This design comes from an exercise in tuning for small area, a short achievable clock period and few clock cycles per item on the open sky130 flow, not from production work. Where RTL was checked, it was by simulation tests only, not by an equivalence proof against the original. The series may have gaps, and a smaller design here may also do less where the tests do not look. For runs 1 to 4 and 9 to 12, only the layout was checked, not whether the RTL still works. Power figures rest on the tool's default switching activity, not on a simulated workload.

### design/flow/design.v
module booth_multiplier(clk, reset_n, multiplier, multiplicand, op_start, op_clear, result, op_done);
	input clk, reset_n, op_start, op_clear;
	input [63:0] multiplier, multiplicand;
	output op_done;
	output [127:0] result;
	reg busy, fin, done;
	reg [2:0] cnt;
	wire idle = ~(busy | fin | done);
	wire last = (cnt == 3'd7);
	always @(posedge clk or negedge reset_n)
		if (!reset_n) begin
			busy <= 1'b0; fin <= 1'b0; done <= 1'b0;
		end else if (op_clear) begin
			busy <= 1'b0; fin <= 1'b0; done <= 1'b0;
		end else begin
			busy <= idle ? op_start : (busy & ~last);
			fin <= busy & last;
			done <= fin | done;
		end
	always @(posedge clk)
		cnt <= busy ? cnt + 1'b1 : 3'd0;
	reg [63:0] B;       
	reg [63:0] lo;      
	reg [63:0] S;       
	reg [62:0] C;       
	reg [7:0] DS, DC;  
	reg cf;             
	wire [8:0] eb = idle ? {multiplier[7:0], 1'b0} : lo[15:7];
	wire [3:0] n_one, n_two, n_neg;
	genvar g;
	generate for (g = 0; g < 4; g = g + 1) begin : enc
		assign n_one[g] = eb[2*g+1] ^ eb[2*g];
		assign n_two[g] = (eb[2*g+2] & ~eb[2*g+1] & ~eb[2*g]) | (~eb[2*g+2] & eb[2*g+1] & eb[2*g]);
		assign n_neg[g] = eb[2*g+2];
	end endgenerate
	reg [3:0] e_one, e_two, e_neg;
	reg [3:0] f_one, f_two, f_neg;  
	always @(posedge clk) begin
		e_one <= n_one; e_two <= n_two; e_neg <= n_neg;
		f_one <= ~n_one; f_two <= ~n_two; f_neg <= ~n_neg;
	end
	wire [3:0] negb = e_neg;
	wire [64:0] bx = {B[63], B};
	wire [65:0] bx2 = {B[63], B, 1'b0};
	wire [64:0] pp0;
	assign pp0[32:0] = {33{e_neg[0]}} ^ (({33{e_one[0]}} & bx[32:0]) | ({33{e_two[0]}} & bx2[32:0]));
	assign pp0[64:33] = {1'b1, 31'b0} ^ ({32{f_neg[0]}} ^ (({32{f_one[0]}} | ~bx[64:33]) & ({32{f_two[0]}} | ~bx2[64:33])));
	wire [64:0] pp1;
	assign pp1[32:0] = {33{e_neg[1]}} ^ (({33{e_one[1]}} & bx[32:0]) | ({33{e_two[1]}} & bx2[32:0]));
	assign pp1[64:33] = {1'b1, 31'b0} ^ ({32{f_neg[1]}} ^ (({32{f_one[1]}} | ~bx[64:33]) & ({32{f_two[1]}} | ~bx2[64:33])));
	wire [64:0] pp2;
	assign pp2[32:0] = {33{e_neg[2]}} ^ (({33{e_one[2]}} & bx[32:0]) | ({33{e_two[2]}} & bx2[32:0]));
	assign pp2[64:33] = {1'b1, 31'b0} ^ ({32{f_neg[2]}} ^ (({32{f_one[2]}} | ~bx[64:33]) & ({32{f_two[2]}} | ~bx2[64:33])));
	wire [64:0] pp3;
	assign pp3[32:0] = {33{e_neg[3]}} ^ (({33{e_one[3]}} & bx[32:0]) | ({33{e_two[3]}} & bx2[32:0]));
	assign pp3[64:33] = {1'b1, 31'b0} ^ ({32{f_neg[3]}} ^ (({32{f_one[3]}} | ~bx[64:33]) & ({32{f_two[3]}} | ~bx2[64:33])));
	wire fs1 = S[0] ^ C[0] ^ negb[0];
	wire fc1 = (S[0] & C[0]) | (S[0] & negb[0]) | (C[0] & negb[0]);
	wire fs2 = S[1] ^ C[1] ^ fc1;
	wire fc2 = (S[1] & C[1]) | (S[1] & fc1) | (C[1] & fc1);
	wire fs3 = S[2] ^ C[2] ^ negb[1];
	wire fc3 = (S[2] & C[2]) | (S[2] & negb[1]) | (C[2] & negb[1]);
	wire fs4 = pp0[2] ^ pp1[0] ^ fs3;
	wire fc4 = (pp0[2] & pp1[0]) | (pp0[2] & fs3) | (pp1[0] & fs3);
	wire fs5 = S[3] ^ C[3] ^ fc3;
	wire fc5 = (S[3] & C[3]) | (S[3] & fc3) | (C[3] & fc3);
	wire fs6 = pp0[3] ^ pp1[1] ^ fc4;
	wire fc6 = (pp0[3] & pp1[1]) | (pp0[3] & fc4) | (pp1[1] & fc4);
	wire fs7 = S[4] ^ C[4] ^ negb[2];
	wire fc7 = (S[4] & C[4]) | (S[4] & negb[2]) | (C[4] & negb[2]);
	wire fs8 = pp0[4] ^ pp1[2] ^ pp2[0];
	wire fc8 = (pp0[4] & pp1[2]) | (pp0[4] & pp2[0]) | (pp1[2] & pp2[0]);
	wire fs9 = fs7 ^ fc5 ^ fs8;
	wire fc9 = (fs7 & fc5) | (fs7 & fs8) | (fc5 & fs8);
	wire fs10 = S[5] ^ C[5] ^ fc7;
	wire fc10 = (S[5] & C[5]) | (S[5] & fc7) | (C[5] & fc7);
	wire fs11 = pp0[5] ^ pp1[3] ^ pp2[1];
	wire fc11 = (pp0[5] & pp1[3]) | (pp0[5] & pp2[1]) | (pp1[3] & pp2[1]);
	wire fs12 = fc8 ^ fs10 ^ fs11;
	wire fc12 = (fc8 & fs10) | (fc8 & fs11) | (fs10 & fs11);
	wire fs13 = S[6] ^ C[6] ^ negb[3];
	wire fc13 = (S[6] & C[6]) | (S[6] & negb[3]) | (C[6] & negb[3]);
	wire fs14 = pp0[6] ^ pp1[4] ^ pp2[2];
	wire fc14 = (pp0[6] & pp1[4]) | (pp0[6] & pp2[2]) | (pp1[4] & pp2[2]);
	wire fs15 = pp3[0] ^ fs13 ^ fc10;
	wire fc15 = (pp3[0] & fs13) | (pp3[0] & fc10) | (fs13 & fc10);
	wire fs16 = fc11 ^ fs14 ^ fs15;
	wire fc16 = (fc11 & fs14) | (fc11 & fs15) | (fs14 & fs15);
	wire fs17 = S[7] ^ C[7] ^ fc13;
	wire fc17 = (S[7] & C[7]) | (S[7] & fc13) | (C[7] & fc13);
	wire fs18 = pp0[7] ^ pp1[5] ^ pp2[3];
	wire fc18 = (pp0[7] & pp1[5]) | (pp0[7] & pp2[3]) | (pp1[5] & pp2[3]);
	wire fs19 = pp3[1] ^ fc14 ^ fs17;
	wire fc19 = (pp3[1] & fc14) | (pp3[1] & fs17) | (fc14 & fs17);
	wire fs20 = fs18 ^ fc15 ^ fs19;
	wire fc20 = (fs18 & fc15) | (fs18 & fs19) | (fc15 & fs19);
	wire fs21 = S[8] ^ C[8] ^ pp0[8];
	wire fc21 = (S[8] & C[8]) | (S[8] & pp0[8]) | (C[8] & pp0[8]);
	wire fs22 = pp1[6] ^ pp2[4] ^ pp3[2];
	wire fc22 = (pp1[6] & pp2[4]) | (pp1[6] & pp3[2]) | (pp2[4] & pp3[2]);
	wire fs23 = fc17 ^ fc18 ^ fs21;
	wire fc23 = (fc17 & fc18) | (fc17 & fs21) | (fc18 & fs21);
	wire fs24 = fs22 ^ fc19 ^ fs23;
	wire fc24 = (fs22 & fc19) | (fs22 & fs23) | (fc19 & fs23);
	wire fs25 = S[9] ^ C[9] ^ pp0[9];
	wire fc25 = (S[9] & C[9]) | (S[9] & pp0[9]) | (C[9] & pp0[9]);
	wire fs26 = pp1[7] ^ pp2[5] ^ pp3[3];
	wire fc26 = (pp1[7] & pp2[5]) | (pp1[7] & pp3[3]) | (pp2[5] & pp3[3]);
	wire fs27 = fc21 ^ fc22 ^ fs25;
	wire fc27 = (fc21 & fc22) | (fc21 & fs25) | (fc22 & fs25);
	wire fs28 = fs26 ^ fc23 ^ fs27;
	wire fc28 = (fs26 & fc23) | (fs26 & fs27) | (fc23 & fs27);
	wire fs29 = S[10] ^ C[10] ^ pp0[10];
	wire fc29 = (S[10] & C[10]) | (S[10] & pp0[10]) | (C[10] & pp0[10]);
	wire fs30 = pp1[8] ^ pp2[6] ^ pp3[4];
	wire fc30 = (pp1[8] & pp2[6]) | (pp1[8] & pp3[4]) | (pp2[6] & pp3[4]);
	wire fs31 = fc25 ^ fc26 ^ fs29;
	wire fc31 = (fc25 & fc26) | (fc25 & fs29) | (fc26 & fs29);
	wire fs32 = fs30 ^ fc27 ^ fs31;
	wire fc32 = (fs30 & fc27) | (fs30 & fs31) | (fc27 & fs31);
	wire fs33 = S[11] ^ C[11] ^ pp0[11];
	wire fc33 = (S[11] & C[11]) | (S[11] & pp0[11]) | (C[11] & pp0[11]);
	wire fs34 = pp1[9] ^ pp2[7] ^ pp3[5];
	wire fc34 = (pp1[9] & pp2[7]) | (pp1[9] & pp3[5]) | (pp2[7] & pp3[5]);
	wire fs35 = fc29 ^ fc30 ^ fs33;
	wire fc35 = (fc29 & fc30) | (fc29 & fs33) | (fc30 & fs33);
	wire fs36 = fs34 ^ fc31 ^ fs35;
	wire fc36 = (fs34 & fc31) | (fs34 & fs35) | (fc31 & fs35);
	wire fs37 = S[12] ^ C[12] ^ pp0[12];
	wire fc37 = (S[12] & C[12]) | (S[12] & pp0[12]) | (C[12] & pp0[12]);
	wire fs38 = pp1[10] ^ pp2[8] ^ pp3[6];
	wire fc38 = (pp1[10] & pp2[8]) | (pp1[10] & pp3[6]) | (pp2[8] & pp3[6]);
	wire fs39 = fc33 ^ fc34 ^ fs37;
	wire fc39 = (fc33 & fc34) | (fc33 & fs37) | (fc34 & fs37);
	wire fs40 = fs38 ^ fc35 ^ fs39;
	wire fc40 = (fs38 & fc35) | (fs38 & fs39) | (fc35 & fs39);
	wire fs41 = S[13] ^ C[13] ^ pp0[13];
	wire fc41 = (S[13] & C[13]) | (S[13] & pp0[13]) | (C[13] & pp0[13]);
	wire fs42 = pp1[11] ^ pp2[9] ^ pp3[7];
	wire fc42 = (pp1[11] & pp2[9]) | (pp1[11] & pp3[7]) | (pp2[9] & pp3[7]);
	wire fs43 = fc37 ^ fc38 ^ fs41;
	wire fc43 = (fc37 & fc38) | (fc37 & fs41) | (fc38 & fs41);
	wire fs44 = fs42 ^ fc39 ^ fs43;
	wire fc44 = (fs42 & fc39) | (fs42 & fs43) | (fc39 & fs43);
	wire fs45 = S[14] ^ C[14] ^ pp0[14];
	wire fc45 = (S[14] & C[14]) | (S[14] & pp0[14]) | (C[14] & pp0[14]);
	wire fs46 = pp1[12] ^ pp2[10] ^ pp3[8];
	wire fc46 = (pp1[12] & pp2[10]) | (pp1[12] & pp3[8]) | (pp2[10] & pp3[8]);
	wire fs47 = fc41 ^ fc42 ^ fs45;
	wire fc47 = (fc41 & fc42) | (fc41 & fs45) | (fc42 & fs45);
	wire fs48 = fs46 ^ fc43 ^ fs47;
	wire fc48 = (fs46 & fc43) | (fs46 & fs47) | (fc43 & fs47);
	wire fs49 = S[15] ^ C[15] ^ pp0[15];
	wire fc49 = (S[15] & C[15]) | (S[15] & pp0[15]) | (C[15] & pp0[15]);
	wire fs50 = pp1[13] ^ pp2[11] ^ pp3[9];
	wire fc50 = (pp1[13] & pp2[11]) | (pp1[13] & pp3[9]) | (pp2[11] & pp3[9]);
	wire fs51 = fc45 ^ fc46 ^ fs49;
	wire fc51 = (fc45 & fc46) | (fc45 & fs49) | (fc46 & fs49);
	wire fs52 = fs50 ^ fc47 ^ fs51;
	wire fc52 = (fs50 & fc47) | (fs50 & fs51) | (fc47 & fs51);
	wire fs53 = S[16] ^ C[16] ^ pp0[16];
	wire fc53 = (S[16] & C[16]) | (S[16] & pp0[16]) | (C[16] & pp0[16]);
	wire fs54 = pp1[14] ^ pp2[12] ^ pp3[10];
	wire fc54 = (pp1[14] & pp2[12]) | (pp1[14] & pp3[10]) | (pp2[12] & pp3[10]);
	wire fs55 = fc49 ^ fc50 ^ fs53;
	wire fc55 = (fc49 & fc50) | (fc49 & fs53) | (fc50 & fs53);
	wire fs56 = fs54 ^ fc51 ^ fs55;
	wire fc56 = (fs54 & fc51) | (fs54 & fs55) | (fc51 & fs55);
	wire fs57 = S[17] ^ C[17] ^ pp0[17];
	wire fc57 = (S[17] & C[17]) | (S[17] & pp0[17]) | (C[17] & pp0[17]);
	wire fs58 = pp1[15] ^ pp2[13] ^ pp3[11];
	wire fc58 = (pp1[15] & pp2[13]) | (pp1[15] & pp3[11]) | (pp2[13] & pp3[11]);
	wire fs59 = fc53 ^ fc54 ^ fs57;
	wire fc59 = (fc53 & fc54) | (fc53 & fs57) | (fc54 & fs57);
	wire fs60 = fs58 ^ fc55 ^ fs59;
	wire fc60 = (fs58 & fc55) | (fs58 & fs59) | (fc55 & fs59);
	wire fs61 = S[18] ^ C[18] ^ pp0[18];
	wire fc61 = (S[18] & C[18]) | (S[18] & pp0[18]) | (C[18] & pp0[18]);
	wire fs62 = pp1[16] ^ pp2[14] ^ pp3[12];
	wire fc62 = (pp1[16] & pp2[14]) | (pp1[16] & pp3[12]) | (pp2[14] & pp3[12]);
	wire fs63 = fc57 ^ fc58 ^ fs61;
	wire fc63 = (fc57 & fc58) | (fc57 & fs61) | (fc58 & fs61);
	wire fs64 = fs62 ^ fc59 ^ fs63;
	wire fc64 = (fs62 & fc59) | (fs62 & fs63) | (fc59 & fs63);
	wire fs65 = S[19] ^ C[19] ^ pp0[19];
	wire fc65 = (S[19] & C[19]) | (S[19] & pp0[19]) | (C[19] & pp0[19]);
	wire fs66 = pp1[17] ^ pp2[15] ^ pp3[13];
	wire fc66 = (pp1[17] & pp2[15]) | (pp1[17] & pp3[13]) | (pp2[15] & pp3[13]);
	wire fs67 = fc61 ^ fc62 ^ fs65;
	wire fc67 = (fc61 & fc62) | (fc61 & fs65) | (fc62 & fs65);
	wire fs68 = fs66 ^ fc63 ^ fs67;
	wire fc68 = (fs66 & fc63) | (fs66 & fs67) | (fc63 & fs67);
	wire fs69 = S[20] ^ C[20] ^ pp0[20];
	wire fc69 = (S[20] & C[20]) | (S[20] & pp0[20]) | (C[20] & pp0[20]);
	wire fs70 = pp1[18] ^ pp2[16] ^ pp3[14];
	wire fc70 = (pp1[18] & pp2[16]) | (pp1[18] & pp3[14]) | (pp2[16] & pp3[14]);
	wire fs71 = fc65 ^ fc66 ^ fs69;
	wire fc71 = (fc65 & fc66) | (fc65 & fs69) | (fc66 & fs69);
	wire fs72 = fs70 ^ fc67 ^ fs71;
	wire fc72 = (fs70 & fc67) | (fs70 & fs71) | (fc67 & fs71);
	wire fs73 = S[21] ^ C[21] ^ pp0[21];
	wire fc73 = (S[21] & C[21]) | (S[21] & pp0[21]) | (C[21] & pp0[21]);
	wire fs74 = pp1[19] ^ pp2[17] ^ pp3[15];
	wire fc74 = (pp1[19] & pp2[17]) | (pp1[19] & pp3[15]) | (pp2[17] & pp3[15]);
	wire fs75 = fc69 ^ fc70 ^ fs73;
	wire fc75 = (fc69 & fc70) | (fc69 & fs73) | (fc70 & fs73);
	wire fs76 = fs74 ^ fc71 ^ fs75;
	wire fc76 = (fs74 & fc71) | (fs74 & fs75) | (fc71 & fs75);
	wire fs77 = S[22] ^ C[22] ^ pp0[22];
	wire fc77 = (S[22] & C[22]) | (S[22] & pp0[22]) | (C[22] & pp0[22]);
	wire fs78 = pp1[20] ^ pp2[18] ^ pp3[16];
	wire fc78 = (pp1[20] & pp2[18]) | (pp1[20] & pp3[16]) | (pp2[18] & pp3[16]);
	wire fs79 = fc73 ^ fc74 ^ fs77;
	wire fc79 = (fc73 & fc74) | (fc73 & fs77) | (fc74 & fs77);
	wire fs80 = fs78 ^ fc75 ^ fs79;
	wire fc80 = (fs78 & fc75) | (fs78 & fs79) | (fc75 & fs79);
	wire fs81 = S[23] ^ C[23] ^ pp0[23];
	wire fc81 = (S[23] & C[23]) | (S[23] & pp0[23]) | (C[23] & pp0[23]);
	wire fs82 = pp1[21] ^ pp2[19] ^ pp3[17];
	wire fc82 = (pp1[21] & pp2[19]) | (pp1[21] & pp3[17]) | (pp2[19] & pp3[17]);
	wire fs83 = fc77 ^ fc78 ^ fs81;
	wire fc83 = (fc77 & fc78) | (fc77 & fs81) | (fc78 & fs81);
	wire fs84 = fs82 ^ fc79 ^ fs83;
	wire fc84 = (fs82 & fc79) | (fs82 & fs83) | (fc79 & fs83);
	wire fs85 = S[24] ^ C[24] ^ pp0[24];
	wire fc85 = (S[24] & C[24]) | (S[24] & pp0[24]) | (C[24] & pp0[24]);
	wire fs86 = pp1[22] ^ pp2[20] ^ pp3[18];
	wire fc86 = (pp1[22] & pp2[20]) | (pp1[22] & pp3[18]) | (pp2[20] & pp3[18]);
	wire fs87 = fc81 ^ fc82 ^ fs85;
	wire fc87 = (fc81 & fc82) | (fc81 & fs85) | (fc82 & fs85);
	wire fs88 = fs86 ^ fc83 ^ fs87;
	wire fc88 = (fs86 & fc83) | (fs86 & fs87) | (fc83 & fs87);
	wire fs89 = S[25] ^ C[25] ^ pp0[25];
	wire fc89 = (S[25] & C[25]) | (S[25] & pp0[25]) | (C[25] & pp0[25]);
	wire fs90 = pp1[23] ^ pp2[21] ^ pp3[19];
	wire fc90 = (pp1[23] & pp2[21]) | (pp1[23] & pp3[19]) | (pp2[21] & pp3[19]);
	wire fs91 = fc85 ^ fc86 ^ fs89;
	wire fc91 = (fc85 & fc86) | (fc85 & fs89) | (fc86 & fs89);
	wire fs92 = fs90 ^ fc87 ^ fs91;
	wire fc92 = (fs90 & fc87) | (fs90 & fs91) | (fc87 & fs91);
	wire fs93 = S[26] ^ C[26] ^ pp0[26];
	wire fc93 = (S[26] & C[26]) | (S[26] & pp0[26]) | (C[26] & pp0[26]);
	wire fs94 = pp1[24] ^ pp2[22] ^ pp3[20];
	wire fc94 = (pp1[24] & pp2[22]) | (pp1[24] & pp3[20]) | (pp2[22] & pp3[20]);
	wire fs95 = fc89 ^ fc90 ^ fs93;
	wire fc95 = (fc89 & fc90) | (fc89 & fs93) | (fc90 & fs93);
	wire fs96 = fs94 ^ fc91 ^ fs95;
	wire fc96 = (fs94 & fc91) | (fs94 & fs95) | (fc91 & fs95);
	wire fs97 = S[27] ^ C[27] ^ pp0[27];
	wire fc97 = (S[27] & C[27]) | (S[27] & pp0[27]) | (C[27] & pp0[27]);
	wire fs98 = pp1[25] ^ pp2[23] ^ pp3[21];
	wire fc98 = (pp1[25] & pp2[23]) | (pp1[25] & pp3[21]) | (pp2[23] & pp3[21]);
	wire fs99 = fc93 ^ fc94 ^ fs97;
	wire fc99 = (fc93 & fc94) | (fc93 & fs97) | (fc94 & fs97);
	wire fs100 = fs98 ^ fc95 ^ fs99;
	wire fc100 = (fs98 & fc95) | (fs98 & fs99) | (fc95 & fs99);
	wire fs101 = S[28] ^ C[28] ^ pp0[28];
	wire fc101 = (S[28] & C[28]) | (S[28] & pp0[28]) | (C[28] & pp0[28]);
	wire fs102 = pp1[26] ^ pp2[24] ^ pp3[22];
	wire fc102 = (pp1[26] & pp2[24]) | (pp1[26] & pp3[22]) | (pp2[24] & pp3[22]);
	wire fs103 = fc97 ^ fc98 ^ fs101;
	wire fc103 = (fc97 & fc98) | (fc97 & fs101) | (fc98 & fs101);
	wire fs104 = fs102 ^ fc99 ^ fs103;
	wire fc104 = (fs102 & fc99) | (fs102 & fs103) | (fc99 & fs103);
	wire fs105 = S[29] ^ C[29] ^ pp0[29];
	wire fc105 = (S[29] & C[29]) | (S[29] & pp0[29]) | (C[29] & pp0[29]);
	wire fs106 = pp1[27] ^ pp2[25] ^ pp3[23];
	wire fc106 = (pp1[27] & pp2[25]) | (pp1[27] & pp3[23]) | (pp2[25] & pp3[23]);
	wire fs107 = fc101 ^ fc102 ^ fs105;
	wire fc107 = (fc101 & fc102) | (fc101 & fs105) | (fc102 & fs105);
	wire fs108 = fs106 ^ fc103 ^ fs107;
	wire fc108 = (fs106 & fc103) | (fs106 & fs107) | (fc103 & fs107);
	wire fs109 = S[30] ^ C[30] ^ pp0[30];
	wire fc109 = (S[30] & C[30]) | (S[30] & pp0[30]) | (C[30] & pp0[30]);
	wire fs110 = pp1[28] ^ pp2[26] ^ pp3[24];
	wire fc110 = (pp1[28] & pp2[26]) | (pp1[28] & pp3[24]) | (pp2[26] & pp3[24]);
	wire fs111 = fc105 ^ fc106 ^ fs109;
	wire fc111 = (fc105 & fc106) | (fc105 & fs109) | (fc106 & fs109);
	wire fs112 = fs110 ^ fc107 ^ fs111;
	wire fc112 = (fs110 & fc107) | (fs110 & fs111) | (fc107 & fs111);
	wire fs113 = S[31] ^ C[31] ^ pp0[31];
	wire fc113 = (S[31] & C[31]) | (S[31] & pp0[31]) | (C[31] & pp0[31]);
	wire fs114 = pp1[29] ^ pp2[27] ^ pp3[25];
	wire fc114 = (pp1[29] & pp2[27]) | (pp1[29] & pp3[25]) | (pp2[27] & pp3[25]);
	wire fs115 = fc109 ^ fc110 ^ fs113;
	wire fc115 = (fc109 & fc110) | (fc109 & fs113) | (fc110 & fs113);
	wire fs116 = fs114 ^ fc111 ^ fs115;
	wire fc116 = (fs114 & fc111) | (fs114 & fs115) | (fc111 & fs115);
	wire fs117 = S[32] ^ C[32] ^ pp0[32];
	wire fc117 = (S[32] & C[32]) | (S[32] & pp0[32]) | (C[32] & pp0[32]);
	wire fs118 = pp1[30] ^ pp2[28] ^ pp3[26];
	wire fc118 = (pp1[30] & pp2[28]) | (pp1[30] & pp3[26]) | (pp2[28] & pp3[26]);
	wire fs119 = fc113 ^ fc114 ^ fs117;
	wire fc119 = (fc113 & fc114) | (fc113 & fs117) | (fc114 & fs117);
	wire fs120 = fs118 ^ fc115 ^ fs119;
	wire fc120 = (fs118 & fc115) | (fs118 & fs119) | (fc115 & fs119);
	wire fs121 = S[33] ^ C[33] ^ pp0[33];
	wire fc121 = (S[33] & C[33]) | (S[33] & pp0[33]) | (C[33] & pp0[33]);
	wire fs122 = pp1[31] ^ pp2[29] ^ pp3[27];
	wire fc122 = (pp1[31] & pp2[29]) | (pp1[31] & pp3[27]) | (pp2[29] & pp3[27]);
	wire fs123 = fc117 ^ fc118 ^ fs121;
	wire fc123 = (fc117 & fc118) | (fc117 & fs121) | (fc118 & fs121);
	wire fs124 = fs122 ^ fc119 ^ fs123;
	wire fc124 = (fs122 & fc119) | (fs122 & fs123) | (fc119 & fs123);
	wire fs125 = S[34] ^ C[34] ^ pp0[34];
	wire fc125 = (S[34] & C[34]) | (S[34] & pp0[34]) | (C[34] & pp0[34]);
	wire fs126 = pp1[32] ^ pp2[30] ^ pp3[28];
	wire fc126 = (pp1[32] & pp2[30]) | (pp1[32] & pp3[28]) | (pp2[30] & pp3[28]);
	wire fs127 = fc121 ^ fc122 ^ fs125;
	wire fc127 = (fc121 & fc122) | (fc121 & fs125) | (fc122 & fs125);
	wire fs128 = fs126 ^ fc123 ^ fs127;
	wire fc128 = (fs126 & fc123) | (fs126 & fs127) | (fc123 & fs127);
	wire fs129 = S[35] ^ C[35] ^ pp0[35];
	wire fc129 = (S[35] & C[35]) | (S[35] & pp0[35]) | (C[35] & pp0[35]);
	wire fs130 = pp1[33] ^ pp2[31] ^ pp3[29];
	wire fc130 = (pp1[33] & pp2[31]) | (pp1[33] & pp3[29]) | (pp2[31] & pp3[29]);
	wire fs131 = fc125 ^ fc126 ^ fs129;
	wire fc131 = (fc125 & fc126) | (fc125 & fs129) | (fc126 & fs129);
	wire fs132 = fs130 ^ fc127 ^ fs131;
	wire fc132 = (fs130 & fc127) | (fs130 & fs131) | (fc127 & fs131);
	wire fs133 = S[36] ^ C[36] ^ pp0[36];
	wire fc133 = (S[36] & C[36]) | (S[36] & pp0[36]) | (C[36] & pp0[36]);
	wire fs134 = pp1[34] ^ pp2[32] ^ pp3[30];
	wire fc134 = (pp1[34] & pp2[32]) | (pp1[34] & pp3[30]) | (pp2[32] & pp3[30]);
	wire fs135 = fc129 ^ fc130 ^ fs133;
	wire fc135 = (fc129 & fc130) | (fc129 & fs133) | (fc130 & fs133);
	wire fs136 = fs134 ^ fc131 ^ fs135;
	wire fc136 = (fs134 & fc131) | (fs134 & fs135) | (fc131 & fs135);
	wire fs137 = S[37] ^ C[37] ^ pp0[37];
	wire fc137 = (S[37] & C[37]) | (S[37] & pp0[37]) | (C[37] & pp0[37]);
	wire fs138 = pp1[35] ^ pp2[33] ^ pp3[31];
	wire fc138 = (pp1[35] & pp2[33]) | (pp1[35] & pp3[31]) | (pp2[33] & pp3[31]);
	wire fs139 = fc133 ^ fc134 ^ fs137;
	wire fc139 = (fc133 & fc134) | (fc133 & fs137) | (fc134 & fs137);
	wire fs140 = fs138 ^ fc135 ^ fs139;
	wire fc140 = (fs138 & fc135) | (fs138 & fs139) | (fc135 & fs139);
	wire fs141 = S[38] ^ C[38] ^ pp0[38];
	wire fc141 = (S[38] & C[38]) | (S[38] & pp0[38]) | (C[38] & pp0[38]);
	wire fs142 = pp1[36] ^ pp2[34] ^ pp3[32];
	wire fc142 = (pp1[36] & pp2[34]) | (pp1[36] & pp3[32]) | (pp2[34] & pp3[32]);
	wire fs143 = fc137 ^ fc138 ^ fs141;
	wire fc143 = (fc137 & fc138) | (fc137 & fs141) | (fc138 & fs141);
	wire fs144 = fs142 ^ fc139 ^ fs143;
	wire fc144 = (fs142 & fc139) | (fs142 & fs143) | (fc139 & fs143);
	wire fs145 = S[39] ^ C[39] ^ pp0[39];
	wire fc145 = (S[39] & C[39]) | (S[39] & pp0[39]) | (C[39] & pp0[39]);
	wire fs146 = pp1[37] ^ pp2[35] ^ pp3[33];
	wire fc146 = (pp1[37] & pp2[35]) | (pp1[37] & pp3[33]) | (pp2[35] & pp3[33]);
	wire fs147 = fc141 ^ fc142 ^ fs145;
	wire fc147 = (fc141 & fc142) | (fc141 & fs145) | (fc142 & fs145);
	wire fs148 = fs146 ^ fc143 ^ fs147;
	wire fc148 = (fs146 & fc143) | (fs146 & fs147) | (fc143 & fs147);
	wire fs149 = S[40] ^ C[40] ^ pp0[40];
	wire fc149 = (S[40] & C[40]) | (S[40] & pp0[40]) | (C[40] & pp0[40]);
	wire fs150 = pp1[38] ^ pp2[36] ^ pp3[34];
	wire fc150 = (pp1[38] & pp2[36]) | (pp1[38] & pp3[34]) | (pp2[36] & pp3[34]);
	wire fs151 = fc145 ^ fc146 ^ fs149;
	wire fc151 = (fc145 & fc146) | (fc145 & fs149) | (fc146 & fs149);
	wire fs152 = fs150 ^ fc147 ^ fs151;
	wire fc152 = (fs150 & fc147) | (fs150 & fs151) | (fc147 & fs151);
	wire fs153 = S[41] ^ C[41] ^ pp0[41];
	wire fc153 = (S[41] & C[41]) | (S[41] & pp0[41]) | (C[41] & pp0[41]);
	wire fs154 = pp1[39] ^ pp2[37] ^ pp3[35];
	wire fc154 = (pp1[39] & pp2[37]) | (pp1[39] & pp3[35]) | (pp2[37] & pp3[35]);
	wire fs155 = fc149 ^ fc150 ^ fs153;
	wire fc155 = (fc149 & fc150) | (fc149 & fs153) | (fc150 & fs153);
	wire fs156 = fs154 ^ fc151 ^ fs155;
	wire fc156 = (fs154 & fc151) | (fs154 & fs155) | (fc151 & fs155);
	wire fs157 = S[42] ^ C[42] ^ pp0[42];
	wire fc157 = (S[42] & C[42]) | (S[42] & pp0[42]) | (C[42] & pp0[42]);
	wire fs158 = pp1[40] ^ pp2[38] ^ pp3[36];
	wire fc158 = (pp1[40] & pp2[38]) | (pp1[40] & pp3[36]) | (pp2[38] & pp3[36]);
	wire fs159 = fc153 ^ fc154 ^ fs157;
	wire fc159 = (fc153 & fc154) | (fc153 & fs157) | (fc154 & fs157);
	wire fs160 = fs158 ^ fc155 ^ fs159;
	wire fc160 = (fs158 & fc155) | (fs158 & fs159) | (fc155 & fs159);
	wire fs161 = S[43] ^ C[43] ^ pp0[43];
	wire fc161 = (S[43] & C[43]) | (S[43] & pp0[43]) | (C[43] & pp0[43]);
	wire fs162 = pp1[41] ^ pp2[39] ^ pp3[37];
	wire fc162 = (pp1[41] & pp2[39]) | (pp1[41] & pp3[37]) | (pp2[39] & pp3[37]);
	wire fs163 = fc157 ^ fc158 ^ fs161;
	wire fc163 = (fc157 & fc158) | (fc157 & fs161) | (fc158 & fs161);
	wire fs164 = fs162 ^ fc159 ^ fs163;
	wire fc164 = (fs162 & fc159) | (fs162 & fs163) | (fc159 & fs163);
	wire fs165 = S[44] ^ C[44] ^ pp0[44];
	wire fc165 = (S[44] & C[44]) | (S[44] & pp0[44]) | (C[44] & pp0[44]);
	wire fs166 = pp1[42] ^ pp2[40] ^ pp3[38];
	wire fc166 = (pp1[42] & pp2[40]) | (pp1[42] & pp3[38]) | (pp2[40] & pp3[38]);
	wire fs167 = fc161 ^ fc162 ^ fs165;
	wire fc167 = (fc161 & fc162) | (fc161 & fs165) | (fc162 & fs165);
	wire fs168 = fs166 ^ fc163 ^ fs167;
	wire fc168 = (fs166 & fc163) | (fs166 & fs167) | (fc163 & fs167);
	wire fs169 = S[45] ^ C[45] ^ pp0[45];
	wire fc169 = (S[45] & C[45]) | (S[45] & pp0[45]) | (C[45] & pp0[45]);
	wire fs170 = pp1[43] ^ pp2[41] ^ pp3[39];
	wire fc170 = (pp1[43] & pp2[41]) | (pp1[43] & pp3[39]) | (pp2[41] & pp3[39]);
	wire fs171 = fc165 ^ fc166 ^ fs169;
	wire fc171 = (fc165 & fc166) | (fc165 & fs169) | (fc166 & fs169);
	wire fs172 = fs170 ^ fc167 ^ fs171;
	wire fc172 = (fs170 & fc167) | (fs170 & fs171) | (fc167 & fs171);
	wire fs173 = S[46] ^ C[46] ^ pp0[46];
	wire fc173 = (S[46] & C[46]) | (S[46] & pp0[46]) | (C[46] & pp0[46]);
	wire fs174 = pp1[44] ^ pp2[42] ^ pp3[40];
	wire fc174 = (pp1[44] & pp2[42]) | (pp1[44] & pp3[40]) | (pp2[42] & pp3[40]);
	wire fs175 = fc169 ^ fc170 ^ fs173;
	wire fc175 = (fc169 & fc170) | (fc169 & fs173) | (fc170 & fs173);
	wire fs176 = fs174 ^ fc171 ^ fs175;
	wire fc176 = (fs174 & fc171) | (fs174 & fs175) | (fc171 & fs175);
	wire fs177 = S[47] ^ C[47] ^ pp0[47];
	wire fc177 = (S[47] & C[47]) | (S[47] & pp0[47]) | (C[47] & pp0[47]);
	wire fs178 = pp1[45] ^ pp2[43] ^ pp3[41];
	wire fc178 = (pp1[45] & pp2[43]) | (pp1[45] & pp3[41]) | (pp2[43] & pp3[41]);
	wire fs179 = fc173 ^ fc174 ^ fs177;
	wire fc179 = (fc173 & fc174) | (fc173 & fs177) | (fc174 & fs177);
	wire fs180 = fs178 ^ fc175 ^ fs179;
	wire fc180 = (fs178 & fc175) | (fs178 & fs179) | (fc175 & fs179);
	wire fs181 = S[48] ^ C[48] ^ pp0[48];
	wire fc181 = (S[48] & C[48]) | (S[48] & pp0[48]) | (C[48] & pp0[48]);
	wire fs182 = pp1[46] ^ pp2[44] ^ pp3[42];
	wire fc182 = (pp1[46] & pp2[44]) | (pp1[46] & pp3[42]) | (pp2[44] & pp3[42]);
	wire fs183 = fc177 ^ fc178 ^ fs181;
	wire fc183 = (fc177 & fc178) | (fc177 & fs181) | (fc178 & fs181);
	wire fs184 = fs182 ^ fc179 ^ fs183;
	wire fc184 = (fs182 & fc179) | (fs182 & fs183) | (fc179 & fs183);
	wire fs185 = S[49] ^ C[49] ^ pp0[49];
	wire fc185 = (S[49] & C[49]) | (S[49] & pp0[49]) | (C[49] & pp0[49]);
	wire fs186 = pp1[47] ^ pp2[45] ^ pp3[43];
	wire fc186 = (pp1[47] & pp2[45]) | (pp1[47] & pp3[43]) | (pp2[45] & pp3[43]);
	wire fs187 = fc181 ^ fc182 ^ fs185;
	wire fc187 = (fc181 & fc182) | (fc181 & fs185) | (fc182 & fs185);
	wire fs188 = fs186 ^ fc183 ^ fs187;
	wire fc188 = (fs186 & fc183) | (fs186 & fs187) | (fc183 & fs187);
	wire fs189 = S[50] ^ C[50] ^ pp0[50];
	wire fc189 = (S[50] & C[50]) | (S[50] & pp0[50]) | (C[50] & pp0[50]);
	wire fs190 = pp1[48] ^ pp2[46] ^ pp3[44];
	wire fc190 = (pp1[48] & pp2[46]) | (pp1[48] & pp3[44]) | (pp2[46] & pp3[44]);
	wire fs191 = fc185 ^ fc186 ^ fs189;
	wire fc191 = (fc185 & fc186) | (fc185 & fs189) | (fc186 & fs189);
	wire fs192 = fs190 ^ fc187 ^ fs191;
	wire fc192 = (fs190 & fc187) | (fs190 & fs191) | (fc187 & fs191);
	wire fs193 = S[51] ^ C[51] ^ pp0[51];
	wire fc193 = (S[51] & C[51]) | (S[51] & pp0[51]) | (C[51] & pp0[51]);
	wire fs194 = pp1[49] ^ pp2[47] ^ pp3[45];
	wire fc194 = (pp1[49] & pp2[47]) | (pp1[49] & pp3[45]) | (pp2[47] & pp3[45]);
	wire fs195 = fc189 ^ fc190 ^ fs193;
	wire fc195 = (fc189 & fc190) | (fc189 & fs193) | (fc190 & fs193);
	wire fs196 = fs194 ^ fc191 ^ fs195;
	wire fc196 = (fs194 & fc191) | (fs194 & fs195) | (fc191 & fs195);
	wire fs197 = S[52] ^ C[52] ^ pp0[52];
	wire fc197 = (S[52] & C[52]) | (S[52] & pp0[52]) | (C[52] & pp0[52]);
	wire fs198 = pp1[50] ^ pp2[48] ^ pp3[46];
	wire fc198 = (pp1[50] & pp2[48]) | (pp1[50] & pp3[46]) | (pp2[48] & pp3[46]);
	wire fs199 = fc193 ^ fc194 ^ fs197;
	wire fc199 = (fc193 & fc194) | (fc193 & fs197) | (fc194 & fs197);
	wire fs200 = fs198 ^ fc195 ^ fs199;
	wire fc200 = (fs198 & fc195) | (fs198 & fs199) | (fc195 & fs199);
	wire fs201 = S[53] ^ C[53] ^ pp0[53];
	wire fc201 = (S[53] & C[53]) | (S[53] & pp0[53]) | (C[53] & pp0[53]);
	wire fs202 = pp1[51] ^ pp2[49] ^ pp3[47];
	wire fc202 = (pp1[51] & pp2[49]) | (pp1[51] & pp3[47]) | (pp2[49] & pp3[47]);
	wire fs203 = fc197 ^ fc198 ^ fs201;
	wire fc203 = (fc197 & fc198) | (fc197 & fs201) | (fc198 & fs201);
	wire fs204 = fs202 ^ fc199 ^ fs203;
	wire fc204 = (fs202 & fc199) | (fs202 & fs203) | (fc199 & fs203);
	wire fs205 = S[54] ^ C[54] ^ pp0[54];
	wire fc205 = (S[54] & C[54]) | (S[54] & pp0[54]) | (C[54] & pp0[54]);
	wire fs206 = pp1[52] ^ pp2[50] ^ pp3[48];
	wire fc206 = (pp1[52] & pp2[50]) | (pp1[52] & pp3[48]) | (pp2[50] & pp3[48]);
	wire fs207 = fc201 ^ fc202 ^ fs205;
	wire fc207 = (fc201 & fc202) | (fc201 & fs205) | (fc202 & fs205);
	wire fs208 = fs206 ^ fc203 ^ fs207;
	wire fc208 = (fs206 & fc203) | (fs206 & fs207) | (fc203 & fs207);
	wire fs209 = S[55] ^ C[55] ^ pp0[55];
	wire fc209 = (S[55] & C[55]) | (S[55] & pp0[55]) | (C[55] & pp0[55]);
	wire fs210 = pp1[53] ^ pp2[51] ^ pp3[49];
	wire fc210 = (pp1[53] & pp2[51]) | (pp1[53] & pp3[49]) | (pp2[51] & pp3[49]);
	wire fs211 = fc205 ^ fc206 ^ fs209;
	wire fc211 = (fc205 & fc206) | (fc205 & fs209) | (fc206 & fs209);
	wire fs212 = fs210 ^ fc207 ^ fs211;
	wire fc212 = (fs210 & fc207) | (fs210 & fs211) | (fc207 & fs211);
	wire fs213 = S[56] ^ C[56] ^ pp0[56];
	wire fc213 = (S[56] & C[56]) | (S[56] & pp0[56]) | (C[56] & pp0[56]);
	wire fs214 = pp1[54] ^ pp2[52] ^ pp3[50];
	wire fc214 = (pp1[54] & pp2[52]) | (pp1[54] & pp3[50]) | (pp2[52] & pp3[50]);
	wire fs215 = fc209 ^ fc210 ^ fs213;
	wire fc215 = (fc209 & fc210) | (fc209 & fs213) | (fc210 & fs213);
	wire fs216 = fs214 ^ fc211 ^ fs215;
	wire fc216 = (fs214 & fc211) | (fs214 & fs215) | (fc211 & fs215);
	wire fs217 = S[57] ^ C[57] ^ pp0[57];
	wire fc217 = (S[57] & C[57]) | (S[57] & pp0[57]) | (C[57] & pp0[57]);
	wire fs218 = pp1[55] ^ pp2[53] ^ pp3[51];
	wire fc218 = (pp1[55] & pp2[53]) | (pp1[55] & pp3[51]) | (pp2[53] & pp3[51]);
	wire fs219 = fc213 ^ fc214 ^ fs217;
	wire fc219 = (fc213 & fc214) | (fc213 & fs217) | (fc214 & fs217);
	wire fs220 = fs218 ^ fc215 ^ fs219;
	wire fc220 = (fs218 & fc215) | (fs218 & fs219) | (fc215 & fs219);
	wire fs221 = S[58] ^ C[58] ^ pp0[58];
	wire fc221 = (S[58] & C[58]) | (S[58] & pp0[58]) | (C[58] & pp0[58]);
	wire fs222 = pp1[56] ^ pp2[54] ^ pp3[52];
	wire fc222 = (pp1[56] & pp2[54]) | (pp1[56] & pp3[52]) | (pp2[54] & pp3[52]);
	wire fs223 = fc217 ^ fc218 ^ fs221;
	wire fc223 = (fc217 & fc218) | (fc217 & fs221) | (fc218 & fs221);
	wire fs224 = fs222 ^ fc219 ^ fs223;
	wire fc224 = (fs222 & fc219) | (fs222 & fs223) | (fc219 & fs223);
	wire fs225 = S[59] ^ C[59] ^ pp0[59];
	wire fc225 = (S[59] & C[59]) | (S[59] & pp0[59]) | (C[59] & pp0[59]);
	wire fs226 = pp1[57] ^ pp2[55] ^ pp3[53];
	wire fc226 = (pp1[57] & pp2[55]) | (pp1[57] & pp3[53]) | (pp2[55] & pp3[53]);
	wire fs227 = fc221 ^ fc222 ^ fs225;
	wire fc227 = (fc221 & fc222) | (fc221 & fs225) | (fc222 & fs225);
	wire fs228 = fs226 ^ fc223 ^ fs227;
	wire fc228 = (fs226 & fc223) | (fs226 & fs227) | (fc223 & fs227);
	wire fs229 = S[60] ^ C[60] ^ pp0[60];
	wire fc229 = (S[60] & C[60]) | (S[60] & pp0[60]) | (C[60] & pp0[60]);
	wire fs230 = pp1[58] ^ pp2[56] ^ pp3[54];
	wire fc230 = (pp1[58] & pp2[56]) | (pp1[58] & pp3[54]) | (pp2[56] & pp3[54]);
	wire fs231 = fc225 ^ fc226 ^ fs229;
	wire fc231 = (fc225 & fc226) | (fc225 & fs229) | (fc226 & fs229);
	wire fs232 = fs230 ^ fc227 ^ fs231;
	wire fc232 = (fs230 & fc227) | (fs230 & fs231) | (fc227 & fs231);
	wire fs233 = S[61] ^ C[61] ^ pp0[61];
	wire fc233 = (S[61] & C[61]) | (S[61] & pp0[61]) | (C[61] & pp0[61]);
	wire fs234 = pp1[59] ^ pp2[57] ^ pp3[55];
	wire fc234 = (pp1[59] & pp2[57]) | (pp1[59] & pp3[55]) | (pp2[57] & pp3[55]);
	wire fs235 = fc229 ^ fc230 ^ fs233;
	wire fc235 = (fc229 & fc230) | (fc229 & fs233) | (fc230 & fs233);
	wire fs236 = fs234 ^ fc231 ^ fs235;
	wire fc236 = (fs234 & fc231) | (fs234 & fs235) | (fc231 & fs235);
	wire fs237 = S[62] ^ C[62] ^ pp0[62];
	wire fc237 = (S[62] & C[62]) | (S[62] & pp0[62]) | (C[62] & pp0[62]);
	wire fs238 = pp1[60] ^ pp2[58] ^ pp3[56];
	wire fc238 = (pp1[60] & pp2[58]) | (pp1[60] & pp3[56]) | (pp2[58] & pp3[56]);
	wire fs239 = fc233 ^ fc234 ^ fs237;
	wire fc239 = (fc233 & fc234) | (fc233 & fs237) | (fc234 & fs237);
	wire fs240 = fs238 ^ fc235 ^ fs239;
	wire fc240 = (fs238 & fc235) | (fs238 & fs239) | (fc235 & fs239);
	wire fs241 = ~(S[63] ^ pp0[63]);
	wire fc241 = S[63] | pp0[63];
	wire fs242 = pp1[61] ^ pp2[59] ^ pp3[57];
	wire fc242 = (pp1[61] & pp2[59]) | (pp1[61] & pp3[57]) | (pp2[59] & pp3[57]);
	wire fs243 = fc237 ^ fc238 ^ fs241;
	wire fc243 = (fc237 & fc238) | (fc237 & fs241) | (fc238 & fs241);
	wire fs244 = fs242 ^ fc239 ^ fs243;
	wire fc244 = (fs242 & fc239) | (fs242 & fs243) | (fc239 & fs243);
	wire fs245 = pp0[64] ^ pp1[62] ^ pp2[60];
	wire fc245 = (pp0[64] & pp1[62]) | (pp0[64] & pp2[60]) | (pp1[62] & pp2[60]);
	wire fs246 = pp3[58] ^ fc241 ^ fc242;
	wire fc246 = (pp3[58] & fc241) | (pp3[58] & fc242) | (fc241 & fc242);
	wire fs247 = fs245 ^ fc243 ^ fs246;
	wire fc247 = (fs245 & fc243) | (fs245 & fs246) | (fc243 & fs246);
	wire fs248 = ~(pp1[63] ^ pp2[61]);
	wire fc248 = pp1[63] | pp2[61];
	wire fs249 = pp3[59] ^ fc245 ^ fs248;
	wire fc249 = (pp3[59] & fc245) | (pp3[59] & fs248) | (fc245 & fs248);
	wire fs250 = fc246 ^ fs249;
	wire fc250 = fc246 & fs249;
	wire fs251 = pp1[64] ^ pp2[62] ^ pp3[60];
	wire fc251 = (pp1[64] & pp2[62]) | (pp1[64] & pp3[60]) | (pp2[62] & pp3[60]);
	wire fs252 = fc248 ^ fs251 ^ fc249;
	wire fc252 = (fc248 & fs251) | (fc248 & fc249) | (fs251 & fc249);
	wire fs253 = ~(pp2[63] ^ pp3[61]);
	wire fc253 = pp2[63] | pp3[61];
	wire fs254 = fc251 ^ fs253;
	wire fc254 = fc251 & fs253;
	wire fs255 = pp2[64] ^ pp3[62] ^ fc253;
	wire fc255 = (pp2[64] & pp3[62]) | (pp2[64] & fc253) | (pp3[62] & fc253);
	wire fs256 = ~(pp3[63] ^ fc255);
	wire fc256 = pp3[63] | fc255;
	wire [71:0] sp = {1'b0, pp3[64], fs256, fc254, fs254, fc250, fs250, fc244, fc240, fc236, fc232, fc228, fc224, fc220, fc216, fc212, fc208, fc204, fc200, fc196, fc192, fc188, fc184, fc180, fc176, fc172, fc168, fc164, fc160, fc156, fc152, fc148, fc144, fc140, fc136, fc132, fc128, fc124, fc120, fc116, fc112, fc108, fc104, fc100, fc96, fc92, fc88, fc84, fc80, fc76, fc72, fc68, fc64, fc60, fc56, fc52, fc48, fc44, fc40, fc36, fc32, fc28, fc24, fc20, fc16, fc12, fc9, fc6, fs5, fc2, pp0[1], pp0[0]};
	wire [71:0] cp = {1'b0, fc256, 1'b0, fs255, fc252, fs252, fc247, fs247, fs244, fs240, fs236, fs232, fs228, fs224, fs220, fs216, fs212, fs208, fs204, fs200, fs196, fs192, fs188, fs184, fs180, fs176, fs172, fs168, fs164, fs160, fs156, fs152, fs148, fs144, fs140, fs136, fs132, fs128, fs124, fs120, fs116, fs112, fs108, fs104, fs100, fs96, fs92, fs88, fs84, fs80, fs76, fs72, fs68, fs64, fs60, fs56, fs52, fs48, fs44, fs40, fs36, fs32, fs28, fs24, fs20, fs16, fs12, fs9, fs6, fs4, fs2, fs1};
	wire [63:0] s_next = {sp[71] | cp[71], sp[70:8]};
	wire [62:0] c_next = cp[70:8];
	wire [71:0] aa = {S, DS};
	wire [71:0] ab = {1'b0, C, DC};
	wire [71:0] ap = aa ^ ab;
	wire [72:0] ag0 = {aa & ab, cf};
	wire [72:0] ap0 = {ap, 1'b0};
	wire [72:0] ag1, ap1;
	assign ag1[0] = ag0[0];
	assign ap1[0] = ap0[0];
	assign ag1[1] = ag0[1] | (ap0[1] & ag0[0]);
	assign ap1[1] = ap0[1] & ap0[0];
	assign ag1[2] = ag0[2];
	assign ap1[2] = ap0[2];
	assign ag1[3] = ag0[3] | (ap0[3] & ag0[2]);
	assign ap1[3] = ap0[3] & ap0[2];
	assign ag1[4] = ag0[4];
	assign ap1[4] = ap0[4];
	assign ag1[5] = ag0[5] | (ap0[5] & ag0[4]);
	assign ap1[5] = ap0[5] & ap0[4];
	assign ag1[6] = ag0[6];
	assign ap1[6] = ap0[6];
	assign ag1[7] = ag0[7] | (ap0[7] & ag0[6]);
	assign ap1[7] = ap0[7] & ap0[6];
	assign ag1[8] = ag0[8];
	assign ap1[8] = ap0[8];
	assign ag1[9] = ag0[9] | (ap0[9] & ag0[8]);
	assign ap1[9] = ap0[9] & ap0[8];
	assign ag1[10] = ag0[10];
	assign ap1[10] = ap0[10];
	assign ag1[11] = ag0[11] | (ap0[11] & ag0[10]);
	assign ap1[11] = ap0[11] & ap0[10];
	assign ag1[12] = ag0[12];
	assign ap1[12] = ap0[12];
	assign ag1[13] = ag0[13] | (ap0[13] & ag0[12]);
	assign ap1[13] = ap0[13] & ap0[12];
	assign ag1[14] = ag0[14];
	assign ap1[14] = ap0[14];
	assign ag1[15] = ag0[15] | (ap0[15] & ag0[14]);
	assign ap1[15] = ap0[15] & ap0[14];
	assign ag1[16] = ag0[16];
	assign ap1[16] = ap0[16];
	assign ag1[17] = ag0[17] | (ap0[17] & ag0[16]);
	assign ap1[17] = ap0[17] & ap0[16];
	assign ag1[18] = ag0[18];
	assign ap1[18] = ap0[18];
	assign ag1[19] = ag0[19] | (ap0[19] & ag0[18]);
	assign ap1[19] = ap0[19] & ap0[18];
	assign ag1[20] = ag0[20];
	assign ap1[20] = ap0[20];
	assign ag1[21] = ag0[21] | (ap0[21] & ag0[20]);
	assign ap1[21] = ap0[21] & ap0[20];
	assign ag1[22] = ag0[22];
	assign ap1[22] = ap0[22];
	assign ag1[23] = ag0[23] | (ap0[23] & ag0[22]);
	assign ap1[23] = ap0[23] & ap0[22];
	assign ag1[24] = ag0[24];
	assign ap1[24] = ap0[24];
	assign ag1[25] = ag0[25] | (ap0[25] & ag0[24]);
	assign ap1[25] = ap0[25] & ap0[24];
	assign ag1[26] = ag0[26];
	assign ap1[26] = ap0[26];
	assign ag1[27] = ag0[27] | (ap0[27] & ag0[26]);
	assign ap1[27] = ap0[27] & ap0[26];
	assign ag1[28] = ag0[28];
	assign ap1[28] = ap0[28];
	assign ag1[29] = ag0[29] | (ap0[29] & ag0[28]);
	assign ap1[29] = ap0[29] & ap0[28];
	assign ag1[30] = ag0[30];
	assign ap1[30] = ap0[30];
	assign ag1[31] = ag0[31] | (ap0[31] & ag0[30]);
	assign ap1[31] = ap0[31] & ap0[30];
	assign ag1[32] = ag0[32];
	assign ap1[32] = ap0[32];
	assign ag1[33] = ag0[33] | (ap0[33] & ag0[32]);
	assign ap1[33] = ap0[33] & ap0[32];
	assign ag1[34] = ag0[34];
	assign ap1[34] = ap0[34];
	assign ag1[35] = ag0[35] | (ap0[35] & ag0[34]);
	assign ap1[35] = ap0[35] & ap0[34];
	assign ag1[36] = ag0[36];
	assign ap1[36] = ap0[36];
	assign ag1[37] = ag0[37] | (ap0[37] & ag0[36]);
	assign ap1[37] = ap0[37] & ap0[36];
	assign ag1[38] = ag0[38];
	assign ap1[38] = ap0[38];
	assign ag1[39] = ag0[39] | (ap0[39] & ag0[38]);
	assign ap1[39] = ap0[39] & ap0[38];
	assign ag1[40] = ag0[40];
	assign ap1[40] = ap0[40];
	assign ag1[41] = ag0[41] | (ap0[41] & ag0[40]);
	assign ap1[41] = ap0[41] & ap0[40];
	assign ag1[42] = ag0[42];
	assign ap1[42] = ap0[42];
	assign ag1[43] = ag0[43] | (ap0[43] & ag0[42]);
	assign ap1[43] = ap0[43] & ap0[42];
	assign ag1[44] = ag0[44];
	assign ap1[44] = ap0[44];
	assign ag1[45] = ag0[45] | (ap0[45] & ag0[44]);
	assign ap1[45] = ap0[45] & ap0[44];
	assign ag1[46] = ag0[46];
	assign ap1[46] = ap0[46];
	assign ag1[47] = ag0[47] | (ap0[47] & ag0[46]);
	assign ap1[47] = ap0[47] & ap0[46];
	assign ag1[48] = ag0[48];
	assign ap1[48] = ap0[48];
	assign ag1[49] = ag0[49] | (ap0[49] & ag0[48]);
	assign ap1[49] = ap0[49] & ap0[48];
	assign ag1[50] = ag0[50];
	assign ap1[50] = ap0[50];
	assign ag1[51] = ag0[51] | (ap0[51] & ag0[50]);
	assign ap1[51] = ap0[51] & ap0[50];
	assign ag1[52] = ag0[52];
	assign ap1[52] = ap0[52];
	assign ag1[53] = ag0[53] | (ap0[53] & ag0[52]);
	assign ap1[53] = ap0[53] & ap0[52];
	assign ag1[54] = ag0[54];
	assign ap1[54] = ap0[54];
	assign ag1[55] = ag0[55] | (ap0[55] & ag0[54]);
	assign ap1[55] = ap0[55] & ap0[54];
	assign ag1[56] = ag0[56];
	assign ap1[56] = ap0[56];
	assign ag1[57] = ag0[57] | (ap0[57] & ag0[56]);
	assign ap1[57] = ap0[57] & ap0[56];
	assign ag1[58] = ag0[58];
	assign ap1[58] = ap0[58];
	assign ag1[59] = ag0[59] | (ap0[59] & ag0[58]);
	assign ap1[59] = ap0[59] & ap0[58];
	assign ag1[60] = ag0[60];
	assign ap1[60] = ap0[60];
	assign ag1[61] = ag0[61] | (ap0[61] & ag0[60]);
	assign ap1[61] = ap0[61] & ap0[60];
	assign ag1[62] = ag0[62];
	assign ap1[62] = ap0[62];
	assign ag1[63] = ag0[63] | (ap0[63] & ag0[62]);
	assign ap1[63] = ap0[63] & ap0[62];
	assign ag1[64] = ag0[64];
	assign ap1[64] = ap0[64];
	assign ag1[65] = ag0[65] | (ap0[65] & ag0[64]);
	assign ap1[65] = ap0[65] & ap0[64];
	assign ag1[66] = ag0[66];
	assign ap1[66] = ap0[66];
	assign ag1[67] = ag0[67] | (ap0[67] & ag0[66]);
	assign ap1[67] = ap0[67] & ap0[66];
	assign ag1[68] = ag0[68];
	assign ap1[68] = ap0[68];
	assign ag1[69] = ag0[69] | (ap0[69] & ag0[68]);
	assign ap1[69] = ap0[69] & ap0[68];
	assign ag1[70] = ag0[70];
	assign ap1[70] = ap0[70];
	assign ag1[71] = ag0[71] | (ap0[71] & ag0[70]);
	assign ap1[71] = ap0[71] & ap0[70];
	assign ag1[72] = ag0[72];
	assign ap1[72] = ap0[72];
	wire [72:0] ag2, ap2;
	assign ag2[0] = ag1[0];
	assign ap2[0] = ap1[0];
	assign ag2[1] = ag1[1];
	assign ap2[1] = ap1[1];
	assign ag2[2] = ag1[2] | (ap1[2] & ag1[1]);
	assign ap2[2] = ap1[2] & ap1[1];
	assign ag2[3] = ag1[3] | (ap1[3] & ag1[1]);
	assign ap2[3] = ap1[3] & ap1[1];
	assign ag2[4] = ag1[4];
	assign ap2[4] = ap1[4];
	assign ag2[5] = ag1[5];
	assign ap2[5] = ap1[5];
	assign ag2[6] = ag1[6] | (ap1[6] & ag1[5]);
	assign ap2[6] = ap1[6] & ap1[5];
	assign ag2[7] = ag1[7] | (ap1[7] & ag1[5]);
	assign ap2[7] = ap1[7] & ap1[5];
	assign ag2[8] = ag1[8];
	assign ap2[8] = ap1[8];
	assign ag2[9] = ag1[9];
	assign ap2[9] = ap1[9];
	assign ag2[10] = ag1[10] | (ap1[10] & ag1[9]);
	assign ap2[10] = ap1[10] & ap1[9];
	assign ag2[11] = ag1[11] | (ap1[11] & ag1[9]);
	assign ap2[11] = ap1[11] & ap1[9];
	assign ag2[12] = ag1[12];
	assign ap2[12] = ap1[12];
	assign ag2[13] = ag1[13];
	assign ap2[13] = ap1[13];
	assign ag2[14] = ag1[14] | (ap1[14] & ag1[13]);
	assign ap2[14] = ap1[14] & ap1[13];
	assign ag2[15] = ag1[15] | (ap1[15] & ag1[13]);
	assign ap2[15] = ap1[15] & ap1[13];
	assign ag2[16] = ag1[16];
	assign ap2[16] = ap1[16];
	assign ag2[17] = ag1[17];
	assign ap2[17] = ap1[17];
	assign ag2[18] = ag1[18] | (ap1[18] & ag1[17]);
	assign ap2[18] = ap1[18] & ap1[17];
	assign ag2[19] = ag1[19] | (ap1[19] & ag1[17]);
	assign ap2[19] = ap1[19] & ap1[17];
	assign ag2[20] = ag1[20];
	assign ap2[20] = ap1[20];
	assign ag2[21] = ag1[21];
	assign ap2[21] = ap1[21];
	assign ag2[22] = ag1[22] | (ap1[22] & ag1[21]);
	assign ap2[22] = ap1[22] & ap1[21];
	assign ag2[23] = ag1[23] | (ap1[23] & ag1[21]);
	assign ap2[23] = ap1[23] & ap1[21];
	assign ag2[24] = ag1[24];
	assign ap2[24] = ap1[24];
	assign ag2[25] = ag1[25];
	assign ap2[25] = ap1[25];
	assign ag2[26] = ag1[26] | (ap1[26] & ag1[25]);
	assign ap2[26] = ap1[26] & ap1[25];
	assign ag2[27] = ag1[27] | (ap1[27] & ag1[25]);
	assign ap2[27] = ap1[27] & ap1[25];
	assign ag2[28] = ag1[28];
	assign ap2[28] = ap1[28];
	assign ag2[29] = ag1[29];
	assign ap2[29] = ap1[29];
	assign ag2[30] = ag1[30] | (ap1[30] & ag1[29]);
	assign ap2[30] = ap1[30] & ap1[29];
	assign ag2[31] = ag1[31] | (ap1[31] & ag1[29]);
	assign ap2[31] = ap1[31] & ap1[29];
	assign ag2[32] = ag1[32];
	assign ap2[32] = ap1[32];
	assign ag2[33] = ag1[33];
	assign ap2[33] = ap1[33];
	assign ag2[34] = ag1[34] | (ap1[34] & ag1[33]);
	assign ap2[34] = ap1[34] & ap1[33];
	assign ag2[35] = ag1[35] | (ap1[35] & ag1[33]);
	assign ap2[35] = ap1[35] & ap1[33];
	assign ag2[36] = ag1[36];
	assign ap2[36] = ap1[36];
	assign ag2[37] = ag1[37];
	assign ap2[37] = ap1[37];
	assign ag2[38] = ag1[38] | (ap1[38] & ag1[37]);
	assign ap2[38] = ap1[38] & ap1[37];
	assign ag2[39] = ag1[39] | (ap1[39] & ag1[37]);
	assign ap2[39] = ap1[39] & ap1[37];
	assign ag2[40] = ag1[40];
	assign ap2[40] = ap1[40];
	assign ag2[41] = ag1[41];
	assign ap2[41] = ap1[41];
	assign ag2[42] = ag1[42] | (ap1[42] & ag1[41]);
	assign ap2[42] = ap1[42] & ap1[41];
	assign ag2[43] = ag1[43] | (ap1[43] & ag1[41]);
	assign ap2[43] = ap1[43] & ap1[41];
	assign ag2[44] = ag1[44];
	assign ap2[44] = ap1[44];
	assign ag2[45] = ag1[45];
	assign ap2[45] = ap1[45];
	assign ag2[46] = ag1[46] | (ap1[46] & ag1[45]);
	assign ap2[46] = ap1[46] & ap1[45];
	assign ag2[47] = ag1[47] | (ap1[47] & ag1[45]);
	assign ap2[47] = ap1[47] & ap1[45];
	assign ag2[48] = ag1[48];
	assign ap2[48] = ap1[48];
	assign ag2[49] = ag1[49];
	assign ap2[49] = ap1[49];
	assign ag2[50] = ag1[50] | (ap1[50] & ag1[49]);
	assign ap2[50] = ap1[50] & ap1[49];
	assign ag2[51] = ag1[51] | (ap1[51] & ag1[49]);
	assign ap2[51] = ap1[51] & ap1[49];
	assign ag2[52] = ag1[52];
	assign ap2[52] = ap1[52];
	assign ag2[53] = ag1[53];
	assign ap2[53] = ap1[53];
	assign ag2[54] = ag1[54] | (ap1[54] & ag1[53]);
	assign ap2[54] = ap1[54] & ap1[53];
	assign ag2[55] = ag1[55] | (ap1[55] & ag1[53]);
	assign ap2[55] = ap1[55] & ap1[53];
	assign ag2[56] = ag1[56];
	assign ap2[56] = ap1[56];
	assign ag2[57] = ag1[57];
	assign ap2[57] = ap1[57];
	assign ag2[58] = ag1[58] | (ap1[58] & ag1[57]);
	assign ap2[58] = ap1[58] & ap1[57];
	assign ag2[59] = ag1[59] | (ap1[59] & ag1[57]);
	assign ap2[59] = ap1[59] & ap1[57];
	assign ag2[60] = ag1[60];
	assign ap2[60] = ap1[60];
	assign ag2[61] = ag1[61];
	assign ap2[61] = ap1[61];
	assign ag2[62] = ag1[62] | (ap1[62] & ag1[61]);
	assign ap2[62] = ap1[62] & ap1[61];
	assign ag2[63] = ag1[63] | (ap1[63] & ag1[61]);
	assign ap2[63] = ap1[63] & ap1[61];
	assign ag2[64] = ag1[64];
	assign ap2[64] = ap1[64];
	assign ag2[65] = ag1[65];
	assign ap2[65] = ap1[65];
	assign ag2[66] = ag1[66] | (ap1[66] & ag1[65]);
	assign ap2[66] = ap1[66] & ap1[65];
	assign ag2[67] = ag1[67] | (ap1[67] & ag1[65]);
	assign ap2[67] = ap1[67] & ap1[65];
	assign ag2[68] = ag1[68];
	assign ap2[68] = ap1[68];
	assign ag2[69] = ag1[69];
	assign ap2[69] = ap1[69];
	assign ag2[70] = ag1[70] | (ap1[70] & ag1[69]);
	assign ap2[70] = ap1[70] & ap1[69];
	assign ag2[71] = ag1[71] | (ap1[71] & ag1[69]);
	assign ap2[71] = ap1[71] & ap1[69];
	assign ag2[72] = ag1[72];
	assign ap2[72] = ap1[72];
	wire [72:0] ag3, ap3;
	assign ag3[0] = ag2[0];
	assign ap3[0] = ap2[0];
	assign ag3[1] = ag2[1];
	assign ap3[1] = ap2[1];
	assign ag3[2] = ag2[2];
	assign ap3[2] = ap2[2];
	assign ag3[3] = ag2[3];
	assign ap3[3] = ap2[3];
	assign ag3[4] = ag2[4] | (ap2[4] & ag2[3]);
	assign ap3[4] = ap2[4] & ap2[3];
	assign ag3[5] = ag2[5] | (ap2[5] & ag2[3]);
	assign ap3[5] = ap2[5] & ap2[3];
	assign ag3[6] = ag2[6] | (ap2[6] & ag2[3]);
	assign ap3[6] = ap2[6] & ap2[3];
	assign ag3[7] = ag2[7] | (ap2[7] & ag2[3]);
	assign ap3[7] = ap2[7] & ap2[3];
	assign ag3[8] = ag2[8];
	assign ap3[8] = ap2[8];
	assign ag3[9] = ag2[9];
	assign ap3[9] = ap2[9];
	assign ag3[10] = ag2[10];
	assign ap3[10] = ap2[10];
	assign ag3[11] = ag2[11];
	assign ap3[11] = ap2[11];
	assign ag3[12] = ag2[12] | (ap2[12] & ag2[11]);
	assign ap3[12] = ap2[12] & ap2[11];
	assign ag3[13] = ag2[13] | (ap2[13] & ag2[11]);
	assign ap3[13] = ap2[13] & ap2[11];
	assign ag3[14] = ag2[14] | (ap2[14] & ag2[11]);
	assign ap3[14] = ap2[14] & ap2[11];
	assign ag3[15] = ag2[15] | (ap2[15] & ag2[11]);
	assign ap3[15] = ap2[15] & ap2[11];
	assign ag3[16] = ag2[16];
	assign ap3[16] = ap2[16];
	assign ag3[17] = ag2[17];
	assign ap3[17] = ap2[17];
	assign ag3[18] = ag2[18];
	assign ap3[18] = ap2[18];
	assign ag3[19] = ag2[19];
	assign ap3[19] = ap2[19];
	assign ag3[20] = ag2[20] | (ap2[20] & ag2[19]);
	assign ap3[20] = ap2[20] & ap2[19];
	assign ag3[21] = ag2[21] | (ap2[21] & ag2[19]);
	assign ap3[21] = ap2[21] & ap2[19];
	assign ag3[22] = ag2[22] | (ap2[22] & ag2[19]);
	assign ap3[22] = ap2[22] & ap2[19];
	assign ag3[23] = ag2[23] | (ap2[23] & ag2[19]);
	assign ap3[23] = ap2[23] & ap2[19];
	assign ag3[24] = ag2[24];
	assign ap3[24] = ap2[24];
	assign ag3[25] = ag2[25];
	assign ap3[25] = ap2[25];
	assign ag3[26] = ag2[26];
	assign ap3[26] = ap2[26];
	assign ag3[27] = ag2[27];
	assign ap3[27] = ap2[27];
	assign ag3[28] = ag2[28] | (ap2[28] & ag2[27]);
	assign ap3[28] = ap2[28] & ap2[27];
	assign ag3[29] = ag2[29] | (ap2[29] & ag2[27]);
	assign ap3[29] = ap2[29] & ap2[27];
	assign ag3[30] = ag2[30] | (ap2[30] & ag2[27]);
	assign ap3[30] = ap2[30] & ap2[27];
	assign ag3[31] = ag2[31] | (ap2[31] & ag2[27]);
	assign ap3[31] = ap2[31] & ap2[27];
	assign ag3[32] = ag2[32];
	assign ap3[32] = ap2[32];
	assign ag3[33] = ag2[33];
	assign ap3[33] = ap2[33];
	assign ag3[34] = ag2[34];
	assign ap3[34] = ap2[34];
	assign ag3[35] = ag2[35];
	assign ap3[35] = ap2[35];
	assign ag3[36] = ag2[36] | (ap2[36] & ag2[35]);
	assign ap3[36] = ap2[36] & ap2[35];
	assign ag3[37] = ag2[37] | (ap2[37] & ag2[35]);
	assign ap3[37] = ap2[37] & ap2[35];
	assign ag3[38] = ag2[38] | (ap2[38] & ag2[35]);
	assign ap3[38] = ap2[38] & ap2[35];
	assign ag3[39] = ag2[39] | (ap2[39] & ag2[35]);
	assign ap3[39] = ap2[39] & ap2[35];
	assign ag3[40] = ag2[40];
	assign ap3[40] = ap2[40];
	assign ag3[41] = ag2[41];
	assign ap3[41] = ap2[41];
	assign ag3[42] = ag2[42];
	assign ap3[42] = ap2[42];
	assign ag3[43] = ag2[43];
	assign ap3[43] = ap2[43];
	assign ag3[44] = ag2[44] | (ap2[44] & ag2[43]);
	assign ap3[44] = ap2[44] & ap2[43];
	assign ag3[45] = ag2[45] | (ap2[45] & ag2[43]);
	assign ap3[45] = ap2[45] & ap2[43];
	assign ag3[46] = ag2[46] | (ap2[46] & ag2[43]);
	assign ap3[46] = ap2[46] & ap2[43];
	assign ag3[47] = ag2[47] | (ap2[47] & ag2[43]);
	assign ap3[47] = ap2[47] & ap2[43];
	assign ag3[48] = ag2[48];
	assign ap3[48] = ap2[48];
	assign ag3[49] = ag2[49];
	assign ap3[49] = ap2[49];
	assign ag3[50] = ag2[50];
	assign ap3[50] = ap2[50];
	assign ag3[51] = ag2[51];
	assign ap3[51] = ap2[51];
	assign ag3[52] = ag2[52] | (ap2[52] & ag2[51]);
	assign ap3[52] = ap2[52] & ap2[51];
	assign ag3[53] = ag2[53] | (ap2[53] & ag2[51]);
	assign ap3[53] = ap2[53] & ap2[51];
	assign ag3[54] = ag2[54] | (ap2[54] & ag2[51]);
	assign ap3[54] = ap2[54] & ap2[51];
	assign ag3[55] = ag2[55] | (ap2[55] & ag2[51]);
	assign ap3[55] = ap2[55] & ap2[51];
	assign ag3[56] = ag2[56];
	assign ap3[56] = ap2[56];
	assign ag3[57] = ag2[57];
	assign ap3[57] = ap2[57];
	assign ag3[58] = ag2[58];
	assign ap3[58] = ap2[58];
	assign ag3[59] = ag2[59];
	assign ap3[59] = ap2[59];
	assign ag3[60] = ag2[60] | (ap2[60] & ag2[59]);
	assign ap3[60] = ap2[60] & ap2[59];
	assign ag3[61] = ag2[61] | (ap2[61] & ag2[59]);
	assign ap3[61] = ap2[61] & ap2[59];
	assign ag3[62] = ag2[62] | (ap2[62] & ag2[59]);
	assign ap3[62] = ap2[62] & ap2[59];
	assign ag3[63] = ag2[63] | (ap2[63] & ag2[59]);
	assign ap3[63] = ap2[63] & ap2[59];
	assign ag3[64] = ag2[64];
	assign ap3[64] = ap2[64];
	assign ag3[65] = ag2[65];
	assign ap3[65] = ap2[65];
	assign ag3[66] = ag2[66];
	assign ap3[66] = ap2[66];
	assign ag3[67] = ag2[67];
	assign ap3[67] = ap2[67];
	assign ag3[68] = ag2[68] | (ap2[68] & ag2[67]);
	assign ap3[68] = ap2[68] & ap2[67];
	assign ag3[69] = ag2[69] | (ap2[69] & ag2[67]);
	assign ap3[69] = ap2[69] & ap2[67];
	assign ag3[70] = ag2[70] | (ap2[70] & ag2[67]);
	assign ap3[70] = ap2[70] & ap2[67];
	assign ag3[71] = ag2[71] | (ap2[71] & ag2[67]);
	assign ap3[71] = ap2[71] & ap2[67];
	assign ag3[72] = ag2[72];
	assign ap3[72] = ap2[72];
	wire [72:0] ag4, ap4;
	assign ag4[0] = ag3[0];
	assign ap4[0] = ap3[0];
	assign ag4[1] = ag3[1];
	assign ap4[1] = ap3[1];
	assign ag4[2] = ag3[2];
	assign ap4[2] = ap3[2];
	assign ag4[3] = ag3[3];
	assign ap4[3] = ap3[3];
	assign ag4[4] = ag3[4];
	assign ap4[4] = ap3[4];
	assign ag4[5] = ag3[5];
	assign ap4[5] = ap3[5];
	assign ag4[6] = ag3[6];
	assign ap4[6] = ap3[6];
	assign ag4[7] = ag3[7];
	assign ap4[7] = ap3[7];
	assign ag4[8] = ag3[8] | (ap3[8] & ag3[7]);
	assign ap4[8] = ap3[8] & ap3[7];
	assign ag4[9] = ag3[9] | (ap3[9] & ag3[7]);
	assign ap4[9] = ap3[9] & ap3[7];
	assign ag4[10] = ag3[10] | (ap3[10] & ag3[7]);
	assign ap4[10] = ap3[10] & ap3[7];
	assign ag4[11] = ag3[11] | (ap3[11] & ag3[7]);
	assign ap4[11] = ap3[11] & ap3[7];
	assign ag4[12] = ag3[12] | (ap3[12] & ag3[7]);
	assign ap4[12] = ap3[12] & ap3[7];
	assign ag4[13] = ag3[13] | (ap3[13] & ag3[7]);
	assign ap4[13] = ap3[13] & ap3[7];
	assign ag4[14] = ag3[14] | (ap3[14] & ag3[7]);
	assign ap4[14] = ap3[14] & ap3[7];
	assign ag4[15] = ag3[15] | (ap3[15] & ag3[7]);
	assign ap4[15] = ap3[15] & ap3[7];
	assign ag4[16] = ag3[16];
	assign ap4[16] = ap3[16];
	assign ag4[17] = ag3[17];
	assign ap4[17] = ap3[17];
	assign ag4[18] = ag3[18];
	assign ap4[18] = ap3[18];
	assign ag4[19] = ag3[19];
	assign ap4[19] = ap3[19];
	assign ag4[20] = ag3[20];
	assign ap4[20] = ap3[20];
	assign ag4[21] = ag3[21];
	assign ap4[21] = ap3[21];
	assign ag4[22] = ag3[22];
	assign ap4[22] = ap3[22];
	assign ag4[23] = ag3[23];
	assign ap4[23] = ap3[23];
	assign ag4[24] = ag3[24] | (ap3[24] & ag3[23]);
	assign ap4[24] = ap3[24] & ap3[23];
	assign ag4[25] = ag3[25] | (ap3[25] & ag3[23]);
	assign ap4[25] = ap3[25] & ap3[23];
	assign ag4[26] = ag3[26] | (ap3[26] & ag3[23]);
	assign ap4[26] = ap3[26] & ap3[23];
	assign ag4[27] = ag3[27] | (ap3[27] & ag3[23]);
	assign ap4[27] = ap3[27] & ap3[23];
	assign ag4[28] = ag3[28] | (ap3[28] & ag3[23]);
	assign ap4[28] = ap3[28] & ap3[23];
	assign ag4[29] = ag3[29] | (ap3[29] & ag3[23]);
	assign ap4[29] = ap3[29] & ap3[23];
	assign ag4[30] = ag3[30] | (ap3[30] & ag3[23]);
	assign ap4[30] = ap3[30] & ap3[23];
	assign ag4[31] = ag3[31] | (ap3[31] & ag3[23]);
	assign ap4[31] = ap3[31] & ap3[23];
	assign ag4[32] = ag3[32];
	assign ap4[32] = ap3[32];
	assign ag4[33] = ag3[33];
	assign ap4[33] = ap3[33];
	assign ag4[34] = ag3[34];
	assign ap4[34] = ap3[34];
	assign ag4[35] = ag3[35];
	assign ap4[35] = ap3[35];
	assign ag4[36] = ag3[36];
	assign ap4[36] = ap3[36];
	assign ag4[37] = ag3[37];
	assign ap4[37] = ap3[37];
	assign ag4[38] = ag3[38];
	assign ap4[38] = ap3[38];
	assign ag4[39] = ag3[39];
	assign ap4[39] = ap3[39];
	assign ag4[40] = ag3[40] | (ap3[40] & ag3[39]);
	assign ap4[40] = ap3[40] & ap3[39];
	assign ag4[41] = ag3[41] | (ap3[41] & ag3[39]);
	assign ap4[41] = ap3[41] & ap3[39];
	assign ag4[42] = ag3[42] | (ap3[42] & ag3[39]);
	assign ap4[42] = ap3[42] & ap3[39];
	assign ag4[43] = ag3[43] | (ap3[43] & ag3[39]);
	assign ap4[43] = ap3[43] & ap3[39];
	assign ag4[44] = ag3[44] | (ap3[44] & ag3[39]);
	assign ap4[44] = ap3[44] & ap3[39];
	assign ag4[45] = ag3[45] | (ap3[45] & ag3[39]);
	assign ap4[45] = ap3[45] & ap3[39];
	assign ag4[46] = ag3[46] | (ap3[46] & ag3[39]);
	assign ap4[46] = ap3[46] & ap3[39];
	assign ag4[47] = ag3[47] | (ap3[47] & ag3[39]);
	assign ap4[47] = ap3[47] & ap3[39];
	assign ag4[48] = ag3[48];
	assign ap4[48] = ap3[48];
	assign ag4[49] = ag3[49];
	assign ap4[49] = ap3[49];
	assign ag4[50] = ag3[50];
	assign ap4[50] = ap3[50];
	assign ag4[51] = ag3[51];
	assign ap4[51] = ap3[51];
	assign ag4[52] = ag3[52];
	assign ap4[52] = ap3[52];
	assign ag4[53] = ag3[53];
	assign ap4[53] = ap3[53];
	assign ag4[54] = ag3[54];
	assign ap4[54] = ap3[54];
	assign ag4[55] = ag3[55];
	assign ap4[55] = ap3[55];
	assign ag4[56] = ag3[56] | (ap3[56] & ag3[55]);
	assign ap4[56] = ap3[56] & ap3[55];
	assign ag4[57] = ag3[57] | (ap3[57] & ag3[55]);
	assign ap4[57] = ap3[57] & ap3[55];
	assign ag4[58] = ag3[58] | (ap3[58] & ag3[55]);
	assign ap4[58] = ap3[58] & ap3[55];
	assign ag4[59] = ag3[59] | (ap3[59] & ag3[55]);
	assign ap4[59] = ap3[59] & ap3[55];
	assign ag4[60] = ag3[60] | (ap3[60] & ag3[55]);
	assign ap4[60] = ap3[60] & ap3[55];
	assign ag4[61] = ag3[61] | (ap3[61] & ag3[55]);
	assign ap4[61] = ap3[61] & ap3[55];
	assign ag4[62] = ag3[62] | (ap3[62] & ag3[55]);
	assign ap4[62] = ap3[62] & ap3[55];
	assign ag4[63] = ag3[63] | (ap3[63] & ag3[55]);
	assign ap4[63] = ap3[63] & ap3[55];
	assign ag4[64] = ag3[64];
	assign ap4[64] = ap3[64];
	assign ag4[65] = ag3[65];
	assign ap4[65] = ap3[65];
	assign ag4[66] = ag3[66];
	assign ap4[66] = ap3[66];
	assign ag4[67] = ag3[67];
	assign ap4[67] = ap3[67];
	assign ag4[68] = ag3[68];
	assign ap4[68] = ap3[68];
	assign ag4[69] = ag3[69];
	assign ap4[69] = ap3[69];
	assign ag4[70] = ag3[70];
	assign ap4[70] = ap3[70];
	assign ag4[71] = ag3[71];
	assign ap4[71] = ap3[71];
	assign ag4[72] = ag3[72] | (ap3[72] & ag3[71]);
	assign ap4[72] = ap3[72] & ap3[71];
	wire [72:0] ag5, ap5;
	assign ag5[0] = ag4[0];
	assign ap5[0] = ap4[0];
	assign ag5[1] = ag4[1];
	assign ap5[1] = ap4[1];
	assign ag5[2] = ag4[2];
	assign ap5[2] = ap4[2];
	assign ag5[3] = ag4[3];
	assign ap5[3] = ap4[3];
	assign ag5[4] = ag4[4];
	assign ap5[4] = ap4[4];
	assign ag5[5] = ag4[5];
	assign ap5[5] = ap4[5];
	assign ag5[6] = ag4[6];
	assign ap5[6] = ap4[6];
	assign ag5[7] = ag4[7];
	assign ap5[7] = ap4[7];
	assign ag5[8] = ag4[8];
	assign ap5[8] = ap4[8];
	assign ag5[9] = ag4[9];
	assign ap5[9] = ap4[9];
	assign ag5[10] = ag4[10];
	assign ap5[10] = ap4[10];
	assign ag5[11] = ag4[11];
	assign ap5[11] = ap4[11];
	assign ag5[12] = ag4[12];
	assign ap5[12] = ap4[12];
	assign ag5[13] = ag4[13];
	assign ap5[13] = ap4[13];
	assign ag5[14] = ag4[14];
	assign ap5[14] = ap4[14];
	assign ag5[15] = ag4[15];
	assign ap5[15] = ap4[15];
	assign ag5[16] = ag4[16] | (ap4[16] & ag4[15]);
	assign ap5[16] = ap4[16] & ap4[15];
	assign ag5[17] = ag4[17] | (ap4[17] & ag4[15]);
	assign ap5[17] = ap4[17] & ap4[15];
	assign ag5[18] = ag4[18] | (ap4[18] & ag4[15]);
	assign ap5[18] = ap4[18] & ap4[15];
	assign ag5[19] = ag4[19] | (ap4[19] & ag4[15]);
	assign ap5[19] = ap4[19] & ap4[15];
	assign ag5[20] = ag4[20] | (ap4[20] & ag4[15]);
	assign ap5[20] = ap4[20] & ap4[15];
	assign ag5[21] = ag4[21] | (ap4[21] & ag4[15]);
	assign ap5[21] = ap4[21] & ap4[15];
	assign ag5[22] = ag4[22] | (ap4[22] & ag4[15]);
	assign ap5[22] = ap4[22] & ap4[15];
	assign ag5[23] = ag4[23] | (ap4[23] & ag4[15]);
	assign ap5[23] = ap4[23] & ap4[15];
	assign ag5[24] = ag4[24] | (ap4[24] & ag4[15]);
	assign ap5[24] = ap4[24] & ap4[15];
	assign ag5[25] = ag4[25] | (ap4[25] & ag4[15]);
	assign ap5[25] = ap4[25] & ap4[15];
	assign ag5[26] = ag4[26] | (ap4[26] & ag4[15]);
	assign ap5[26] = ap4[26] & ap4[15];
	assign ag5[27] = ag4[27] | (ap4[27] & ag4[15]);
	assign ap5[27] = ap4[27] & ap4[15];
	assign ag5[28] = ag4[28] | (ap4[28] & ag4[15]);
	assign ap5[28] = ap4[28] & ap4[15];
	assign ag5[29] = ag4[29] | (ap4[29] & ag4[15]);
	assign ap5[29] = ap4[29] & ap4[15];
	assign ag5[30] = ag4[30] | (ap4[30] & ag4[15]);
	assign ap5[30] = ap4[30] & ap4[15];
	assign ag5[31] = ag4[31] | (ap4[31] & ag4[15]);
	assign ap5[31] = ap4[31] & ap4[15];
	assign ag5[32] = ag4[32];
	assign ap5[32] = ap4[32];
	assign ag5[33] = ag4[33];
	assign ap5[33] = ap4[33];
	assign ag5[34] = ag4[34];
	assign ap5[34] = ap4[34];
	assign ag5[35] = ag4[35];
	assign ap5[35] = ap4[35];
	assign ag5[36] = ag4[36];
	assign ap5[36] = ap4[36];
	assign ag5[37] = ag4[37];
	assign ap5[37] = ap4[37];
	assign ag5[38] = ag4[38];
	assign ap5[38] = ap4[38];
	assign ag5[39] = ag4[39];
	assign ap5[39] = ap4[39];
	assign ag5[40] = ag4[40];
	assign ap5[40] = ap4[40];
	assign ag5[41] = ag4[41];
	assign ap5[41] = ap4[41];
	assign ag5[42] = ag4[42];
	assign ap5[42] = ap4[42];
	assign ag5[43] = ag4[43];
	assign ap5[43] = ap4[43];
	assign ag5[44] = ag4[44];
	assign ap5[44] = ap4[44];
	assign ag5[45] = ag4[45];
	assign ap5[45] = ap4[45];
	assign ag5[46] = ag4[46];
	assign ap5[46] = ap4[46];
	assign ag5[47] = ag4[47];
	assign ap5[47] = ap4[47];
	assign ag5[48] = ag4[48] | (ap4[48] & ag4[47]);
	assign ap5[48] = ap4[48] & ap4[47];
	assign ag5[49] = ag4[49] | (ap4[49] & ag4[47]);
	assign ap5[49] = ap4[49] & ap4[47];
	assign ag5[50] = ag4[50] | (ap4[50] & ag4[47]);
	assign ap5[50] = ap4[50] & ap4[47];
	assign ag5[51] = ag4[51] | (ap4[51] & ag4[47]);
	assign ap5[51] = ap4[51] & ap4[47];
	assign ag5[52] = ag4[52] | (ap4[52] & ag4[47]);
	assign ap5[52] = ap4[52] & ap4[47];
	assign ag5[53] = ag4[53] | (ap4[53] & ag4[47]);
	assign ap5[53] = ap4[53] & ap4[47];
	assign ag5[54] = ag4[54] | (ap4[54] & ag4[47]);
	assign ap5[54] = ap4[54] & ap4[47];
	assign ag5[55] = ag4[55] | (ap4[55] & ag4[47]);
	assign ap5[55] = ap4[55] & ap4[47];
	assign ag5[56] = ag4[56] | (ap4[56] & ag4[47]);
	assign ap5[56] = ap4[56] & ap4[47];
	assign ag5[57] = ag4[57] | (ap4[57] & ag4[47]);
	assign ap5[57] = ap4[57] & ap4[47];
	assign ag5[58] = ag4[58] | (ap4[58] & ag4[47]);
	assign ap5[58] = ap4[58] & ap4[47];
	assign ag5[59] = ag4[59] | (ap4[59] & ag4[47]);
	assign ap5[59] = ap4[59] & ap4[47];
	assign ag5[60] = ag4[60] | (ap4[60] & ag4[47]);
	assign ap5[60] = ap4[60] & ap4[47];
	assign ag5[61] = ag4[61] | (ap4[61] & ag4[47]);
	assign ap5[61] = ap4[61] & ap4[47];
	assign ag5[62] = ag4[62] | (ap4[62] & ag4[47]);
	assign ap5[62] = ap4[62] & ap4[47];
	assign ag5[63] = ag4[63] | (ap4[63] & ag4[47]);
	assign ap5[63] = ap4[63] & ap4[47];
	assign ag5[64] = ag4[64];
	assign ap5[64] = ap4[64];
	assign ag5[65] = ag4[65];
	assign ap5[65] = ap4[65];
	assign ag5[66] = ag4[66];
	assign ap5[66] = ap4[66];
	assign ag5[67] = ag4[67];
	assign ap5[67] = ap4[67];
	assign ag5[68] = ag4[68];
	assign ap5[68] = ap4[68];
	assign ag5[69] = ag4[69];
	assign ap5[69] = ap4[69];
	assign ag5[70] = ag4[70];
	assign ap5[70] = ap4[70];
	assign ag5[71] = ag4[71];
	assign ap5[71] = ap4[71];
	assign ag5[72] = ag4[72];
	assign ap5[72] = ap4[72];
	wire [72:0] ag6, ap6;
	assign ag6[0] = ag5[0];
	assign ap6[0] = ap5[0];
	assign ag6[1] = ag5[1];
	assign ap6[1] = ap5[1];
	assign ag6[2] = ag5[2];
	assign ap6[2] = ap5[2];
	assign ag6[3] = ag5[3];
	assign ap6[3] = ap5[3];
	assign ag6[4] = ag5[4];
	assign ap6[4] = ap5[4];
	assign ag6[5] = ag5[5];
	assign ap6[5] = ap5[5];
	assign ag6[6] = ag5[6];
	assign ap6[6] = ap5[6];
	assign ag6[7] = ag5[7];
	assign ap6[7] = ap5[7];
	assign ag6[8] = ag5[8];
	assign ap6[8] = ap5[8];
	assign ag6[9] = ag5[9];
	assign ap6[9] = ap5[9];
	assign ag6[10] = ag5[10];
	assign ap6[10] = ap5[10];
	assign ag6[11] = ag5[11];
	assign ap6[11] = ap5[11];
	assign ag6[12] = ag5[12];
	assign ap6[12] = ap5[12];
	assign ag6[13] = ag5[13];
	assign ap6[13] = ap5[13];
	assign ag6[14] = ag5[14];
	assign ap6[14] = ap5[14];
	assign ag6[15] = ag5[15];
	assign ap6[15] = ap5[15];
	assign ag6[16] = ag5[16];
	assign ap6[16] = ap5[16];
	assign ag6[17] = ag5[17];
	assign ap6[17] = ap5[17];
	assign ag6[18] = ag5[18];
	assign ap6[18] = ap5[18];
	assign ag6[19] = ag5[19];
	assign ap6[19] = ap5[19];
	assign ag6[20] = ag5[20];
	assign ap6[20] = ap5[20];
	assign ag6[21] = ag5[21];
	assign ap6[21] = ap5[21];
	assign ag6[22] = ag5[22];
	assign ap6[22] = ap5[22];
	assign ag6[23] = ag5[23];
	assign ap6[23] = ap5[23];
	assign ag6[24] = ag5[24];
	assign ap6[24] = ap5[24];
	assign ag6[25] = ag5[25];
	assign ap6[25] = ap5[25];
	assign ag6[26] = ag5[26];
	assign ap6[26] = ap5[26];
	assign ag6[27] = ag5[27];
	assign ap6[27] = ap5[27];
	assign ag6[28] = ag5[28];
	assign ap6[28] = ap5[28];
	assign ag6[29] = ag5[29];
	assign ap6[29] = ap5[29];
	assign ag6[30] = ag5[30];
	assign ap6[30] = ap5[30];
	assign ag6[31] = ag5[31];
	assign ap6[31] = ap5[31];
	assign ag6[32] = ag5[32] | (ap5[32] & ag5[31]);
	assign ap6[32] = ap5[32] & ap5[31];
	assign ag6[33] = ag5[33] | (ap5[33] & ag5[31]);
	assign ap6[33] = ap5[33] & ap5[31];
	assign ag6[34] = ag5[34] | (ap5[34] & ag5[31]);
	assign ap6[34] = ap5[34] & ap5[31];
	assign ag6[35] = ag5[35] | (ap5[35] & ag5[31]);
	assign ap6[35] = ap5[35] & ap5[31];
	assign ag6[36] = ag5[36] | (ap5[36] & ag5[31]);
	assign ap6[36] = ap5[36] & ap5[31];
	assign ag6[37] = ag5[37] | (ap5[37] & ag5[31]);
	assign ap6[37] = ap5[37] & ap5[31];
	assign ag6[38] = ag5[38] | (ap5[38] & ag5[31]);
	assign ap6[38] = ap5[38] & ap5[31];
	assign ag6[39] = ag5[39] | (ap5[39] & ag5[31]);
	assign ap6[39] = ap5[39] & ap5[31];
	assign ag6[40] = ag5[40] | (ap5[40] & ag5[31]);
	assign ap6[40] = ap5[40] & ap5[31];
	assign ag6[41] = ag5[41] | (ap5[41] & ag5[31]);
	assign ap6[41] = ap5[41] & ap5[31];
	assign ag6[42] = ag5[42] | (ap5[42] & ag5[31]);
	assign ap6[42] = ap5[42] & ap5[31];
	assign ag6[43] = ag5[43] | (ap5[43] & ag5[31]);
	assign ap6[43] = ap5[43] & ap5[31];
	assign ag6[44] = ag5[44] | (ap5[44] & ag5[31]);
	assign ap6[44] = ap5[44] & ap5[31];
	assign ag6[45] = ag5[45] | (ap5[45] & ag5[31]);
	assign ap6[45] = ap5[45] & ap5[31];
	assign ag6[46] = ag5[46] | (ap5[46] & ag5[31]);
	assign ap6[46] = ap5[46] & ap5[31];
	assign ag6[47] = ag5[47] | (ap5[47] & ag5[31]);
	assign ap6[47] = ap5[47] & ap5[31];
	assign ag6[48] = ag5[48] | (ap5[48] & ag5[31]);
	assign ap6[48] = ap5[48] & ap5[31];
	assign ag6[49] = ag5[49] | (ap5[49] & ag5[31]);
	assign ap6[49] = ap5[49] & ap5[31];
	assign ag6[50] = ag5[50] | (ap5[50] & ag5[31]);
	assign ap6[50] = ap5[50] & ap5[31];
	assign ag6[51] = ag5[51] | (ap5[51] & ag5[31]);
	assign ap6[51] = ap5[51] & ap5[31];
	assign ag6[52] = ag5[52] | (ap5[52] & ag5[31]);
	assign ap6[52] = ap5[52] & ap5[31];
	assign ag6[53] = ag5[53] | (ap5[53] & ag5[31]);
	assign ap6[53] = ap5[53] & ap5[31];
	assign ag6[54] = ag5[54] | (ap5[54] & ag5[31]);
	assign ap6[54] = ap5[54] & ap5[31];
	assign ag6[55] = ag5[55] | (ap5[55] & ag5[31]);
	assign ap6[55] = ap5[55] & ap5[31];
	assign ag6[56] = ag5[56] | (ap5[56] & ag5[31]);
	assign ap6[56] = ap5[56] & ap5[31];
	assign ag6[57] = ag5[57] | (ap5[57] & ag5[31]);
	assign ap6[57] = ap5[57] & ap5[31];
	assign ag6[58] = ag5[58] | (ap5[58] & ag5[31]);
	assign ap6[58] = ap5[58] & ap5[31];
	assign ag6[59] = ag5[59] | (ap5[59] & ag5[31]);
	assign ap6[59] = ap5[59] & ap5[31];
	assign ag6[60] = ag5[60] | (ap5[60] & ag5[31]);
	assign ap6[60] = ap5[60] & ap5[31];
	assign ag6[61] = ag5[61] | (ap5[61] & ag5[31]);
	assign ap6[61] = ap5[61] & ap5[31];
	assign ag6[62] = ag5[62] | (ap5[62] & ag5[31]);
	assign ap6[62] = ap5[62] & ap5[31];
	assign ag6[63] = ag5[63] | (ap5[63] & ag5[31]);
	assign ap6[63] = ap5[63] & ap5[31];
	assign ag6[64] = ag5[64];
	assign ap6[64] = ap5[64];
	assign ag6[65] = ag5[65];
	assign ap6[65] = ap5[65];
	assign ag6[66] = ag5[66];
	assign ap6[66] = ap5[66];
	assign ag6[67] = ag5[67];
	assign ap6[67] = ap5[67];
	assign ag6[68] = ag5[68];
	assign ap6[68] = ap5[68];
	assign ag6[69] = ag5[69];
	assign ap6[69] = ap5[69];
	assign ag6[70] = ag5[70];
	assign ap6[70] = ap5[70];
	assign ag6[71] = ag5[71];
	assign ap6[71] = ap5[71];
	assign ag6[72] = ag5[72];
	assign ap6[72] = ap5[72];
	wire [72:0] ag7, ap7;
	assign ag7[0] = ag6[0];
	assign ap7[0] = ap6[0];
	assign ag7[1] = ag6[1];
	assign ap7[1] = ap6[1];
	assign ag7[2] = ag6[2];
	assign ap7[2] = ap6[2];
	assign ag7[3] = ag6[3];
	assign ap7[3] = ap6[3];
	assign ag7[4] = ag6[4];
	assign ap7[4] = ap6[4];
	assign ag7[5] = ag6[5];
	assign ap7[5] = ap6[5];
	assign ag7[6] = ag6[6];
	assign ap7[6] = ap6[6];
	assign ag7[7] = ag6[7];
	assign ap7[7] = ap6[7];
	assign ag7[8] = ag6[8];
	assign ap7[8] = ap6[8];
	assign ag7[9] = ag6[9];
	assign ap7[9] = ap6[9];
	assign ag7[10] = ag6[10];
	assign ap7[10] = ap6[10];
	assign ag7[11] = ag6[11];
	assign ap7[11] = ap6[11];
	assign ag7[12] = ag6[12];
	assign ap7[12] = ap6[12];
	assign ag7[13] = ag6[13];
	assign ap7[13] = ap6[13];
	assign ag7[14] = ag6[14];
	assign ap7[14] = ap6[14];
	assign ag7[15] = ag6[15];
	assign ap7[15] = ap6[15];
	assign ag7[16] = ag6[16];
	assign ap7[16] = ap6[16];
	assign ag7[17] = ag6[17];
	assign ap7[17] = ap6[17];
	assign ag7[18] = ag6[18];
	assign ap7[18] = ap6[18];
	assign ag7[19] = ag6[19];
	assign ap7[19] = ap6[19];
	assign ag7[20] = ag6[20];
	assign ap7[20] = ap6[20];
	assign ag7[21] = ag6[21];
	assign ap7[21] = ap6[21];
	assign ag7[22] = ag6[22];
	assign ap7[22] = ap6[22];
	assign ag7[23] = ag6[23];
	assign ap7[23] = ap6[23];
	assign ag7[24] = ag6[24];
	assign ap7[24] = ap6[24];
	assign ag7[25] = ag6[25];
	assign ap7[25] = ap6[25];
	assign ag7[26] = ag6[26];
	assign ap7[26] = ap6[26];
	assign ag7[27] = ag6[27];
	assign ap7[27] = ap6[27];
	assign ag7[28] = ag6[28];
	assign ap7[28] = ap6[28];
	assign ag7[29] = ag6[29];
	assign ap7[29] = ap6[29];
	assign ag7[30] = ag6[30];
	assign ap7[30] = ap6[30];
	assign ag7[31] = ag6[31];
	assign ap7[31] = ap6[31];
	assign ag7[32] = ag6[32];
	assign ap7[32] = ap6[32];
	assign ag7[33] = ag6[33];
	assign ap7[33] = ap6[33];
	assign ag7[34] = ag6[34];
	assign ap7[34] = ap6[34];
	assign ag7[35] = ag6[35];
	assign ap7[35] = ap6[35];
	assign ag7[36] = ag6[36];
	assign ap7[36] = ap6[36];
	assign ag7[37] = ag6[37];
	assign ap7[37] = ap6[37];
	assign ag7[38] = ag6[38];
	assign ap7[38] = ap6[38];
	assign ag7[39] = ag6[39];
	assign ap7[39] = ap6[39];
	assign ag7[40] = ag6[40];
	assign ap7[40] = ap6[40];
	assign ag7[41] = ag6[41];
	assign ap7[41] = ap6[41];
	assign ag7[42] = ag6[42];
	assign ap7[42] = ap6[42];
	assign ag7[43] = ag6[43];
	assign ap7[43] = ap6[43];
	assign ag7[44] = ag6[44];
	assign ap7[44] = ap6[44];
	assign ag7[45] = ag6[45];
	assign ap7[45] = ap6[45];
	assign ag7[46] = ag6[46];
	assign ap7[46] = ap6[46];
	assign ag7[47] = ag6[47];
	assign ap7[47] = ap6[47];
	assign ag7[48] = ag6[48];
	assign ap7[48] = ap6[48];
	assign ag7[49] = ag6[49];
	assign ap7[49] = ap6[49];
	assign ag7[50] = ag6[50];
	assign ap7[50] = ap6[50];
	assign ag7[51] = ag6[51];
	assign ap7[51] = ap6[51];
	assign ag7[52] = ag6[52];
	assign ap7[52] = ap6[52];
	assign ag7[53] = ag6[53];
	assign ap7[53] = ap6[53];
	assign ag7[54] = ag6[54];
	assign ap7[54] = ap6[54];
	assign ag7[55] = ag6[55];
	assign ap7[55] = ap6[55];
	assign ag7[56] = ag6[56];
	assign ap7[56] = ap6[56];
	assign ag7[57] = ag6[57];
	assign ap7[57] = ap6[57];
	assign ag7[58] = ag6[58];
	assign ap7[58] = ap6[58];
	assign ag7[59] = ag6[59];
	assign ap7[59] = ap6[59];
	assign ag7[60] = ag6[60];
	assign ap7[60] = ap6[60];
	assign ag7[61] = ag6[61];
	assign ap7[61] = ap6[61];
	assign ag7[62] = ag6[62];
	assign ap7[62] = ap6[62];
	assign ag7[63] = ag6[63];
	assign ap7[63] = ap6[63];
	assign ag7[64] = ag6[64] | (ap6[64] & ag6[63]);
	assign ap7[64] = ap6[64] & ap6[63];
	assign ag7[65] = ag6[65] | (ap6[65] & ag6[63]);
	assign ap7[65] = ap6[65] & ap6[63];
	assign ag7[66] = ag6[66] | (ap6[66] & ag6[63]);
	assign ap7[66] = ap6[66] & ap6[63];
	assign ag7[67] = ag6[67] | (ap6[67] & ag6[63]);
	assign ap7[67] = ap6[67] & ap6[63];
	assign ag7[68] = ag6[68] | (ap6[68] & ag6[63]);
	assign ap7[68] = ap6[68] & ap6[63];
	assign ag7[69] = ag6[69] | (ap6[69] & ag6[63]);
	assign ap7[69] = ap6[69] & ap6[63];
	assign ag7[70] = ag6[70] | (ap6[70] & ag6[63]);
	assign ap7[70] = ap6[70] & ap6[63];
	assign ag7[71] = ag6[71] | (ap6[71] & ag6[63]);
	assign ap7[71] = ap6[71] & ap6[63];
	assign ag7[72] = ag6[72] | (ap6[72] & ag6[63]);
	assign ap7[72] = ap6[72] & ap6[63];
	wire [71:0] asum = ap ^ ag7[71:0];
	wire acarry = ag7[8];   
	wire [63:0] hi = asum[71:8];
	wire first = busy & (cnt == 3'd0);
	always @(posedge clk) begin
		DS <= sp[7:0];
		DC <= cp[7:0];
		cf <= acarry & ~first;
		B <= idle ? multiplicand : B;
		lo <= (busy | fin) ? {asum[7:0], lo[63:8]} : (done ? lo : multiplier);
		S <= busy ? s_next : (fin ? {~hi[63], hi[62:0]} : (done ? S : {1'b1, 63'b0}));
		C <= busy ? c_next : 63'b0;
	end
	assign result = {S, lo};
	assign op_done = done;
endmodule
### design/flow/run.sh
#!/bin/bash
# synth_recipe.tcl (not shown) runs the flow's synth.tcl, then flattens the netlist and writes it again
# the make line also repeats each setting of config.mk as NAME=value (left out here)
make -C /OpenROAD-flow-scripts/flow DESIGN_CONFIG=/design/flow/config.mk WORK_HOME=/design/flow/orfs CLKGATE_MAP_FILE= SYNTH_SCRIPT=/design/flow/synth_recipe.tcl finish
### design/flow/config.mk
export PLATFORM = sky130hd
export DESIGN_NAME = booth_multiplier
export DESIGN_NICKNAME = booth_multiplier
export VERILOG_FILES = /design/flow/design.v
export SDC_FILE = /design/flow/constraint.sdc
export NUM_CORES = 4
export LEC_CHECK = 0
export ABC_CLOCK_PERIOD_IN_PS = 1500
export CAP_MARGIN = 20
export CORE_MARGIN = 2
export CORE_UTILIZATION = 40
export SETUP_SLACK_MARGIN = 3.3
export SLEW_MARGIN = 20
### design/flow/constraint.sdc
create_clock -name core_clock -period 6.0 [get_ports {clk}]
set_input_delay 1.2000 -clock core_clock [delete_from_list [all_inputs] [get_ports {clk}]]
set_output_delay 1.2000 -clock core_clock [all_outputs]
set_load 0.01 [all_outputs]
Run 1, where the registers sit:
Bar = 50 µm.
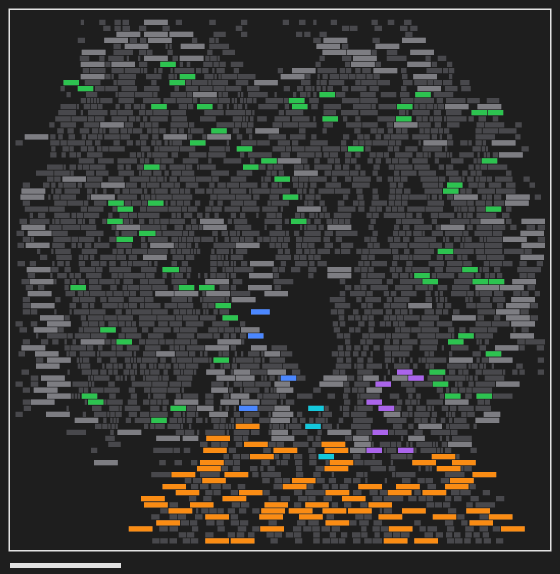
| name in the netlist | color | flops |
|---|---|---|
| e_one | blue | 4 |
| cnt | cyan | 3 |
| lo | orange | 64 |
| C | green | 62 |
| DC | purple | 8 |
not colored: 160
register area: 0.00802 mm²
sequential cell area share: 24.8%
final core occ: 57.2%
P_seq: 3.27 mW

Run 1, the routed nets:
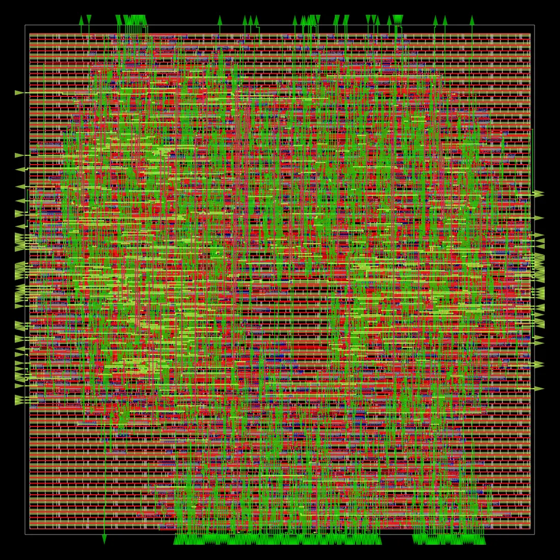
final wirelength: 78.2 mm
Post-Route M1 WL: 31.0 mm
top layer in use: met4
DR WL/cell: 24.4 µm

Run 1, M3 wires:
Bar = 50 µm.
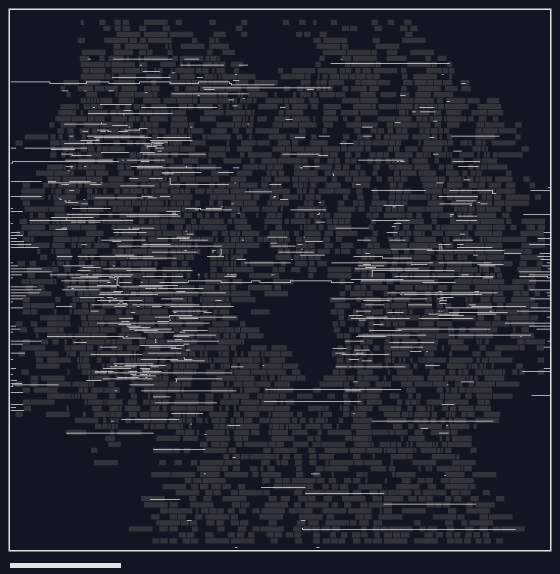
nets with wire on the layer: 317
main direction: horizontal
share of all routed wire: 7.0%
wire length on this layer: 5520 µm
longest straight run: 95.9 µm
met3 Resource Use GR: 4.44%
DR vias: 18000

==> results.txt, run 1 <==
* # port buffers at 260
* RR Endpoint: S[45]$_DFFE_PP_
* Most numerous cell in the Yosys netlist: xnor2_1
* Final ANT Viol Nets at 0
* Library cells used by synthesis at 69
* Gr usage total at 25.6%
* Die Span Y at 244 µm
* Worst setup path end: S[45]$_DFFE_PP_
* Share of cells above drive strength 1 at 34.6%
* Worst EP required at 6.32 ns
* Hold Slack at 0.445 ns
* Hold buffer count at cts at 0
* Cells on Worst Hold Path at 1
* Leak at 12.8 nW
* Clock buffer cells at 53
* Crit. End Element: register
* Placed instance area at 0.0265 mm²
* Crit path depth at 15
* RSZ-0062 raised after global routing: true
* Hold Path Class: register to register
* Syn Std Cell Area at 0.0229 mm²
* Area contributors post-synth: edfxtp_1 25%, fa_1 22%, xnor2_1 10%
* Root Driver: clkbuf_16
* Postcts setup bufs at 162
* Status: no timing/DRC/antenna violations
* Hold Fails Final Rpt at 0
* Adder-cell share of the synthesized area at 26.6%
* Syn Area/Cell at 11.5 µm²
* Drt pass-1 iters at 6
* CTS tree: built
* Ys flop type: edfxtp_1
* Vias in the first global route at 18800
[run 1: cells by family (layout without fill, tap and decap cells)]
kind of cell / Yosys count / after routing
fa+ha+maj: 335 / 335
flops: 301 / 301
compound gates: 450 / 450
other cells: 0 / 1
buf+inv: 260 / 725
xor+xnor: 318 / 318
simple gates: 258 / 259
mux: 66 / 66
[run 1: metal layers]
| metal | vias up | global-route usage [%] | share of wire (%) |
|---|---|---|---|
| li1 | 7852 | - | - |
| met1 | 9138 | 32.9 | 40 |
| met2 | 864 | 43.2 | 49 |
| met3 | 194 | 4.44 | 7.1 |
| met4 | 0 | 9.94 | 4.2 |
| met5 | - | 0 | 0 |
[run 1: power groups by stage]
stage	sequential, mW	clock [mW]	combinational, mW
3_3_place_gp	3.43	0	7.75
6_report	3.27	2.40	9.48
3_5_place_dp	3.44	0	7.90
5_1_grt	3.32	2.52	10.4
2_1_floorplan	3.25	0	5.31
4_1_cts	3.26	2.44	8.89
[run 1: registers in the layout, indices dropped and copies added (netlist names), 3 cells and up]
signal  cells
C          62
DS          8
e_one       4
e_neg       4
B          64
f_neg       4
cnt         3
e_two       4
S          64
lo         64
DC          8
f_one       4
f_two       4
==> run 1 -> run 2 <==
--- a/design/flow/config.mk
+++ b/design/flow/config.mk
@@ -7,3 +7,3 @@
 export LEC_CHECK = 0
-export ABC_CLOCK_PERIOD_IN_PS = 1500
+export ABC_CLOCK_PERIOD_IN_PS = 2000
 export CAP_MARGIN = 20
@@ -11,3 +11,3 @@
 export CORE_UTILIZATION = 40
-export SETUP_SLACK_MARGIN = 3.3
+export SETUP_SLACK_MARGIN = 3.5
 export SLEW_MARGIN = 20
Run 2, placement by cell class:
Bar = 50 µm. Fill, decap, tap and diode cells in gray.
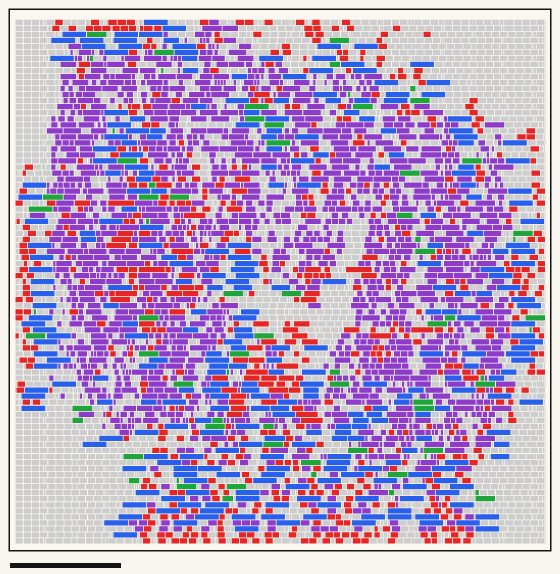
| class | color | cells |
|---|---|---|
| clock drivers and dummy loads | green | 70 |
| sequential cells | blue | 301 |
| combinational and other logic | purple | 1542 |
| remaining buffers and delay cells | red | 639 |
final core occ: 59.8%
sequential cell area share: 23.8%
Finished Cell Area: 0.0338 mm²
total core area: 0.0566 mm²

==> run 2 against run 1 <==
Critical path depth decreased by 4. Still clean on timing, DRC and antenna. Final cell count up 3.1%. Worst hold slack improved by 0.015 ns. Sequential share of layout area is 1.0 points lower. Via count is 2.8% higher. Critical endpoint is now S[62]$_DFFE_PP_. Clock power hardly changed. Area after synthesis did not move. First-iteration DRC count decreased by 15%. Die area unchanged. Fmax rose by 1.0%.
==> results.txt, run 2 <==
* Hold buffer count at cts at 0 (unchanged)
* Cells on Worst Hold Path at 1 (unchanged)
* Final wirelength at 82.0 mm (+4.8%)
* Share of cells above drive strength 1 at 40.6% (+6.0 points)
* Sw Ratio at 40.3%
* Final nets at 2989
* Crit. End Element: register
* Area Overhead vs Synth at 47.4%
* Clock latency on the worst-skew pair at 0.57 ns
* Maximum vdd drop at 261 µV
* Root Driver: clkbuf_16
* Mux cell area share after synthesis at 3.19%
* Hold Fails Final Rpt at 0 (unchanged)
* Met1 usage at 33.5% (+0.57 points)
* Most numerous cell in the Yosys netlist: xnor2_1
* Syn Std Cell Area at 0.0229 mm² (unchanged)
* Post-Route M1 WL at 31.6 mm (+2.1%)
* Vias in the first global route at 19300 (+2.6%)
* DR WL met3 at 6.38 mm (+16%)
* RR Endpoint: S[62]$_DFFE_PP_
* Max-slew violation count at 0
* Gr usage total at 26.6% (+0.93 points)
* Top layer in use: met5
* EDFF count, synth at 191
* Hold Slack at 0.460 ns (+0.0151 ns)
* # port buffers at 260 (unchanged)
* Register area share after synthesis at 34.7%
* Library cells used by synthesis at 69 (unchanged)
* Slew of the pin with the lowest slew margin at 0.795 ns
* Busiest grt layer: met2
* Top Registers: B (64), S (64), lo (64)
* Met2 WL at 40.1 mm (+4.2%)
* Synth Register Bits at 301
* Most frequent cells in the layout: 211 x xnor2_1, 202 x buf_4, 191 x edfxtp_1
* Met3 Resource Use GR at 5.08% (+0.64 points)
* RSZ-0062 raised after global routing: true
* DR vias at 18600 (+2.8%)
* Area contributors post-synth: edfxtp_1 25%, fa_1 22%, xnor2_1 10%
* Ys flop type: edfxtp_1
* Clock Power at 2.42 mW (about the same)
* Syn Area/Cell at 11.5 µm² (unchanged)
* Placed instance area at 0.0268 mm² (+1.0%)
* GR Layer Usage met2 at 45.1% (+2.0 points)
* Die Span Y at 244 µm (unchanged)
* CP Max Fanout at 4
* DR WL/cell at 24.8 µm (+1.7%)
* Post-Synth XOR/XNOR Area at 12.1%
* Worst EP required at 6.32 ns (about the same)
* Final ANT Viol Nets at 0 (unchanged)
* Comb pwr at 10.0 mW (+5%)
* CTS tree: built
* Hold Path Class: register to register
* Leak at 13.3 nW (+4.3%)
* Status: no timing/DRC/antenna violations
* CP peak stage delay at 0.40 ns
* Adder-cell share of the synthesized area at 26.6% (unchanged)
* Top Consumer: combinational logic
* Drt pass-1 iters at 6 (unchanged)
Run 2, where the registers sit:
Bar = 50 µm.
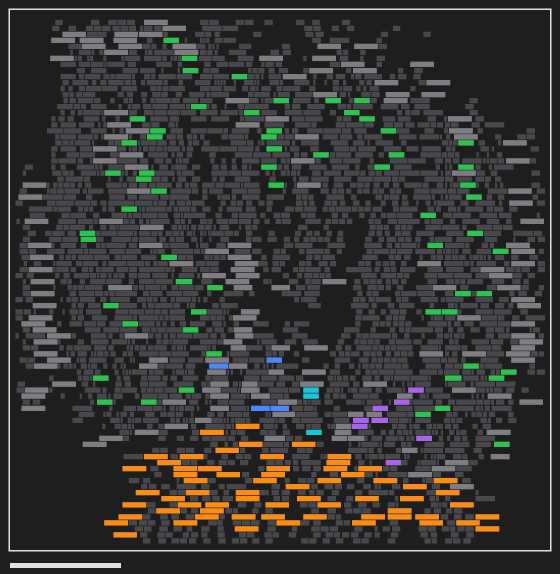
| name in the netlist | color | flops |
|---|---|---|
| C | green | 62 |
| e_one | blue | 4 |
| DC | purple | 8 |
| cnt | cyan | 3 |
| lo | orange | 64 |
P_seq: 3.26 mW
register area: 0.00804 mm²

-- run 2: cell counts after synthesis --
Identical to the previous run, type by type.
-- run 2: what timing repair did --
action,in CTS,in global routing
pin swaps,233,161
buffers inserted,271,75
gates cloned,10,4
resized for setup,777,191
setup endpoints to repair,400,288
-- run 2: how the worst max path moves through the flow --
stage | from | end | slack, ns | depth (start not counted)
finish | S[45]$_DFFE_PP_ | S[62]$_DFFE_PP_ | 2.73 | 11
global route | S[45]$_DFFE_PP_ | S[62]$_DFFE_PP_ | 2.63 | 11
CTS | S[51]$_DFFE_PP_ | S[62]$_DFFE_PP_ | 2.75 | 11
detailed placement | S[2]$_DFFE_PP_ | S[53]$_DFFE_PP_ | 2.34 | 11
global placement | S[2]$_DFFE_PP_ | S[51]$_DFFE_PP_ | 2.34 | 11
floorplan | S[50]$_DFFE_PP_ | S[62]$_DFFE_PP_ | 2.87 | 11
-- run 2: cell type report --
type                       count  share of cell area [%]
multi-input combinational   1429                    48.4
sequential                   301                    23.8
timing repair buffer         639                    19.8
clock buffer                  59                    3.43
tap                          756                    2.80
inverter                     113                    1.36
clock inverter                11                   0.455
antenna                        1                 0.00740
==> run 2 -> run 3 <==
--- a/design/flow/design.v
+++ b/design/flow/design.v
@@ -35,4 +35,7 @@
 	end endgenerate
-	reg [3:0] e_one, e_two, e_neg;
-	reg [3:0] f_one, f_two, f_neg;  
+	reg [3:0] e_one, e_two, e_neg;     
+	wire [3:0] n_nz = n_one | n_two;
+	reg [3:0] f_one, f_two, f_neg;     
+	reg [3:0] g_nz, g_two, g_neg;      
+	reg [3:0] h_nz, h_two, h_neg;      
 	always @(posedge clk) begin
@@ -40,2 +43,4 @@
 		f_one <= ~n_one; f_two <= ~n_two; f_neg <= ~n_neg;
+		g_nz <= n_nz; g_two <= n_two; g_neg <= n_neg;
+		h_nz <= ~n_nz; h_two <= ~n_two; h_neg <= ~n_neg;
 	end
@@ -43,15 +48,27 @@
 	wire [64:0] bx = {B[63], B};
-	wire [65:0] bx2 = {B[63], B, 1'b0};
-	wire [64:0] pp0;
-	assign pp0[32:0] = {33{e_neg[0]}} ^ (({33{e_one[0]}} & bx[32:0]) | ({33{e_two[0]}} & bx2[32:0]));
-	assign pp0[64:33] = {1'b1, 31'b0} ^ ({32{f_neg[0]}} ^ (({32{f_one[0]}} | ~bx[64:33]) & ({32{f_two[0]}} | ~bx2[64:33])));
-	wire [64:0] pp1;
-	assign pp1[32:0] = {33{e_neg[1]}} ^ (({33{e_one[1]}} & bx[32:0]) | ({33{e_two[1]}} & bx2[32:0]));
-	assign pp1[64:33] = {1'b1, 31'b0} ^ ({32{f_neg[1]}} ^ (({32{f_one[1]}} | ~bx[64:33]) & ({32{f_two[1]}} | ~bx2[64:33])));
-	wire [64:0] pp2;
-	assign pp2[32:0] = {33{e_neg[2]}} ^ (({33{e_one[2]}} & bx[32:0]) | ({33{e_two[2]}} & bx2[32:0]));
-	assign pp2[64:33] = {1'b1, 31'b0} ^ ({32{f_neg[2]}} ^ (({32{f_one[2]}} | ~bx[64:33]) & ({32{f_two[2]}} | ~bx2[64:33])));
-	wire [64:0] pp3;
-	assign pp3[32:0] = {33{e_neg[3]}} ^ (({33{e_one[3]}} & bx[32:0]) | ({33{e_two[3]}} & bx2[32:0]));
-	assign pp3[64:33] = {1'b1, 31'b0} ^ ({32{f_neg[3]}} ^ (({32{f_one[3]}} | ~bx[64:33]) & ({32{f_two[3]}} | ~bx2[64:33])));
+	wire [64:0] bx2 = {B, 1'b0};
+	wire [64:0] pp0, px0;
+	assign px0[15:0] = {16{e_neg[0]}} ^ (({16{e_one[0]}} & bx[15:0]) | ({16{e_two[0]}} & bx2[15:0]));
+	assign px0[31:16] = {16{f_neg[0]}} ^ (({16{f_one[0]}} | ~bx[31:16]) & ({16{f_two[0]}} | ~bx2[31:16]));
+	assign px0[48:32] = {17{g_neg[0]}} ^ ({17{g_nz[0]}} & (g_two[0] ? bx2[48:32] : bx[48:32]));
+	assign px0[64:49] = ~{16{h_neg[0]}} ^ (~{16{h_nz[0]}} & (h_two[0] ? bx[64:49] : bx2[64:49]));
+	assign pp0 = {~px0[64], px0[63:0]};
+	wire [64:0] pp1, px1;
+	assign px1[15:0] = {16{e_neg[1]}} ^ (({16{e_one[1]}} & bx[15:0]) | ({16{e_two[1]}} & bx2[15:0]));
+	assign px1[31:16] = {16{f_neg[1]}} ^ (({16{f_one[1]}} | ~bx[31:16]) & ({16{f_two[1]}} | ~bx2[31:16]));
+	assign px1[48:32] = {17{g_neg[1]}} ^ ({17{g_nz[1]}} & (g_two[1] ? bx2[48:32] : bx[48:32]));
+	assign px1[64:49] = ~{16{h_neg[1]}} ^ (~{16{h_nz[1]}} & (h_two[1] ? bx[64:49] : bx2[64:49]));
+	assign pp1 = {~px1[64], px1[63:0]};
+	wire [64:0] pp2, px2;
+	assign px2[15:0] = {16{e_neg[2]}} ^ (({16{e_one[2]}} & bx[15:0]) | ({16{e_two[2]}} & bx2[15:0]));
+	assign px2[31:16] = {16{f_neg[2]}} ^ (({16{f_one[2]}} | ~bx[31:16]) & ({16{f_two[2]}} | ~bx2[31:16]));
+	assign px2[48:32] = {17{g_neg[2]}} ^ ({17{g_nz[2]}} & (g_two[2] ? bx2[48:32] : bx[48:32]));
+	assign px2[64:49] = ~{16{h_neg[2]}} ^ (~{16{h_nz[2]}} & (h_two[2] ? bx[64:49] : bx2[64:49]));
+	assign pp2 = {~px2[64], px2[63:0]};
+	wire [64:0] pp3, px3;
+	assign px3[15:0] = {16{e_neg[3]}} ^ (({16{e_one[3]}} & bx[15:0]) | ({16{e_two[3]}} & bx2[15:0]));
+	assign px3[31:16] = {16{f_neg[3]}} ^ (({16{f_one[3]}} | ~bx[31:16]) & ({16{f_two[3]}} | ~bx2[31:16]));
+	assign px3[48:32] = {17{g_neg[3]}} ^ ({17{g_nz[3]}} & (g_two[3] ? bx2[48:32] : bx[48:32]));
+	assign px3[64:49] = ~{16{h_neg[3]}} ^ (~{16{h_nz[3]}} & (h_two[3] ? bx[64:49] : bx2[64:49]));
+	assign pp3 = {~px3[64], px3[63:0]};
 	wire fs1 = S[0] ^ C[0] ^ negb[0];
@@ -570,3 +587,3 @@
 	wire [71:0] cp = {1'b0, fc256, 1'b0, fs255, fc252, fs252, fc247, fs247, fs244, fs240, fs236, fs232, fs228, fs224, fs220, fs216, fs212, fs208, fs204, fs200, fs196, fs192, fs188, fs184, fs180, fs176, fs172, fs168, fs164, fs160, fs156, fs152, fs148, fs144, fs140, fs136, fs132, fs128, fs124, fs120, fs116, fs112, fs108, fs104, fs100, fs96, fs92, fs88, fs84, fs80, fs76, fs72, fs68, fs64, fs60, fs56, fs52, fs48, fs44, fs40, fs36, fs32, fs28, fs24, fs20, fs16, fs12, fs9, fs6, fs4, fs2, fs1};
-	wire [63:0] s_next = {sp[71] | cp[71], sp[70:8]};
+	wire [63:0] s_next = {(sp[71] | cp[71]) ^ last, sp[70:8]};
 	wire [62:0] c_next = cp[70:8];
@@ -1611,8 +1628,8 @@
 	always @(posedge clk) begin
-		DS <= sp[7:0];
-		DC <= cp[7:0];
-		cf <= acarry & ~first;
+		DS <= busy ? sp[7:0] : 8'b0;
+		DC <= busy ? cp[7:0] : 8'b0;
+		cf <= busy & ~first & acarry;
 		B <= idle ? multiplicand : B;
 		lo <= (busy | fin) ? {asum[7:0], lo[63:8]} : (done ? lo : multiplier);
-		S <= busy ? s_next : (fin ? {~hi[63], hi[62:0]} : (done ? S : {1'b1, 63'b0}));
+		S <= busy ? s_next : (idle ? {1'b1, 63'b0} : hi);
 		C <= busy ? c_next : 63'b0;
--- a/design/flow/config.mk
+++ b/design/flow/config.mk
@@ -7,3 +7,2 @@
 export LEC_CHECK = 0
-export ABC_CLOCK_PERIOD_IN_PS = 2000
 export CAP_MARGIN = 20
@@ -11,3 +10,3 @@
 export CORE_UTILIZATION = 40
-export SETUP_SLACK_MARGIN = 3.5
+export SETUP_SLACK_MARGIN = 3.3
 export SLEW_MARGIN = 20
Run 3, the routed nets:
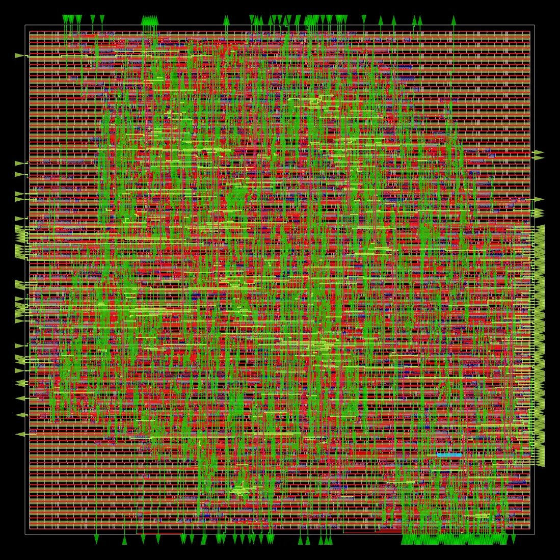
Post-Route M1 WL: 32.4 mm
final wirelength: 77.6 mm

==> run 3 against run 2 <==
Clock power up 5%. Fmax is 7.7% higher. Final area shrank 3.8%. Critical endpoint is now S[26]$_DFF_P_. Largest power group unchanged.
==> results.txt, run 3 <==
* Status: no timing/DRC/antenna violations
* Max-slew violation count at 0 (unchanged)
* Postcts setup bufs at 97 (-64%)
* Root Driver: clkbuf_16
* Drt pass-1 iters at 7 (+1)
* DR vias at 18900 (+1.7%)
* Leading cell kind: multi-input gates
* Sequential cell area share at 23.5% (-0.32 points)
* Hold Fails Final Rpt at 0 (unchanged)
* Vias in the first global route at 19400 (+0.72%)
* Die Span Y at 251 µm (+2.9%)
* Most frequent cells in the layout: 293 x nand2_1, 214 x xnor2_1, 208 x inv_1
* CP Max Fanout at 8 (+4)
* Non-clock buffering overhead at 13.2% (-6.6 points)
* Worst setup path end: S[26]$_DFF_P_
* Inserted Diodes at 1 (unchanged)
* Slew of the pin with the lowest slew margin at 0.921 ns (+0.125 ns)
* Busiest grt layer: met2
* CTS tree: built
* RR Endpoint: S[26]$_DFF_P_
* Clock-cell share at 4.22% (+0.33 points)
* N_taps at 782 (+3.4%)
* Register area share after synthesis at 30.7% (-3.9 points)
* Syn Std Cell Area at 0.0243 mm² (+6.0%)
* Hold Slack at 0.440 ns (-0.0202 ns)
* Hold buffer count at cts at 0 (unchanged)
* Clock latency on the worst-skew pair at 0.59 ns (+0.02 ns)
* Crit. End Element: register
* Ys flop type: dfxtp_1
* Share of cells above drive strength 1 at 26.9% (-14 points)
* Library cells used by synthesis at 71 (+2.9%)
* Inverters at 259 (+130%)
* Area Overhead vs Synth at 33.8%
* Clock buffer cells at 57 (-3.4%)
* Crit path depth at 9 (-2)
* Register area at 0.00763 mm² (-5.1%)
* Mux cell area share after synthesis at 5.98% (+2.8 points)
* CP peak stage delay at 0.51 ns (+0.11 ns)
* Placed instance area at 0.0278 mm² (+3.7%)
* Most numerous cell in the Yosys netlist: nand2_1
* Worst EP required at 6.45 ns (+0.13 ns)
* Seq Cell Count at 309 (+2.7%)
* Syn Area/Cell at 9.97 µm² (-14%)
* GR Layer Usage met2 at 41.6% (-3.5 points)
* Met3 Resource Use GR at 3.78% (-1.3 points)
* Area contributors post-synth: fa_1 21%, edfxtp_1 16%, dfxtp_1 15%
* Post-cts sizing count at 484 (-38%)
* Post-Synth XOR/XNOR Area at 10.7% (-1.4 points)
* Adder-cell share of the synthesized area at 25.1% (-1.5 points)
* Gr usage total at 24.3% (-2.3 points)
* Final nets at 3212 (+7.5%)
* Synth Register Bits at 309 (+2.7%)
* Finished Cell Area at 0.0326 mm² (-3.8%)
Run 3, placement by cell class:
Bar = 100 µm. Fill, decap, tap and diode cells in gray.
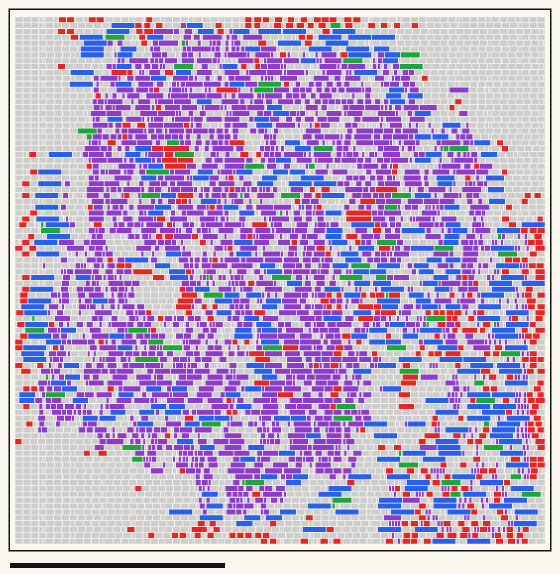
total core area: 0.0602 mm²
final core occ: 54.0%

## run 3: layer usage
layer  share of wire (%)  routed length [µm]
met1                  42               32400
met2                  49               38300
met3                 5.7                4460
met4                 3.2                2480
met5               0.013                  10
## run 3: power by group
group	switching (mW)	leakage (nW)	total, mW	internal (mW)
sequential	0.689	2.87	3.40	2.72
clock	1.01	0.663	2.55	1.53
combinational	4.47	10.3	8.72	4.25
## run 3: how the worst min path moves through the flow
| stage | slack, ns | start | cells after the start | end |
|---|---|---|---|---|
| 2_1_floorplan | 0.40 | cnt[0]$_SDFF_PN0_ | 1 | cnt[0]$_SDFF_PN0_ |
| 3_3_place_gp | 0.41 | cnt[0]$_SDFF_PN0_ | 1 | cnt[0]$_SDFF_PN0_ |
| 3_5_place_dp | 0.43 | cnt[0]$_SDFF_PN0_ | 1 | cnt[0]$_SDFF_PN0_ |
| 4_1_cts | 0.44 | cnt[0]$_SDFF_PN0_ | 1 | cnt[0]$_SDFF_PN0_ |
| 5_1_grt | 0.47 | cnt[0]$_SDFF_PN0_ | 1 | cnt[0]$_SDFF_PN0_ |
| 6_report | 0.44 | cnt[0]$_SDFF_PN0_ | 1 | cnt[0]$_SDFF_PN0_ |
==> run 3 -> run 4 <==
--- a/design/flow/config.mk
+++ b/design/flow/config.mk
@@ -9,3 +9,4 @@
 export CORE_MARGIN = 2
-export CORE_UTILIZATION = 40
+export CORE_UTILIZATION = 65
+export PLACE_DENSITY = 0.85
 export SETUP_SLACK_MARGIN = 3.3
Run 4, M3 wires:
Bar = 50 µm.
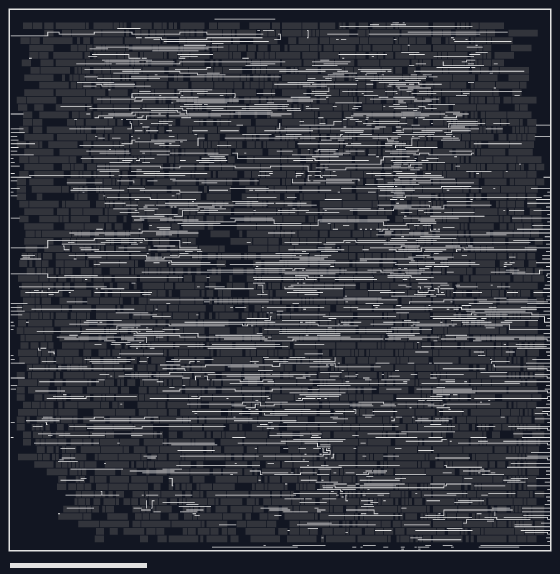
longest straight run: 90.2 µm
main direction: horizontal
share of all routed wire: 13%
met3 Resource Use GR: 11.8%
final wirelength: 94.1 mm
DR vias: 21900

==> run 4 against run 3 <==
Still clean. Non-clock buffer count grew 8. Global-route usage grew 20 points. Total power grew 6.4%. Synthesized cell count is the same. Setup slack lost 0.19 ns. Fmax shrank 6.0%. Count of clock-buffer cells in the layout shrank 9. Register-to-register slack lost 0.19 ns. Critical endpoint unchanged. Largest cell class unchanged.
==> results.txt, run 4 <==
* Syn Area/Cell at 9.97 µm² (unchanged)
* Initial core utilization at 66.2%
* Cells on Worst Hold Path at 2 (+1)
* Register area at 0.00764 mm² (+0.13%)
* Hold Path Class: register to register
* Synth Register Bits at 309 (unchanged)
* Gr ovfl total at 0
* Share of cells above drive strength 1 at 27.8% (+0.88 points)
* Drt pass-1 iters at 8 (+1)
* Met2 WL at 42.4 mm (+11%)
* Postcts setup bufs at 90 (-7.2%)
* Hold buffer count at cts at 0 (unchanged)
* Area contributors post-synth: fa_1 21%, edfxtp_1 16%, dfxtp_1 15%
* Final core occ at 87.6% (+34 points)
* Library cells used by synthesis at 71 (unchanged)
* Max-slew violation count at 0 (unchanged)
* Post-Route M1 WL at 30.6 mm (-5.5%)
* Area Overhead vs Synth at 32.4%
* Final nets at 3217 (+0.16%)
* Vias in the first global route at 22200 (+14%)
* RR Endpoint: S[26]$_DFF_P_
* Die Span Y at 198 µm (-21%)
* Worst setup path end: S[26]$_DFF_P_
* Root Driver: clkbuf_16
* Adder-cell share of the synthesized area at 25.1% (unchanged)
* CP peak stage delay at 0.52 ns (about the same)
* Final ANT Viol Nets at 0
* Top layer in use: met5
* Ys flop type: dfxtp_1
* Most numerous cell in the Yosys netlist: nand2_1
* Worst EP required at 6.52 ns (+0.07 ns)
* Largest family of logic cells by synthesized area: adder cells
* Most frequent cells in the layout: 296 x nand2_1, 213 x xnor2_1, 203 x inv_1
* Mux cell area share after synthesis at 5.98% (unchanged)
* Setup CP Type: register to register
* CP Max Fanout at 4 (-4)
* Syn Std Cell Area at 0.0243 mm² (unchanged)
* Hold Slack at 0.464 ns (+0.0237 ns)
* Gr usage total at 44.5% (+20 points)
* Clock latency on the worst-skew pair at 0.59 ns (about the same)
* End of the worst hold path: cf$_DFF_P_
* DR WL met3 at 12.6 mm (+180%)
* R2r worst-path depth at 11
* CTS Buf Count at 36
* CTS tree: built
* Register area share after synthesis at 30.7% (unchanged)
* Post-Synth XOR/XNOR Area at 10.7% (unchanged)
* Worst hold path startpoint: cnt[2]$_SDFF_PN0_
* Hold Fails Final Rpt at 0 (unchanged)
* Post-cts sizing count at 513 (+6.0%)
* GP Congestion at 0.948
* Status: no timing/DRC/antenna violations
Run 4, placement by cell class:
Bar = 50 µm. Fill, decap, tap and diode cells in gray.
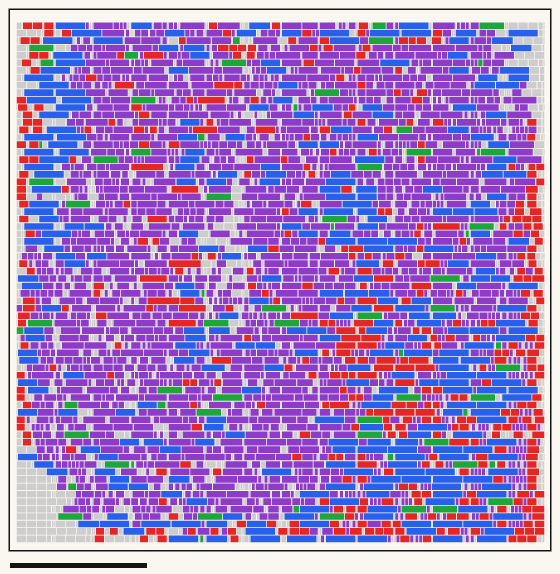
sequential cell area share: 23.7%
total core area: 0.0368 mm²
Finished Cell Area: 0.0322 mm²

-- run 4: cell counts after synthesis --
No cell type changed its count.
-- run 4: power breakdown --
group	total, mW	internal [mW]	switching (mW)	leakage [nW]
Sequential	3.41	2.72	0.695	2.88
Combinational	9.84	4.56	5.28	10.5
Clock	2.35	1.32	1.04	0.594
-- run 4: layout make-up --
cell class              count  share of cell area (%)
inverters                 259                    3.07
clock inverters            18                   0.575
diodes                      3                  0.0233
flip-flops and latches    309                    23.7
repair buffers            427                    14.1
multi-input cells        1717                    53.5
clock buffers              48                    3.19
well taps                 468                    1.82
-- run 4: metal layers --
| layer | track usage, % | vias up |
|---|---|---|
| met1 | 53.3 | 10500 |
| met3 | 11.8 | 708 |
| met4 | 27.3 | 4 |
| met2 | 72.0 | 2066 |
| met5 | 0 | - |
| li1 | - | 8660 |
-- run 4: worst max-delay path: cells and delay by family, from the launching register on --
family | cells | cell delay (ns)
compound gates | 7 | 1.84
fa+ha+maj | 1 | 0.23
buf+inv | 1 | 0.14
flops | 1 | 0.36
simple gates | 2 | 0.57
==> run 4 -> run 5 <==
--- a/design/flow/design.v
+++ b/design/flow/design.v
@@ -38,4 +38,2 @@
 	reg [3:0] f_one, f_two, f_neg;     
-	reg [3:0] g_nz, g_two, g_neg;      
-	reg [3:0] h_nz, h_two, h_neg;      
 	always @(posedge clk) begin
@@ -43,4 +41,2 @@
 		f_one <= ~n_one; f_two <= ~n_two; f_neg <= ~n_neg;
-		g_nz <= n_nz; g_two <= n_two; g_neg <= n_neg;
-		h_nz <= ~n_nz; h_two <= ~n_two; h_neg <= ~n_neg;
 	end
@@ -50,24 +46,16 @@
 	wire [64:0] pp0, px0;
-	assign px0[15:0] = {16{e_neg[0]}} ^ (({16{e_one[0]}} & bx[15:0]) | ({16{e_two[0]}} & bx2[15:0]));
-	assign px0[31:16] = {16{f_neg[0]}} ^ (({16{f_one[0]}} | ~bx[31:16]) & ({16{f_two[0]}} | ~bx2[31:16]));
-	assign px0[48:32] = {17{g_neg[0]}} ^ ({17{g_nz[0]}} & (g_two[0] ? bx2[48:32] : bx[48:32]));
-	assign px0[64:49] = ~{16{h_neg[0]}} ^ (~{16{h_nz[0]}} & (h_two[0] ? bx[64:49] : bx2[64:49]));
+	assign px0[31:0] = {32{e_neg[0]}} ^ (({32{e_one[0]}} & bx[31:0]) | ({32{e_two[0]}} & bx2[31:0]));
+	assign px0[64:32] = {33{f_neg[0]}} ^ (({33{f_one[0]}} | ~bx[64:32]) & ({33{f_two[0]}} | ~bx2[64:32]));
 	assign pp0 = {~px0[64], px0[63:0]};
 	wire [64:0] pp1, px1;
-	assign px1[15:0] = {16{e_neg[1]}} ^ (({16{e_one[1]}} & bx[15:0]) | ({16{e_two[1]}} & bx2[15:0]));
-	assign px1[31:16] = {16{f_neg[1]}} ^ (({16{f_one[1]}} | ~bx[31:16]) & ({16{f_two[1]}} | ~bx2[31:16]));
-	assign px1[48:32] = {17{g_neg[1]}} ^ ({17{g_nz[1]}} & (g_two[1] ? bx2[48:32] : bx[48:32]));
-	assign px1[64:49] = ~{16{h_neg[1]}} ^ (~{16{h_nz[1]}} & (h_two[1] ? bx[64:49] : bx2[64:49]));
+	assign px1[31:0] = {32{e_neg[1]}} ^ (({32{e_one[1]}} & bx[31:0]) | ({32{e_two[1]}} & bx2[31:0]));
+	assign px1[64:32] = {33{f_neg[1]}} ^ (({33{f_one[1]}} | ~bx[64:32]) & ({33{f_two[1]}} | ~bx2[64:32]));
 	assign pp1 = {~px1[64], px1[63:0]};
 	wire [64:0] pp2, px2;
-	assign px2[15:0] = {16{e_neg[2]}} ^ (({16{e_one[2]}} & bx[15:0]) | ({16{e_two[2]}} & bx2[15:0]));
-	assign px2[31:16] = {16{f_neg[2]}} ^ (({16{f_one[2]}} | ~bx[31:16]) & ({16{f_two[2]}} | ~bx2[31:16]));
-	assign px2[48:32] = {17{g_neg[2]}} ^ ({17{g_nz[2]}} & (g_two[2] ? bx2[48:32] : bx[48:32]));
-	assign px2[64:49] = ~{16{h_neg[2]}} ^ (~{16{h_nz[2]}} & (h_two[2] ? bx[64:49] : bx2[64:49]));
+	assign px2[31:0] = {32{e_neg[2]}} ^ (({32{e_one[2]}} & bx[31:0]) | ({32{e_two[2]}} & bx2[31:0]));
+	assign px2[64:32] = {33{f_neg[2]}} ^ (({33{f_one[2]}} | ~bx[64:32]) & ({33{f_two[2]}} | ~bx2[64:32]));
 	assign pp2 = {~px2[64], px2[63:0]};
 	wire [64:0] pp3, px3;
-	assign px3[15:0] = {16{e_neg[3]}} ^ (({16{e_one[3]}} & bx[15:0]) | ({16{e_two[3]}} & bx2[15:0]));
-	assign px3[31:16] = {16{f_neg[3]}} ^ (({16{f_one[3]}} | ~bx[31:16]) & ({16{f_two[3]}} | ~bx2[31:16]));
-	assign px3[48:32] = {17{g_neg[3]}} ^ ({17{g_nz[3]}} & (g_two[3] ? bx2[48:32] : bx[48:32]));
-	assign px3[64:49] = ~{16{h_neg[3]}} ^ (~{16{h_nz[3]}} & (h_two[3] ? bx[64:49] : bx2[64:49]));
+	assign px3[31:0] = {32{e_neg[3]}} ^ (({32{e_one[3]}} & bx[31:0]) | ({32{e_two[3]}} & bx2[31:0]));
+	assign px3[64:32] = {33{f_neg[3]}} ^ (({33{f_one[3]}} | ~bx[64:32]) & ({33{f_two[3]}} | ~bx2[64:32]));
 	assign pp3 = {~px3[64], px3[63:0]};
==> design/flow/flow/run.sh (new file) <==
#!/bin/bash
# Standard layout, except that the port buffers are plain buffers (buf_2)
# instead of the delay buffers buffer_ports picks by default.
bash standard.sh "BUFFER_PORTS_ARGS=-buffer_cell sky130_fd_sc_hd__buf_2" finish > standard.log 2>&1
==> design/flow/standard.sh (new file) <==
#!/bin/bash
# synth_recipe.tcl (not shown) runs the flow's synth.tcl, then flattens the netlist and writes it again
# the make line also repeats each setting of config.mk as NAME=value (left out here)
make -C /OpenROAD-flow-scripts/flow DESIGN_CONFIG=/design/flow/config.mk WORK_HOME=/design/flow/orfs CLKGATE_MAP_FILE= SYNTH_SCRIPT=/design/flow/synth_recipe.tcl "${@:-finish}"
--- a/design/flow/config.mk
+++ b/design/flow/config.mk
@@ -9,4 +9,3 @@
 export CORE_MARGIN = 2
-export CORE_UTILIZATION = 65
-export PLACE_DENSITY = 0.85
+export CORE_UTILIZATION = 40
 export SETUP_SLACK_MARGIN = 3.3
removed: design/flow/run.sh
Run 5, where the registers sit:
Bar = 50 µm.
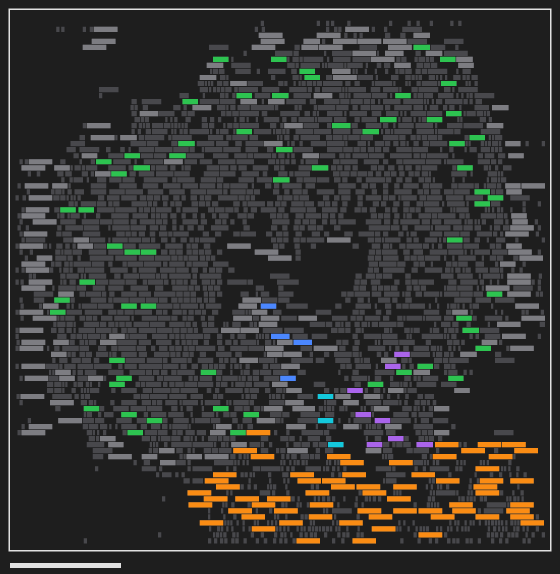
final core occ: 55.0%
P_seq: 3.10 mW

==> run 5 against run 4 <==
Combinational power shrank 12%. Fmax rose by 3.6%. Worst hold slack worse by 0.073 ns. Highest routed layer is now met4. Still clean. Largest power group unchanged.
==> results.txt, run 5 <==
* CP Max Fanout at 5 (+1)
* Library cells used by synthesis at 81 (+14%)
* Setup CP Type: register to register
* Final wirelength at 78.3 mm (-17%)
* Most numerous cell in the Yosys netlist: xnor2_1
* Hold Slack at 0.390 ns (-0.0735 ns)
* GP Congestion at 0.949 (+0.20%)
* Int Power at 8.28 mW (-3.6%)
* Area contributors post-synth: fa_1 22%, edfxtp_1 17%, dfxtp_1 15%
* Worst Path Buf+Inv at 2 (+1)
* Clock Power Share at 17.8% (+2.7 points)
* Clock Power at 2.54 mW (+8%)
* Worst EP required at 6.44 ns (-0.08 ns)
* Sw Ratio at 42.0% (-2.9 points)
* Post-Route M1 WL at 31.2 mm (+2.1%)
* Postcts setup bufs at 136 (+51%)
* Most frequent cells in the layout: 260 x buf_2, 254 x nand2_1, 215 x xnor2_1
* Syn Std Cell Area at 0.0230 mm² (-5.3%)
* CTS Buf Count at 39 (+8.3%)
* Hold Fails Final Rpt at 0 (unchanged)
* Inserted Diodes at 0 (-3)
* Busiest grt layer: met2
* DR WL met3 at 5.81 mm (-54%)
* Finished Cell Area at 0.0312 mm² (-3.2%)
* Hold buffer count at cts at 0 (unchanged)
* Worst setup path end: S[63]$_DFF_P_
* Gr ovfl total at 0 (unchanged)
* Crit path depth at 12 (+1)
* Comb pwr at 8.64 mW (-12%)
* Die Span Y at 244 µm (+24%)
* Met1 usage at 33.1% (-20 points)
* GR Layer Usage met2 at 42.4% (-30 points)
* Drt pass-1 iters at 7 (-1)
* Top Consumer: combinational logic
* Root Driver: clkbuf_16
* Status: no timing/DRC/antenna violations
* Final ANT Viol Nets at 0 (unchanged)
* Area Overhead vs Synth at 35.3%
* Gr usage total at 25.4% (-19 points)
* Sequential Power Share at 21.7% (-0.2 points)
* R2r worst-path depth at 12 (+1)
* Share of cells above drive strength 1 at 38.9% (+11 points)
* Initial core utilization at 40.6% (-26 points)
* DR vias at 19000 (-13%)
* Clock latency on the worst-skew pair at 0.60 ns (about the same)
* Sw Pwr at 6.00 mW (-14%)
Testbench counts for the RTL of run 5, summed over its fixed seeds: cycles 5,760, items 480.
Run 5, placement by cell class:
Bar = 50 µm. Fill, decap, tap and diode cells in gray.
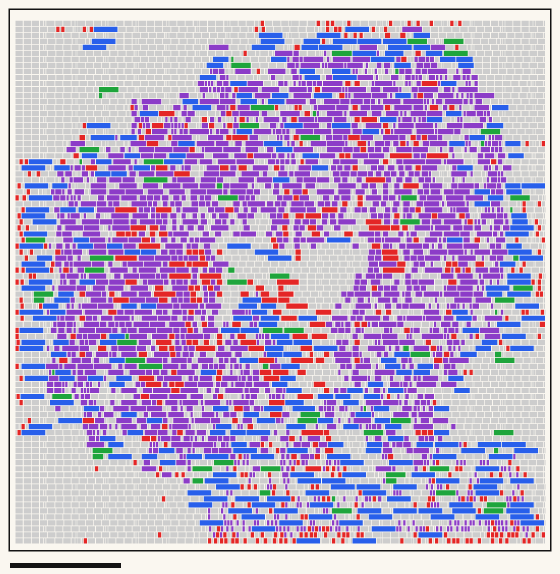
| class | color | cells |
|---|---|---|
| sequential cells | blue | 301 |
| clock drivers and dummy loads | green | 72 |
| combinational and other logic | purple | 1799 |
| remaining buffers and delay cells | red | 510 |
sequential cell area share: 23.9%
FP Rows: 87
total core area: 0.0567 mm²

==> run 5: cell types whose count changed in the layout (fill, tap and decap cells not counted), sizes merged, moves of 15 or more <==
cell           previous run  this run
mux2                     68         2
dlymetal6s2s             23         0
mux2i                    69         9
xor2                     50        35
o22ai                    65       130
clkdlybuf4s50           142         0
a22oi                    62       128
inv                     262       206
nand2                   321       261
dlygate4sd2              95         0
nor2                    103        53
xnor2                   247       266
buf                     163       508
==> run 5: cell families (layout without fill, tap and decap cells) <==
group	Yosys count	after routing	synth area share [%]
DFF	301	301	31.8
xor gates and xnor gates	301	301	11.4
muxes	11	11	0.489
buffers and inverters	370	793	6.14
adders and majority gates	335	335	26.5
AOI/OAI and AO/OA	469	469	14.1
and+or+nand+nor	470	472	9.51
==> run 5: layout make-up <==
| cell class | instances | area [µm²] | area share (%) |
|---|---|---|---|
| Multi-Input combinational cell | 1588 | 16400 | 52.5 |
| Sequential cell | 301 | 7460 | 23.9 |
| Timing Repair Buffer | 510 | 4160 | 13.3 |
| Clock buffer | 52 | 1140 | 3.65 |
| Tap cell | 756 | 946 | 3.03 |
| Inverter | 211 | 838 | 2.69 |
| Clock inverter | 20 | 258 | 0.827 |
==> run 5 -> run 6 <==
==> design/flow/run.sh (new file) <==
#!/bin/bash
# synth_recipe.tcl (not shown) runs the flow's synth.tcl, then flattens the netlist and writes it again
# the make line also repeats each setting of config.mk as NAME=value (left out here)
make -C /OpenROAD-flow-scripts/flow DESIGN_CONFIG=/design/flow/config.mk WORK_HOME=/design/flow/orfs CLKGATE_MAP_FILE= SYNTH_SCRIPT=/design/flow/synth_recipe.tcl finish
removed: design/flow/flow/run.sh
removed: design/flow/standard.sh
Run 6, where the registers sit:
Bar = 50 µm.
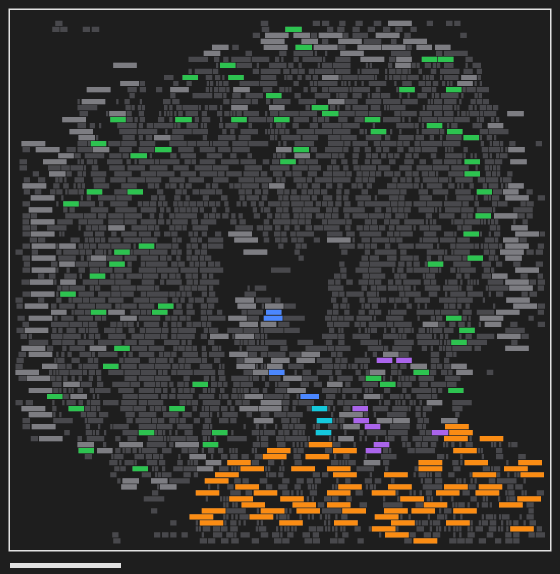
| name in the netlist | color | flops |
|---|---|---|
| e_one | blue | 4 |
| C | green | 62 |
| DC | purple | 8 |
| cnt | cyan | 3 |
| lo | orange | 64 |
register area: 0.00746 mm²
P_seq: 3.08 mW
final core occ: 56.6%

==> run 6 against run 5 <==
Global-route usage grew 0.37 points. Total power shrank 1.6%. Non-clock buffer count shrank 3. Still clean on timing, DRC and antenna. Clock power shrank 8.7%. Critical path type unchanged.
==> results.txt, run 6 <==
* Hold buffer count at cts at 0 (unchanged)
* Status: no timing/DRC/antenna violations
* GP Congestion at 0.929 (-2.1%)
* DR WL met3 at 5.15 mm (-11%)
* Total core area at 0.0567 mm² (unchanged)
* Share of cells above drive strength 1 at 29.7% (-9.1 points)
* Initial core utilization at 40.6% (unchanged)
* Clock Power Share at 16.5% (-1.3 points)
* Sequential Power Share at 21.9% (+0.2 points)
* Worst Path Buf+Inv at 2 (unchanged)
* Hold Fails Final Rpt at 0 (unchanged)
* Sw Pwr at 5.86 mW (-2.3%)
* DR vias at 19000 (-0.11%)
* Post-Route M1 WL at 31.6 mm (+1.3%)
* Clock latency on the worst-skew pair at 0.58 ns (-0.02 ns)
* Inserted Diodes at 0 (unchanged)
* Sw Ratio at 41.7% (-0.33 points)
* Area of the multi-input gates at 0.0163 mm² (-0.28%)
* Final wirelength at 78.2 mm (-0.12%)
* Syn Std Cell Area at 0.0230 mm² (unchanged)
* Worst setup path end: S[63]$_DFF_P_
* Busiest grt layer: met2
* R2r worst-path depth at 12 (unchanged)
* Int Power at 8.19 mW (-1.0%)
* Hold Slack at 0.439 ns (+0.0489 ns)
* Area Overhead vs Synth at 39.2%
* Final ANT Viol Nets at 0 (unchanged)
* Worst EP required at 6.41 ns (-0.03 ns)
Run 6, placement by cell class:
Bar = 50 µm. Fill, decap, tap and diode cells in gray.
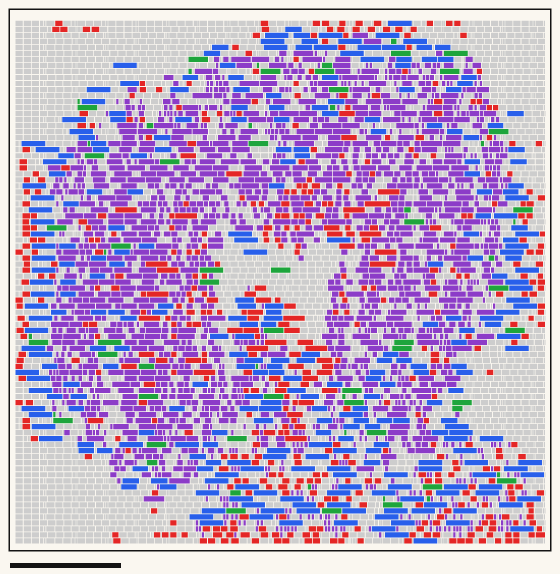
| class | color | cells |
|---|---|---|
| combinational and other logic | purple | 1797 |
| sequential cells | blue | 301 |
| remaining buffers and delay cells | red | 507 |
| clock drivers and dummy loads | green | 68 |
Finished Cell Area: 0.0321 mm²
sequential cell area share: 23.3%

[run 6: timing repair]
| action | CTS | global route |
|---|---|---|
| setup endpoints to repair | 399 | 138 |
| gates cloned | 12 | 0 |
| gates resized for setup | 503 | 242 |
| setup buffers | 134 | 80 |
| pin swaps | 261 | 198 |
[run 6: power groups by stage]
| stage | Sequential (mW) | Clock, mW | Combinational [mW] |
|---|---|---|---|
| after floorplan | 2.98 | 0 | 4.99 |
| after global placement | 3.20 | 0 | 7.11 |
| after detailed placement | 3.20 | 0 | 7.24 |
| after CTS | 3.09 | 2.37 | 8.01 |
| after global routing | 3.13 | 2.43 | 9.58 |
| final | 3.08 | 2.32 | 8.65 |
[run 6: final cells by class]
class,instances,area share (%)
Tap cell,756,2.95
Inverter,211,2.63
Clock buffer,51,3.25
Multi-Input combinational cell,1586,50.9
Clock inverter,17,0.585
Timing Repair Buffer,507,16.4
Sequential cell,301,23.3
[run 6: cell families after synthesis]
logic type               count (synthesis)  synth area share (%)
AO/OA/AOI/OAI                          469                  14.1
buffers and inverters                  370                  6.14
XOR/XNOR                               301                  11.4
multiplexers                            11                 0.489
adder cells (fa/ha/maj)                335                  26.5
flip-flops                             301                  31.8
AND/OR/NAND/NOR                        470                  9.51
==> run 6 -> run 7 <==
==> design/flow/flow/run.sh (new file) <==
#!/bin/bash
# Standard layout with two changes: the port buffers are plain buffers (buf_2)
# instead of delay buffers, and synthesis leaves adders to abc (no full-adder
# cells). Registers are untouched by either change.
bash standard.sh ADDER_MAP_FILE= "BUFFER_PORTS_ARGS=-buffer_cell sky130_fd_sc_hd__buf_2" finish > standard.log 2>&1
==> design/flow/standard.sh (new file) <==
#!/bin/bash
# synth_recipe.tcl (not shown) runs the flow's synth.tcl, then flattens the netlist and writes it again
# the make line also repeats each setting of config.mk as NAME=value (left out here)
make -C /OpenROAD-flow-scripts/flow DESIGN_CONFIG=/design/flow/config.mk WORK_HOME=/design/flow/orfs CLKGATE_MAP_FILE= SYNTH_SCRIPT=/design/flow/synth_recipe.tcl "${@:-finish}"
removed: design/flow/run.sh
Run 7, M3 wires:
Bar = 50 µm.
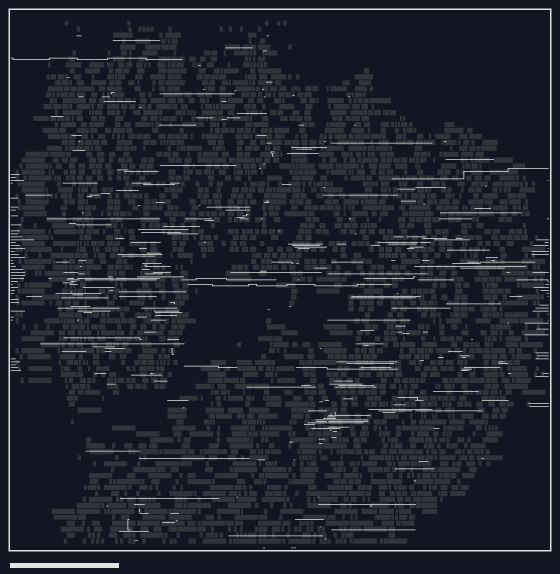
wire length on this layer: 3520 µm
nets with wire on the layer: 233
DR vias: 19700
met3 Resource Use GR: 2.38%

==> run 7 against run 6 <==
Count of clock-buffer cells in the layout decreased by 1. Critical path depth increased by 1. First-iteration DRC count up 8.8%. Critical endpoint is now S[6]$_DFF_P_. Sequential share of layout area rose by 3.0 points. Combinational power up 15%. Routed wire length shrank 6.4%. Final cell count increased by 4.7%. Largest power group unchanged. Via count rose by 3.3%. Still clean on timing, DRC and antenna.
==> results.txt, run 7 <==
* Mux cell area share after synthesis at 3.16% (+2.7 points)
* Post-Route M1 WL at 31.0 mm (-2.1%)
* Area Overhead vs Synth at 19.4%
* GP Congestion at 0.952 (+2.5%)
* Hold Fails Final Rpt at 0 (unchanged)
* Worst EP required at 6.42 ns (about the same)
* Sw Pwr at 7.01 mW (+20%)
* Status: no timing/DRC/antenna violations
* RSZ-0062 raised after global routing: true
* Post-Synth XOR/XNOR Area at 31.0% (+20 points)
* Post-synthesis compound-gate area fraction at 13.1% (-1.1 points)
* Sequential Power Share at 21.1% (-0.8 points)
* Relative slew slack at 40.4%
* Hold buffer count at cts at 0 (unchanged)
* Ys flop type: dfxtp_1
* Total core area at 0.0580 mm² (+2.3%)
* Most frequent cells in the layout: 490 x xnor2_1, 303 x xor2_1, 260 x buf_2
* DR WL met3 at 3.52 mm (-32%)
* Syn Std Cell Area at 0.0236 mm² (+2.3%)
* R2r worst-path depth at 13 (+1)
* Worst setup path end: S[6]$_DFF_P_
* Max-slew violation count at 0
* Initial core utilization at 40.6% (about the same)
* Share of cells above drive strength 1 at 22.7% (-7.0 points)
* Adder-cell share of the synthesized area at 11.4% (-15 points)
* Sw Ratio at 44.4% (+2.7 points)
* Busiest grt layer: met2
* Int Power at 8.77 mW (+7.1%)
* Final wirelength at 73.2 mm (-6.4%)
* Final ANT Viol Nets at 0 (unchanged)
* Post-cts sizing count at 136 (-73%)
* Largest family of logic cells by synthesized area: XOR/XNOR gates
* Clock Power Share at 15.8% (-0.7 points)
* Worst Path Buf+Inv at 0 (-2)
Run 7, where the registers sit:
Bar = 50 µm.
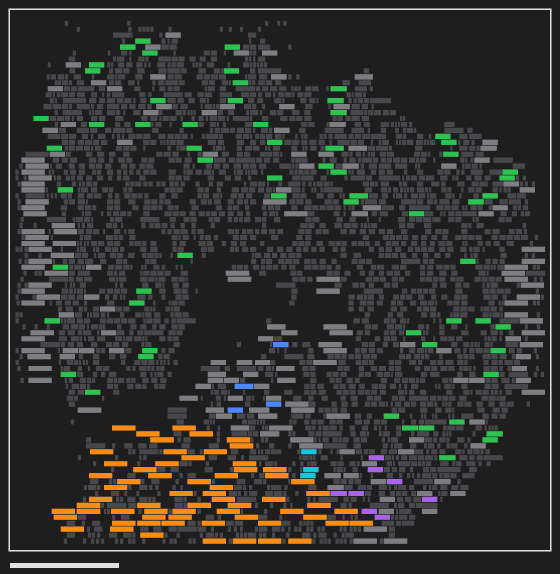
sequential cell area share: 26.3%
register area: 0.00740 mm²
final core occ: 48.5%

-- run 7: changes by cell type after synthesis, moves of 79 or more --
cell,before,now
xor2_1,35,317
maj3_1,0,258
fa_1,256,0
xnor2_1,266,518
nand2_1,261,136
inv_1,209,97
nor2_1,51,143
ha_1,79,0
-- run 7: area by class of cell --
class,count,area (µm²)
fillers,5374,29900
multi-input cells,1997,16000
flip-flops and latches,301,7400
repair buffers,354,2100
clock buffers,50,1040
well taps,765,957
inverters,99,374
clock inverters,20,294
diodes,3,7.51
-- run 7: power by group through the flow --
stage / clock [mW] / sequential, mW / combinational [mW]
floorplan: 0 / 3.11 / 7.78
finish: 2.49 / 3.33 / 9.97
global placement: 0 / 3.30 / 9.43
global route: 2.62 / 3.40 / 10.9
detailed placement: 0 / 3.31 / 9.56
CTS: 2.54 / 3.30 / 9.82
-- run 7: per-stage QoR --
stage	area (µm²)	util, %	hold WS [ns]	total power [mW]	setup WS [ns]
global route	28200	48.5	0.405	16.9	1.89
finish	28200	48.5	0.429	15.8	2.01
CTS	27700	47.8	0.398	15.7	1.98
global placement	25500	44.0	0.463	12.7	1.66
detailed placement	25500	44.0	0.476	12.9	1.70
floorplan	23700	-	0.448	10.9	2.02
==> run 7 -> run 8 <==
==> design/flow/flow/run.sh (replaced) <==
#!/bin/bash
# Standard layout with two changes: the port buffers are plain buffers (buf_2)
# instead of delay buffers, and the resizer may swap a cell for one of
# another footprint.
bash standard.sh MATCH_CELL_FOOTPRINT=0 "BUFFER_PORTS_ARGS=-buffer_cell sky130_fd_sc_hd__buf_2" finish > standard.log 2>&1
Run 8, M3 wires:
Bar = 50 µm.
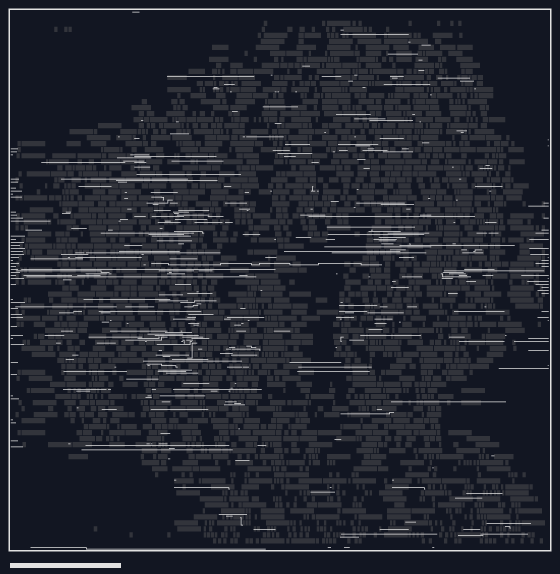
met3 Resource Use GR: 3.98%
DR vias: 19000
final wirelength: 77.1 mm

==> run 8 against run 7 <==
Clock power increased by 2%. Synthesized cell count decreased by 12%. Area after synthesis decreased by 2.3%. Via count decreased by 3.4%. Utilization increased by 6.9 points. Critical path depth decreased by 2. Fmax increased by 29%. Sequential share of layout area decreased by 2.5 points.
==> results.txt, run 8 <==
* Adder-cell share of the synthesized area at 26.5% (+15 points)
* Int Power at 8.30 mW (-5.4%)
* Relative slew slack at 40.2% (-0.17 points)
* Busiest grt layer: met2
* Library cells used by synthesis at 81
* DR WL met3 at 4.41 mm (+25%)
* Sw Pwr at 5.92 mW (-16%)
* Worst Path Buf+Inv at 1 (+1)
* Clock latency on the worst-skew pair at 0.59 ns
* Total core area at 0.0567 mm² (-2.3%)
* Syn Std Cell Area at 0.0230 mm² (-2.3%)
* R2r worst-path depth at 11 (-2)
* GP Congestion at 0.934 (-1.9%)
* # setup viols final at 0
* Sw Ratio at 41.6% (-2.8 points)
* Clock Power Share at 17.9% (+2.1 points)
* Share of cells above drive strength 1 at 40.2% (+18 points)
* Worst setup path end: S[63]$_DFF_P_
* Syn. warnings at 1
* Max-slew violation count at 0 (unchanged)
* Placed instance area at 0.0251 mm² (-1.6%)
* Post-synthesis compound-gate area fraction at 14.1% (+1.1 points)
* Hold Fails Final Rpt at 0 (unchanged)
* Mux cell area share after synthesis at 0.489% (-2.7 points)
* Sequential Power Share at 21.9% (+0.8 points)
* Fillers at 4733 (-12%)
* Gr usage total at 24.7%
* Top Consumer: combinational logic
* Post-Synth XOR/XNOR Area at 11.4% (-20 points)
* Hold buffer count at cts at 0 (unchanged)
* Root Driver: clkbuf_16
* Finished Cell Area at 0.0314 mm² (+12%)
* Clock tree buffer depth at 3
* Comb pwr at 8.57 mW (-14%)
* Clock Power at 2.54 mW (+2%)
* Post-Route M1 WL at 31.8 mm (+2.8%)
* Gate power share at 60.2%
* Status: no timing/DRC/antenna violations
* Hold Slack at 0.417 ns (-0.0119 ns)
* Post-route minimum period at 3.08 ns
* Initial core utilization at 40.6% (about the same)
* Ys flop type: dfxtp_1
* Total Power at 14.2 mW (-9.9%)
* Area of the multi-input gates at 0.0165 mm² (+3.1%)
* Final ANT Viol Nets at 0 (unchanged)
* Critical path's slowest cell: or4_4
* Worst EP required at 6.40 ns (-0.02 ns)
* Most frequent cells in the layout: 260 x buf_2, 258 x nand2_1, 214 x xnor2_1
* P_seq at 3.11 mW (-6.6%)
Run 8, where the registers sit:
Bar = 50 µm.
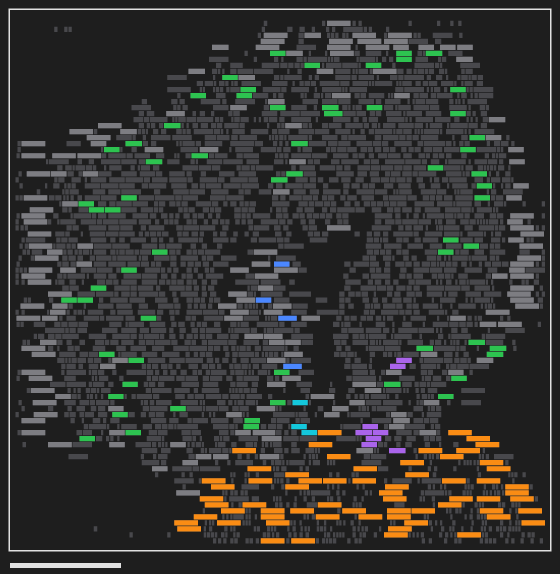
| name in the netlist | color | flops |
|---|---|---|
| DC | purple | 8 |
| e_one | blue | 4 |
| lo | orange | 64 |
| C | green | 62 |
| cnt | cyan | 3 |
not colored: 160
final core occ: 55.4%
sequential cell area share: 23.8%

## run 8: cell types whose count changed after synthesis, moves of 19 or more
| cell | delta |
|---|---|
| xor2_1 | -282 |
| mux2_2 | -58 |
| and2_1 | +69 |
| fa_1 | +256 |
| o21ai_1 | -35 |
| nand2_1 | +125 |
| ha_1 | +79 |
| xnor2_1 | -252 |
| o21ai_0 | -19 |
| maj3_1 | -258 |
| nor2_1 | -92 |
| inv_1 | +112 |
## run 8: stage by stage
stage               utilization (%)  cells  setup slack [ns]
finish                         55.4   3469              2.92
global route                   55.4   3469              2.84
CTS                            51.8   3361              2.90
detailed placement             44.3   3135              2.27
global placement               44.2   3134              2.34
floorplan                         -   2257              3.08
## run 8: layout make-up
cell class | instances | area share [%]
clock inverters | 14 | 0.709
inverters | 211 | 2.68
clock buffers | 55 | 3.66
diodes | 1 | 0.00796
flip-flops and latches | 301 | 23.8
multi-input cells | 1586 | 52.5
well taps | 756 | 3.01
repair buffers | 545 | 13.7
## run 8: timing repair
action                     in CTS  in global routing
cloned                          6                  5
setup endpoints to repair     151                124
resized for setup             353                281
pin swaps                     245                229
buffers inserted              151                102
==> run 8 -> run 9 <==
--- a/design/flow/design.v
+++ b/design/flow/design.v
@@ -577,2 +577,26 @@
 	wire [62:0] c_next = cp[70:8];
+	wire [71:0] asum;
+	wire acarry;
+	booth_final_adder u_add(.S(S), .C(C), .DS(DS), .DC(DC), .cf(cf), .asum(asum), .acarry(acarry));
+	wire [63:0] hi = asum[71:8];
+	wire first = busy & (cnt == 3'd0);
+	always @(posedge clk) begin
+		DS <= busy ? sp[7:0] : 8'b0;
+		DC <= busy ? cp[7:0] : 8'b0;
+		cf <= busy & ~first & acarry;
+		B <= idle ? multiplicand : B;
+		lo <= (busy | fin) ? {asum[7:0], lo[63:8]} : (done ? lo : multiplier);
+		S <= busy ? s_next : (idle ? {1'b1, 63'b0} : hi);
+		C <= busy ? c_next : 63'b0;
+	end
+	assign result = {S, lo};
+	assign op_done = done;
+endmodule
+module booth_final_adder(S, C, DS, DC, cf, asum, acarry);
+	input [63:0] S;
+	input [62:0] C;
+	input [7:0] DS, DC;
+	input cf;
+	output [71:0] asum;
+	output acarry;
 	wire [71:0] aa = {S, DS};
@@ -1611,17 +1635,4 @@
 	assign ap7[72] = ap6[72] & ap6[63];
-	wire [71:0] asum = ap ^ ag7[71:0];
-	wire acarry = ag7[8];   
-	wire [63:0] hi = asum[71:8];
-	wire first = busy & (cnt == 3'd0);
-	always @(posedge clk) begin
-		DS <= busy ? sp[7:0] : 8'b0;
-		DC <= busy ? cp[7:0] : 8'b0;
-		cf <= busy & ~first & acarry;
-		B <= idle ? multiplicand : B;
-		lo <= (busy | fin) ? {asum[7:0], lo[63:8]} : (done ? lo : multiplier);
-		S <= busy ? s_next : (idle ? {1'b1, 63'b0} : hi);
-		C <= busy ? c_next : 63'b0;
-	end
-	assign result = {S, lo};
-	assign op_done = done;
+	assign asum = ap ^ ag7[71:0];
+	assign acarry = ag7[8];   
 endmodule
==> design/flow/run.sh (new file) <==
#!/bin/bash
# synth_recipe.tcl (not shown) runs the flow's synth.tcl, then flattens the netlist and writes it again
# the make line also repeats each setting of config.mk as NAME=value (left out here)
make -C /OpenROAD-flow-scripts/flow DESIGN_CONFIG=/design/flow/config.mk WORK_HOME=/design/flow/orfs CLKGATE_MAP_FILE= SYNTH_SCRIPT=/design/flow/synth_recipe.tcl finish
--- a/design/flow/config.mk
+++ b/design/flow/config.mk
@@ -12 +12,2 @@
 export SLEW_MARGIN = 20
+export SYNTH_HIERARCHICAL = 1
removed: design/flow/flow/run.sh
removed: design/flow/standard.sh
Run 9, placement by cell class:
Bar = 50 µm. Fill, decap, tap and diode cells in gray.
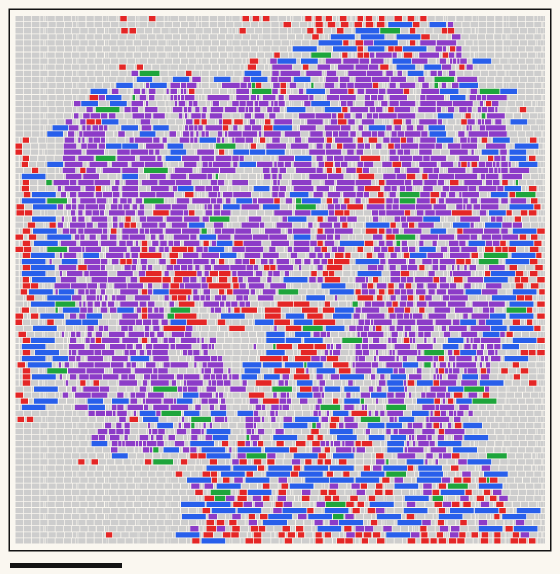
| class | color | cells |
|---|---|---|
| combinational and other logic | purple | 1521 |
| clock drivers and dummy loads | green | 72 |
| remaining buffers and delay cells | red | 514 |
| sequential cells | blue | 301 |
final core occ: 56.8%
total core area: 0.0562 mm²
sequential cell area share: 23.6%

==> run 9 against run 8 <==
Still clean. Clock power shrank 5%. Critical path depth grew 3. Fmax shrank 0.45%. Area after synthesis shrank 1.8%. Critical path type unchanged. Largest cell class unchanged. Largest power group unchanged.
==> results.txt, run 9 <==
* Post-Route M1 WL at 30.3 mm (-4.8%)
* Post-synthesis compound-gate area fraction at 14.4% (+0.24 points)
* Setup ws final at 2.91 ns (-0.0138 ns)
* Sequential Power Share at 22.4% (+0.5 points)
* Most used cell, CP: a21o_1
* Worst setup path end: S[50]$_DFF_P_
* Clock Power Share at 16.2% (-1.7 points)
* P_seq at 3.33 mW (+7.1%)
* Initial core utilization at 40.3% (-0.34 points)
* Crit path depth at 14
* Hold Fails Final Rpt at 0 (unchanged)
* Gr usage total at 24.7% (about the same)
* Library cells used by synthesis at 69 (-15%)
* Syn. warnings at 7 (+6)
* Finished Layout Cells at 3165 (-8.8%)
* Clock tree buffer depth at 3 (unchanged)
* DR WL met3 at 5.08 mm (+15%)
* # setup viols final at 0 (unchanged)
* GP Congestion at 0.870 (-6.8%)
* Worst EP required at 6.47 ns (+0.07 ns)
* Worst Path Buf+Inv at 2 (+1)
* Ys flop type: dfxtp_1
* Sw Ratio at 41.6% (about the same)
* Root Driver: clkbuf_16
* DP Cell Count at 2858 (-8.8%)
* Critical path's slowest cell: dfxtp_4
* Hold Slack at 0.466 ns (+0.0485 ns)
* Mux cell area share after synthesis at 3.55% (+3.1 points)
* Clock latency on the worst-skew pair at 0.59 ns (about the same)
* Syn Std Cell Area at 0.0226 mm² (-1.8%)
* Dpl ws at 2.55 ns (+0.272 ns)
* Total Power at 14.8 mW (+4.4%)
* Adder-cell share of the synthesized area at 27.1% (+0.54 points)
* R2r worst-path depth at 14 (+3)
* Relative slew slack at 34.8% (-5.5 points)
* Share of cells above drive strength 1 at 36.1% (-4.1 points)
* DR vias at 17500 (-7.7%)
* Top Consumer: combinational logic
* Gate power share at 61.3% (+1.1 points)
* Sw Pwr at 6.18 mW (+4.4%)
* Area Overhead vs Synth at 40.9%
* Comb pwr at 9.11 mW (+6.3%)
* Clock Power at 2.41 mW (-5%)
* Final nets at 2845
* Max-slew violation count at 0 (unchanged)
* Placed instance area at 0.0260 mm² (+3.6%)
* Most frequent cells in the layout: 229 x xnor2_1, 160 x buf_4, 155 x fa_1
* Finished Cell Area at 0.0319 mm² (+1.5%)
* Status: no timing/DRC/antenna violations
Run 9, wires at chosen ports, followed through buffers:
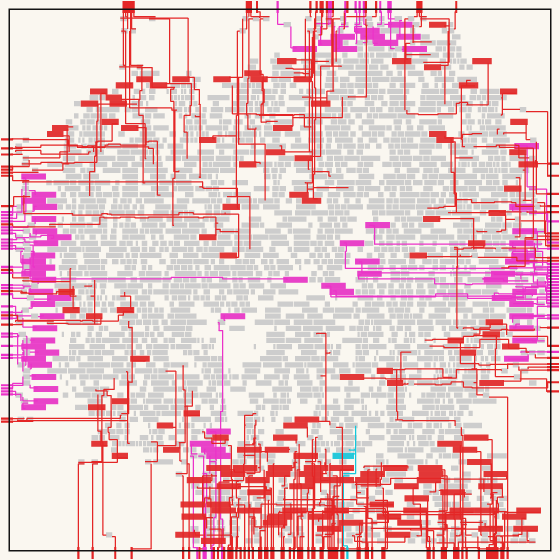
| port | color | bits | direction | edge | end cells | wire |
|---|---|---|---|---|---|---|
| result | red | 128 | output | 71 bottom, 23 top, 19 right, 15 left | 128 | 8320 µm |
| multiplicand | magenta | 64 | input | 28 left, 21 right, 10 top, 5 bottom | 64 | 2100 µm |
| op_done | cyan | 1 | output | bottom | 1 | 69.2 µm |
Ports: 261
# port buffers: 260

run 9: changes by cell type after synthesis, sizes merged, moves of 34 or more:
cell,previous run,this run
nand2,261,47
inv,210,100
mux2,2,66
a22o,3,63
clkbuf,131,84
buf,28,66
o21ai,59,25
run 9: Yosys stat by module (local to each module, per instance):
module / area (µm²) / copies in the design / flip-flops and latches
booth_final_adder: 2970 / 1 / 0
booth_multiplier: 19700 / 1 / 301
run 9: metal layers:
layer | track usage, % | vias to the layer above
met3 | 5.05 | 175
li1 | - | 7740
met4 | 9.37 | 2
met5 | 0 | -
met2 | 41.6 | 726
met1 | 31.1 | 8881
run 9: cell type report:
cell class / instances / area [µm²]
Sequential cell: 301 / 7520
Multi-Input combinational cell: 1418 / 16400
Timing Repair Buffer: 514 / 5240
Antenna cell: 1 / 2.50
Clock inverter: 25 / 279
Clock buffer: 47 / 1040
Inverter: 103 / 435
Fill cell: 4646 / 24300
Tap cell: 756 / 946
run 9: timing repair:
item / in CTS / in global routing
endpoints found under the hold margin: 0 / 0
cloned: 7 / 3
resized for setup: 496 / 214
endpoints found under the setup margin: 314 / 162
buffers inserted: 131 / 93
pin swaps: 217 / 188
hold buffers: 0 / 0
==> run 9 -> run 10 <==
==> design/flow/flow/run.sh (new file) <==
#!/bin/bash
# Standard layout, except that the port buffers are plain buffers (buf_2)
# instead of the delay buffers buffer_ports picks by default.
bash standard.sh "BUFFER_PORTS_ARGS=-buffer_cell sky130_fd_sc_hd__buf_2" finish > standard.log 2>&1
==> design/flow/standard.sh (new file) <==
#!/bin/bash
# synth_recipe.tcl (not shown) runs the flow's synth.tcl, then flattens the netlist and writes it again
# the make line also repeats each setting of config.mk as NAME=value (left out here)
make -C /OpenROAD-flow-scripts/flow DESIGN_CONFIG=/design/flow/config.mk WORK_HOME=/design/flow/orfs CLKGATE_MAP_FILE= SYNTH_SCRIPT=/design/flow/synth_recipe.tcl "${@:-finish}"
removed: design/flow/run.sh
Run 10, placement by cell class:
Bar = 50 µm. Fill, decap, tap and diode cells in gray.
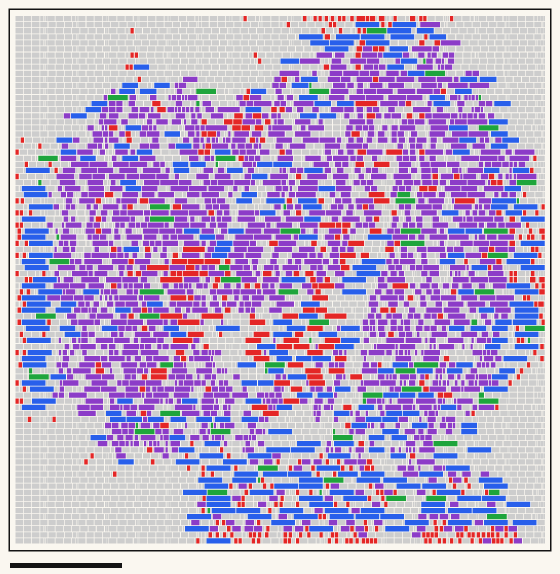
| class | color | cells |
|---|---|---|
| clock drivers and dummy loads | green | 70 |
| sequential cells | blue | 301 |
| remaining buffers and delay cells | red | 473 |
| combinational and other logic | purple | 1521 |
Finished Cell Area: 0.0302 mm²
sequential cell area share: 24.8%
final core occ: 53.7%

==> run 10 against run 9 <==
Die area is the same. Final cell count shrank 1.4%. Setup slack worse by 0.029 ns. Via count is 1.0% lower. Area after synthesis stayed put. Sequential share of layout area increased by 1.2 points. Critical path type unchanged. Largest cell class unchanged.
==> results.txt, run 10 <==
* Share of cells above drive strength 1 at 43.3% (+7.2 points)
* Critical path's slowest cell: dfxtp_2
* Crit path depth at 12 (-2)
* Hold Slack at 0.405 ns (-0.0604 ns)
* Status: no timing/DRC/antenna violations
* Final nets at 2803 (-1.5%)
* Comb pwr at 8.83 mW (-3.1%)
* Maximum vdd drop at 275 µV
* Met1 usage at 30.8% (-0.31 points)
* CP peak stage delay at 0.39 ns
* Worst EP required at 6.46 ns (about the same)
* Postcts setup bufs at 139 (+6.1%)
* Hold buffer count at cts at 0 (unchanged)
* Gate power share at 60.8% (-0.5 points)
* Worst setup path end: S[38]$_DFF_P_
* CTS H-tree lvls at 2
* Clock Power at 2.38 mW (about the same)
* P_seq at 3.32 mW (about the same)
* Sequential Power Share at 22.8% (+0.4 points)
* Area Overhead vs Synth at 33.3%
* Met3 Resource Use GR at 3.73% (-1.3 points)
* Sw Pwr at 6.05 mW (-2.1%)
* Clock Power Share at 16.4% (+0.2 points)
* Ports at 261 (unchanged)
* Total core area at 0.0562 mm² (unchanged)
* DP Cell Count at 2858 (unchanged)
* Fillers at 4764 (+2.5%)
* Dpl ws at 2.58 ns (+0.0329 ns)
* Total Power at 14.5 mW (-2.2%)
* # setup viols final at 0 (unchanged)
* Inserted Diodes at 0 (-1)
* Root Driver: clkbuf_16
* Busiest grt layer: met2
* # port buffers at 260 (unchanged)
* Ys flop type: dfxtp_1
* Placed instance area at 0.0247 mm² (-5.0%)
* Syn. warnings at 7 (unchanged)
* Library cells used by synthesis at 69 (unchanged)
* Syn Std Cell Area at 0.0226 mm² (unchanged)
* Max-slew violation count at 0 (unchanged)
* GP Congestion at 0.899 (+3.3%)
* Initial core utilization at 40.3% (unchanged)
* DR vias at 17300 (-1.0%)
* Worst R2R Setup Slack at 2.88 ns
* GR Layer Usage met2 at 40.9% (-0.72 points)
* Top layer in use: met4
* Relative slew slack at 36.3% (+1.5 points)
* Clock latency on the worst-skew pair at 0.58 ns (about the same)
* Clock tree buffer depth at 3 (unchanged)
* Post-Route M1 WL at 28.7 mm (-5.3%)
* Top Consumer: combinational logic
* Post-cts sizing count at 309 (-38%)
* R2r worst-path depth at 12 (-2)
* Commonest non-fill, non-tap cell in the layout: buf_2
* Hold Fails Final Rpt at 0 (unchanged)
* Worst Path Buf+Inv at 1 (-1)
* Finished Layout Cells at 3121 (-1.4%)
* Crit. End Element: register
* Sw Ratio at 41.7% (about the same)
* Setup ws final at 2.88 ns (-0.0291 ns)
Run 10, the routed nets:
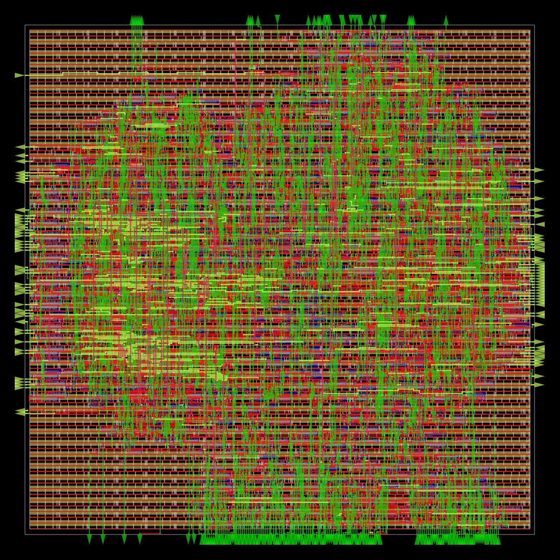
gr usage total: 24.0%
met2 WL: 35.5 mm
final wirelength: 71.7 mm
DR WL met3: 4.66 mm

run 10: cell counts after synthesis:
Identical to the previous run, type by type.
run 10: final cells by class:
| type | instances | area, µm² | share of cell area (%) |
|---|---|---|---|
| multi-input combinational | 1418 | 16200 | 53.8 |
| sequential | 301 | 7470 | 24.8 |
| timing repair buffer | 473 | 3780 | 12.5 |
| clock buffer | 48 | 1010 | 3.34 |
| tap | 756 | 946 | 3.14 |
| inverter | 103 | 439 | 1.46 |
| clock inverter | 22 | 278 | 0.921 |
run 10: per-module statistics from Yosys (local to each module, per instance):
module | copies in the design | cells | area, µm²
booth_final_adder | 1 | 388 | 2970
booth_multiplier | 1 | 1584 | 19700
run 10: kinds of logic (layout without fill, tap and decap cells):
kind of cell             Yosys count  after routing  share of synthesized area [%]
AND/OR/NAND/NOR                  224            224                           5.34
adder cells (fa/ha/maj)          336            336                           27.1
XOR/XNOR                         326            326                           12.6
AO/OA/AOI/OAI                    459            459                           14.4
buffers and inverters            253            646                           4.69
flip-flops                       301            301                           32.4
other                              1              1                         0.0166
multiplexers                      72             72                           3.55
## Run 11: large edit since run 10, in outline
design/flow/design.v: 1638 -> 1642 lines; modules unchanged: 0
  booth_multiplier: edited, 594 -> 1642 lines
  removed: booth_final_adder
==> design/flow/run.sh (new file) <==
#!/bin/bash
# synth_recipe.tcl (not shown) runs the flow's synth.tcl, then flattens the netlist and writes it again
# the make line also repeats each setting of config.mk as NAME=value (left out here)
make -C /OpenROAD-flow-scripts/flow DESIGN_CONFIG=/design/flow/config.mk WORK_HOME=/design/flow/orfs CLKGATE_MAP_FILE= SYNTH_SCRIPT=/design/flow/synth_recipe.tcl finish
--- a/design/flow/config.mk
+++ b/design/flow/config.mk
@@ -11,3 +11,2 @@
 export SETUP_SLACK_MARGIN = 3.3
 export SLEW_MARGIN = 20
-export SYNTH_HIERARCHICAL = 1
removed: design/flow/flow/run.sh
removed: design/flow/standard.sh
Run 11, the routed nets:
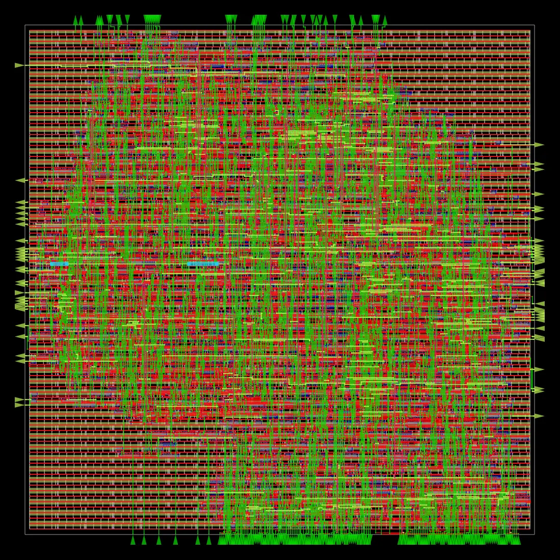
gr usage total: 24.8%
DR WL/cell: 22.3 µm
Post-Route M1 WL: 34.0 mm
DR vias: 19500

==> run 11 against run 10 <==
Still clean. Fmax shrank 8.3%. Via count increased by 12%. Worst hold slack improved by 0.022 ns. Largest cell class unchanged.
==> results.txt, run 11 <==
* Relative slew slack at 30.9% (-5.5 points)
* GR Layer Usage met2 at 42.1% (+1.2 points)
* Syn. warnings at 1 (-6)
* Post-Synth Simple-Gate Area at 11.7% (+6.3 points)
* Register area at 0.00824 mm² (+10%)
* Post-Synth XOR/XNOR Area at 11.0% (-1.7 points)
* Syn Std Cell Area at 0.0248 mm² (+9.5%)
* Share of cells above drive strength 1 at 28.0% (-15 points)
* Fillers at 5223 (+9.6%)
* CP peak stage delay at 0.48 ns (+0.09 ns)
* Comb pwr at 13.1 mW (+48%)
* Status: no timing/DRC/antenna violations
* DP Cell Count at 3308 (+16%)
* Clock Power at 2.56 mW (+8%)
* Maximum vdd drop at 318 µV (+15%)
* Worst EP required at 6.32 ns (-0.14 ns)
* Final wirelength at 81.2 mm (+13%)
* Placed instance area at 0.0282 mm² (+14%)
* Commonest non-fill, non-tap cell in the layout: nand2_1
* Final nets at 3277 (+17%)
* Met2 WL at 40.0 mm (+13%)
* Sequential Power Share at 20.8% (-2.0 points)
* Root Driver: clkbuf_16
* Worst setup path end: S[55]$_DFFE_PN_
* Top Consumer: combinational logic
* # setup viols final at 0 (unchanged)
* Finished Layout Cells at 3634 (+16%)
* Worst Path Buf+Inv at 0 (-1)
* GP Congestion at 0.907 (+0.88%)
* Total core area at 0.0615 mm² (+9.5%)
* Busiest grt layer: met2
* Max-slew violation count at 0 (unchanged)
* Initial core utilization at 40.3% (about the same)
* Mux cell area share after synthesis at 6.05% (+2.5 points)
* Post-synthesis compound-gate area fraction at 8.46% (-5.9 points)
* Hold Fails Final Rpt at 0 (unchanged)
* Crit path depth at 11 (-1)
Run 11, wires at chosen ports, followed through buffers:
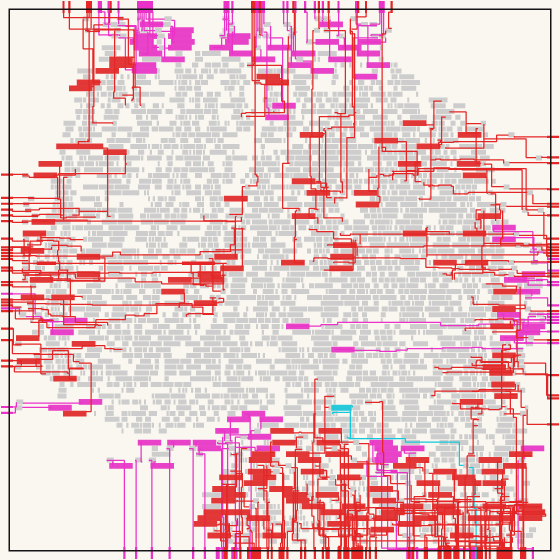

run 11: cell count changes after synthesis, sizes merged, moves of 55 or more:
cell,delta
dfxtp,-55
a22o,-62
a22oi,-62
xnor2,-118
nor2,+66
mux2i,+65
nor2b,+112
inv,+91
edfxtp,+64
and2,-72
o22ai,-70
nand2,+288
xor2,+102
run 11: through the flow:
stage | worst slack (ns) | hold slack, ns | total power [mW]
final | 2.59 | 0.427 | 19.8
after global routing | 2.49 | 0.464 | 21.5
after CTS | 2.62 | 0.428 | 18.9
after detailed placement | 1.95 | 0.419 | 15.0
after global placement | 2.00 | 0.412 | 14.8
after floorplan | 2.89 | 0.398 | 11.5
run 11: area by class of cell:
class	instances	share of cell area [%]
repair buffers	531	16.0
flip-flops and latches	310	24.3
inverters	193	2.21
well taps	790	2.92
clock buffers	53	3.29
diodes	1	0.00738
clock inverters	21	0.764
multi-input cells	1735	50.6
run 11: timing repair:
| action | in CTS | in global routing |
|---|---|---|
| pin swaps | 173 | 190 |
| resized for setup | 464 | 240 |
| gates cloned | 10 | 3 |
| hold endpoints to repair | 0 | 0 |
| setup endpoints to repair | 425 | 145 |
| setup buffers | 172 | 66 |
==> run 11 -> run 12 <==
--- a/design/flow/config.mk
+++ b/design/flow/config.mk
@@ -10,3 +10,3 @@
 export CORE_UTILIZATION = 40
-export SETUP_SLACK_MARGIN = 3.3
+export SETUP_SLACK_MARGIN = 3.0
 export SLEW_MARGIN = 20
Run 12, M3 wires:
Bar = 100 µm.
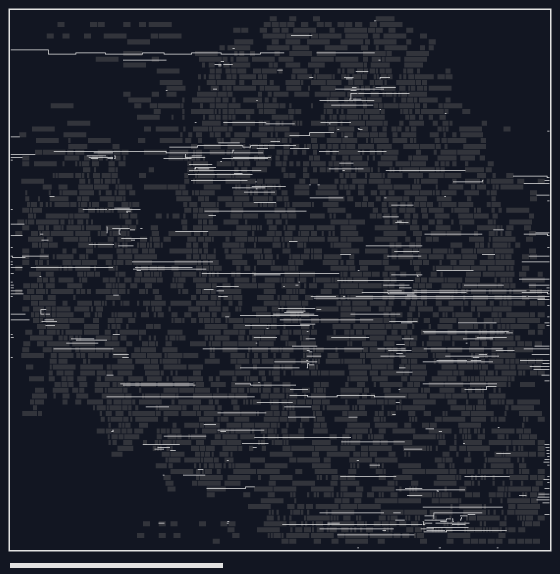
longest straight run: 108 µm
main direction: horizontal
met3 Resource Use GR: 3.30%
final wirelength: 77.9 mm
DR vias: 18600

==> run 12 against run 11 <==
Fmax rose by 0.89%. Synthesized cell count did not move. Die area did not move. First-iteration DRC count fell by 1.4%. Sequential power rose by 2%. Clock power rose by 6%. Register-to-register slack improved by 0.03 ns. Worst hold slack improved by 0.0094 ns. Final area fell by 5.6%. Flip-flop and latch count did not move. Count of clock-buffer cells in the layout fell by 5. Critical path depth did not move.
==> results.txt, run 12 <==
* Root Driver: clkbuf_16
* Setup ws final at 2.62 ns (+0.0300 ns)
* Syn Std Cell Area at 0.0248 mm² (unchanged)
* Total Power at 19.7 mW (-0.29%)
* Max-slew violation count at 0 (unchanged)
* Maximum vdd drop at 358 µV (+13%)
* Leading cell kind: multi-input gates
* Dpl ws at 2.15 ns (+0.199 ns)
* Syn. warnings at 1 (unchanged)
* Post-synthesis compound-gate area fraction at 8.46% (unchanged)
* DR WL/cell at 22.2 µm (-0.48%)
* N_taps at 790 (unchanged)
* Inserted Diodes at 1 (unchanged)
* Worst Path Buf+Inv at 0 (unchanged)
* Finished Layout Cells at 3503 (-3.6%)
* Multi-In Gates at 1735 (unchanged)
* Post-cts sizing count at 205 (-56%)
* Register area at 0.00822 mm² (-0.20%)
* Initial core utilization at 40.3% (unchanged)
* Post-Synth Simple-Gate Area at 11.7% (unchanged)
* Inverters at 193 (unchanged)
* Synth top cells by count: 335 x nand2_1, 256 x fa_1, 192 x edfxtp_1
* Layout buffer count excluding clock buffers at 400 (-25%)
* Total core area at 0.0615 mm² (unchanged)
* Gr usage total at 24.2% (-0.62 points)
* Sequential cell area share at 25.7% (+1.4 points)
* Share of cells above drive strength 1 at 18.5% (-9.4 points)
* DP Cell Count at 3311 (+0.091%)
* Post-Synth XOR/XNOR Area at 11.0% (unchanged)
* Fillers at 5360 (+2.6%)
* Final nets at 3146 (-4.0%)
* Relative slew slack at 23.2% (-7.6 points)
* CP peak stage delay at 0.46 ns (-0.02 ns)
* GP Congestion at 0.912 (+0.61%)
* Hold Fails Final Rpt at 0 (unchanged)
* Ports at 261
* Clock-cell share at 4.68% (+0.63 points)
* Non-clock buffering overhead at 12.6% (-3.4 points)
* R2r worst-path depth at 11
* Number of remaining DRC errors at 0
* Hold Slack at 0.437 ns (+0.00937 ns)
* Multi-input combinational area share at 51.6% (+1.1 points)
* Placed instance area at 0.0280 mm² (-0.52%)
* Postcts setup bufs at 81 (-53%)
* Status: no timing/DRC/antenna violations
* Max Cap Viol at 0
* Clock buffer cells at 48 (-9.4%)
* Seq Cell Count at 310 (unchanged)
* Mux cell area share after synthesis at 6.05% (unchanged)
* # setup viols final at 0 (unchanged)
Run 12, wires at chosen ports, followed through buffers:
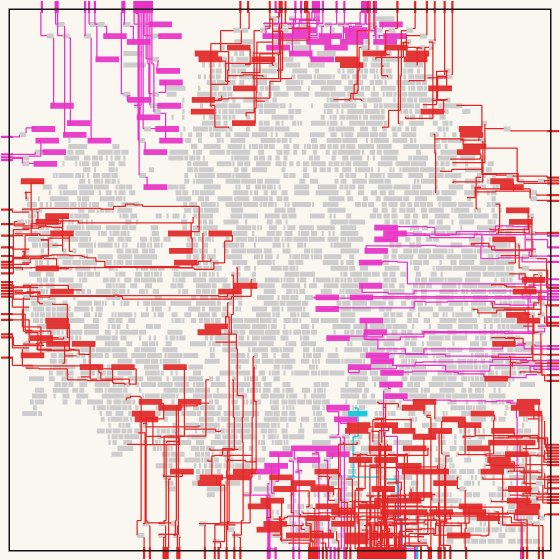

==> run 12: cell families after synthesis <==
| group | Yosys count |
|---|---|
| buffers and inverters | 352 |
| AOI/OAI and AO/OA | 315 |
| xor gates and xnor gates | 310 |
| and+or+nand+nor | 635 |
| muxes | 141 |
| adders and majority gates | 334 |
| DFF | 310 |
==> run 12: power by group <==
group | internal [mW] | switching [mW]
logic | 6.27 | 6.54
registers | 3.35 | 0.849
clock network | 1.63 | 1.09
==> run 12: how the worst max path moves through the flow <==
stage	to	slack, ns	from	cells after the start
CTS	S[55]$_DFFE_PN_	2.58	S[14]$_DFFE_PN_	11
floorplan	S[54]$_DFFE_PN_	2.88	S[12]$_DFFE_PN_	12
global route	S[55]$_DFFE_PN_	2.46	S[17]$_DFFE_PN_	11
finish	S[55]$_DFFE_PN_	2.62	S[17]$_DFFE_PN_	11
detailed placement	S[54]$_DFFE_PN_	2.15	DS[0]$_DFF_P_	13
global placement	S[54]$_DFFE_PN_	1.93	f_two[0]$_DFF_P_	9
==> run 12: layer usage <==
layer	global-route usage, %	share of wire, %
met5	0	0
met3	3.30	5.4
met2	42.7	51
met1	31.2	41
met4	6.02	2.5
--- run 13: outline of the changes from run 12 ---
design/flow/design.v: 1642 -> 1359 lines; modules unchanged: 0
  booth_multiplier: edited, 1642 -> 594 lines
  booth_final_adder: new, 700 lines
  booth_pfx1p: new, 6 lines
  booth_pfx1g: new, 5 lines
  booth_pfx2p: new, 6 lines
  booth_pfx2g: new, 5 lines
  booth_pfx3p: new, 6 lines
  booth_pfx3g: new, 5 lines
  booth_pfx4p: new, 6 lines
  booth_pfx4g: new, 5 lines
  booth_pfx5p: new, 6 lines
  booth_pfx5g: new, 5 lines
  booth_pfx6g: new, 5 lines
  booth_pfx7g: new, 5 lines
==> module booth_pfx5p as of run 13 <==
module booth_pfx5p(gh, ph, gl, pl, g, p);
	input [15:0] gh, ph, gl, pl;
	output [15:0] g, p;
	assign g = gh | (ph & gl);
	assign p = ph & pl;
endmodule
==> module booth_pfx6g as of run 13 <==
module booth_pfx6g(gh, ph, gl, g);
	input [31:0] gh, ph, gl;
	output [31:0] g;
	assign g = gh | (ph & gl);
endmodule
==> module booth_pfx2p as of run 13 <==
module booth_pfx2p(gh, ph, gl, pl, g, p);
	input [33:0] gh, ph, gl, pl;
	output [33:0] g, p;
	assign g = gh | (ph & gl);
	assign p = ph & pl;
endmodule
==> module booth_pfx3p as of run 13 <==
module booth_pfx3p(gh, ph, gl, pl, g, p);
	input [31:0] gh, ph, gl, pl;
	output [31:0] g, p;
	assign g = gh | (ph & gl);
	assign p = ph & pl;
endmodule
==> module booth_pfx4g as of run 13 <==
module booth_pfx4g(gh, ph, gl, g);
	input [7:0] gh, ph, gl;
	output [7:0] g;
	assign g = gh | (ph & gl);
endmodule
==> module booth_pfx7g as of run 13 <==
module booth_pfx7g(gh, ph, gl, g);
	input [8:0] gh, ph, gl;
	output [8:0] g;
	assign g = gh | (ph & gl);
endmodule
==> module booth_pfx1p as of run 13 <==
module booth_pfx1p(gh, ph, gl, pl, g, p);
	input [34:0] gh, ph, gl, pl;
	output [34:0] g, p;
	assign g = gh | (ph & gl);
	assign p = ph & pl;
endmodule
==> module booth_pfx3g as of run 13 <==
module booth_pfx3g(gh, ph, gl, g);
	input [3:0] gh, ph, gl;
	output [3:0] g;
	assign g = gh | (ph & gl);
endmodule
==> module booth_pfx2g as of run 13 <==
module booth_pfx2g(gh, ph, gl, g);
	input [1:0] gh, ph, gl;
	output [1:0] g;
	assign g = gh | (ph & gl);
endmodule
==> module booth_pfx5g as of run 13 <==
module booth_pfx5g(gh, ph, gl, g);
	input [15:0] gh, ph, gl;
	output [15:0] g;
	assign g = gh | (ph & gl);
endmodule
==> module booth_pfx1g as of run 13 <==
module booth_pfx1g(gh, ph, gl, g);
	input [0:0] gh, ph, gl;
	output [0:0] g;
	assign g = gh | (ph & gl);
endmodule
==> module booth_pfx4p as of run 13 <==
module booth_pfx4p(gh, ph, gl, pl, g, p);
	input [24:0] gh, ph, gl, pl;
	output [24:0] g, p;
	assign g = gh | (ph & gl);
	assign p = ph & pl;
endmodule
--- a/design/flow/config.mk
+++ b/design/flow/config.mk
@@ -9,4 +9,5 @@
 export CORE_MARGIN = 2
 export CORE_UTILIZATION = 40
-export SETUP_SLACK_MARGIN = 3.0
+export SETUP_SLACK_MARGIN = 3.3
 export SLEW_MARGIN = 20
+export SYNTH_HIERARCHICAL = 1
Run 13, M3 wires:
Bar = 50 µm.
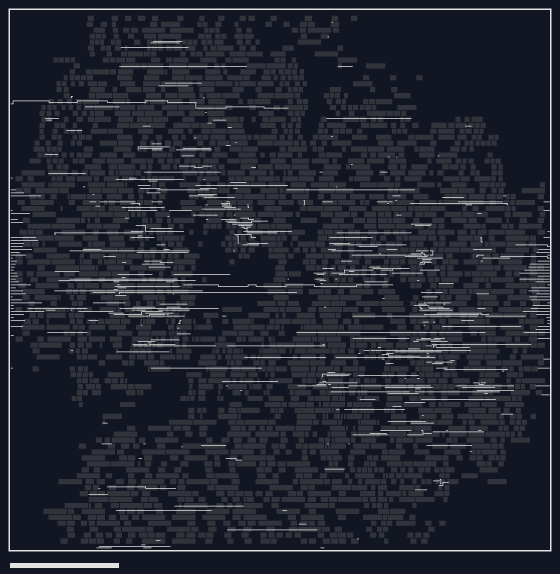
longest straight run: 86.3 µm
nets with wire on the layer: 291
met3 Resource Use GR: 3.66%
final wirelength: 77.2 mm

==> run 13 against run 12 <==
Still clean. Sequential share of layout area fell by 2.4 points. Global-route usage up 0.80 points. Fmax up 19%. Clock power fell by 14%. Worst hold slack gained 0.016 ns. Utilization up 2.9 points. Die area shrank 4.4%. Total power fell by 27%. Critical endpoint is now C[43]$_SDFF_PN0_.
==> results.txt, run 13 <==
* Register area at 0.00751 mm² (-8.6%)
* Dpl ws at 2.53 ns (+0.379 ns)
* Syn. warnings at 7 (+6)
* Clock slew seen by the registers of the worst setup and hold paths at 0.06 ns
* Maximum vdd drop at 302 µV (-15%)
* CP peak stage delay at 0.55 ns (+0.09 ns)
* Number of remaining DRC errors at 0 (unchanged)
* Syn Std Cell Area at 0.0237 mm² (-4.5%)
* Setup crit start: f_two[0]$_DFF_P_
* Most frequent cells in the layout: 201 x a21o_1, 196 x and2_1, 189 x xnor2_1
* Max Cap Viol at 0 (unchanged)
* Finished Layout Cells at 3225 (-7.9%)
* Final ANT Viol Nets at 0
* Fillers at 4868 (-9.2%)
* # setup viols final at 0 (unchanged)
* GP Congestion at 0.867 (-4.9%)
* Ports at 261 (unchanged)
* Hold Fails Final Rpt at 0 (unchanged)
* Placed instance area at 0.0267 mm² (-4.7%)
* Total Power at 14.4 mW (-27%)
* Share of cells above drive strength 1 at 31.8% (+13 points)
* Relative slew slack at 28.8% (+5.5 points)
* Drt pass-1 iters at 6
* Hold Slack at 0.453 ns (+0.0165 ns)
* Initial core utilization at 40.3% (-0.045 points)
* Total core area at 0.0588 mm² (-4.4%)
* Root Driver: clkbuf_16
* Max-slew violation count at 0 (unchanged)
* Final nets at 2880 (-8.5%)
* Status: no timing/DRC/antenna violations
Testbench counts for the RTL of run 13, summed over its fixed seeds: cycles 5,760, items 480.
Run 13, the routed nets:
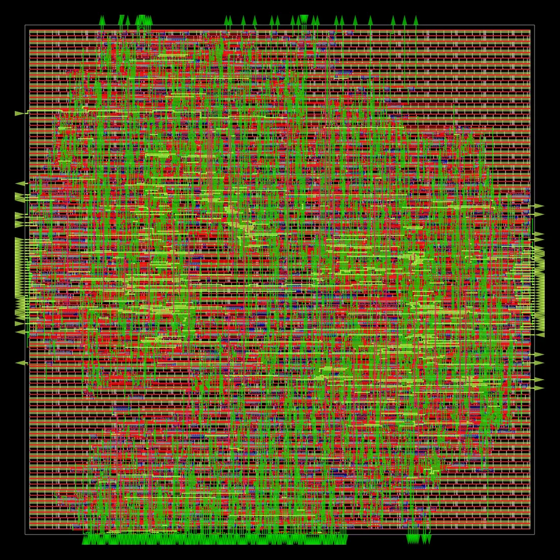
DR WL/cell: 23.9 µm
DR vias: 18000

## run 13: where the power goes
group | switching, mW | internal (mW)
combinational | 4.26 | 4.45
sequential | 0.664 | 2.69
clock | 0.965 | 1.37
## run 13: area by class of cell
cell class	instances	area share, %
Antenna cell	4	0.0310
Sequential cell	301	23.3
Clock buffer	56	3.41
Timing Repair Buffer	445	14.9
Tap cell	773	3.00
Clock inverter	15	0.484
Inverter	76	1.04
Multi-Input combinational cell	1555	53.9
## run 13: timing repair
action / 4_1_cts / 5_1_grt
gates cloned: 12 / 1
gates resized for setup: 556 / 164
hold buffers: 0 / 0
pin swaps: 226 / 175
setup buffers: 121 / 36
setup endpoints to repair: 299 / 170
## run 13: path summary, 6_finish.rpt
path	end	slack [ns]	depth (start not counted)
worst max-delay path	C[43]$_SDFF_PN0_	3.16	9
worst min-delay path	cf$_DFF_P_	0.45	2
worst max register to register	C[43]$_SDFF_PN0_	3.16	9
worst min register to register	cf$_DFF_P_	0.45	2
max in group asynchronous	busy$_DFF_PN0_	4.98	1
min in group asynchronous	busy$_DFF_PN0_	0.84	1
## run 13: layer usage
layer,track usage (%),wire length [µm]
met2,43.5,38600
met1,31.5,31400
met3,3.66,4630
met5,0,0
met4,8.75,2600
==> run 13 -> run 14 <==
==> design/flow/flow/run.sh (new file) <==
#!/bin/bash
# Standard layout with two changes: the port buffers are plain buffers (buf_2)
# instead of delay buffers, and synthesis leaves adders to abc (no full-adder
# cells). Registers are untouched by either change.
bash standard.sh ADDER_MAP_FILE= "BUFFER_PORTS_ARGS=-buffer_cell sky130_fd_sc_hd__buf_2" finish > standard.log 2>&1
==> design/flow/standard.sh (new file) <==
#!/bin/bash
# synth_recipe.tcl (not shown) runs the flow's synth.tcl, then flattens the netlist and writes it again
# the make line also repeats each setting of config.mk as NAME=value (left out here)
make -C /OpenROAD-flow-scripts/flow DESIGN_CONFIG=/design/flow/config.mk WORK_HOME=/design/flow/orfs CLKGATE_MAP_FILE= SYNTH_SCRIPT=/design/flow/synth_recipe.tcl "${@:-finish}"
--- a/design/flow/config.mk
+++ b/design/flow/config.mk
@@ -10,3 +10,3 @@
 export CORE_UTILIZATION = 40
-export SETUP_SLACK_MARGIN = 3.3
+export SETUP_SLACK_MARGIN = 3.55
 export SLEW_MARGIN = 20
removed: design/flow/run.sh
Run 14, placement by cell class:
Bar = 100 µm. Fill, decap, tap and diode cells in gray.
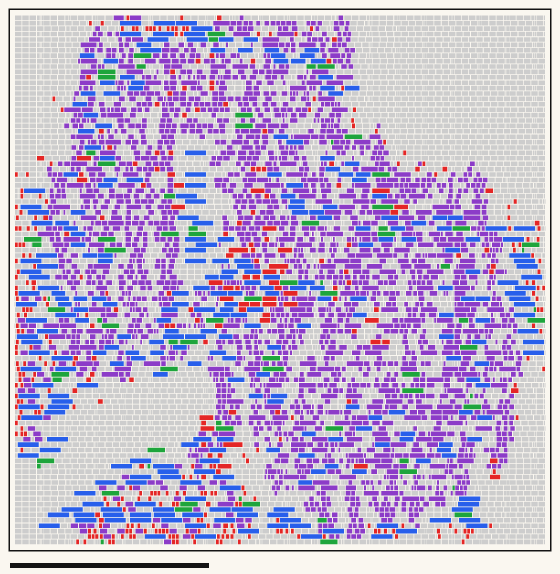
| class | color | cells |
|---|---|---|
| sequential cells | blue | 301 |
| remaining buffers and delay cells | red | 389 |
| clock drivers and dummy loads | green | 74 |
| combinational and other logic | purple | 2282 |
FP Rows: 98
total core area: 0.0712 mm²
Finished Cell Area: 0.0339 mm²
sequential cell area share: 22.4%

==> run 14 against run 13 <==
Still clean on timing, DRC and antenna. Total power up 23%. Combinational power up 33%. Sequential share of layout area down 0.88 points. Setup slack better by 0.063 ns. Critical endpoint is now S[56]$_DFF_P_. Largest cell class unchanged. Largest power group unchanged. Highest routed layer unchanged.
==> results.txt, run 14 <==
* Status: no timing/DRC/antenna violations
* CP peak stage delay at 0.37 ns (-0.18 ns)
* Maximum vdd drop at 247 µV (-18%)
* Max Cap Viol at 0 (unchanged)
* Clock slew seen by the registers of the worst setup and hold paths at 0.06 ns (about the same)
* Top layer in use: met4
* Int Power at 10.9 mW (+28%)
* Setup CP Type: register to register
* Comb pwr at 11.6 mW (+33%)
* Inserted Diodes at 0 (-4)
* P_seq at 3.55 mW (+6%)
* DR vias at 22200 (+24%)
* Ports at 261 (unchanged)
* Final ANT Viol Nets at 0 (unchanged)
* Busiest grt layer: met2
* Post-Route Skew at 0.0419 ns
* Gate power share at 65.3% (+4.8 points)
* Clock Power at 2.61 mW (+12%)
* Met2 WL at 42.8 mm (+11%)
* Final nets at 3146 (+9.2%)
* Relative slew slack at 34.2% (+5.4 points)
* Clock Power Share at 14.7% (-1.5 points)
* Sw Ratio at 38.7% (-2.2 points)
* Crit start category: register
* DIE WIDTH at 272 µm
* Sw Pwr at 6.87 mW (+17%)
* DR WL met3 at 4.79 mm (+3.4%)
* Initial core utilization at 40.3% (about the same)
* Slew of the pin with the lowest slew margin at 0.987 ns
* Met3 Resource Use GR at 3.01% (-0.65 points)
* DR WL/cell at 22.0 µm (-8.0%)
* Vias in the first global route at 22100
* Syn Std Cell Area at 0.0287 mm² (+21%)
* Post-DP HPWL at 58.8 mm
* Drt pass-1 iters at 5 (-1)
* Hold Fails Final Rpt at 0 (unchanged)
* Cells after Synth at 2741
* Share of cells above drive strength 1 at 32.8% (+1.0 points)
* Max-slew violation count at 0 (unchanged)
* Hold buffer count at cts at 0 (unchanged)
* Number of remaining DRC errors at 0 (unchanged)
* Root Driver: clkbuf_16
* Most used cell, CP: a21o_1
* Syn Area/Cell at 10.5 µm²
* Most frequent cells in the layout: 422 x xnor2_1, 256 x buf_2, 205 x a21o_1
* Postcts setup bufs at 59 (-51%)
* Post-cts sizing count at 191 (-66%)
* Total Power at 17.8 mW (+23%)
* Top Consumer: combinational logic
* Antenna violations before repair at 2
* Cell Chain, Critical Path: xor2_2, a21o_1, a21o_1, a21o_1, a21o_4, a21o_4, a21o_4, a21o_1, xor3_1, a22o_1
* Syn. warnings at 7 (unchanged)
* Final wirelength at 88.0 mm (+14%)
* GR Layer Usage met2 at 39.0% (-4.5 points)
* Largest delay share family, worst path: compound AO/OA/AOI/OAI gates
* Sequential Power Share at 20.0% (-3.3 points)
* # setup viols final at 0 (unchanged)
* Met1 usage at 30.3% (-1.2 points)
* Post-Route M1 WL at 38.3 mm (+22%)
* GP Congestion at 0.860 (-0.85%)
Run 14, wires at chosen ports, followed through buffers:
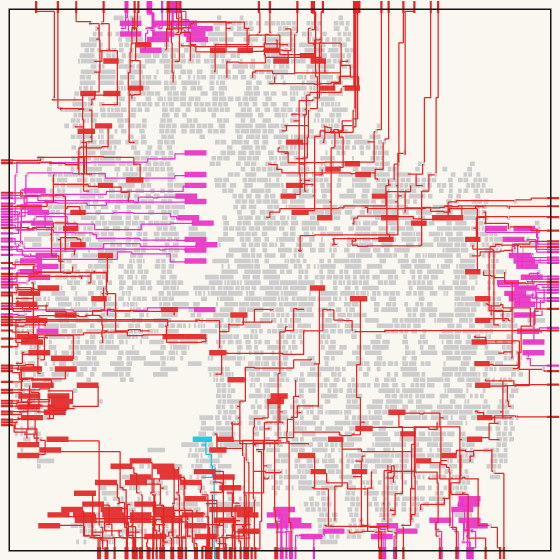
| port | color | bits | direction | edge | end cells | wire |
|---|---|---|---|---|---|---|
| multiplicand | magenta | 64 | input | 22 left, 16 right, 16 bottom, 10 top | 64 | 2260 µm |
| result | red | 128 | output | 56 bottom, 34 left, 26 top, 12 right | 128 | 9880 µm |
| op_done | cyan | 1 | output | bottom | 1 | 74.0 µm |

run 14: final cells by class:
type	instances	area, µm²
Tap cell	950	1190
Fill cell	6548	37400
Inverter	51	210
Clock buffer	62	1280
Sequential cell	301	7590
Multi-Input combinational cell	2231	20700
Timing Repair Buffer	389	2710
Clock inverter	12	179
run 14: path summary, 6_finish.rpt:
kind                       cells past startpoint                 to         startpoint  slack, ns
setup / recovery                              10      S[56]$_DFF_P_       S[0]$_DFF_P_       3.22
hold / removal                                 1     done$_DFF_PN0_            reset_n       0.38
setup reg to reg                              10      S[56]$_DFF_P_       S[0]$_DFF_P_       3.22
hold reg to reg                                1  cnt[0]$_SDFF_PN0_  cnt[0]$_SDFF_PN0_       0.47
max in group asynchronous                      1     busy$_DFF_PN0_            reset_n       5.50
min in group core_clock                        1  cnt[0]$_SDFF_PN0_  cnt[0]$_SDFF_PN0_       0.47
run 14: per-stage QoR:
step,setup slack [ns],hold WS [ns],util (%),std cells,instance area (µm²)
after CTS,3.25,0.343,46.3,3947,33000
final,3.22,0.378,47.6,3996,33900
after global placement,2.33,0.445,42.8,3812,30500
after global routing,3.18,0.351,47.6,3996,33900
after floorplan,3.40,0.433,-,2743,28800
after detailed placement,2.64,0.455,42.8,3812,30500
==> run 14 -> run 15 <==
--- a/design/flow/config.mk
+++ b/design/flow/config.mk
@@ -10,3 +10,3 @@
 export CORE_UTILIZATION = 40
-export SETUP_SLACK_MARGIN = 3.55
+export SETUP_SLACK_MARGIN = 3.1
 export SLEW_MARGIN = 20
Run 15, the routed nets:
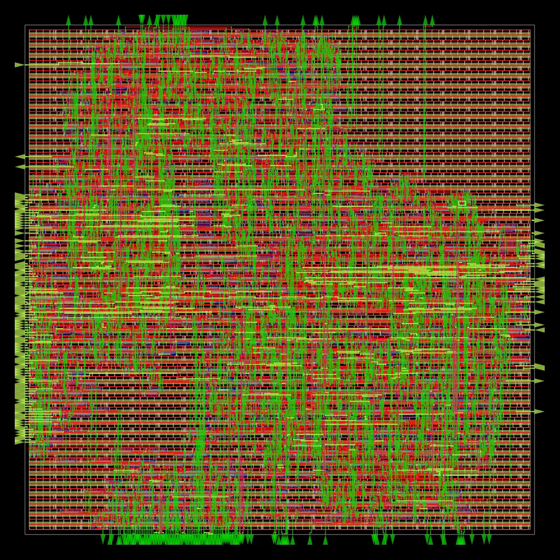
met2 WL: 39.8 mm
DR vias: 21500
gr usage total: 21.9%
final wirelength: 83.4 mm

==> run 15 against run 14 <==
Still clean. First-iteration DRC count shrank 1.5%. Sequential power about the same. Total power down 3.4%. Register-to-register slack got worse by 0.09 ns. Combinational power down 4%. Critical path depth increased by 1. Sequential share of layout area increased by 0.64 points. Highest routed layer unchanged.
==> results.txt, run 15 <==
* Total Power at 17.2 mW (-3.4%)
* Share of cells above drive strength 1 at 26.3% (-6.5 points)
* Met1 usage at 28.8% (-1.5 points)
* DP Cell Count at 3815 (+0.079%)
* GP Congestion at 0.854 (-0.70%)
* Dpl ws at 2.52 ns (-0.119 ns)
* Syn Area/Cell at 10.5 µm² (unchanged)
* Finished Layout Cells at 3913 (-2.1%)
* Inserted Diodes at 0 (unchanged)
* Busiest grt layer: met2
* Post-DP HPWL at 59.1 mm (+0.42%)
* Setup crit start: S[23]$_DFF_P_
* Antenna violations before repair at 2 (unchanged)
* Status: no timing/DRC/antenna violations
* Vias in the first global route at 21700 (-1.7%)
* Worst R2R Setup Slack at 3.13 ns (-0.09 ns)
* Relative slew slack at 33.5% (-0.67 points)
* Worst setup path end: S[56]$_DFF_P_
* Hold Fails Final Rpt at 0 (unchanged)
* Setup ws final at 3.13 ns (-0.0931 ns)
* Final nets at 3064 (-2.6%)
* Max-slew violation count at 0 (unchanged)
* Syn Std Cell Area at 0.0287 mm² (unchanged)
* Post-Route Skew at 0.0458 ns (+0.00394 ns)
* Fillers at 6705 (+2.4%)
* R2r worst-path depth at 11 (+1)
Run 15, placement by cell class:
Bar = 100 µm. Fill, decap, tap and diode cells in gray.
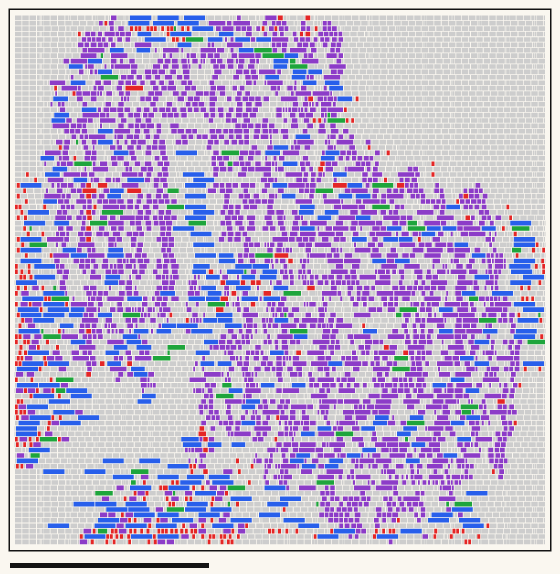
| class | color | cells |
|---|---|---|
| clock drivers and dummy loads | green | 73 |
| sequential cells | blue | 301 |
| combinational and other logic | purple | 2282 |
| remaining buffers and delay cells | red | 307 |
Finished Cell Area: 0.0323 mm²
final core occ: 45.4%

==> run 15: metal layers <==
| metal | share of wire, % | wire, µm | vias to the layer above |
|---|---|---|---|
| li1 | - | - | 10100 |
| met1 | 44 | 36400 | 10600 |
| met2 | 48 | 39800 | 674 |
| met3 | 6.2 | 5140 | 127 |
| met4 | 2.5 | 2100 | 0 |
| met5 | 0 | 0 | - |
==> run 15: final cells by class <==
cell class                 instances  area share, %
inverter                          51          0.596
clock inverter                    14          0.554
timing repair buffer             307           5.43
sequential                       301           23.0
multi-input combinational       2231           63.1
tap                              950           3.68
clock buffer                      59           3.58
==> run 15: timing repair <==
item | CTS | global route
cloned | 1 | 2
endpoints found under the setup margin | 79 | 62
buffers inserted | 5 | 17
pin swaps | 3 | 9
resized for setup | 33 | 69
==> run 15: worst max-delay path, stage by stage (launching register included) <==
cell and delay, ns:
dfxtp_2 0.36, and2_2 0.22, a21o_1 0.20, a21o_1 0.20
a21o_4 0.27, a21o_1 0.19, buf_4 0.21, a21o_1 0.28
a21o_4 0.24, a21o_1 0.16, xor3_1 0.22, a22o_1 0.22
==> run 15: power breakdown <==
part	internal, mW	switching, mW
registers	2.63	0.952
logic	6.40	4.71
clock network	1.44	1.02
total	10.5	6.68
==> run 15 -> run 16 <==
--- a/design/flow/config.mk
+++ b/design/flow/config.mk
@@ -10,4 +10,5 @@
 export CORE_UTILIZATION = 40
-export SETUP_SLACK_MARGIN = 3.1
+export SETUP_SLACK_MARGIN = 3.3
 export SLEW_MARGIN = 20
 export SYNTH_HIERARCHICAL = 1
+export TNS_END_PERCENT = 20
Run 16, placement by cell class:
Bar = 100 µm. Fill, decap, tap and diode cells in gray.
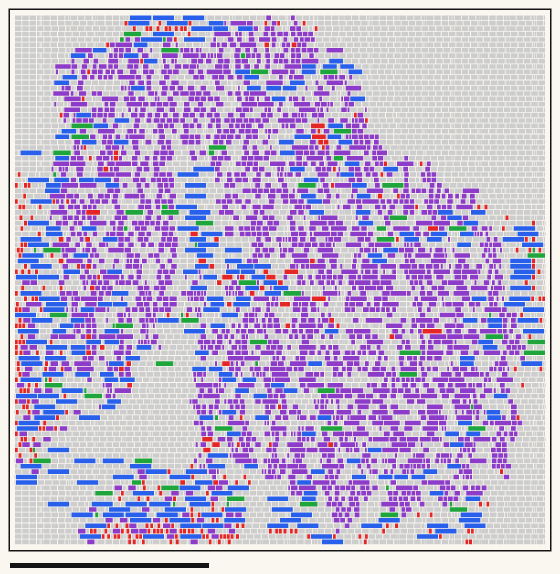
Finished Cell Area: 0.0325 mm²
sequential cell area share: 23.1%

==> run 16 against run 15 <==
Critical endpoint is now S[63]$_DFF_P_. Flip-flop and latch count is the same. Synthesized cell count unchanged. First-iteration DRC count rose by 2.1%. Worst hold slack improved by 0.0053 ns. Largest power group unchanged. Still clean on timing, DRC and antenna. Fmax grew 3.1%. Utilization is 0.20 points higher.
==> results.txt, run 16 <==
* Crit path depth at 12 (+1)
* Hold Fails Final Rpt at 0 (unchanged)
* Sw Ratio at 39.4% (+0.48 points)
* Finished Layout Cells at 3916 (+0.077%)
* CP peak stage delay at 0.33 ns (-0.03 ns)
* Most used cell, CP: a21o_4
* Post-DP HPWL at 58.7 mm (-0.56%)
* Critical path's slowest cell: dfxtp_2
* Worst Path Buf+Inv at 2 (+1)
* Worst R2R Setup Slack at 3.22 ns (+0.09 ns)
* Post-Route Skew at 0.0495 ns (+0.00364 ns)
* Sequential Power Share at 20.1% (-0.8 points)
* P_seq at 3.48 mW (-3%)
* Final nets at 3068 (+0.13%)
* Int Power at 10.5 mW (+0.23%)
* Syn Area/Cell at 10.5 µm² (unchanged)
* Clock Power Share at 14.0% (-0.3 points)
* Status: no timing/DRC/antenna violations
* Cell Chain, Critical Path: xor2_1, and2_1, a21o_4, a21o_4, a21o_1, buf_12, a21o_4, buf_12, a21o_4, a21o_1, xor2_1, o31a_1
* Total Power at 17.3 mW (+1.0%)
* Gr usage total at 21.6% (-0.24 points)
* Syn Std Cell Area at 0.0287 mm² (unchanged)
* Clock Power at 2.43 mW (about the same)
* Largest delay share family, worst path: compound AO/OA/AOI/OAI gates
* Final wirelength at 82.3 mm (-1.3%)
* Final core occ at 45.6% (+0.20 points)
Run 16, wires at chosen ports, followed through buffers:
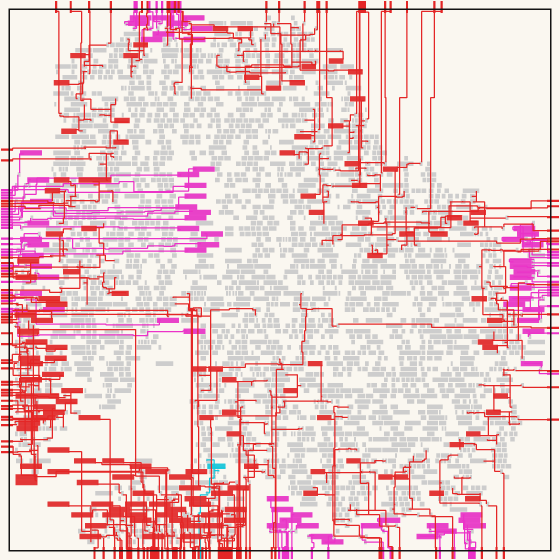
| port | color | bits | direction | edge | end cells | wire |
|---|---|---|---|---|---|---|
| op_done | cyan | 1 | output | bottom | 1 | 65.4 µm |
| result | red | 128 | output | 53 bottom, 37 left, 25 top, 13 right | 128 | 9360 µm |
| multiplicand | magenta | 64 | input | 24 left, 16 bottom, 15 right, 9 top | 64 | 2360 µm |

-- run 16: worst register-to-register path: stages, from the launching register on --
cell,delay (ns)
dfxtp_2,0.33
xor2_1,0.18
and2_1,0.18
a21o_4,0.22
a21o_4,0.21
a21o_1,0.18
buf_12,0.14
a21o_4,0.23
buf_12,0.15
a21o_4,0.24
a21o_1,0.17
xor2_1,0.16
o31a_1,0.29
-- run 16: repair_timing --
action	4_1_cts	5_1_grt
endpoints found under the hold margin	0	0
pin swaps	17	22
cloned	2	1
setup endpoints to repair	131	98
buffers inserted	11	12
gates resized for setup	73	95
-- run 16: stage by stage --
| step | hold WS (ns) | setup WS (ns) |
|---|---|---|
| 2_1_floorplan | 0.433 | 2.94 |
| 3_3_place_gp | 0.445 | 2.64 |
| 3_5_place_dp | 0.466 | 2.49 |
| 4_1_cts | 0.355 | 3.19 |
| 5_1_grt | 0.370 | 3.16 |
| 6_report | 0.393 | 3.22 |
-- run 16: area by class of cell --
class	count	area [µm²]
Sequential cell	301	7480
Inverter	51	195
Fill cell	6779	38800
Clock inverter	20	233
Timing Repair Buffer	311	1820
Tap cell	950	1190
Multi-Input combinational cell	2231	20500
Clock buffer	52	1080
==> run 16 -> run 17 <==
--- a/design/flow/config.mk
+++ b/design/flow/config.mk
@@ -10,2 +10,3 @@
 export CORE_UTILIZATION = 40
+export PLACE_DENSITY = 0.7
 export SETUP_SLACK_MARGIN = 3.3
@@ -13,2 +14 @@
 export SYNTH_HIERARCHICAL = 1
-export TNS_END_PERCENT = 20
Run 17, wires at chosen ports, followed through buffers:
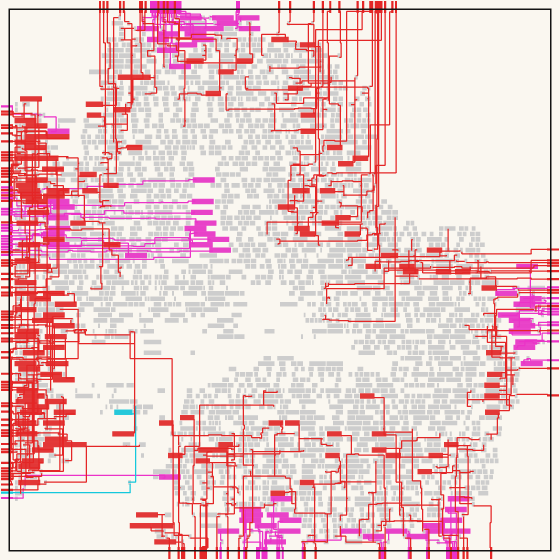
| port | color | bits | direction | edge | end cells | wire |
|---|---|---|---|---|---|---|
| result | red | 128 | output | 63 left, 29 top, 24 bottom, 12 right | 128 | 10400 µm |
| op_done | cyan | 1 | output | left | 1 | 108 µm |
| multiplicand | magenta | 64 | input | 20 bottom, 18 left, 15 top, 11 right | 64 | 2250 µm |

==> run 17 against run 16 <==
Setup slack better by 0.098 ns. Largest cell class unchanged. First-iteration DRC count down 1.5%. Non-clock buffer count up 17. Routed wire length down 1.0%.
==> results.txt, run 17 <==
* N_taps at 950 (unchanged)
* Number of remaining DRC errors at 0
* Clock Power at 2.38 mW (-2%)
* Fillers at 6643 (-2.0%)
* Finished Cell Area at 0.0326 mm² (+0.54%)
* Most used cell, CP: a21o_1
* Leading cell kind: multi-input gates
* Die area at 0.0739 mm²
* Worst R2R Setup Slack at 3.32 ns (+0.10 ns)
* Register area at 0.00749 mm² (+0.10%)
* Total Power at 17.2 mW (-0.96%)
* Sequential cell area share at 23.0% (-0.10 points)
* Commonest non-fill, non-tap cell in the layout: xnor2_1
* Seq Cell Count at 301 (unchanged)
* Comb pwr at 11.3 mW
* Cell Chain, Critical Path: and2_2, a21o_1, a21o_1, a21o_1, a21o_4, a21o_4, buf_4, buf_4, a21o_1, xor3_1, a22o_1
* Cells after Synth at 2741
* Clock Power Share at 13.9% (about the same)
* CP peak stage delay at 0.34 ns (about the same)
* Most frequent cells in the layout: 437 x xnor2_1, 260 x buf_2, 204 x a21o_1
* Sequential Power Share at 20.1% (about the same)
* Area of the multi-input gates at 0.0205 mm² (+0.41%)
* Syn Area/Cell at 10.5 µm² (unchanged)
* GR Layer Usage met2 at 35.7%
* Multi-In Gates at 2231 (unchanged)
* FP Rows at 98
* Clock-cell share at 3.91% (-0.13 points)
* Critical path's slowest cell: dfxtp_2
* Post-cts sizing count at 91 (+25%)
* Postcts setup bufs at 28 (+17)
* Inverters at 51 (unchanged)
* Final core occ at 45.8% (+0.25 points)
* Share of cells above drive strength 1 at 28.4%
* Gr ovfl total at 0
* Worst Path Buf+Inv at 2 (unchanged)
* Final nets at 3085 (+0.55%)
* Syn. warnings at 7
* Multi-input combinational area share at 63.0% (-0.081 points)
* Initial core utilization at 40.3%
* Layout buffer count excluding clock buffers at 328 (+5.5%)
* CTS H-tree lvls at 2
* Hold Fails Final Rpt at 0 (unchanged)
* Max-slew violation count at 0
* P_seq at 3.46 mW (about the same)
* Int Power at 10.5 mW (-0.28%)
* Clock buffer cells at 56 (+7.7%)
* Maximum vdd drop at 266 µV
* Status: no timing/DRC/antenna violations
* Sw Ratio at 39.0% (-0.42 points)
* Post-Route Skew at 0.0330 ns (-0.0165 ns)
* Non-clock buffering overhead at 5.93% (+0.32 points)
* Post-DP HPWL at 56.5 mm (-3.7%)
* Syn Std Cell Area at 0.0287 mm² (unchanged)
* Vias in the first global route at 21100
* Clock tree buffer depth at 3
* Area Overhead vs Synth at 13.7%
* Largest delay share family, worst path: compound AO/OA/AOI/OAI gates
Run 17, the routed nets:
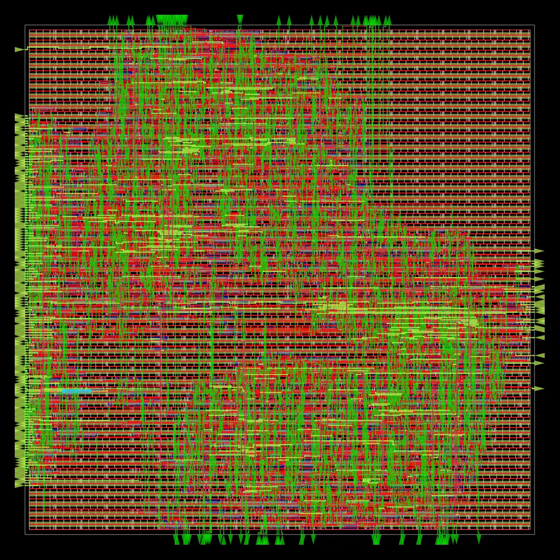
gr usage total: 21.2%
Post-Route M1 WL: 35.3 mm
DR vias: 21600
top layer in use: met5
final wirelength: 81.5 mm

[run 17: changes by cell type in the layout (fill, tap and decap cells not counted), sizes merged]
cell	delta
clkbuf	+3
buf	+18
and2	-1
clkinvlp	+3
diode	+1
a21o	+1
inv	-3
bufinv	-2
[run 17: metrics by stage]
stage                     worst slack (ns)  hold slack [ns]  instances
final                                 3.32            0.407       3936
after CTS                             3.28            0.371       3924
after detailed placement              2.46            0.460       3821
after global placement                2.51            0.452       3821
after global routing                  3.22            0.386       3935
after floorplan                       3.30            0.433       2743
[run 17: path summary, 6_finish.rpt]
| path | startpoint | end | cells past startpoint |
|---|---|---|---|
| setup / recovery | DS[7]$_SDFF_PN0_ | S[47]$_DFF_P_ | 11 |
| hold / removal | reset_n | busy$_DFF_PN0_ | 1 |
| setup reg to reg | DS[7]$_SDFF_PN0_ | S[47]$_DFF_P_ | 11 |
| hold reg to reg | cnt[0]$_SDFF_PN0_ | cnt[0]$_SDFF_PN0_ | 1 |
| max in group asynchronous | reset_n | busy$_DFF_PN0_ | 1 |
| min in group core_clock | cnt[0]$_SDFF_PN0_ | cnt[0]$_SDFF_PN0_ | 1 |
==> run 17 -> run 18 <==
--- a/design/flow/config.mk
+++ b/design/flow/config.mk
@@ -10,3 +10,2 @@
 export CORE_UTILIZATION = 40
-export PLACE_DENSITY = 0.7
 export SETUP_SLACK_MARGIN = 3.3
Run 18, M3 wires:
Bar = 100 µm.
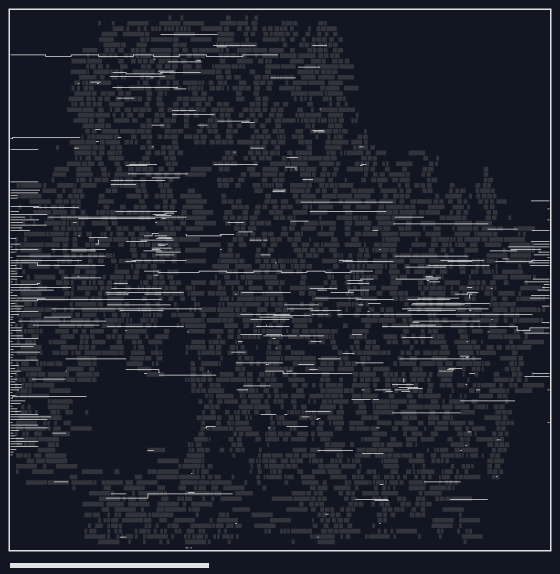
main direction: horizontal
longest straight run: 98.0 µm
share of all routed wire: 5.4%
nets with wire on the layer: 276
DR vias: 21700
final wirelength: 84.1 mm

==> run 18 against run 17 <==
Still clean on timing, DRC and antenna. Register-to-register slack better by 0.03 ns. Global-route usage is 0.90 points higher. Synthesized cell count stayed put. First-iteration DRC count is 12% higher. Critical path type unchanged. Critical endpoint is now S[63]$_DFF_P_. Highest routed layer is now met4.
==> results.txt, run 18 <==
* Post-cts sizing count at 91 (unchanged)
* Share of cells above drive strength 1 at 28.5% (+0.17 points)
* Worst r2r src: S[7]$_DFF_P_
* Largest delay share family, worst path: compound AO/OA/AOI/OAI gates
* Setup crit start: S[7]$_DFF_P_
* Clock tree buffer depth at 3 (unchanged)
* Commonest non-fill, non-tap cell in the layout: xnor2_1
* CP Max Fanout at 6
* Post-Route M1 WL at 37.0 mm (+4.7%)
* Gr ovfl total at 0 (unchanged)
* Post-Route Skew at 0.0300 ns (-0.00294 ns)
* Clock Power at 2.57 mW (+8%)
* 1st-iter DRT viols at 1689
* Area of the multi-input gates at 0.0206 mm² (about the same)
* DIE WIDTH at 272 µm
* Number of remaining DRC errors at 0 (unchanged)
* Syn Area/Cell at 10.5 µm² (unchanged)
* Syn Std Cell Area at 0.0287 mm² (unchanged)
* Sw Ratio at 39.1% (+0.098 points)
* Status: no timing/DRC/antenna violations
* Top layer in use: met4
* CP peak stage delay at 0.36 ns (+0.02 ns)
* Worst Path Buf+Inv at 0 (-2)
* Postcts setup bufs at 15 (-46%)
* P_seq at 3.53 mW (+2%)
* Max-slew violation count at 0 (unchanged)
* Area Overhead vs Synth at 13.9%
* Total Power at 17.5 mW (+1.7%)
* Gr usage total at 22.1% (+0.90 points)
* Critical path's slowest cell: dfxtp_4
* Sequential Power Share at 20.2% (about the same)
* Worst EP required at 6.47 ns
* Post-DP HPWL at 58.5 mm (+3.5%)
* FP Rows at 98 (unchanged)
* Int Power at 10.6 mW (+1.5%)
* Comb pwr at 11.4 mW (about the same)
* Clock Power Share at 14.7% (+0.8 points)
* Final nets at 3077 (-0.26%)
* Initial core utilization at 40.3% (unchanged)
* Maximum vdd drop at 257 µV (-3.2%)
* Fillers at 6633 (-0.15%)
* Most used cell, CP: a21o_4
* Cell Chain, Critical Path: and2_2, a21o_1, a21o_1, a21o_4, a21o_4, a21o_4, a21o_4, a21o_1, xor2_1, o31a_1
* Register area at 0.00750 mm² (about the same)
* Cells after Synth at 2741 (unchanged)
Run 18, placement by cell class:
Bar = 100 µm. Fill, decap, tap and diode cells in gray.
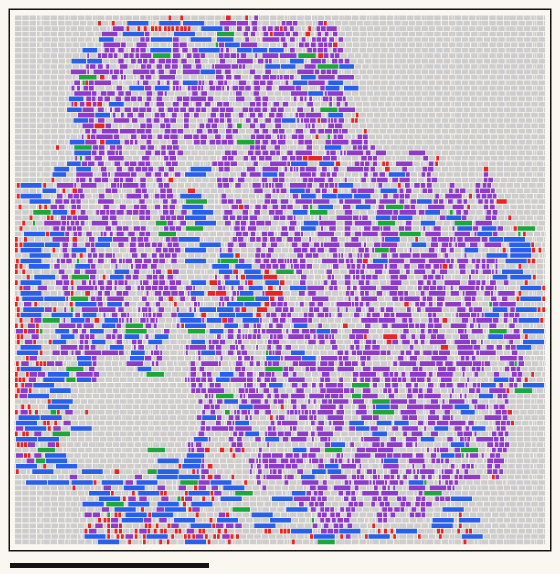
| class | color | cells |
|---|---|---|
| clock drivers and dummy loads | green | 76 |
| combinational and other logic | purple | 2282 |
| sequential cells | blue | 301 |
| remaining buffers and delay cells | red | 319 |
final core occ: 45.9%
Finished Cell Area: 0.0327 mm²
sequential cell area share: 22.9%

[run 18: final timing paths]
kind                       cells past startpoint  slack (ns)           endpoint
setup / recovery                              10        3.34      S[63]$_DFF_P_
hold reg to reg                                1        0.48  cnt[0]$_SDFF_PN0_
setup reg to reg                              10        3.34      S[63]$_DFF_P_
hold / removal                                 1        0.40     busy$_DFF_PN0_
min in group core_clock                        1        0.48  cnt[0]$_SDFF_PN0_
max in group asynchronous                      1        5.49     busy$_DFF_PN0_
[run 18: final cells by class]
cell class                      count  share of cell area (%)
Multi-Input combinational cell   2231                    62.9
Sequential cell                   301                    22.9
Timing Repair Buffer              319                    5.64
Tap cell                          950                    3.64
Clock buffer                       57                    3.51
Clock inverter                     19                   0.773
Inverter                           51                   0.601
Antenna cell                        1                 0.00766
[run 18: through the flow]
| stage | instances | cell area (µm²) | util [%] | hold WS (ns) |
|---|---|---|---|---|
| floorplan | 2743 | 28700 | - | 0.433 |
| global placement | 3815 | 30500 | 42.8 | 0.445 |
| detailed placement | 3815 | 30500 | 42.8 | 0.469 |
| CTS | 3908 | 32300 | 45.3 | 0.360 |
| global route | 3928 | 32700 | 45.9 | 0.368 |
| finish | 3929 | 32700 | 45.9 | 0.396 |
==> run 18 -> run 19 <==
--- a/design/flow/config.mk
+++ b/design/flow/config.mk
@@ -10,2 +10,4 @@
 export CORE_UTILIZATION = 40
+export CTS_CLUSTER_DIAMETER = 100
+export CTS_CLUSTER_SIZE = 20
 export SETUP_SLACK_MARGIN = 3.3
Run 19, placement by cell class:
Bar = 100 µm. Fill, decap, tap and diode cells in gray.
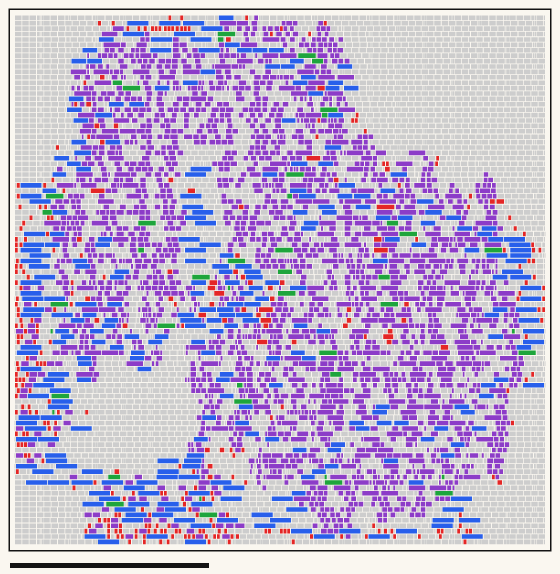
final core occ: 45.2%
Finished Cell Area: 0.0322 mm²
sequential cell area share: 23.4%

==> run 19 against run 18 <==
Die area unchanged. Worst hold slack got worse by 0.034 ns. Area after synthesis unchanged. Synthesized cell count unchanged. Utilization decreased by 0.72 points. Clock skew increased by 0.019 ns. Largest cell class unchanged. Highest routed layer is now met5.
==> results.txt, run 19 <==
* Multi-In Gates at 2232 (+0.045%)
* Largest delay share family, worst path: compound AO/OA/AOI/OAI gates
* Max-slew violation count at 0 (unchanged)
* Post-DP HPWL at 58.5 mm (unchanged)
* Postcts setup bufs at 19 (+4)
* DP Cell Count at 3815 (unchanged)
* Syn Std Cell Area at 0.0287 mm² (unchanged)
* Commonest non-fill, non-tap cell in the layout: xnor2_1
* Post-Route Skew at 0.0487 ns (+0.0187 ns)
* Area Overhead vs Synth at 12.1%
* Worst EP required at 6.47 ns (about the same)
* Cells after Synth at 2741 (unchanged)
* Clock Power Share at 10.4% (-4.3 points)
* Number of remaining DRC errors at 0 (unchanged)
* Critical path's slowest cell: dfxtp_4
* Syn. warnings at 7
* Leading cell kind: multi-input gates
* Final wirelength at 83.8 mm (-0.29%)
* DIE WIDTH at 272 µm (unchanged)
* Die area at 0.0739 mm²
* Int Power at 9.93 mW (-6.5%)
* Total Power at 16.6 mW (-4.6%)
* Gr usage total at 22.1% (-0.055 points)
* N_taps at 950 (unchanged)
* Sw Ratio at 40.3% (+1.2 points)
* CP Max Fanout at 5 (-1)
* DR vias at 21600 (-0.40%)
* Inserted Diodes at 0 (-1)
* Maximum vdd drop at 263 µV (+2.1%)
* Syn Area/Cell at 10.5 µm² (unchanged)
* Final nets at 3062 (-0.49%)
* Clock-cell share at 2.49% (-1.8 points)
* Post-cts sizing count at 100 (+9.9%)
* Initial core utilization at 40.3% (unchanged)
* Cell Chain, Critical Path: xor2_2, a21o_1, a21o_1, a21o_4, a21o_4, a21o_4, a21o_4, a21o_1, xor3_1, a22o_1
* Clock tree buffer depth at 3 (unchanged)
* Multi-input combinational area share at 64.0% (+1.1 points)
* Hold Slack at 0.362 ns (-0.0338 ns)
* Area of the multi-input gates at 0.0206 mm² (+0.18%)
* Most used cell, CP: a21o_4
* Seq Cell Count at 301 (unchanged)
* WP data arrival at 3.16 ns
* Worst r2r src: C[8]$_SDFF_PN0_
* Inverters at 51 (unchanged)
* Worst Path Buf+Inv at 0 (unchanged)
* 1st-iter DRT viols at 1558 (-7.8%)
* Setup crit start: C[8]$_SDFF_PN0_
* Hold Fails Final Rpt at 0
* Layout buffer count excluding clock buffers at 320 (+0.31%)
* Status: no timing/DRC/antenna violations
* Share of cells above drive strength 1 at 28.4% (-0.18 points)
Run 19, where the registers sit:
Bar = 100 µm.
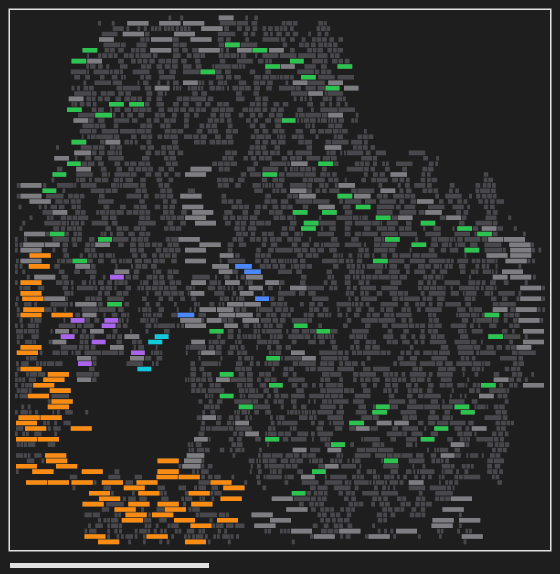
| name in the netlist | color | flops |
|---|---|---|
| DC | purple | 8 |
| C | green | 62 |
| e_one | blue | 4 |
| lo | orange | 64 |
| cnt | cyan | 3 |
not colored: 160
P_seq: 3.54 mW
register area: 0.00751 mm²

run 19: power by group through the flow:
stage	registers [mW]	clock network [mW]	logic [mW]
2_1_floorplan	3.21	0	9.42
3_3_place_gp	3.51	0	11.0
3_5_place_dp	3.53	0	11.1
4_1_cts	3.50	1.76	11.3
5_1_grt	3.63	1.84	12.2
6_report	3.54	1.73	11.4
run 19: path summary, 6_finish.rpt:
path                            cells past startpoint  slack [ns]                 to
min in group core_clock                             1        0.49  cnt[0]$_SDFF_PN0_
worst max register to register                     10        3.31      S[56]$_DFF_P_
worst min-delay path                                1        0.36     busy$_DFF_PN0_
max in group asynchronous                           1        5.52     busy$_DFF_PN0_
worst max-delay path                               10        3.31      S[56]$_DFF_P_
worst min register to register                      1        0.49  cnt[0]$_SDFF_PN0_
run 19: worst reg2reg max path, stage by stage (launching register included):
cell     delay [ns]
dfxtp_4        0.37
xor2_2         0.18
a21o_1         0.22
a21o_1         0.23
a21o_4         0.26
a21o_4         0.22
a21o_4         0.24
a21o_4         0.27
a21o_1         0.17
xor3_1         0.18
a22o_1         0.21
run 19: metal layers:
metal	vias to the layer above	share of wire, %
met5	-	0.016
met4	2	2.0
met3	99	5.7
met2	624	49
met1	10800	44
li1	10100	-
==> run 19 -> run 20 <==
--- a/design/flow/design.v
+++ b/design/flow/design.v
@@ -37,6 +37,4 @@
 	wire [3:0] n_nz = n_one | n_two;
-	reg [3:0] f_one, f_two, f_neg;     
 	always @(posedge clk) begin
 		e_one <= n_one; e_two <= n_two; e_neg <= n_neg;
-		f_one <= ~n_one; f_two <= ~n_two; f_neg <= ~n_neg;
 	end
@@ -46,16 +44,12 @@
 	wire [64:0] pp0, px0;
-	assign px0[31:0] = {32{e_neg[0]}} ^ (({32{e_one[0]}} & bx[31:0]) | ({32{e_two[0]}} & bx2[31:0]));
-	assign px0[64:32] = {33{f_neg[0]}} ^ (({33{f_one[0]}} | ~bx[64:32]) & ({33{f_two[0]}} | ~bx2[64:32]));
+	assign px0[64:0] = {65{e_neg[0]}} ^ (({65{e_one[0]}} & bx[64:0]) | ({65{e_two[0]}} & bx2[64:0]));
 	assign pp0 = {~px0[64], px0[63:0]};
 	wire [64:0] pp1, px1;
-	assign px1[31:0] = {32{e_neg[1]}} ^ (({32{e_one[1]}} & bx[31:0]) | ({32{e_two[1]}} & bx2[31:0]));
-	assign px1[64:32] = {33{f_neg[1]}} ^ (({33{f_one[1]}} | ~bx[64:32]) & ({33{f_two[1]}} | ~bx2[64:32]));
+	assign px1[64:0] = {65{e_neg[1]}} ^ (({65{e_one[1]}} & bx[64:0]) | ({65{e_two[1]}} & bx2[64:0]));
 	assign pp1 = {~px1[64], px1[63:0]};
 	wire [64:0] pp2, px2;
-	assign px2[31:0] = {32{e_neg[2]}} ^ (({32{e_one[2]}} & bx[31:0]) | ({32{e_two[2]}} & bx2[31:0]));
-	assign px2[64:32] = {33{f_neg[2]}} ^ (({33{f_one[2]}} | ~bx[64:32]) & ({33{f_two[2]}} | ~bx2[64:32]));
+	assign px2[64:0] = {65{e_neg[2]}} ^ (({65{e_one[2]}} & bx[64:0]) | ({65{e_two[2]}} & bx2[64:0]));
 	assign pp2 = {~px2[64], px2[63:0]};
 	wire [64:0] pp3, px3;
-	assign px3[31:0] = {32{e_neg[3]}} ^ (({32{e_one[3]}} & bx[31:0]) | ({32{e_two[3]}} & bx2[31:0]));
-	assign px3[64:32] = {33{f_neg[3]}} ^ (({33{f_one[3]}} | ~bx[64:32]) & ({33{f_two[3]}} | ~bx2[64:32]));
+	assign px3[64:0] = {65{e_neg[3]}} ^ (({65{e_one[3]}} & bx[64:0]) | ({65{e_two[3]}} & bx2[64:0]));
 	assign pp3 = {~px3[64], px3[63:0]};
--- a/design/flow/config.mk
+++ b/design/flow/config.mk
@@ -10,4 +10,2 @@
 export CORE_UTILIZATION = 40
-export CTS_CLUSTER_DIAMETER = 100
-export CTS_CLUSTER_SIZE = 20
 export SETUP_SLACK_MARGIN = 3.3
Run 20, M3 wires:
Bar = 100 µm.
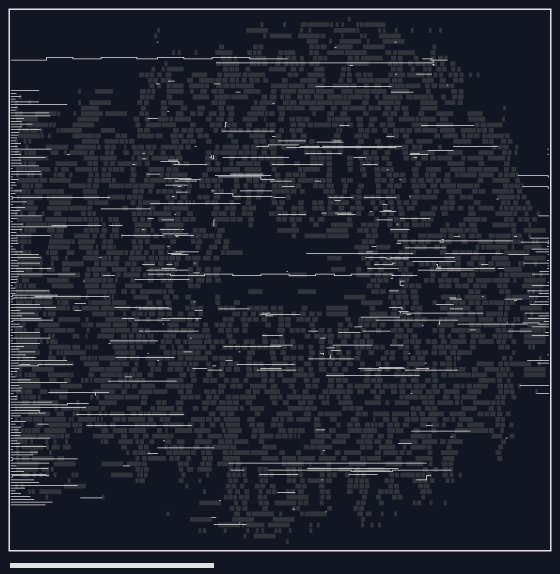
final wirelength: 79.7 mm
DR vias: 20200

==> run 20 against run 19 <==
First-iteration DRC count is 21% lower. Critical endpoint is now S[59]$_DFF_P_. Sequential power decreased by 3%. Clock skew shrank 0.022 ns. Critical path type unchanged. Via count down 6.2%. Fmax is 1.1% lower. Clock power up 33%. Setup slack got worse by 0.030 ns. Critical path depth increased by 1.
==> results.txt, run 20 <==
* Status: no timing/DRC/antenna violations
* Cell Chain, Critical Path: and2_2, a21o_1, a21o_1, a21o_1, a21o_4, a21o_4, a21o_4, buf_6, a21o_1, xor3_1, a22o_1
* Final core occ at 46.5% (+1.3 points)
* Comb pwr at 11.2 mW (about the same)
* Syn Std Cell Area at 0.0271 mm² (-5.6%)
* Clock Power at 2.30 mW (+33%)
* CP Max Fanout at 5 (unchanged)
* Initial core utilization at 40.3% (+0.053 points)
* Die area at 0.0698 mm² (-5.5%)
* Top Consumer: combinational logic
* Top layer in use: met5
* DR WL met3 at 4.86 mm (+1.3%)
* Hold Fails Final Rpt at 0 (unchanged)
* Gr usage total at 21.9% (-0.16 points)
* Met2 WL at 39.0 mm (-4.5%)
* Post-Route M1 WL at 33.2 mm (-9.0%)
* Clock tree buffer depth at 3 (unchanged)
* Total Power at 16.9 mW (+1.8%)
* Clock Power Share at 13.6% (+3.2 points)
* Worst EP required at 6.46 ns (about the same)
* Worst R2R Setup Slack at 3.28 ns (-0.03 ns)
* Most used cell, CP: a21o_1
* Post-Route Skew at 0.0271 ns (-0.0216 ns)
* Sw Ratio at 38.4% (-2.0 points)
* Number of remaining DRC errors at 0 (unchanged)
* Largest delay share family, worst path: compound AO/OA/AOI/OAI gates
* Syn. warnings at 7 (unchanged)
* Worst Path Buf+Inv at 1 (+1)
* 1st-iter DRT viols at 1224 (-21%)
* R2r worst-path depth at 11 (+1)
* P_seq at 3.42 mW (-3%)
* Int Power at 10.4 mW (+5.1%)
* WP data arrival at 3.18 ns (+0.02 ns)
Testbench counts for the RTL of run 20, summed over its fixed seeds: cycles 5,760, items 480.
Run 20, wires at chosen ports, followed through buffers:
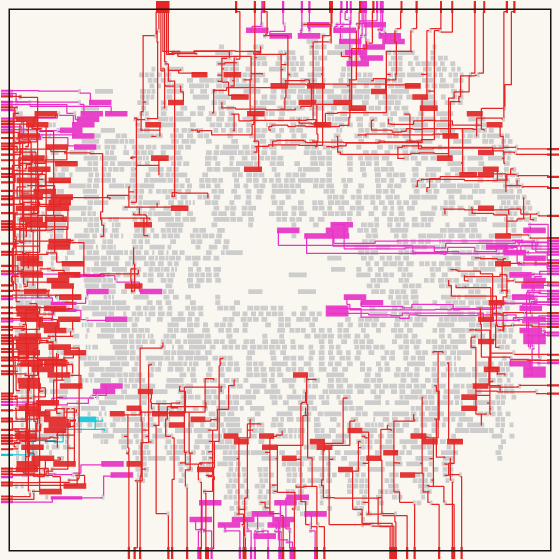
| port | color | bits | direction | edge | end cells | wire |
|---|---|---|---|---|---|---|
| result | red | 128 | output | 67 left, 25 bottom, 22 top, 14 right | 128 | 9850 µm |
| multiplicand | magenta | 64 | input | 25 right, 15 left, 13 top, 11 bottom | 64 | 2710 µm |
| op_done | cyan | 1 | output | left | 1 | 68.9 µm |

==> run 20: final cells by class <==
class	instances	share of cell area [%]
antenna	3	0.0241
clock buffer	46	3.27
clock inverter	22	0.714
inverter	2	0.0241
multi-input combinational	2081	61.7
sequential	289	23.3
tap	873	3.50
timing repair buffer	360	7.51
==> run 20: worst max path at each step <==
stage	start	to	slack, ns	cells past startpoint
6_report	S[0]$_DFF_P_	S[59]$_DFF_P_	3.28	11
5_1_grt	DC[4]$_SDFF_PN0_	S[59]$_DFF_P_	3.21	11
4_1_cts	DC[0]$_SDFF_PN0_	S[58]$_DFF_P_	3.25	12
3_5_place_dp	DS[0]$_SDFF_PN0_	S[58]$_DFF_P_	2.57	11
3_3_place_gp	DS[0]$_SDFF_PN0_	S[60]$_DFF_P_	2.72	10
2_1_floorplan	S[23]$_DFF_P_	S[63]$_DFF_P_	3.30	10
==> run 20: what timing repair did <==
item | in CTS | in global routing
endpoints found under the setup margin | 186 | 136
resized for setup | 112 | 85
endpoints found under the hold margin | 0 | 0
buffers inserted | 42 | 39
pin swaps | 16 | 17
gates cloned | 1 | 3
==> run 20 -> run 21 <==
--- a/design/flow/config.mk
+++ b/design/flow/config.mk
@@ -10,3 +10,3 @@
 export CORE_UTILIZATION = 40
-export SETUP_SLACK_MARGIN = 3.3
+export SETUP_SLACK_MARGIN = 3.4
 export SLEW_MARGIN = 20
Run 21, M3 wires:
Bar = 100 µm.
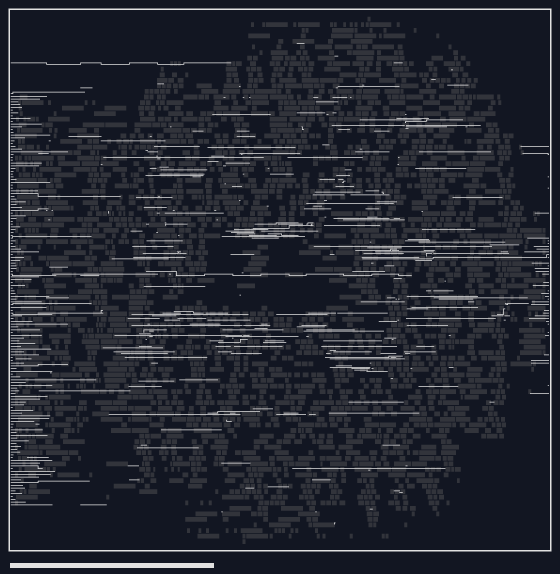
met3 Resource Use GR: 4.06%
DR vias: 20600
final wirelength: 83.7 mm

==> run 21 against run 20 <==
Fmax is 2.7% higher. Area after synthesis stayed put. Via count is 1.7% higher. Flip-flop and latch count stayed put. Clock skew is 0.0046 ns lower. Count of clock-buffer cells in the layout stayed put. Utilization is 0.68 points higher. Final area is 1.5% higher. Sequential power hardly changed. Sequential share of layout area is 0.20 points lower. Critical endpoint is now S[63]$_DFF_P_. Highest routed layer unchanged.
==> results.txt, run 21 <==
* CP Max Fanout at 6 (+1)
* Gate power share at 66.4%
* Multi-In Gates at 2081 (unchanged)
* Post-Route M1 WL at 35.1 mm (+5.6%)
* Die area at 0.0698 mm² (unchanged)
* Clock tree buffer depth at 3 (unchanged)
* Leading cell kind: multi-input gates
* Pwr/cell area at 542 mW/mm²
* DR WL met3 at 5.73 mm (+18%)
* Top layer in use: met5
* Setup CP Type: register to register
* WP data arrival at 3.11 ns (-0.07 ns)
* Antenna violations before repair at 8
* Sw Pwr at 6.59 mW
* Initial core utilization at 40.3% (unchanged)
* Syn. warnings at 7 (unchanged)
* Clock-cell share at 4.00% (+0.017 points)
* Sw Ratio at 38.4% (about the same)
* # setup viols final at 0
* Clock Power Share at 13.8% (+0.2 points)
* Post-DP HPWL at 53.2 mm
* R2r worst-path depth at 10 (-1)
* Area Overhead vs Synth at 16.9%
* Setup crit start: C[8]$_SDFF_PN0_
* N_taps at 873 (unchanged)
* Inverters at 2 (unchanged)
* Layout buffer count excluding clock buffers at 374 (+3.9%)
* Total Power at 17.2 mW (+1.4%)
* Finished Layout Cells at 3690
* # port buffers at 260
* Worst R2R Setup Slack at 3.36 ns (+0.07 ns)
* Met2 WL at 40.0 mm (+2.4%)
* Hold Fails Final Rpt at 0 (unchanged)
* Seq Cell Count at 289 (unchanged)
* Post-Route Skew at 0.0226 ns (-0.00455 ns)
* Hold buffer count at cts at 0
* Worst r2r src: C[8]$_SDFF_PN0_
* Syn Std Cell Area at 0.0271 mm² (unchanged)
* Inserted Diodes at 3 (unchanged)
* 1st-iter DRT viols at 1428 (+17%)
* Non-clock buffering overhead at 8.53% (+1.0 points)
* Final nets at 2917
* Worst setup path end: S[63]$_DFF_P_
* Top Registers: B (64), S (64), lo (64)
* Int Power at 10.6 mW (+1.4%)
* Status: no timing/DRC/antenna violations
* Gr usage total at 22.0% (+0.13 points)
* Worst EP required at 6.46 ns (about the same)
* RSZ-0062 raised after global routing: true
* CTS H-tree lvls at 2
* Clock buffer cells at 46 (unchanged)
* Most frequent cells in the layout: 623 x xnor2_1, 260 x buf_2, 248 x a22oi_1
* Number of remaining DRC errors at 0 (unchanged)
* Multi-input combinational area share at 60.9% (-0.80 points)
* Die Span Y at 264 µm
* Via density at 5.58
* Post-route minimum period at 2.64 ns
* Placed instance area at 0.0287 mm²
Run 21, placement by cell class:
Bar = 100 µm. Fill, decap, tap and diode cells in gray.
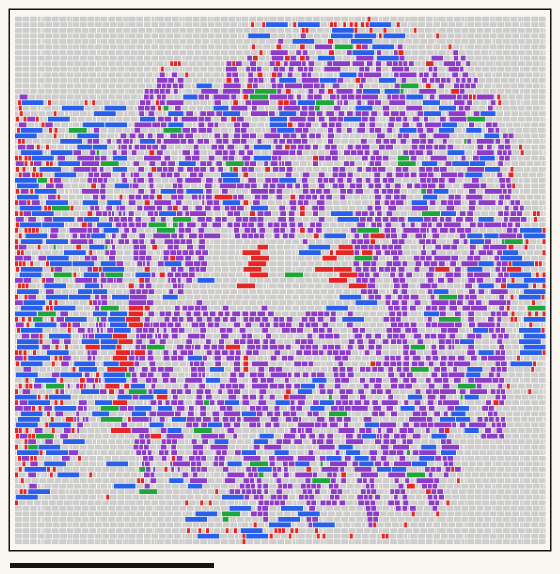
Finished Cell Area: 0.0317 mm²
total core area: 0.0672 mm²
FP Rows: 95
final core occ: 47.2%
sequential cell area share: 23.1%

## run 21: cell count changes in the layout (fill, tap and decap cells not counted), sizes merged
cell and change:
a21o +1, and2 -1, buf +2, bufinv +2, clkbuf +12, clkinv +1
clkinvlp +3, inv -6
## run 21: critical path: stages, from the launching register on
cell and delay (ns):
dfxtp_4 0.37, xor2_1 0.17, a21o_1 0.21, a21o_1 0.22
a21o_4 0.24, a21o_4 0.21, a21o_4 0.27, a21o_4 0.26
a21o_1 0.17, xor2_1 0.17, o31a_1 0.24
## run 21: routing by layer
layer,vias up,GRT usage [%]
met1,10200,27.5
li1,9513,-
met2,726,38.0
met4,8,7.72
met5,-,0
met3,167,4.06
## run 21: power groups by stage
stage	logic [mW]	registers, mW	clock network (mW)
after global placement	10.7	3.42	0
after global routing	12.2	3.47	2.50
final	11.4	3.40	2.38
after CTS	11.1	3.38	2.42
after detailed placement	10.8	3.43	0
after floorplan	9.26	3.10	0
## run 21: timing repair
item,4_1_cts,5_1_grt
cloned,3,13
endpoints found under the setup margin,200,143
buffers inserted,46,37
pin swaps,24,27
resized for setup,125,88
==> run 21 -> run 22 <==
--- a/design/flow/config.mk
+++ b/design/flow/config.mk
@@ -10,2 +10,4 @@
 export CORE_UTILIZATION = 40
+export CTS_CLUSTER_DIAMETER = 100
+export CTS_CLUSTER_SIZE = 24
 export SETUP_SLACK_MARGIN = 3.4
Run 22, M3 wires:
Bar = 100 µm.
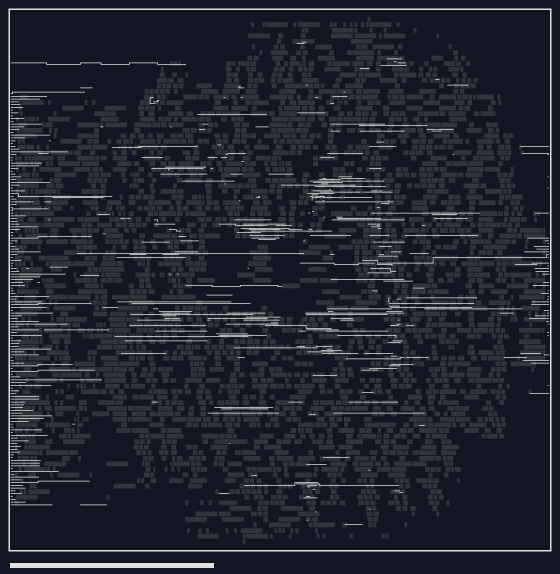
main direction: horizontal
nets with wire on the layer: 323
wire length on this layer: 5010 µm
longest straight run: 111 µm
final wirelength: 83.5 mm
DR vias: 20300

==> run 22 against run 21 <==
Clock power decreased by 33%. Sequential power about the same. First-iteration DRC count increased by 7.6%. Critical path type unchanged.
==> results.txt, run 22 <==
* Most frequent cells in the layout: 619 x xnor2_1, 261 x buf_2, 244 x a22oi_1
* RSZ-0062 raised after global routing: true
* Multi-In Gates at 2080 (-0.048%)
* Comb pwr at 11.4 mW (about the same)
* 1st-iter DRT viols at 1537 (+7.6%)
* Top Registers: B (64), S (64), lo (64)
* CP Max Fanout at 7 (+1)
* FP Rows at 95 (unchanged)
* Area Overhead vs Synth at 14.5%
* Inverters at 2 (unchanged)
* Die area at 0.0698 mm² (unchanged)
* Number of remaining DRC errors at 0 (unchanged)
* WP data arrival at 3.14 ns (+0.03 ns)
* N_taps at 873 (unchanged)
* Antenna violations before repair at 8 (unchanged)
* Worst r2r src: DS[7]$_SDFF_PN0_
* Post-DP HPWL at 53.2 mm (unchanged)
* Status: no timing/DRC/antenna violations
* Sw Ratio at 39.7% (+1.3 points)
* Pwr/cell area at 528 mW/mm² (-2.7%)
* Final nets at 2886 (-1.1%)
* Multi-input combinational area share at 62.2% (+1.3 points)
* Die Span Y at 264 µm (unchanged)
* Post-Route Skew at 0.0408 ns (+0.0182 ns)
* Inserted Diodes at 2 (-1)
* Crit path depth at 10 (unchanged)
* R2r worst-path depth at 10 (unchanged)
* Syn. warnings at 7 (unchanged)
* Cell Chain, Critical Path: and2_2, a21o_1, a21o_1, a21o_1, a21o_4, a21o_4, a21o_4, a21o_1, xor2_1, o31a_1
* Initial core utilization at 40.3% (unchanged)
* Post-route minimum period at 2.67 ns (+0.0204 ns)
* Worst Path Buf+Inv at 0 (unchanged)
* Sw Pwr at 6.50 mW (-1.4%)
* # setup viols final at 0 (unchanged)
* Clock tree buffer depth at 3 (unchanged)
* Worst EP required at 6.48 ns (+0.02 ns)
* Most used cell, CP: a21o_1
* CP peak stage delay at 0.35 ns (-0.02 ns)
* Gr usage total at 21.7% (-0.38 points)
* Critical path's slowest cell: dfxtp_2
* Clock-cell share at 2.29% (-1.7 points)
* Leading cell kind: multi-input gates
Run 22, where the registers sit:
Bar = 100 µm.
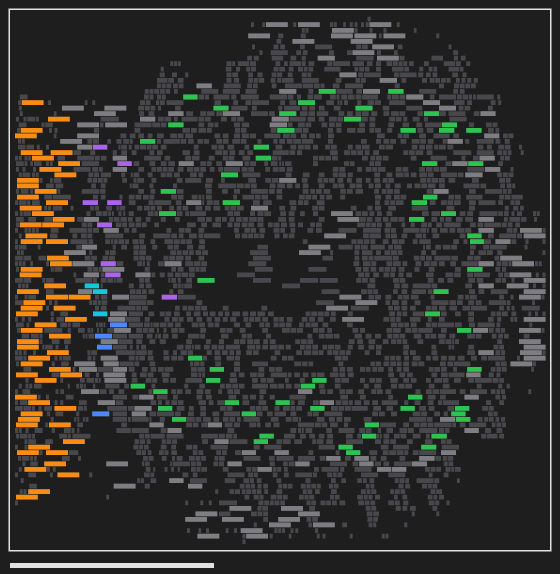
| name in the netlist | color | flops |
|---|---|---|
| cnt | cyan | 3 |
| DC | purple | 8 |
| e_one | blue | 4 |
| lo | orange | 64 |
| C | green | 62 |
not colored: 148
sequential cell area share: 23.5%
register area: 0.00730 mm²
final core occ: 46.2%
P_seq: 3.40 mW

## run 22: changes by cell type in the layout (fill, tap and decap cells not counted), sizes merged
| cell | delta |
|---|---|
| a21o | -1 |
| clkbuf | -21 |
| bufinv | -4 |
| diode | -1 |
| clkinvlp | -7 |
| clkinv | -7 |
| inv | +10 |
| buf | -15 |
## run 22: what timing repair did
item,in CTS,in global routing
pin swaps,23,27
cloned,2,15
buffers inserted,47,20
setup endpoints to repair,200,141
resized for setup,130,71
## run 22: stage by stage
stage | instances | total power [mW] | instance area [µm²]
finish | 3644 | 16.4 | 31000
global route | 3643 | 17.4 | 31000
CTS | 3607 | 16.2 | 30300
detailed placement | 3520 | 14.3 | 28700
global placement | 3520 | 14.1 | 28700
floorplan | 2551 | 12.4 | 27100
## run 22: per-layer routing
metal / vias up / global-route usage, % / share of wire [%]
met5: - / 0 / 0.061
met4: 8 / 4.61 / 2.0
met3: 100 / 3.23 / 6.0
met2: 681 / 38.6 / 50
met1: 10100 / 27.6 / 42
li1: 9423 / - / -
==> run 22 -> run 23 <==
--- a/design/flow/config.mk
+++ b/design/flow/config.mk
@@ -10,5 +10,5 @@
 export CORE_UTILIZATION = 40
-export CTS_CLUSTER_DIAMETER = 100
-export CTS_CLUSTER_SIZE = 24
-export SETUP_SLACK_MARGIN = 3.4
+export CTS_CLUSTER_DIAMETER = 80
+export CTS_CLUSTER_SIZE = 16
+export SETUP_SLACK_MARGIN = 3.3
 export SLEW_MARGIN = 20
Run 23, M3 wires:
Bar = 100 µm.
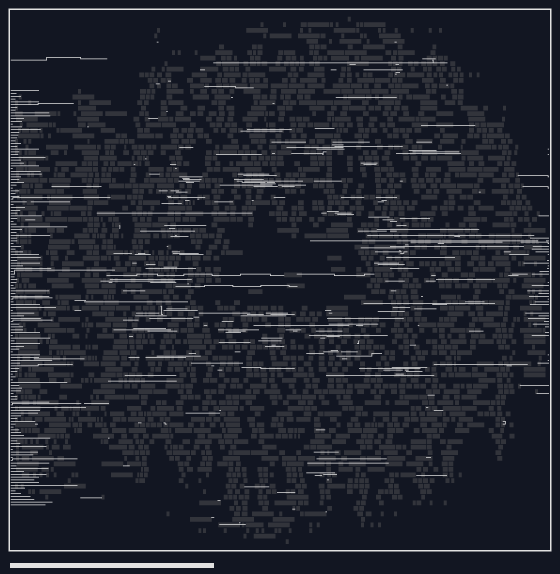
wire length on this layer: 5040 µm
nets with wire on the layer: 317
final wirelength: 79.5 mm
DR vias: 20100
met3 Resource Use GR: 3.76%

==> run 23 against run 22 <==
Final cell count is 0.85% higher. Critical path depth grew 1. Count of clock-buffer cells in the layout grew 11. Highest routed layer unchanged.
==> results.txt, run 23 <==
* Worst EP required at 6.51 ns (+0.03 ns)
* Number of remaining DRC errors at 0 (unchanged)
* WP data arrival at 3.23 ns (+0.09 ns)
* Met2 WL at 39.1 mm (-5.9%)
* Critical path's slowest cell: dfxtp_4
* Post-Route Skew at 0.0311 ns (-0.00977 ns)
* # setup viols final at 0 (unchanged)
* Busiest grt layer: met2
* Worst r2r src: S[0]$_DFF_P_
* FP Rows at 95 (unchanged)
* Final core occ at 46.3% (+0.091 points)
* CP Max Fanout at 4 (-3)
* Clock tree buffer depth at 3 (unchanged)
* RSZ-0062 raised after global routing: true
* Status: no timing/DRC/antenna violations
* Die Span Y at 264 µm (unchanged)
* GR Layer Usage met2 at 38.8% (+0.21 points)
* Gr usage total at 21.8% (+0.13 points)
* Crit path depth at 11 (+1)
* Post-route minimum period at 2.72 ns (+0.0571 ns)
* Area Overhead vs Synth at 14.8%
* R2r worst-path depth at 11 (+1)
* Final nets at 2907 (+0.73%)
* 1st-iter DRT viols at 1315 (-14%)
* Total Power at 16.6 mW (+1.3%)
* Cell Chain, Critical Path: and2_2, a21o_1, a21o_1, a21o_1, a21o_4, a21o_4, a21o_4, buf_6, a21o_1, xor3_1, a22o_1
* Post-DP HPWL at 54.1 mm (+1.6%)
* Met1 usage at 27.0% (-0.61 points)
* Top layer in use: met5
Run 23, where the registers sit:
Bar = 100 µm.
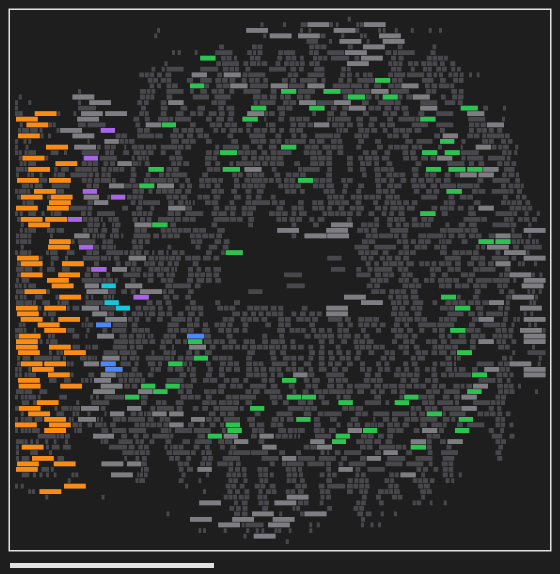
| name in the netlist | color | flops |
|---|---|---|
| C | green | 62 |
| lo | orange | 64 |
| DC | purple | 8 |
| cnt | cyan | 3 |
| e_one | blue | 4 |
not colored: 148
register area: 0.00730 mm²
sequential cell area share: 23.5%

==> run 23: worst reg2reg max path: cells and delay by family (launching register included) <==
family | cells | cell delay (ns)
simple gates | 1 | 0.19
xor+xnor | 1 | 0.18
compound gates | 8 | 1.74
buf+inv | 1 | 0.12
flops | 1 | 0.35
==> run 23: stage by stage <==
step / cell area (µm²) / cells / hold slack [ns]
after detailed placement: 28700 / 3520 / 0.482
after floorplan: 27100 / 2551 / 0.454
final: 31100 / 3675 / 0.358
after global routing: 31100 / 3673 / 0.327
after CTS: 30300 / 3614 / 0.319
after global placement: 28700 / 3520 / 0.466
==> run 23: layout make-up <==
cell class                 instances  area (µm²)
sequential                       289        7300
clock buffer                      35         769
fill                            6268       36100
multi-input combinational       2081       19200
timing repair buffer             371        2480
clock inverter                    21         215
inverter                           2        7.51
antenna                            3        7.51
tap                              873        1090
==> run 23: report_power, final <==
group	switching (mW)	internal, mW	total, mW	leakage (nW)
clock network	0.960	0.965	1.92	0.477
logic	4.68	6.57	11.3	10.6
registers	0.830	2.58	3.41	2.72
==> run 23: what timing repair did <==
action,4_1_cts,5_1_grt
pin swaps,16,23
setup endpoints to repair,201,75
resized for setup,111,97
hold buffers,0,0
cloned,1,4
setup buffers,37,54
==> run 23 -> run 24 <==
--- a/design/flow/config.mk
+++ b/design/flow/config.mk
@@ -9,5 +9,5 @@
 export CORE_MARGIN = 2
-export CORE_UTILIZATION = 40
-export CTS_CLUSTER_DIAMETER = 80
-export CTS_CLUSTER_SIZE = 16
+export CORE_UTILIZATION = 60
+export CTS_CLUSTER_DIAMETER = 100
+export CTS_CLUSTER_SIZE = 20
 export SETUP_SLACK_MARGIN = 3.3
Run 24, the routed nets:
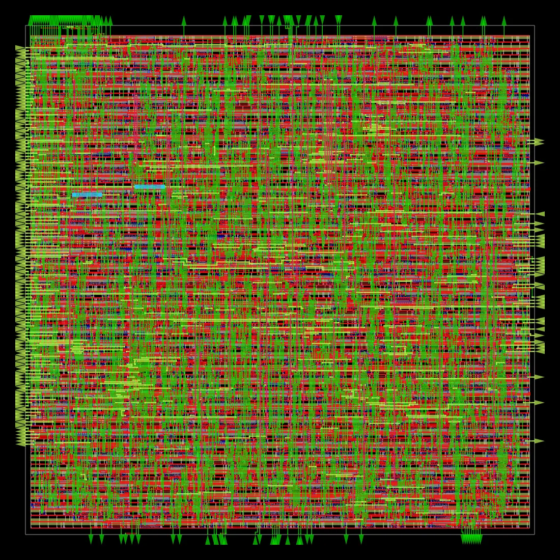
gr usage total: 31.6%
DR WL met3: 4.34 mm
met2 WL: 38.1 mm
final wirelength: 76.2 mm

==> run 24 against run 23 <==
Critical path depth did not move. Combinational power about the same. Die area down 33%. Clock skew up 0.0072 ns. Final area shrank 3.5%. Total power shrank 4.1%.
==> results.txt, run 24 <==
* Number of remaining DRC errors at 0 (unchanged)
* Commonest non-fill, non-tap cell in the layout: xnor2_1
* Postcts setup bufs at 36 (-2.7%)
* Total Power at 15.9 mW (-4.1%)
* Setup ws final at 3.27 ns
* Slew of the pin with the lowest slew margin at 0.945 ns
* Post-DP HPWL at 51.1 mm (-5.5%)
* CP Max Fanout at 4 (unchanged)
* Peak Freq at 366 MHz
* Clock slew seen by the registers of the worst setup and hold paths at 0.10 ns
* RSZ-0062 raised after global routing: true
* Busiest grt layer: met2
* WP data arrival at 3.21 ns (-0.02 ns)
* Clock latency on the worst-skew pair at 0.58 ns
* Max Cap Viol at 0
* R2r worst-path depth at 11 (unchanged)
* Status: no timing/DRC/antenna violations
* Vias in the first global route at 20700
* DP Cell Count at 3239 (-8.0%)
* Syn Std Cell Area at 0.0271 mm²
* Die Span Y at 217 µm (-18%)
* Final ANT Viol Nets at 0
* Post-route minimum period at 2.73 ns (+0.00981 ns)
* Clock tree buffer depth at 3 (unchanged)
* CTS H-tree lvls at 1
* Most used cell, CP: a21o_4
* Worst r2r src: S[8]$_DFF_P_
* Hold buffer count at cts at 0 (unchanged)
* DR vias at 20300 (+1.1%)
* FP Rows at 77 (-19%)
* Hold Slack at 0.414 ns (+0.0558 ns)
* Maximum vdd drop at 284 µV
* Worst R2R Setup Slack at 3.27 ns
* Max-slew violation count at 0
* # port buffers at 260
* Area Overhead vs Synth at 10.7%
* Hold Fails Final Rpt at 0
* Post-Route M1 WL at 31.6 mm
* Dpl ws at 2.50 ns
* Worst EP required at 6.47 ns (-0.04 ns)
* Post-Route Skew at 0.0383 ns (+0.00720 ns)
* Finished Layout Cells at 3331 (-9.4%)
* # setup viols final at 0 (unchanged)
* CTS Buf Count at 18
* Cell Chain, Critical Path: and2_2, a21o_1, a21o_4, a21o_4, a21o_4, a21o_4, buf_6, a21o_4, a21o_1, xor3_1, a22o_1
* Critical path's slowest cell: dfxtp_4
* GP Congestion at 0.835
* DIE WIDTH at 217 µm
* GR Layer Usage met2 at 56.6% (+18 points)
* Post-cts sizing count at 105 (-5.4%)
* Met1 usage at 39.7% (+13 points)
* Crit start category: register
* Placed instance area at 0.0284 mm² (-1.2%)
* Final nets at 2858 (-1.7%)
* Met3 Resource Use GR at 4.59% (+0.83 points)
* Top layer in use: met5
* 1st-iter DRT viols at 1524 (+16%)
* Total core area at 0.0444 mm²
Run 24, placement by cell class:
Bar = 50 µm. Fill, decap, tap and diode cells in gray.
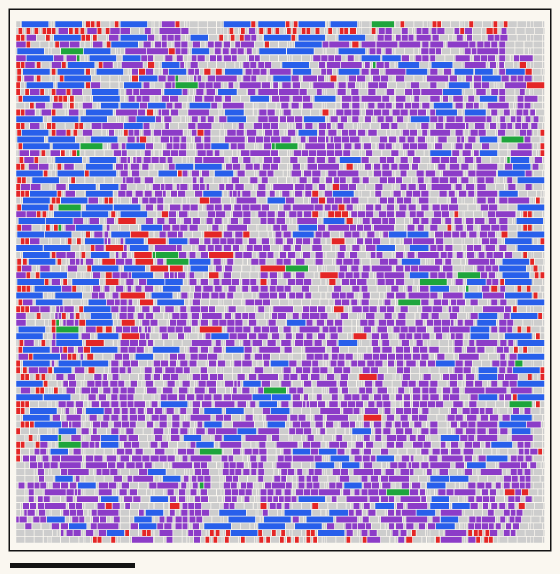
final core occ: 67.5%
Finished Cell Area: 0.0300 mm²

run 24: layout make-up:
cell class	instances	area, µm²
Antenna cell	1	2.50
Clock buffer	29	492
Clock inverter	3	43.8
Fill cell	3474	14400
Inverter	2	7.51
Multi-Input combinational cell	2080	19300
Sequential cell	289	7270
Tap cell	592	741
Timing Repair Buffer	335	2190
run 24: report_power, final:
part | switching (mW) | total [mW] | internal, mW
combinational | 4.67 | 11.2 | 6.51
sequential | 0.832 | 3.40 | 2.57
clock | 0.747 | 1.33 | 0.579
total | 6.25 | 15.9 | 9.65
run 24: worst max path at each step:
stage	startpoint	endpoint	slack, ns	depth (start not counted)
floorplan	S[23]$_DFF_P_	S[63]$_DFF_P_	3.30	10
global placement	DS[0]$_SDFF_PN0_	S[60]$_DFF_P_	2.63	10
detailed placement	DS[2]$_SDFF_PN0_	S[57]$_DFF_P_	2.50	10
CTS	DC[0]$_SDFF_PN0_	S[56]$_DFF_P_	3.27	11
global route	C[8]$_SDFF_PN0_	S[62]$_DFF_P_	3.22	11
finish	S[8]$_DFF_P_	S[62]$_DFF_P_	3.27	11

==> notes/layouts.md <==
Pictures saved along the way, in no particular order.

The routed nets.
picture 1
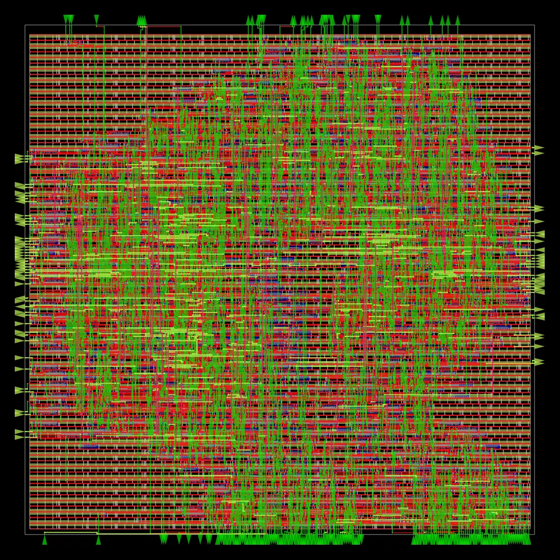
picture 2
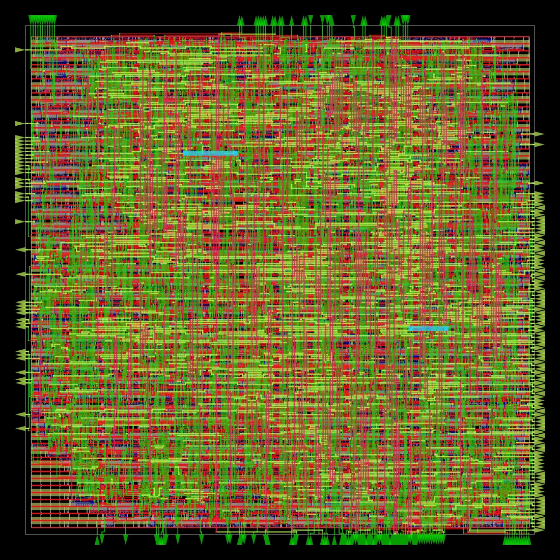
picture 3
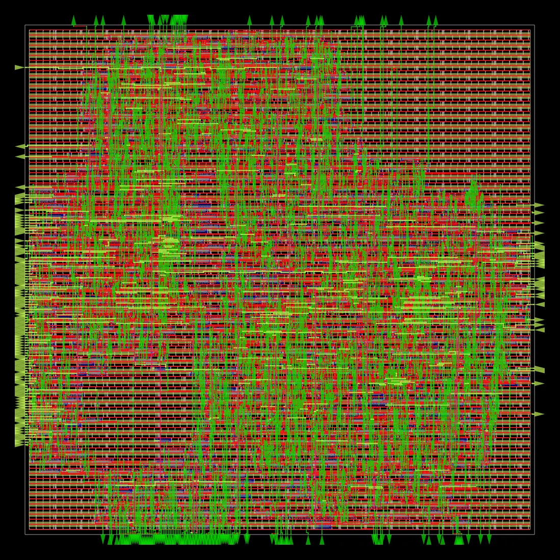
picture 4
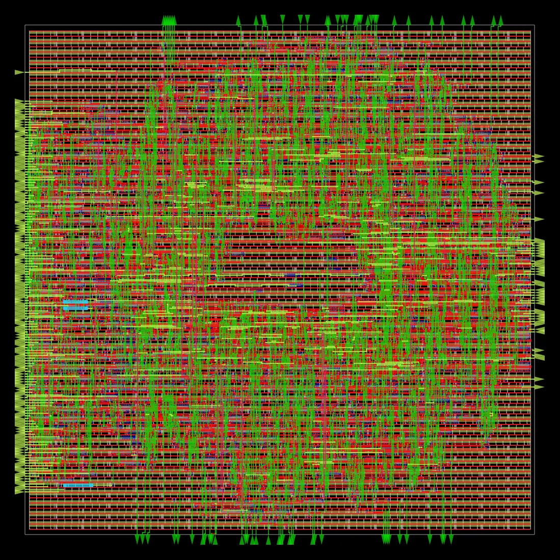
picture 5
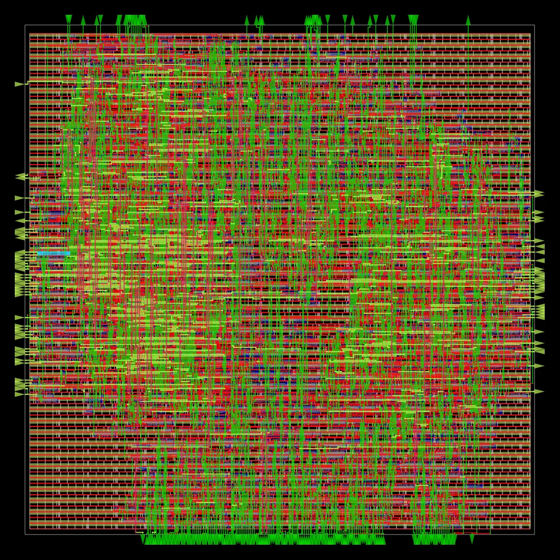
- run 2 = picture 5
- run 23 = picture 4
- run 18 = picture 3
- run 8 = picture 1
- run 4 = picture 2
- most wire per cell: picture 2
- highest track usage: picture 2


==> layout pictures side by side <==
Where the registers sit.
image #1
Bar = 50 µm.
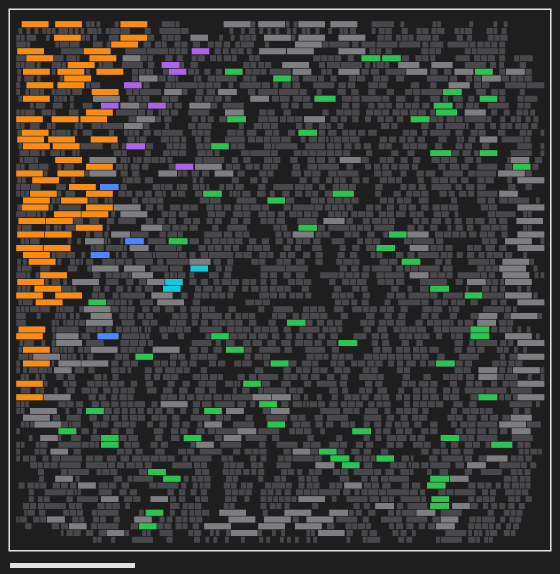
image #2
Bar = 100 µm.
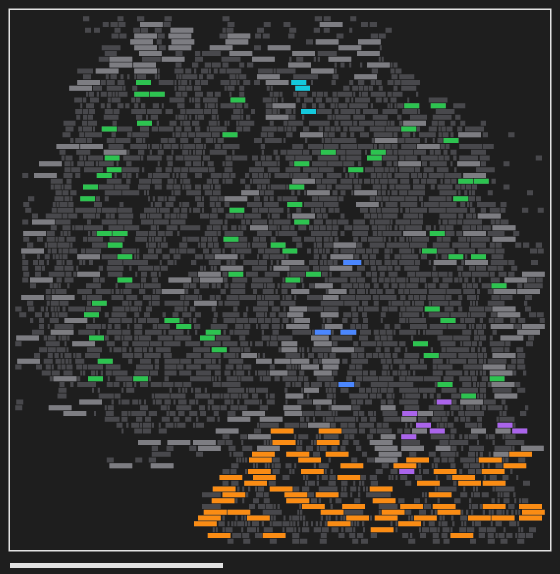
image #3
Bar = 100 µm.
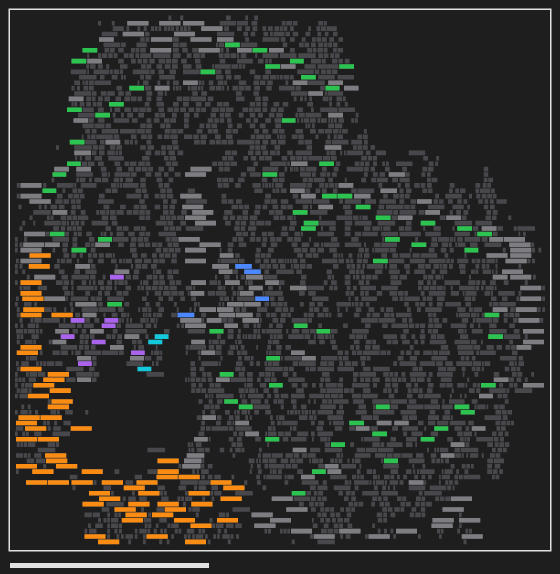
image #4
Bar = 50 µm.
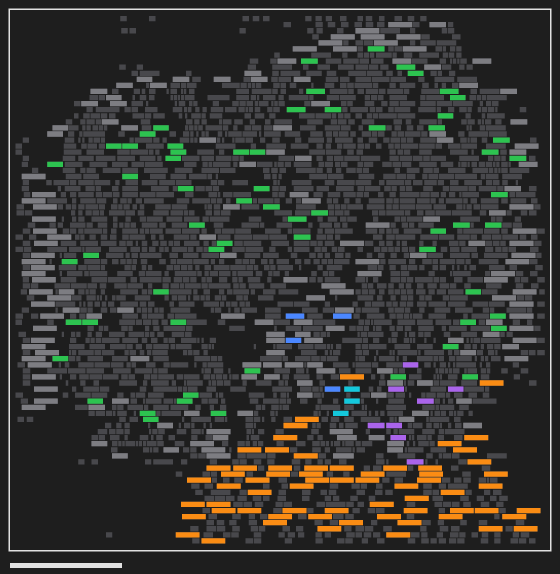
image #5
Bar = 50 µm.
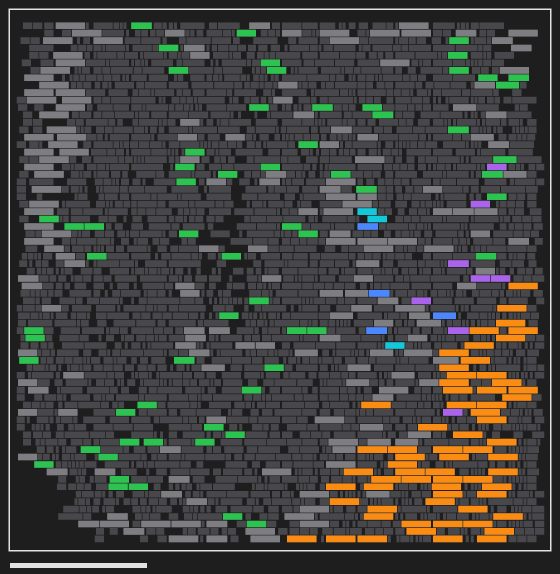
image #6
Bar = 100 µm.
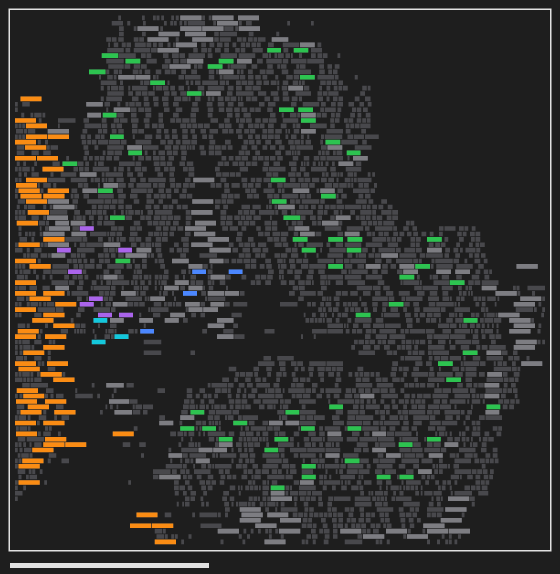
image #3 -> run 18
image #6 -> run 17
image #5 -> run 4
image #4 -> run 9
image #1 -> run 24
image #2 -> run 11

Key to image #4:
| name in the netlist | color | flops |
|---|---|---|
| DC | purple | 8 |
| e_one | blue | 4 |
| cnt | cyan | 3 |
| lo | orange | 64 |
| C | green | 62 |
not colored: 160

Check on run 24: ideal ports give 3.268 ns setup slack; a clkbuf_16 on the clock port and buf_2 on the inputs give 3.268 ns; moving port delays by the midpoint clock arrival (0.621 ns) as well gives 3.268 ns.
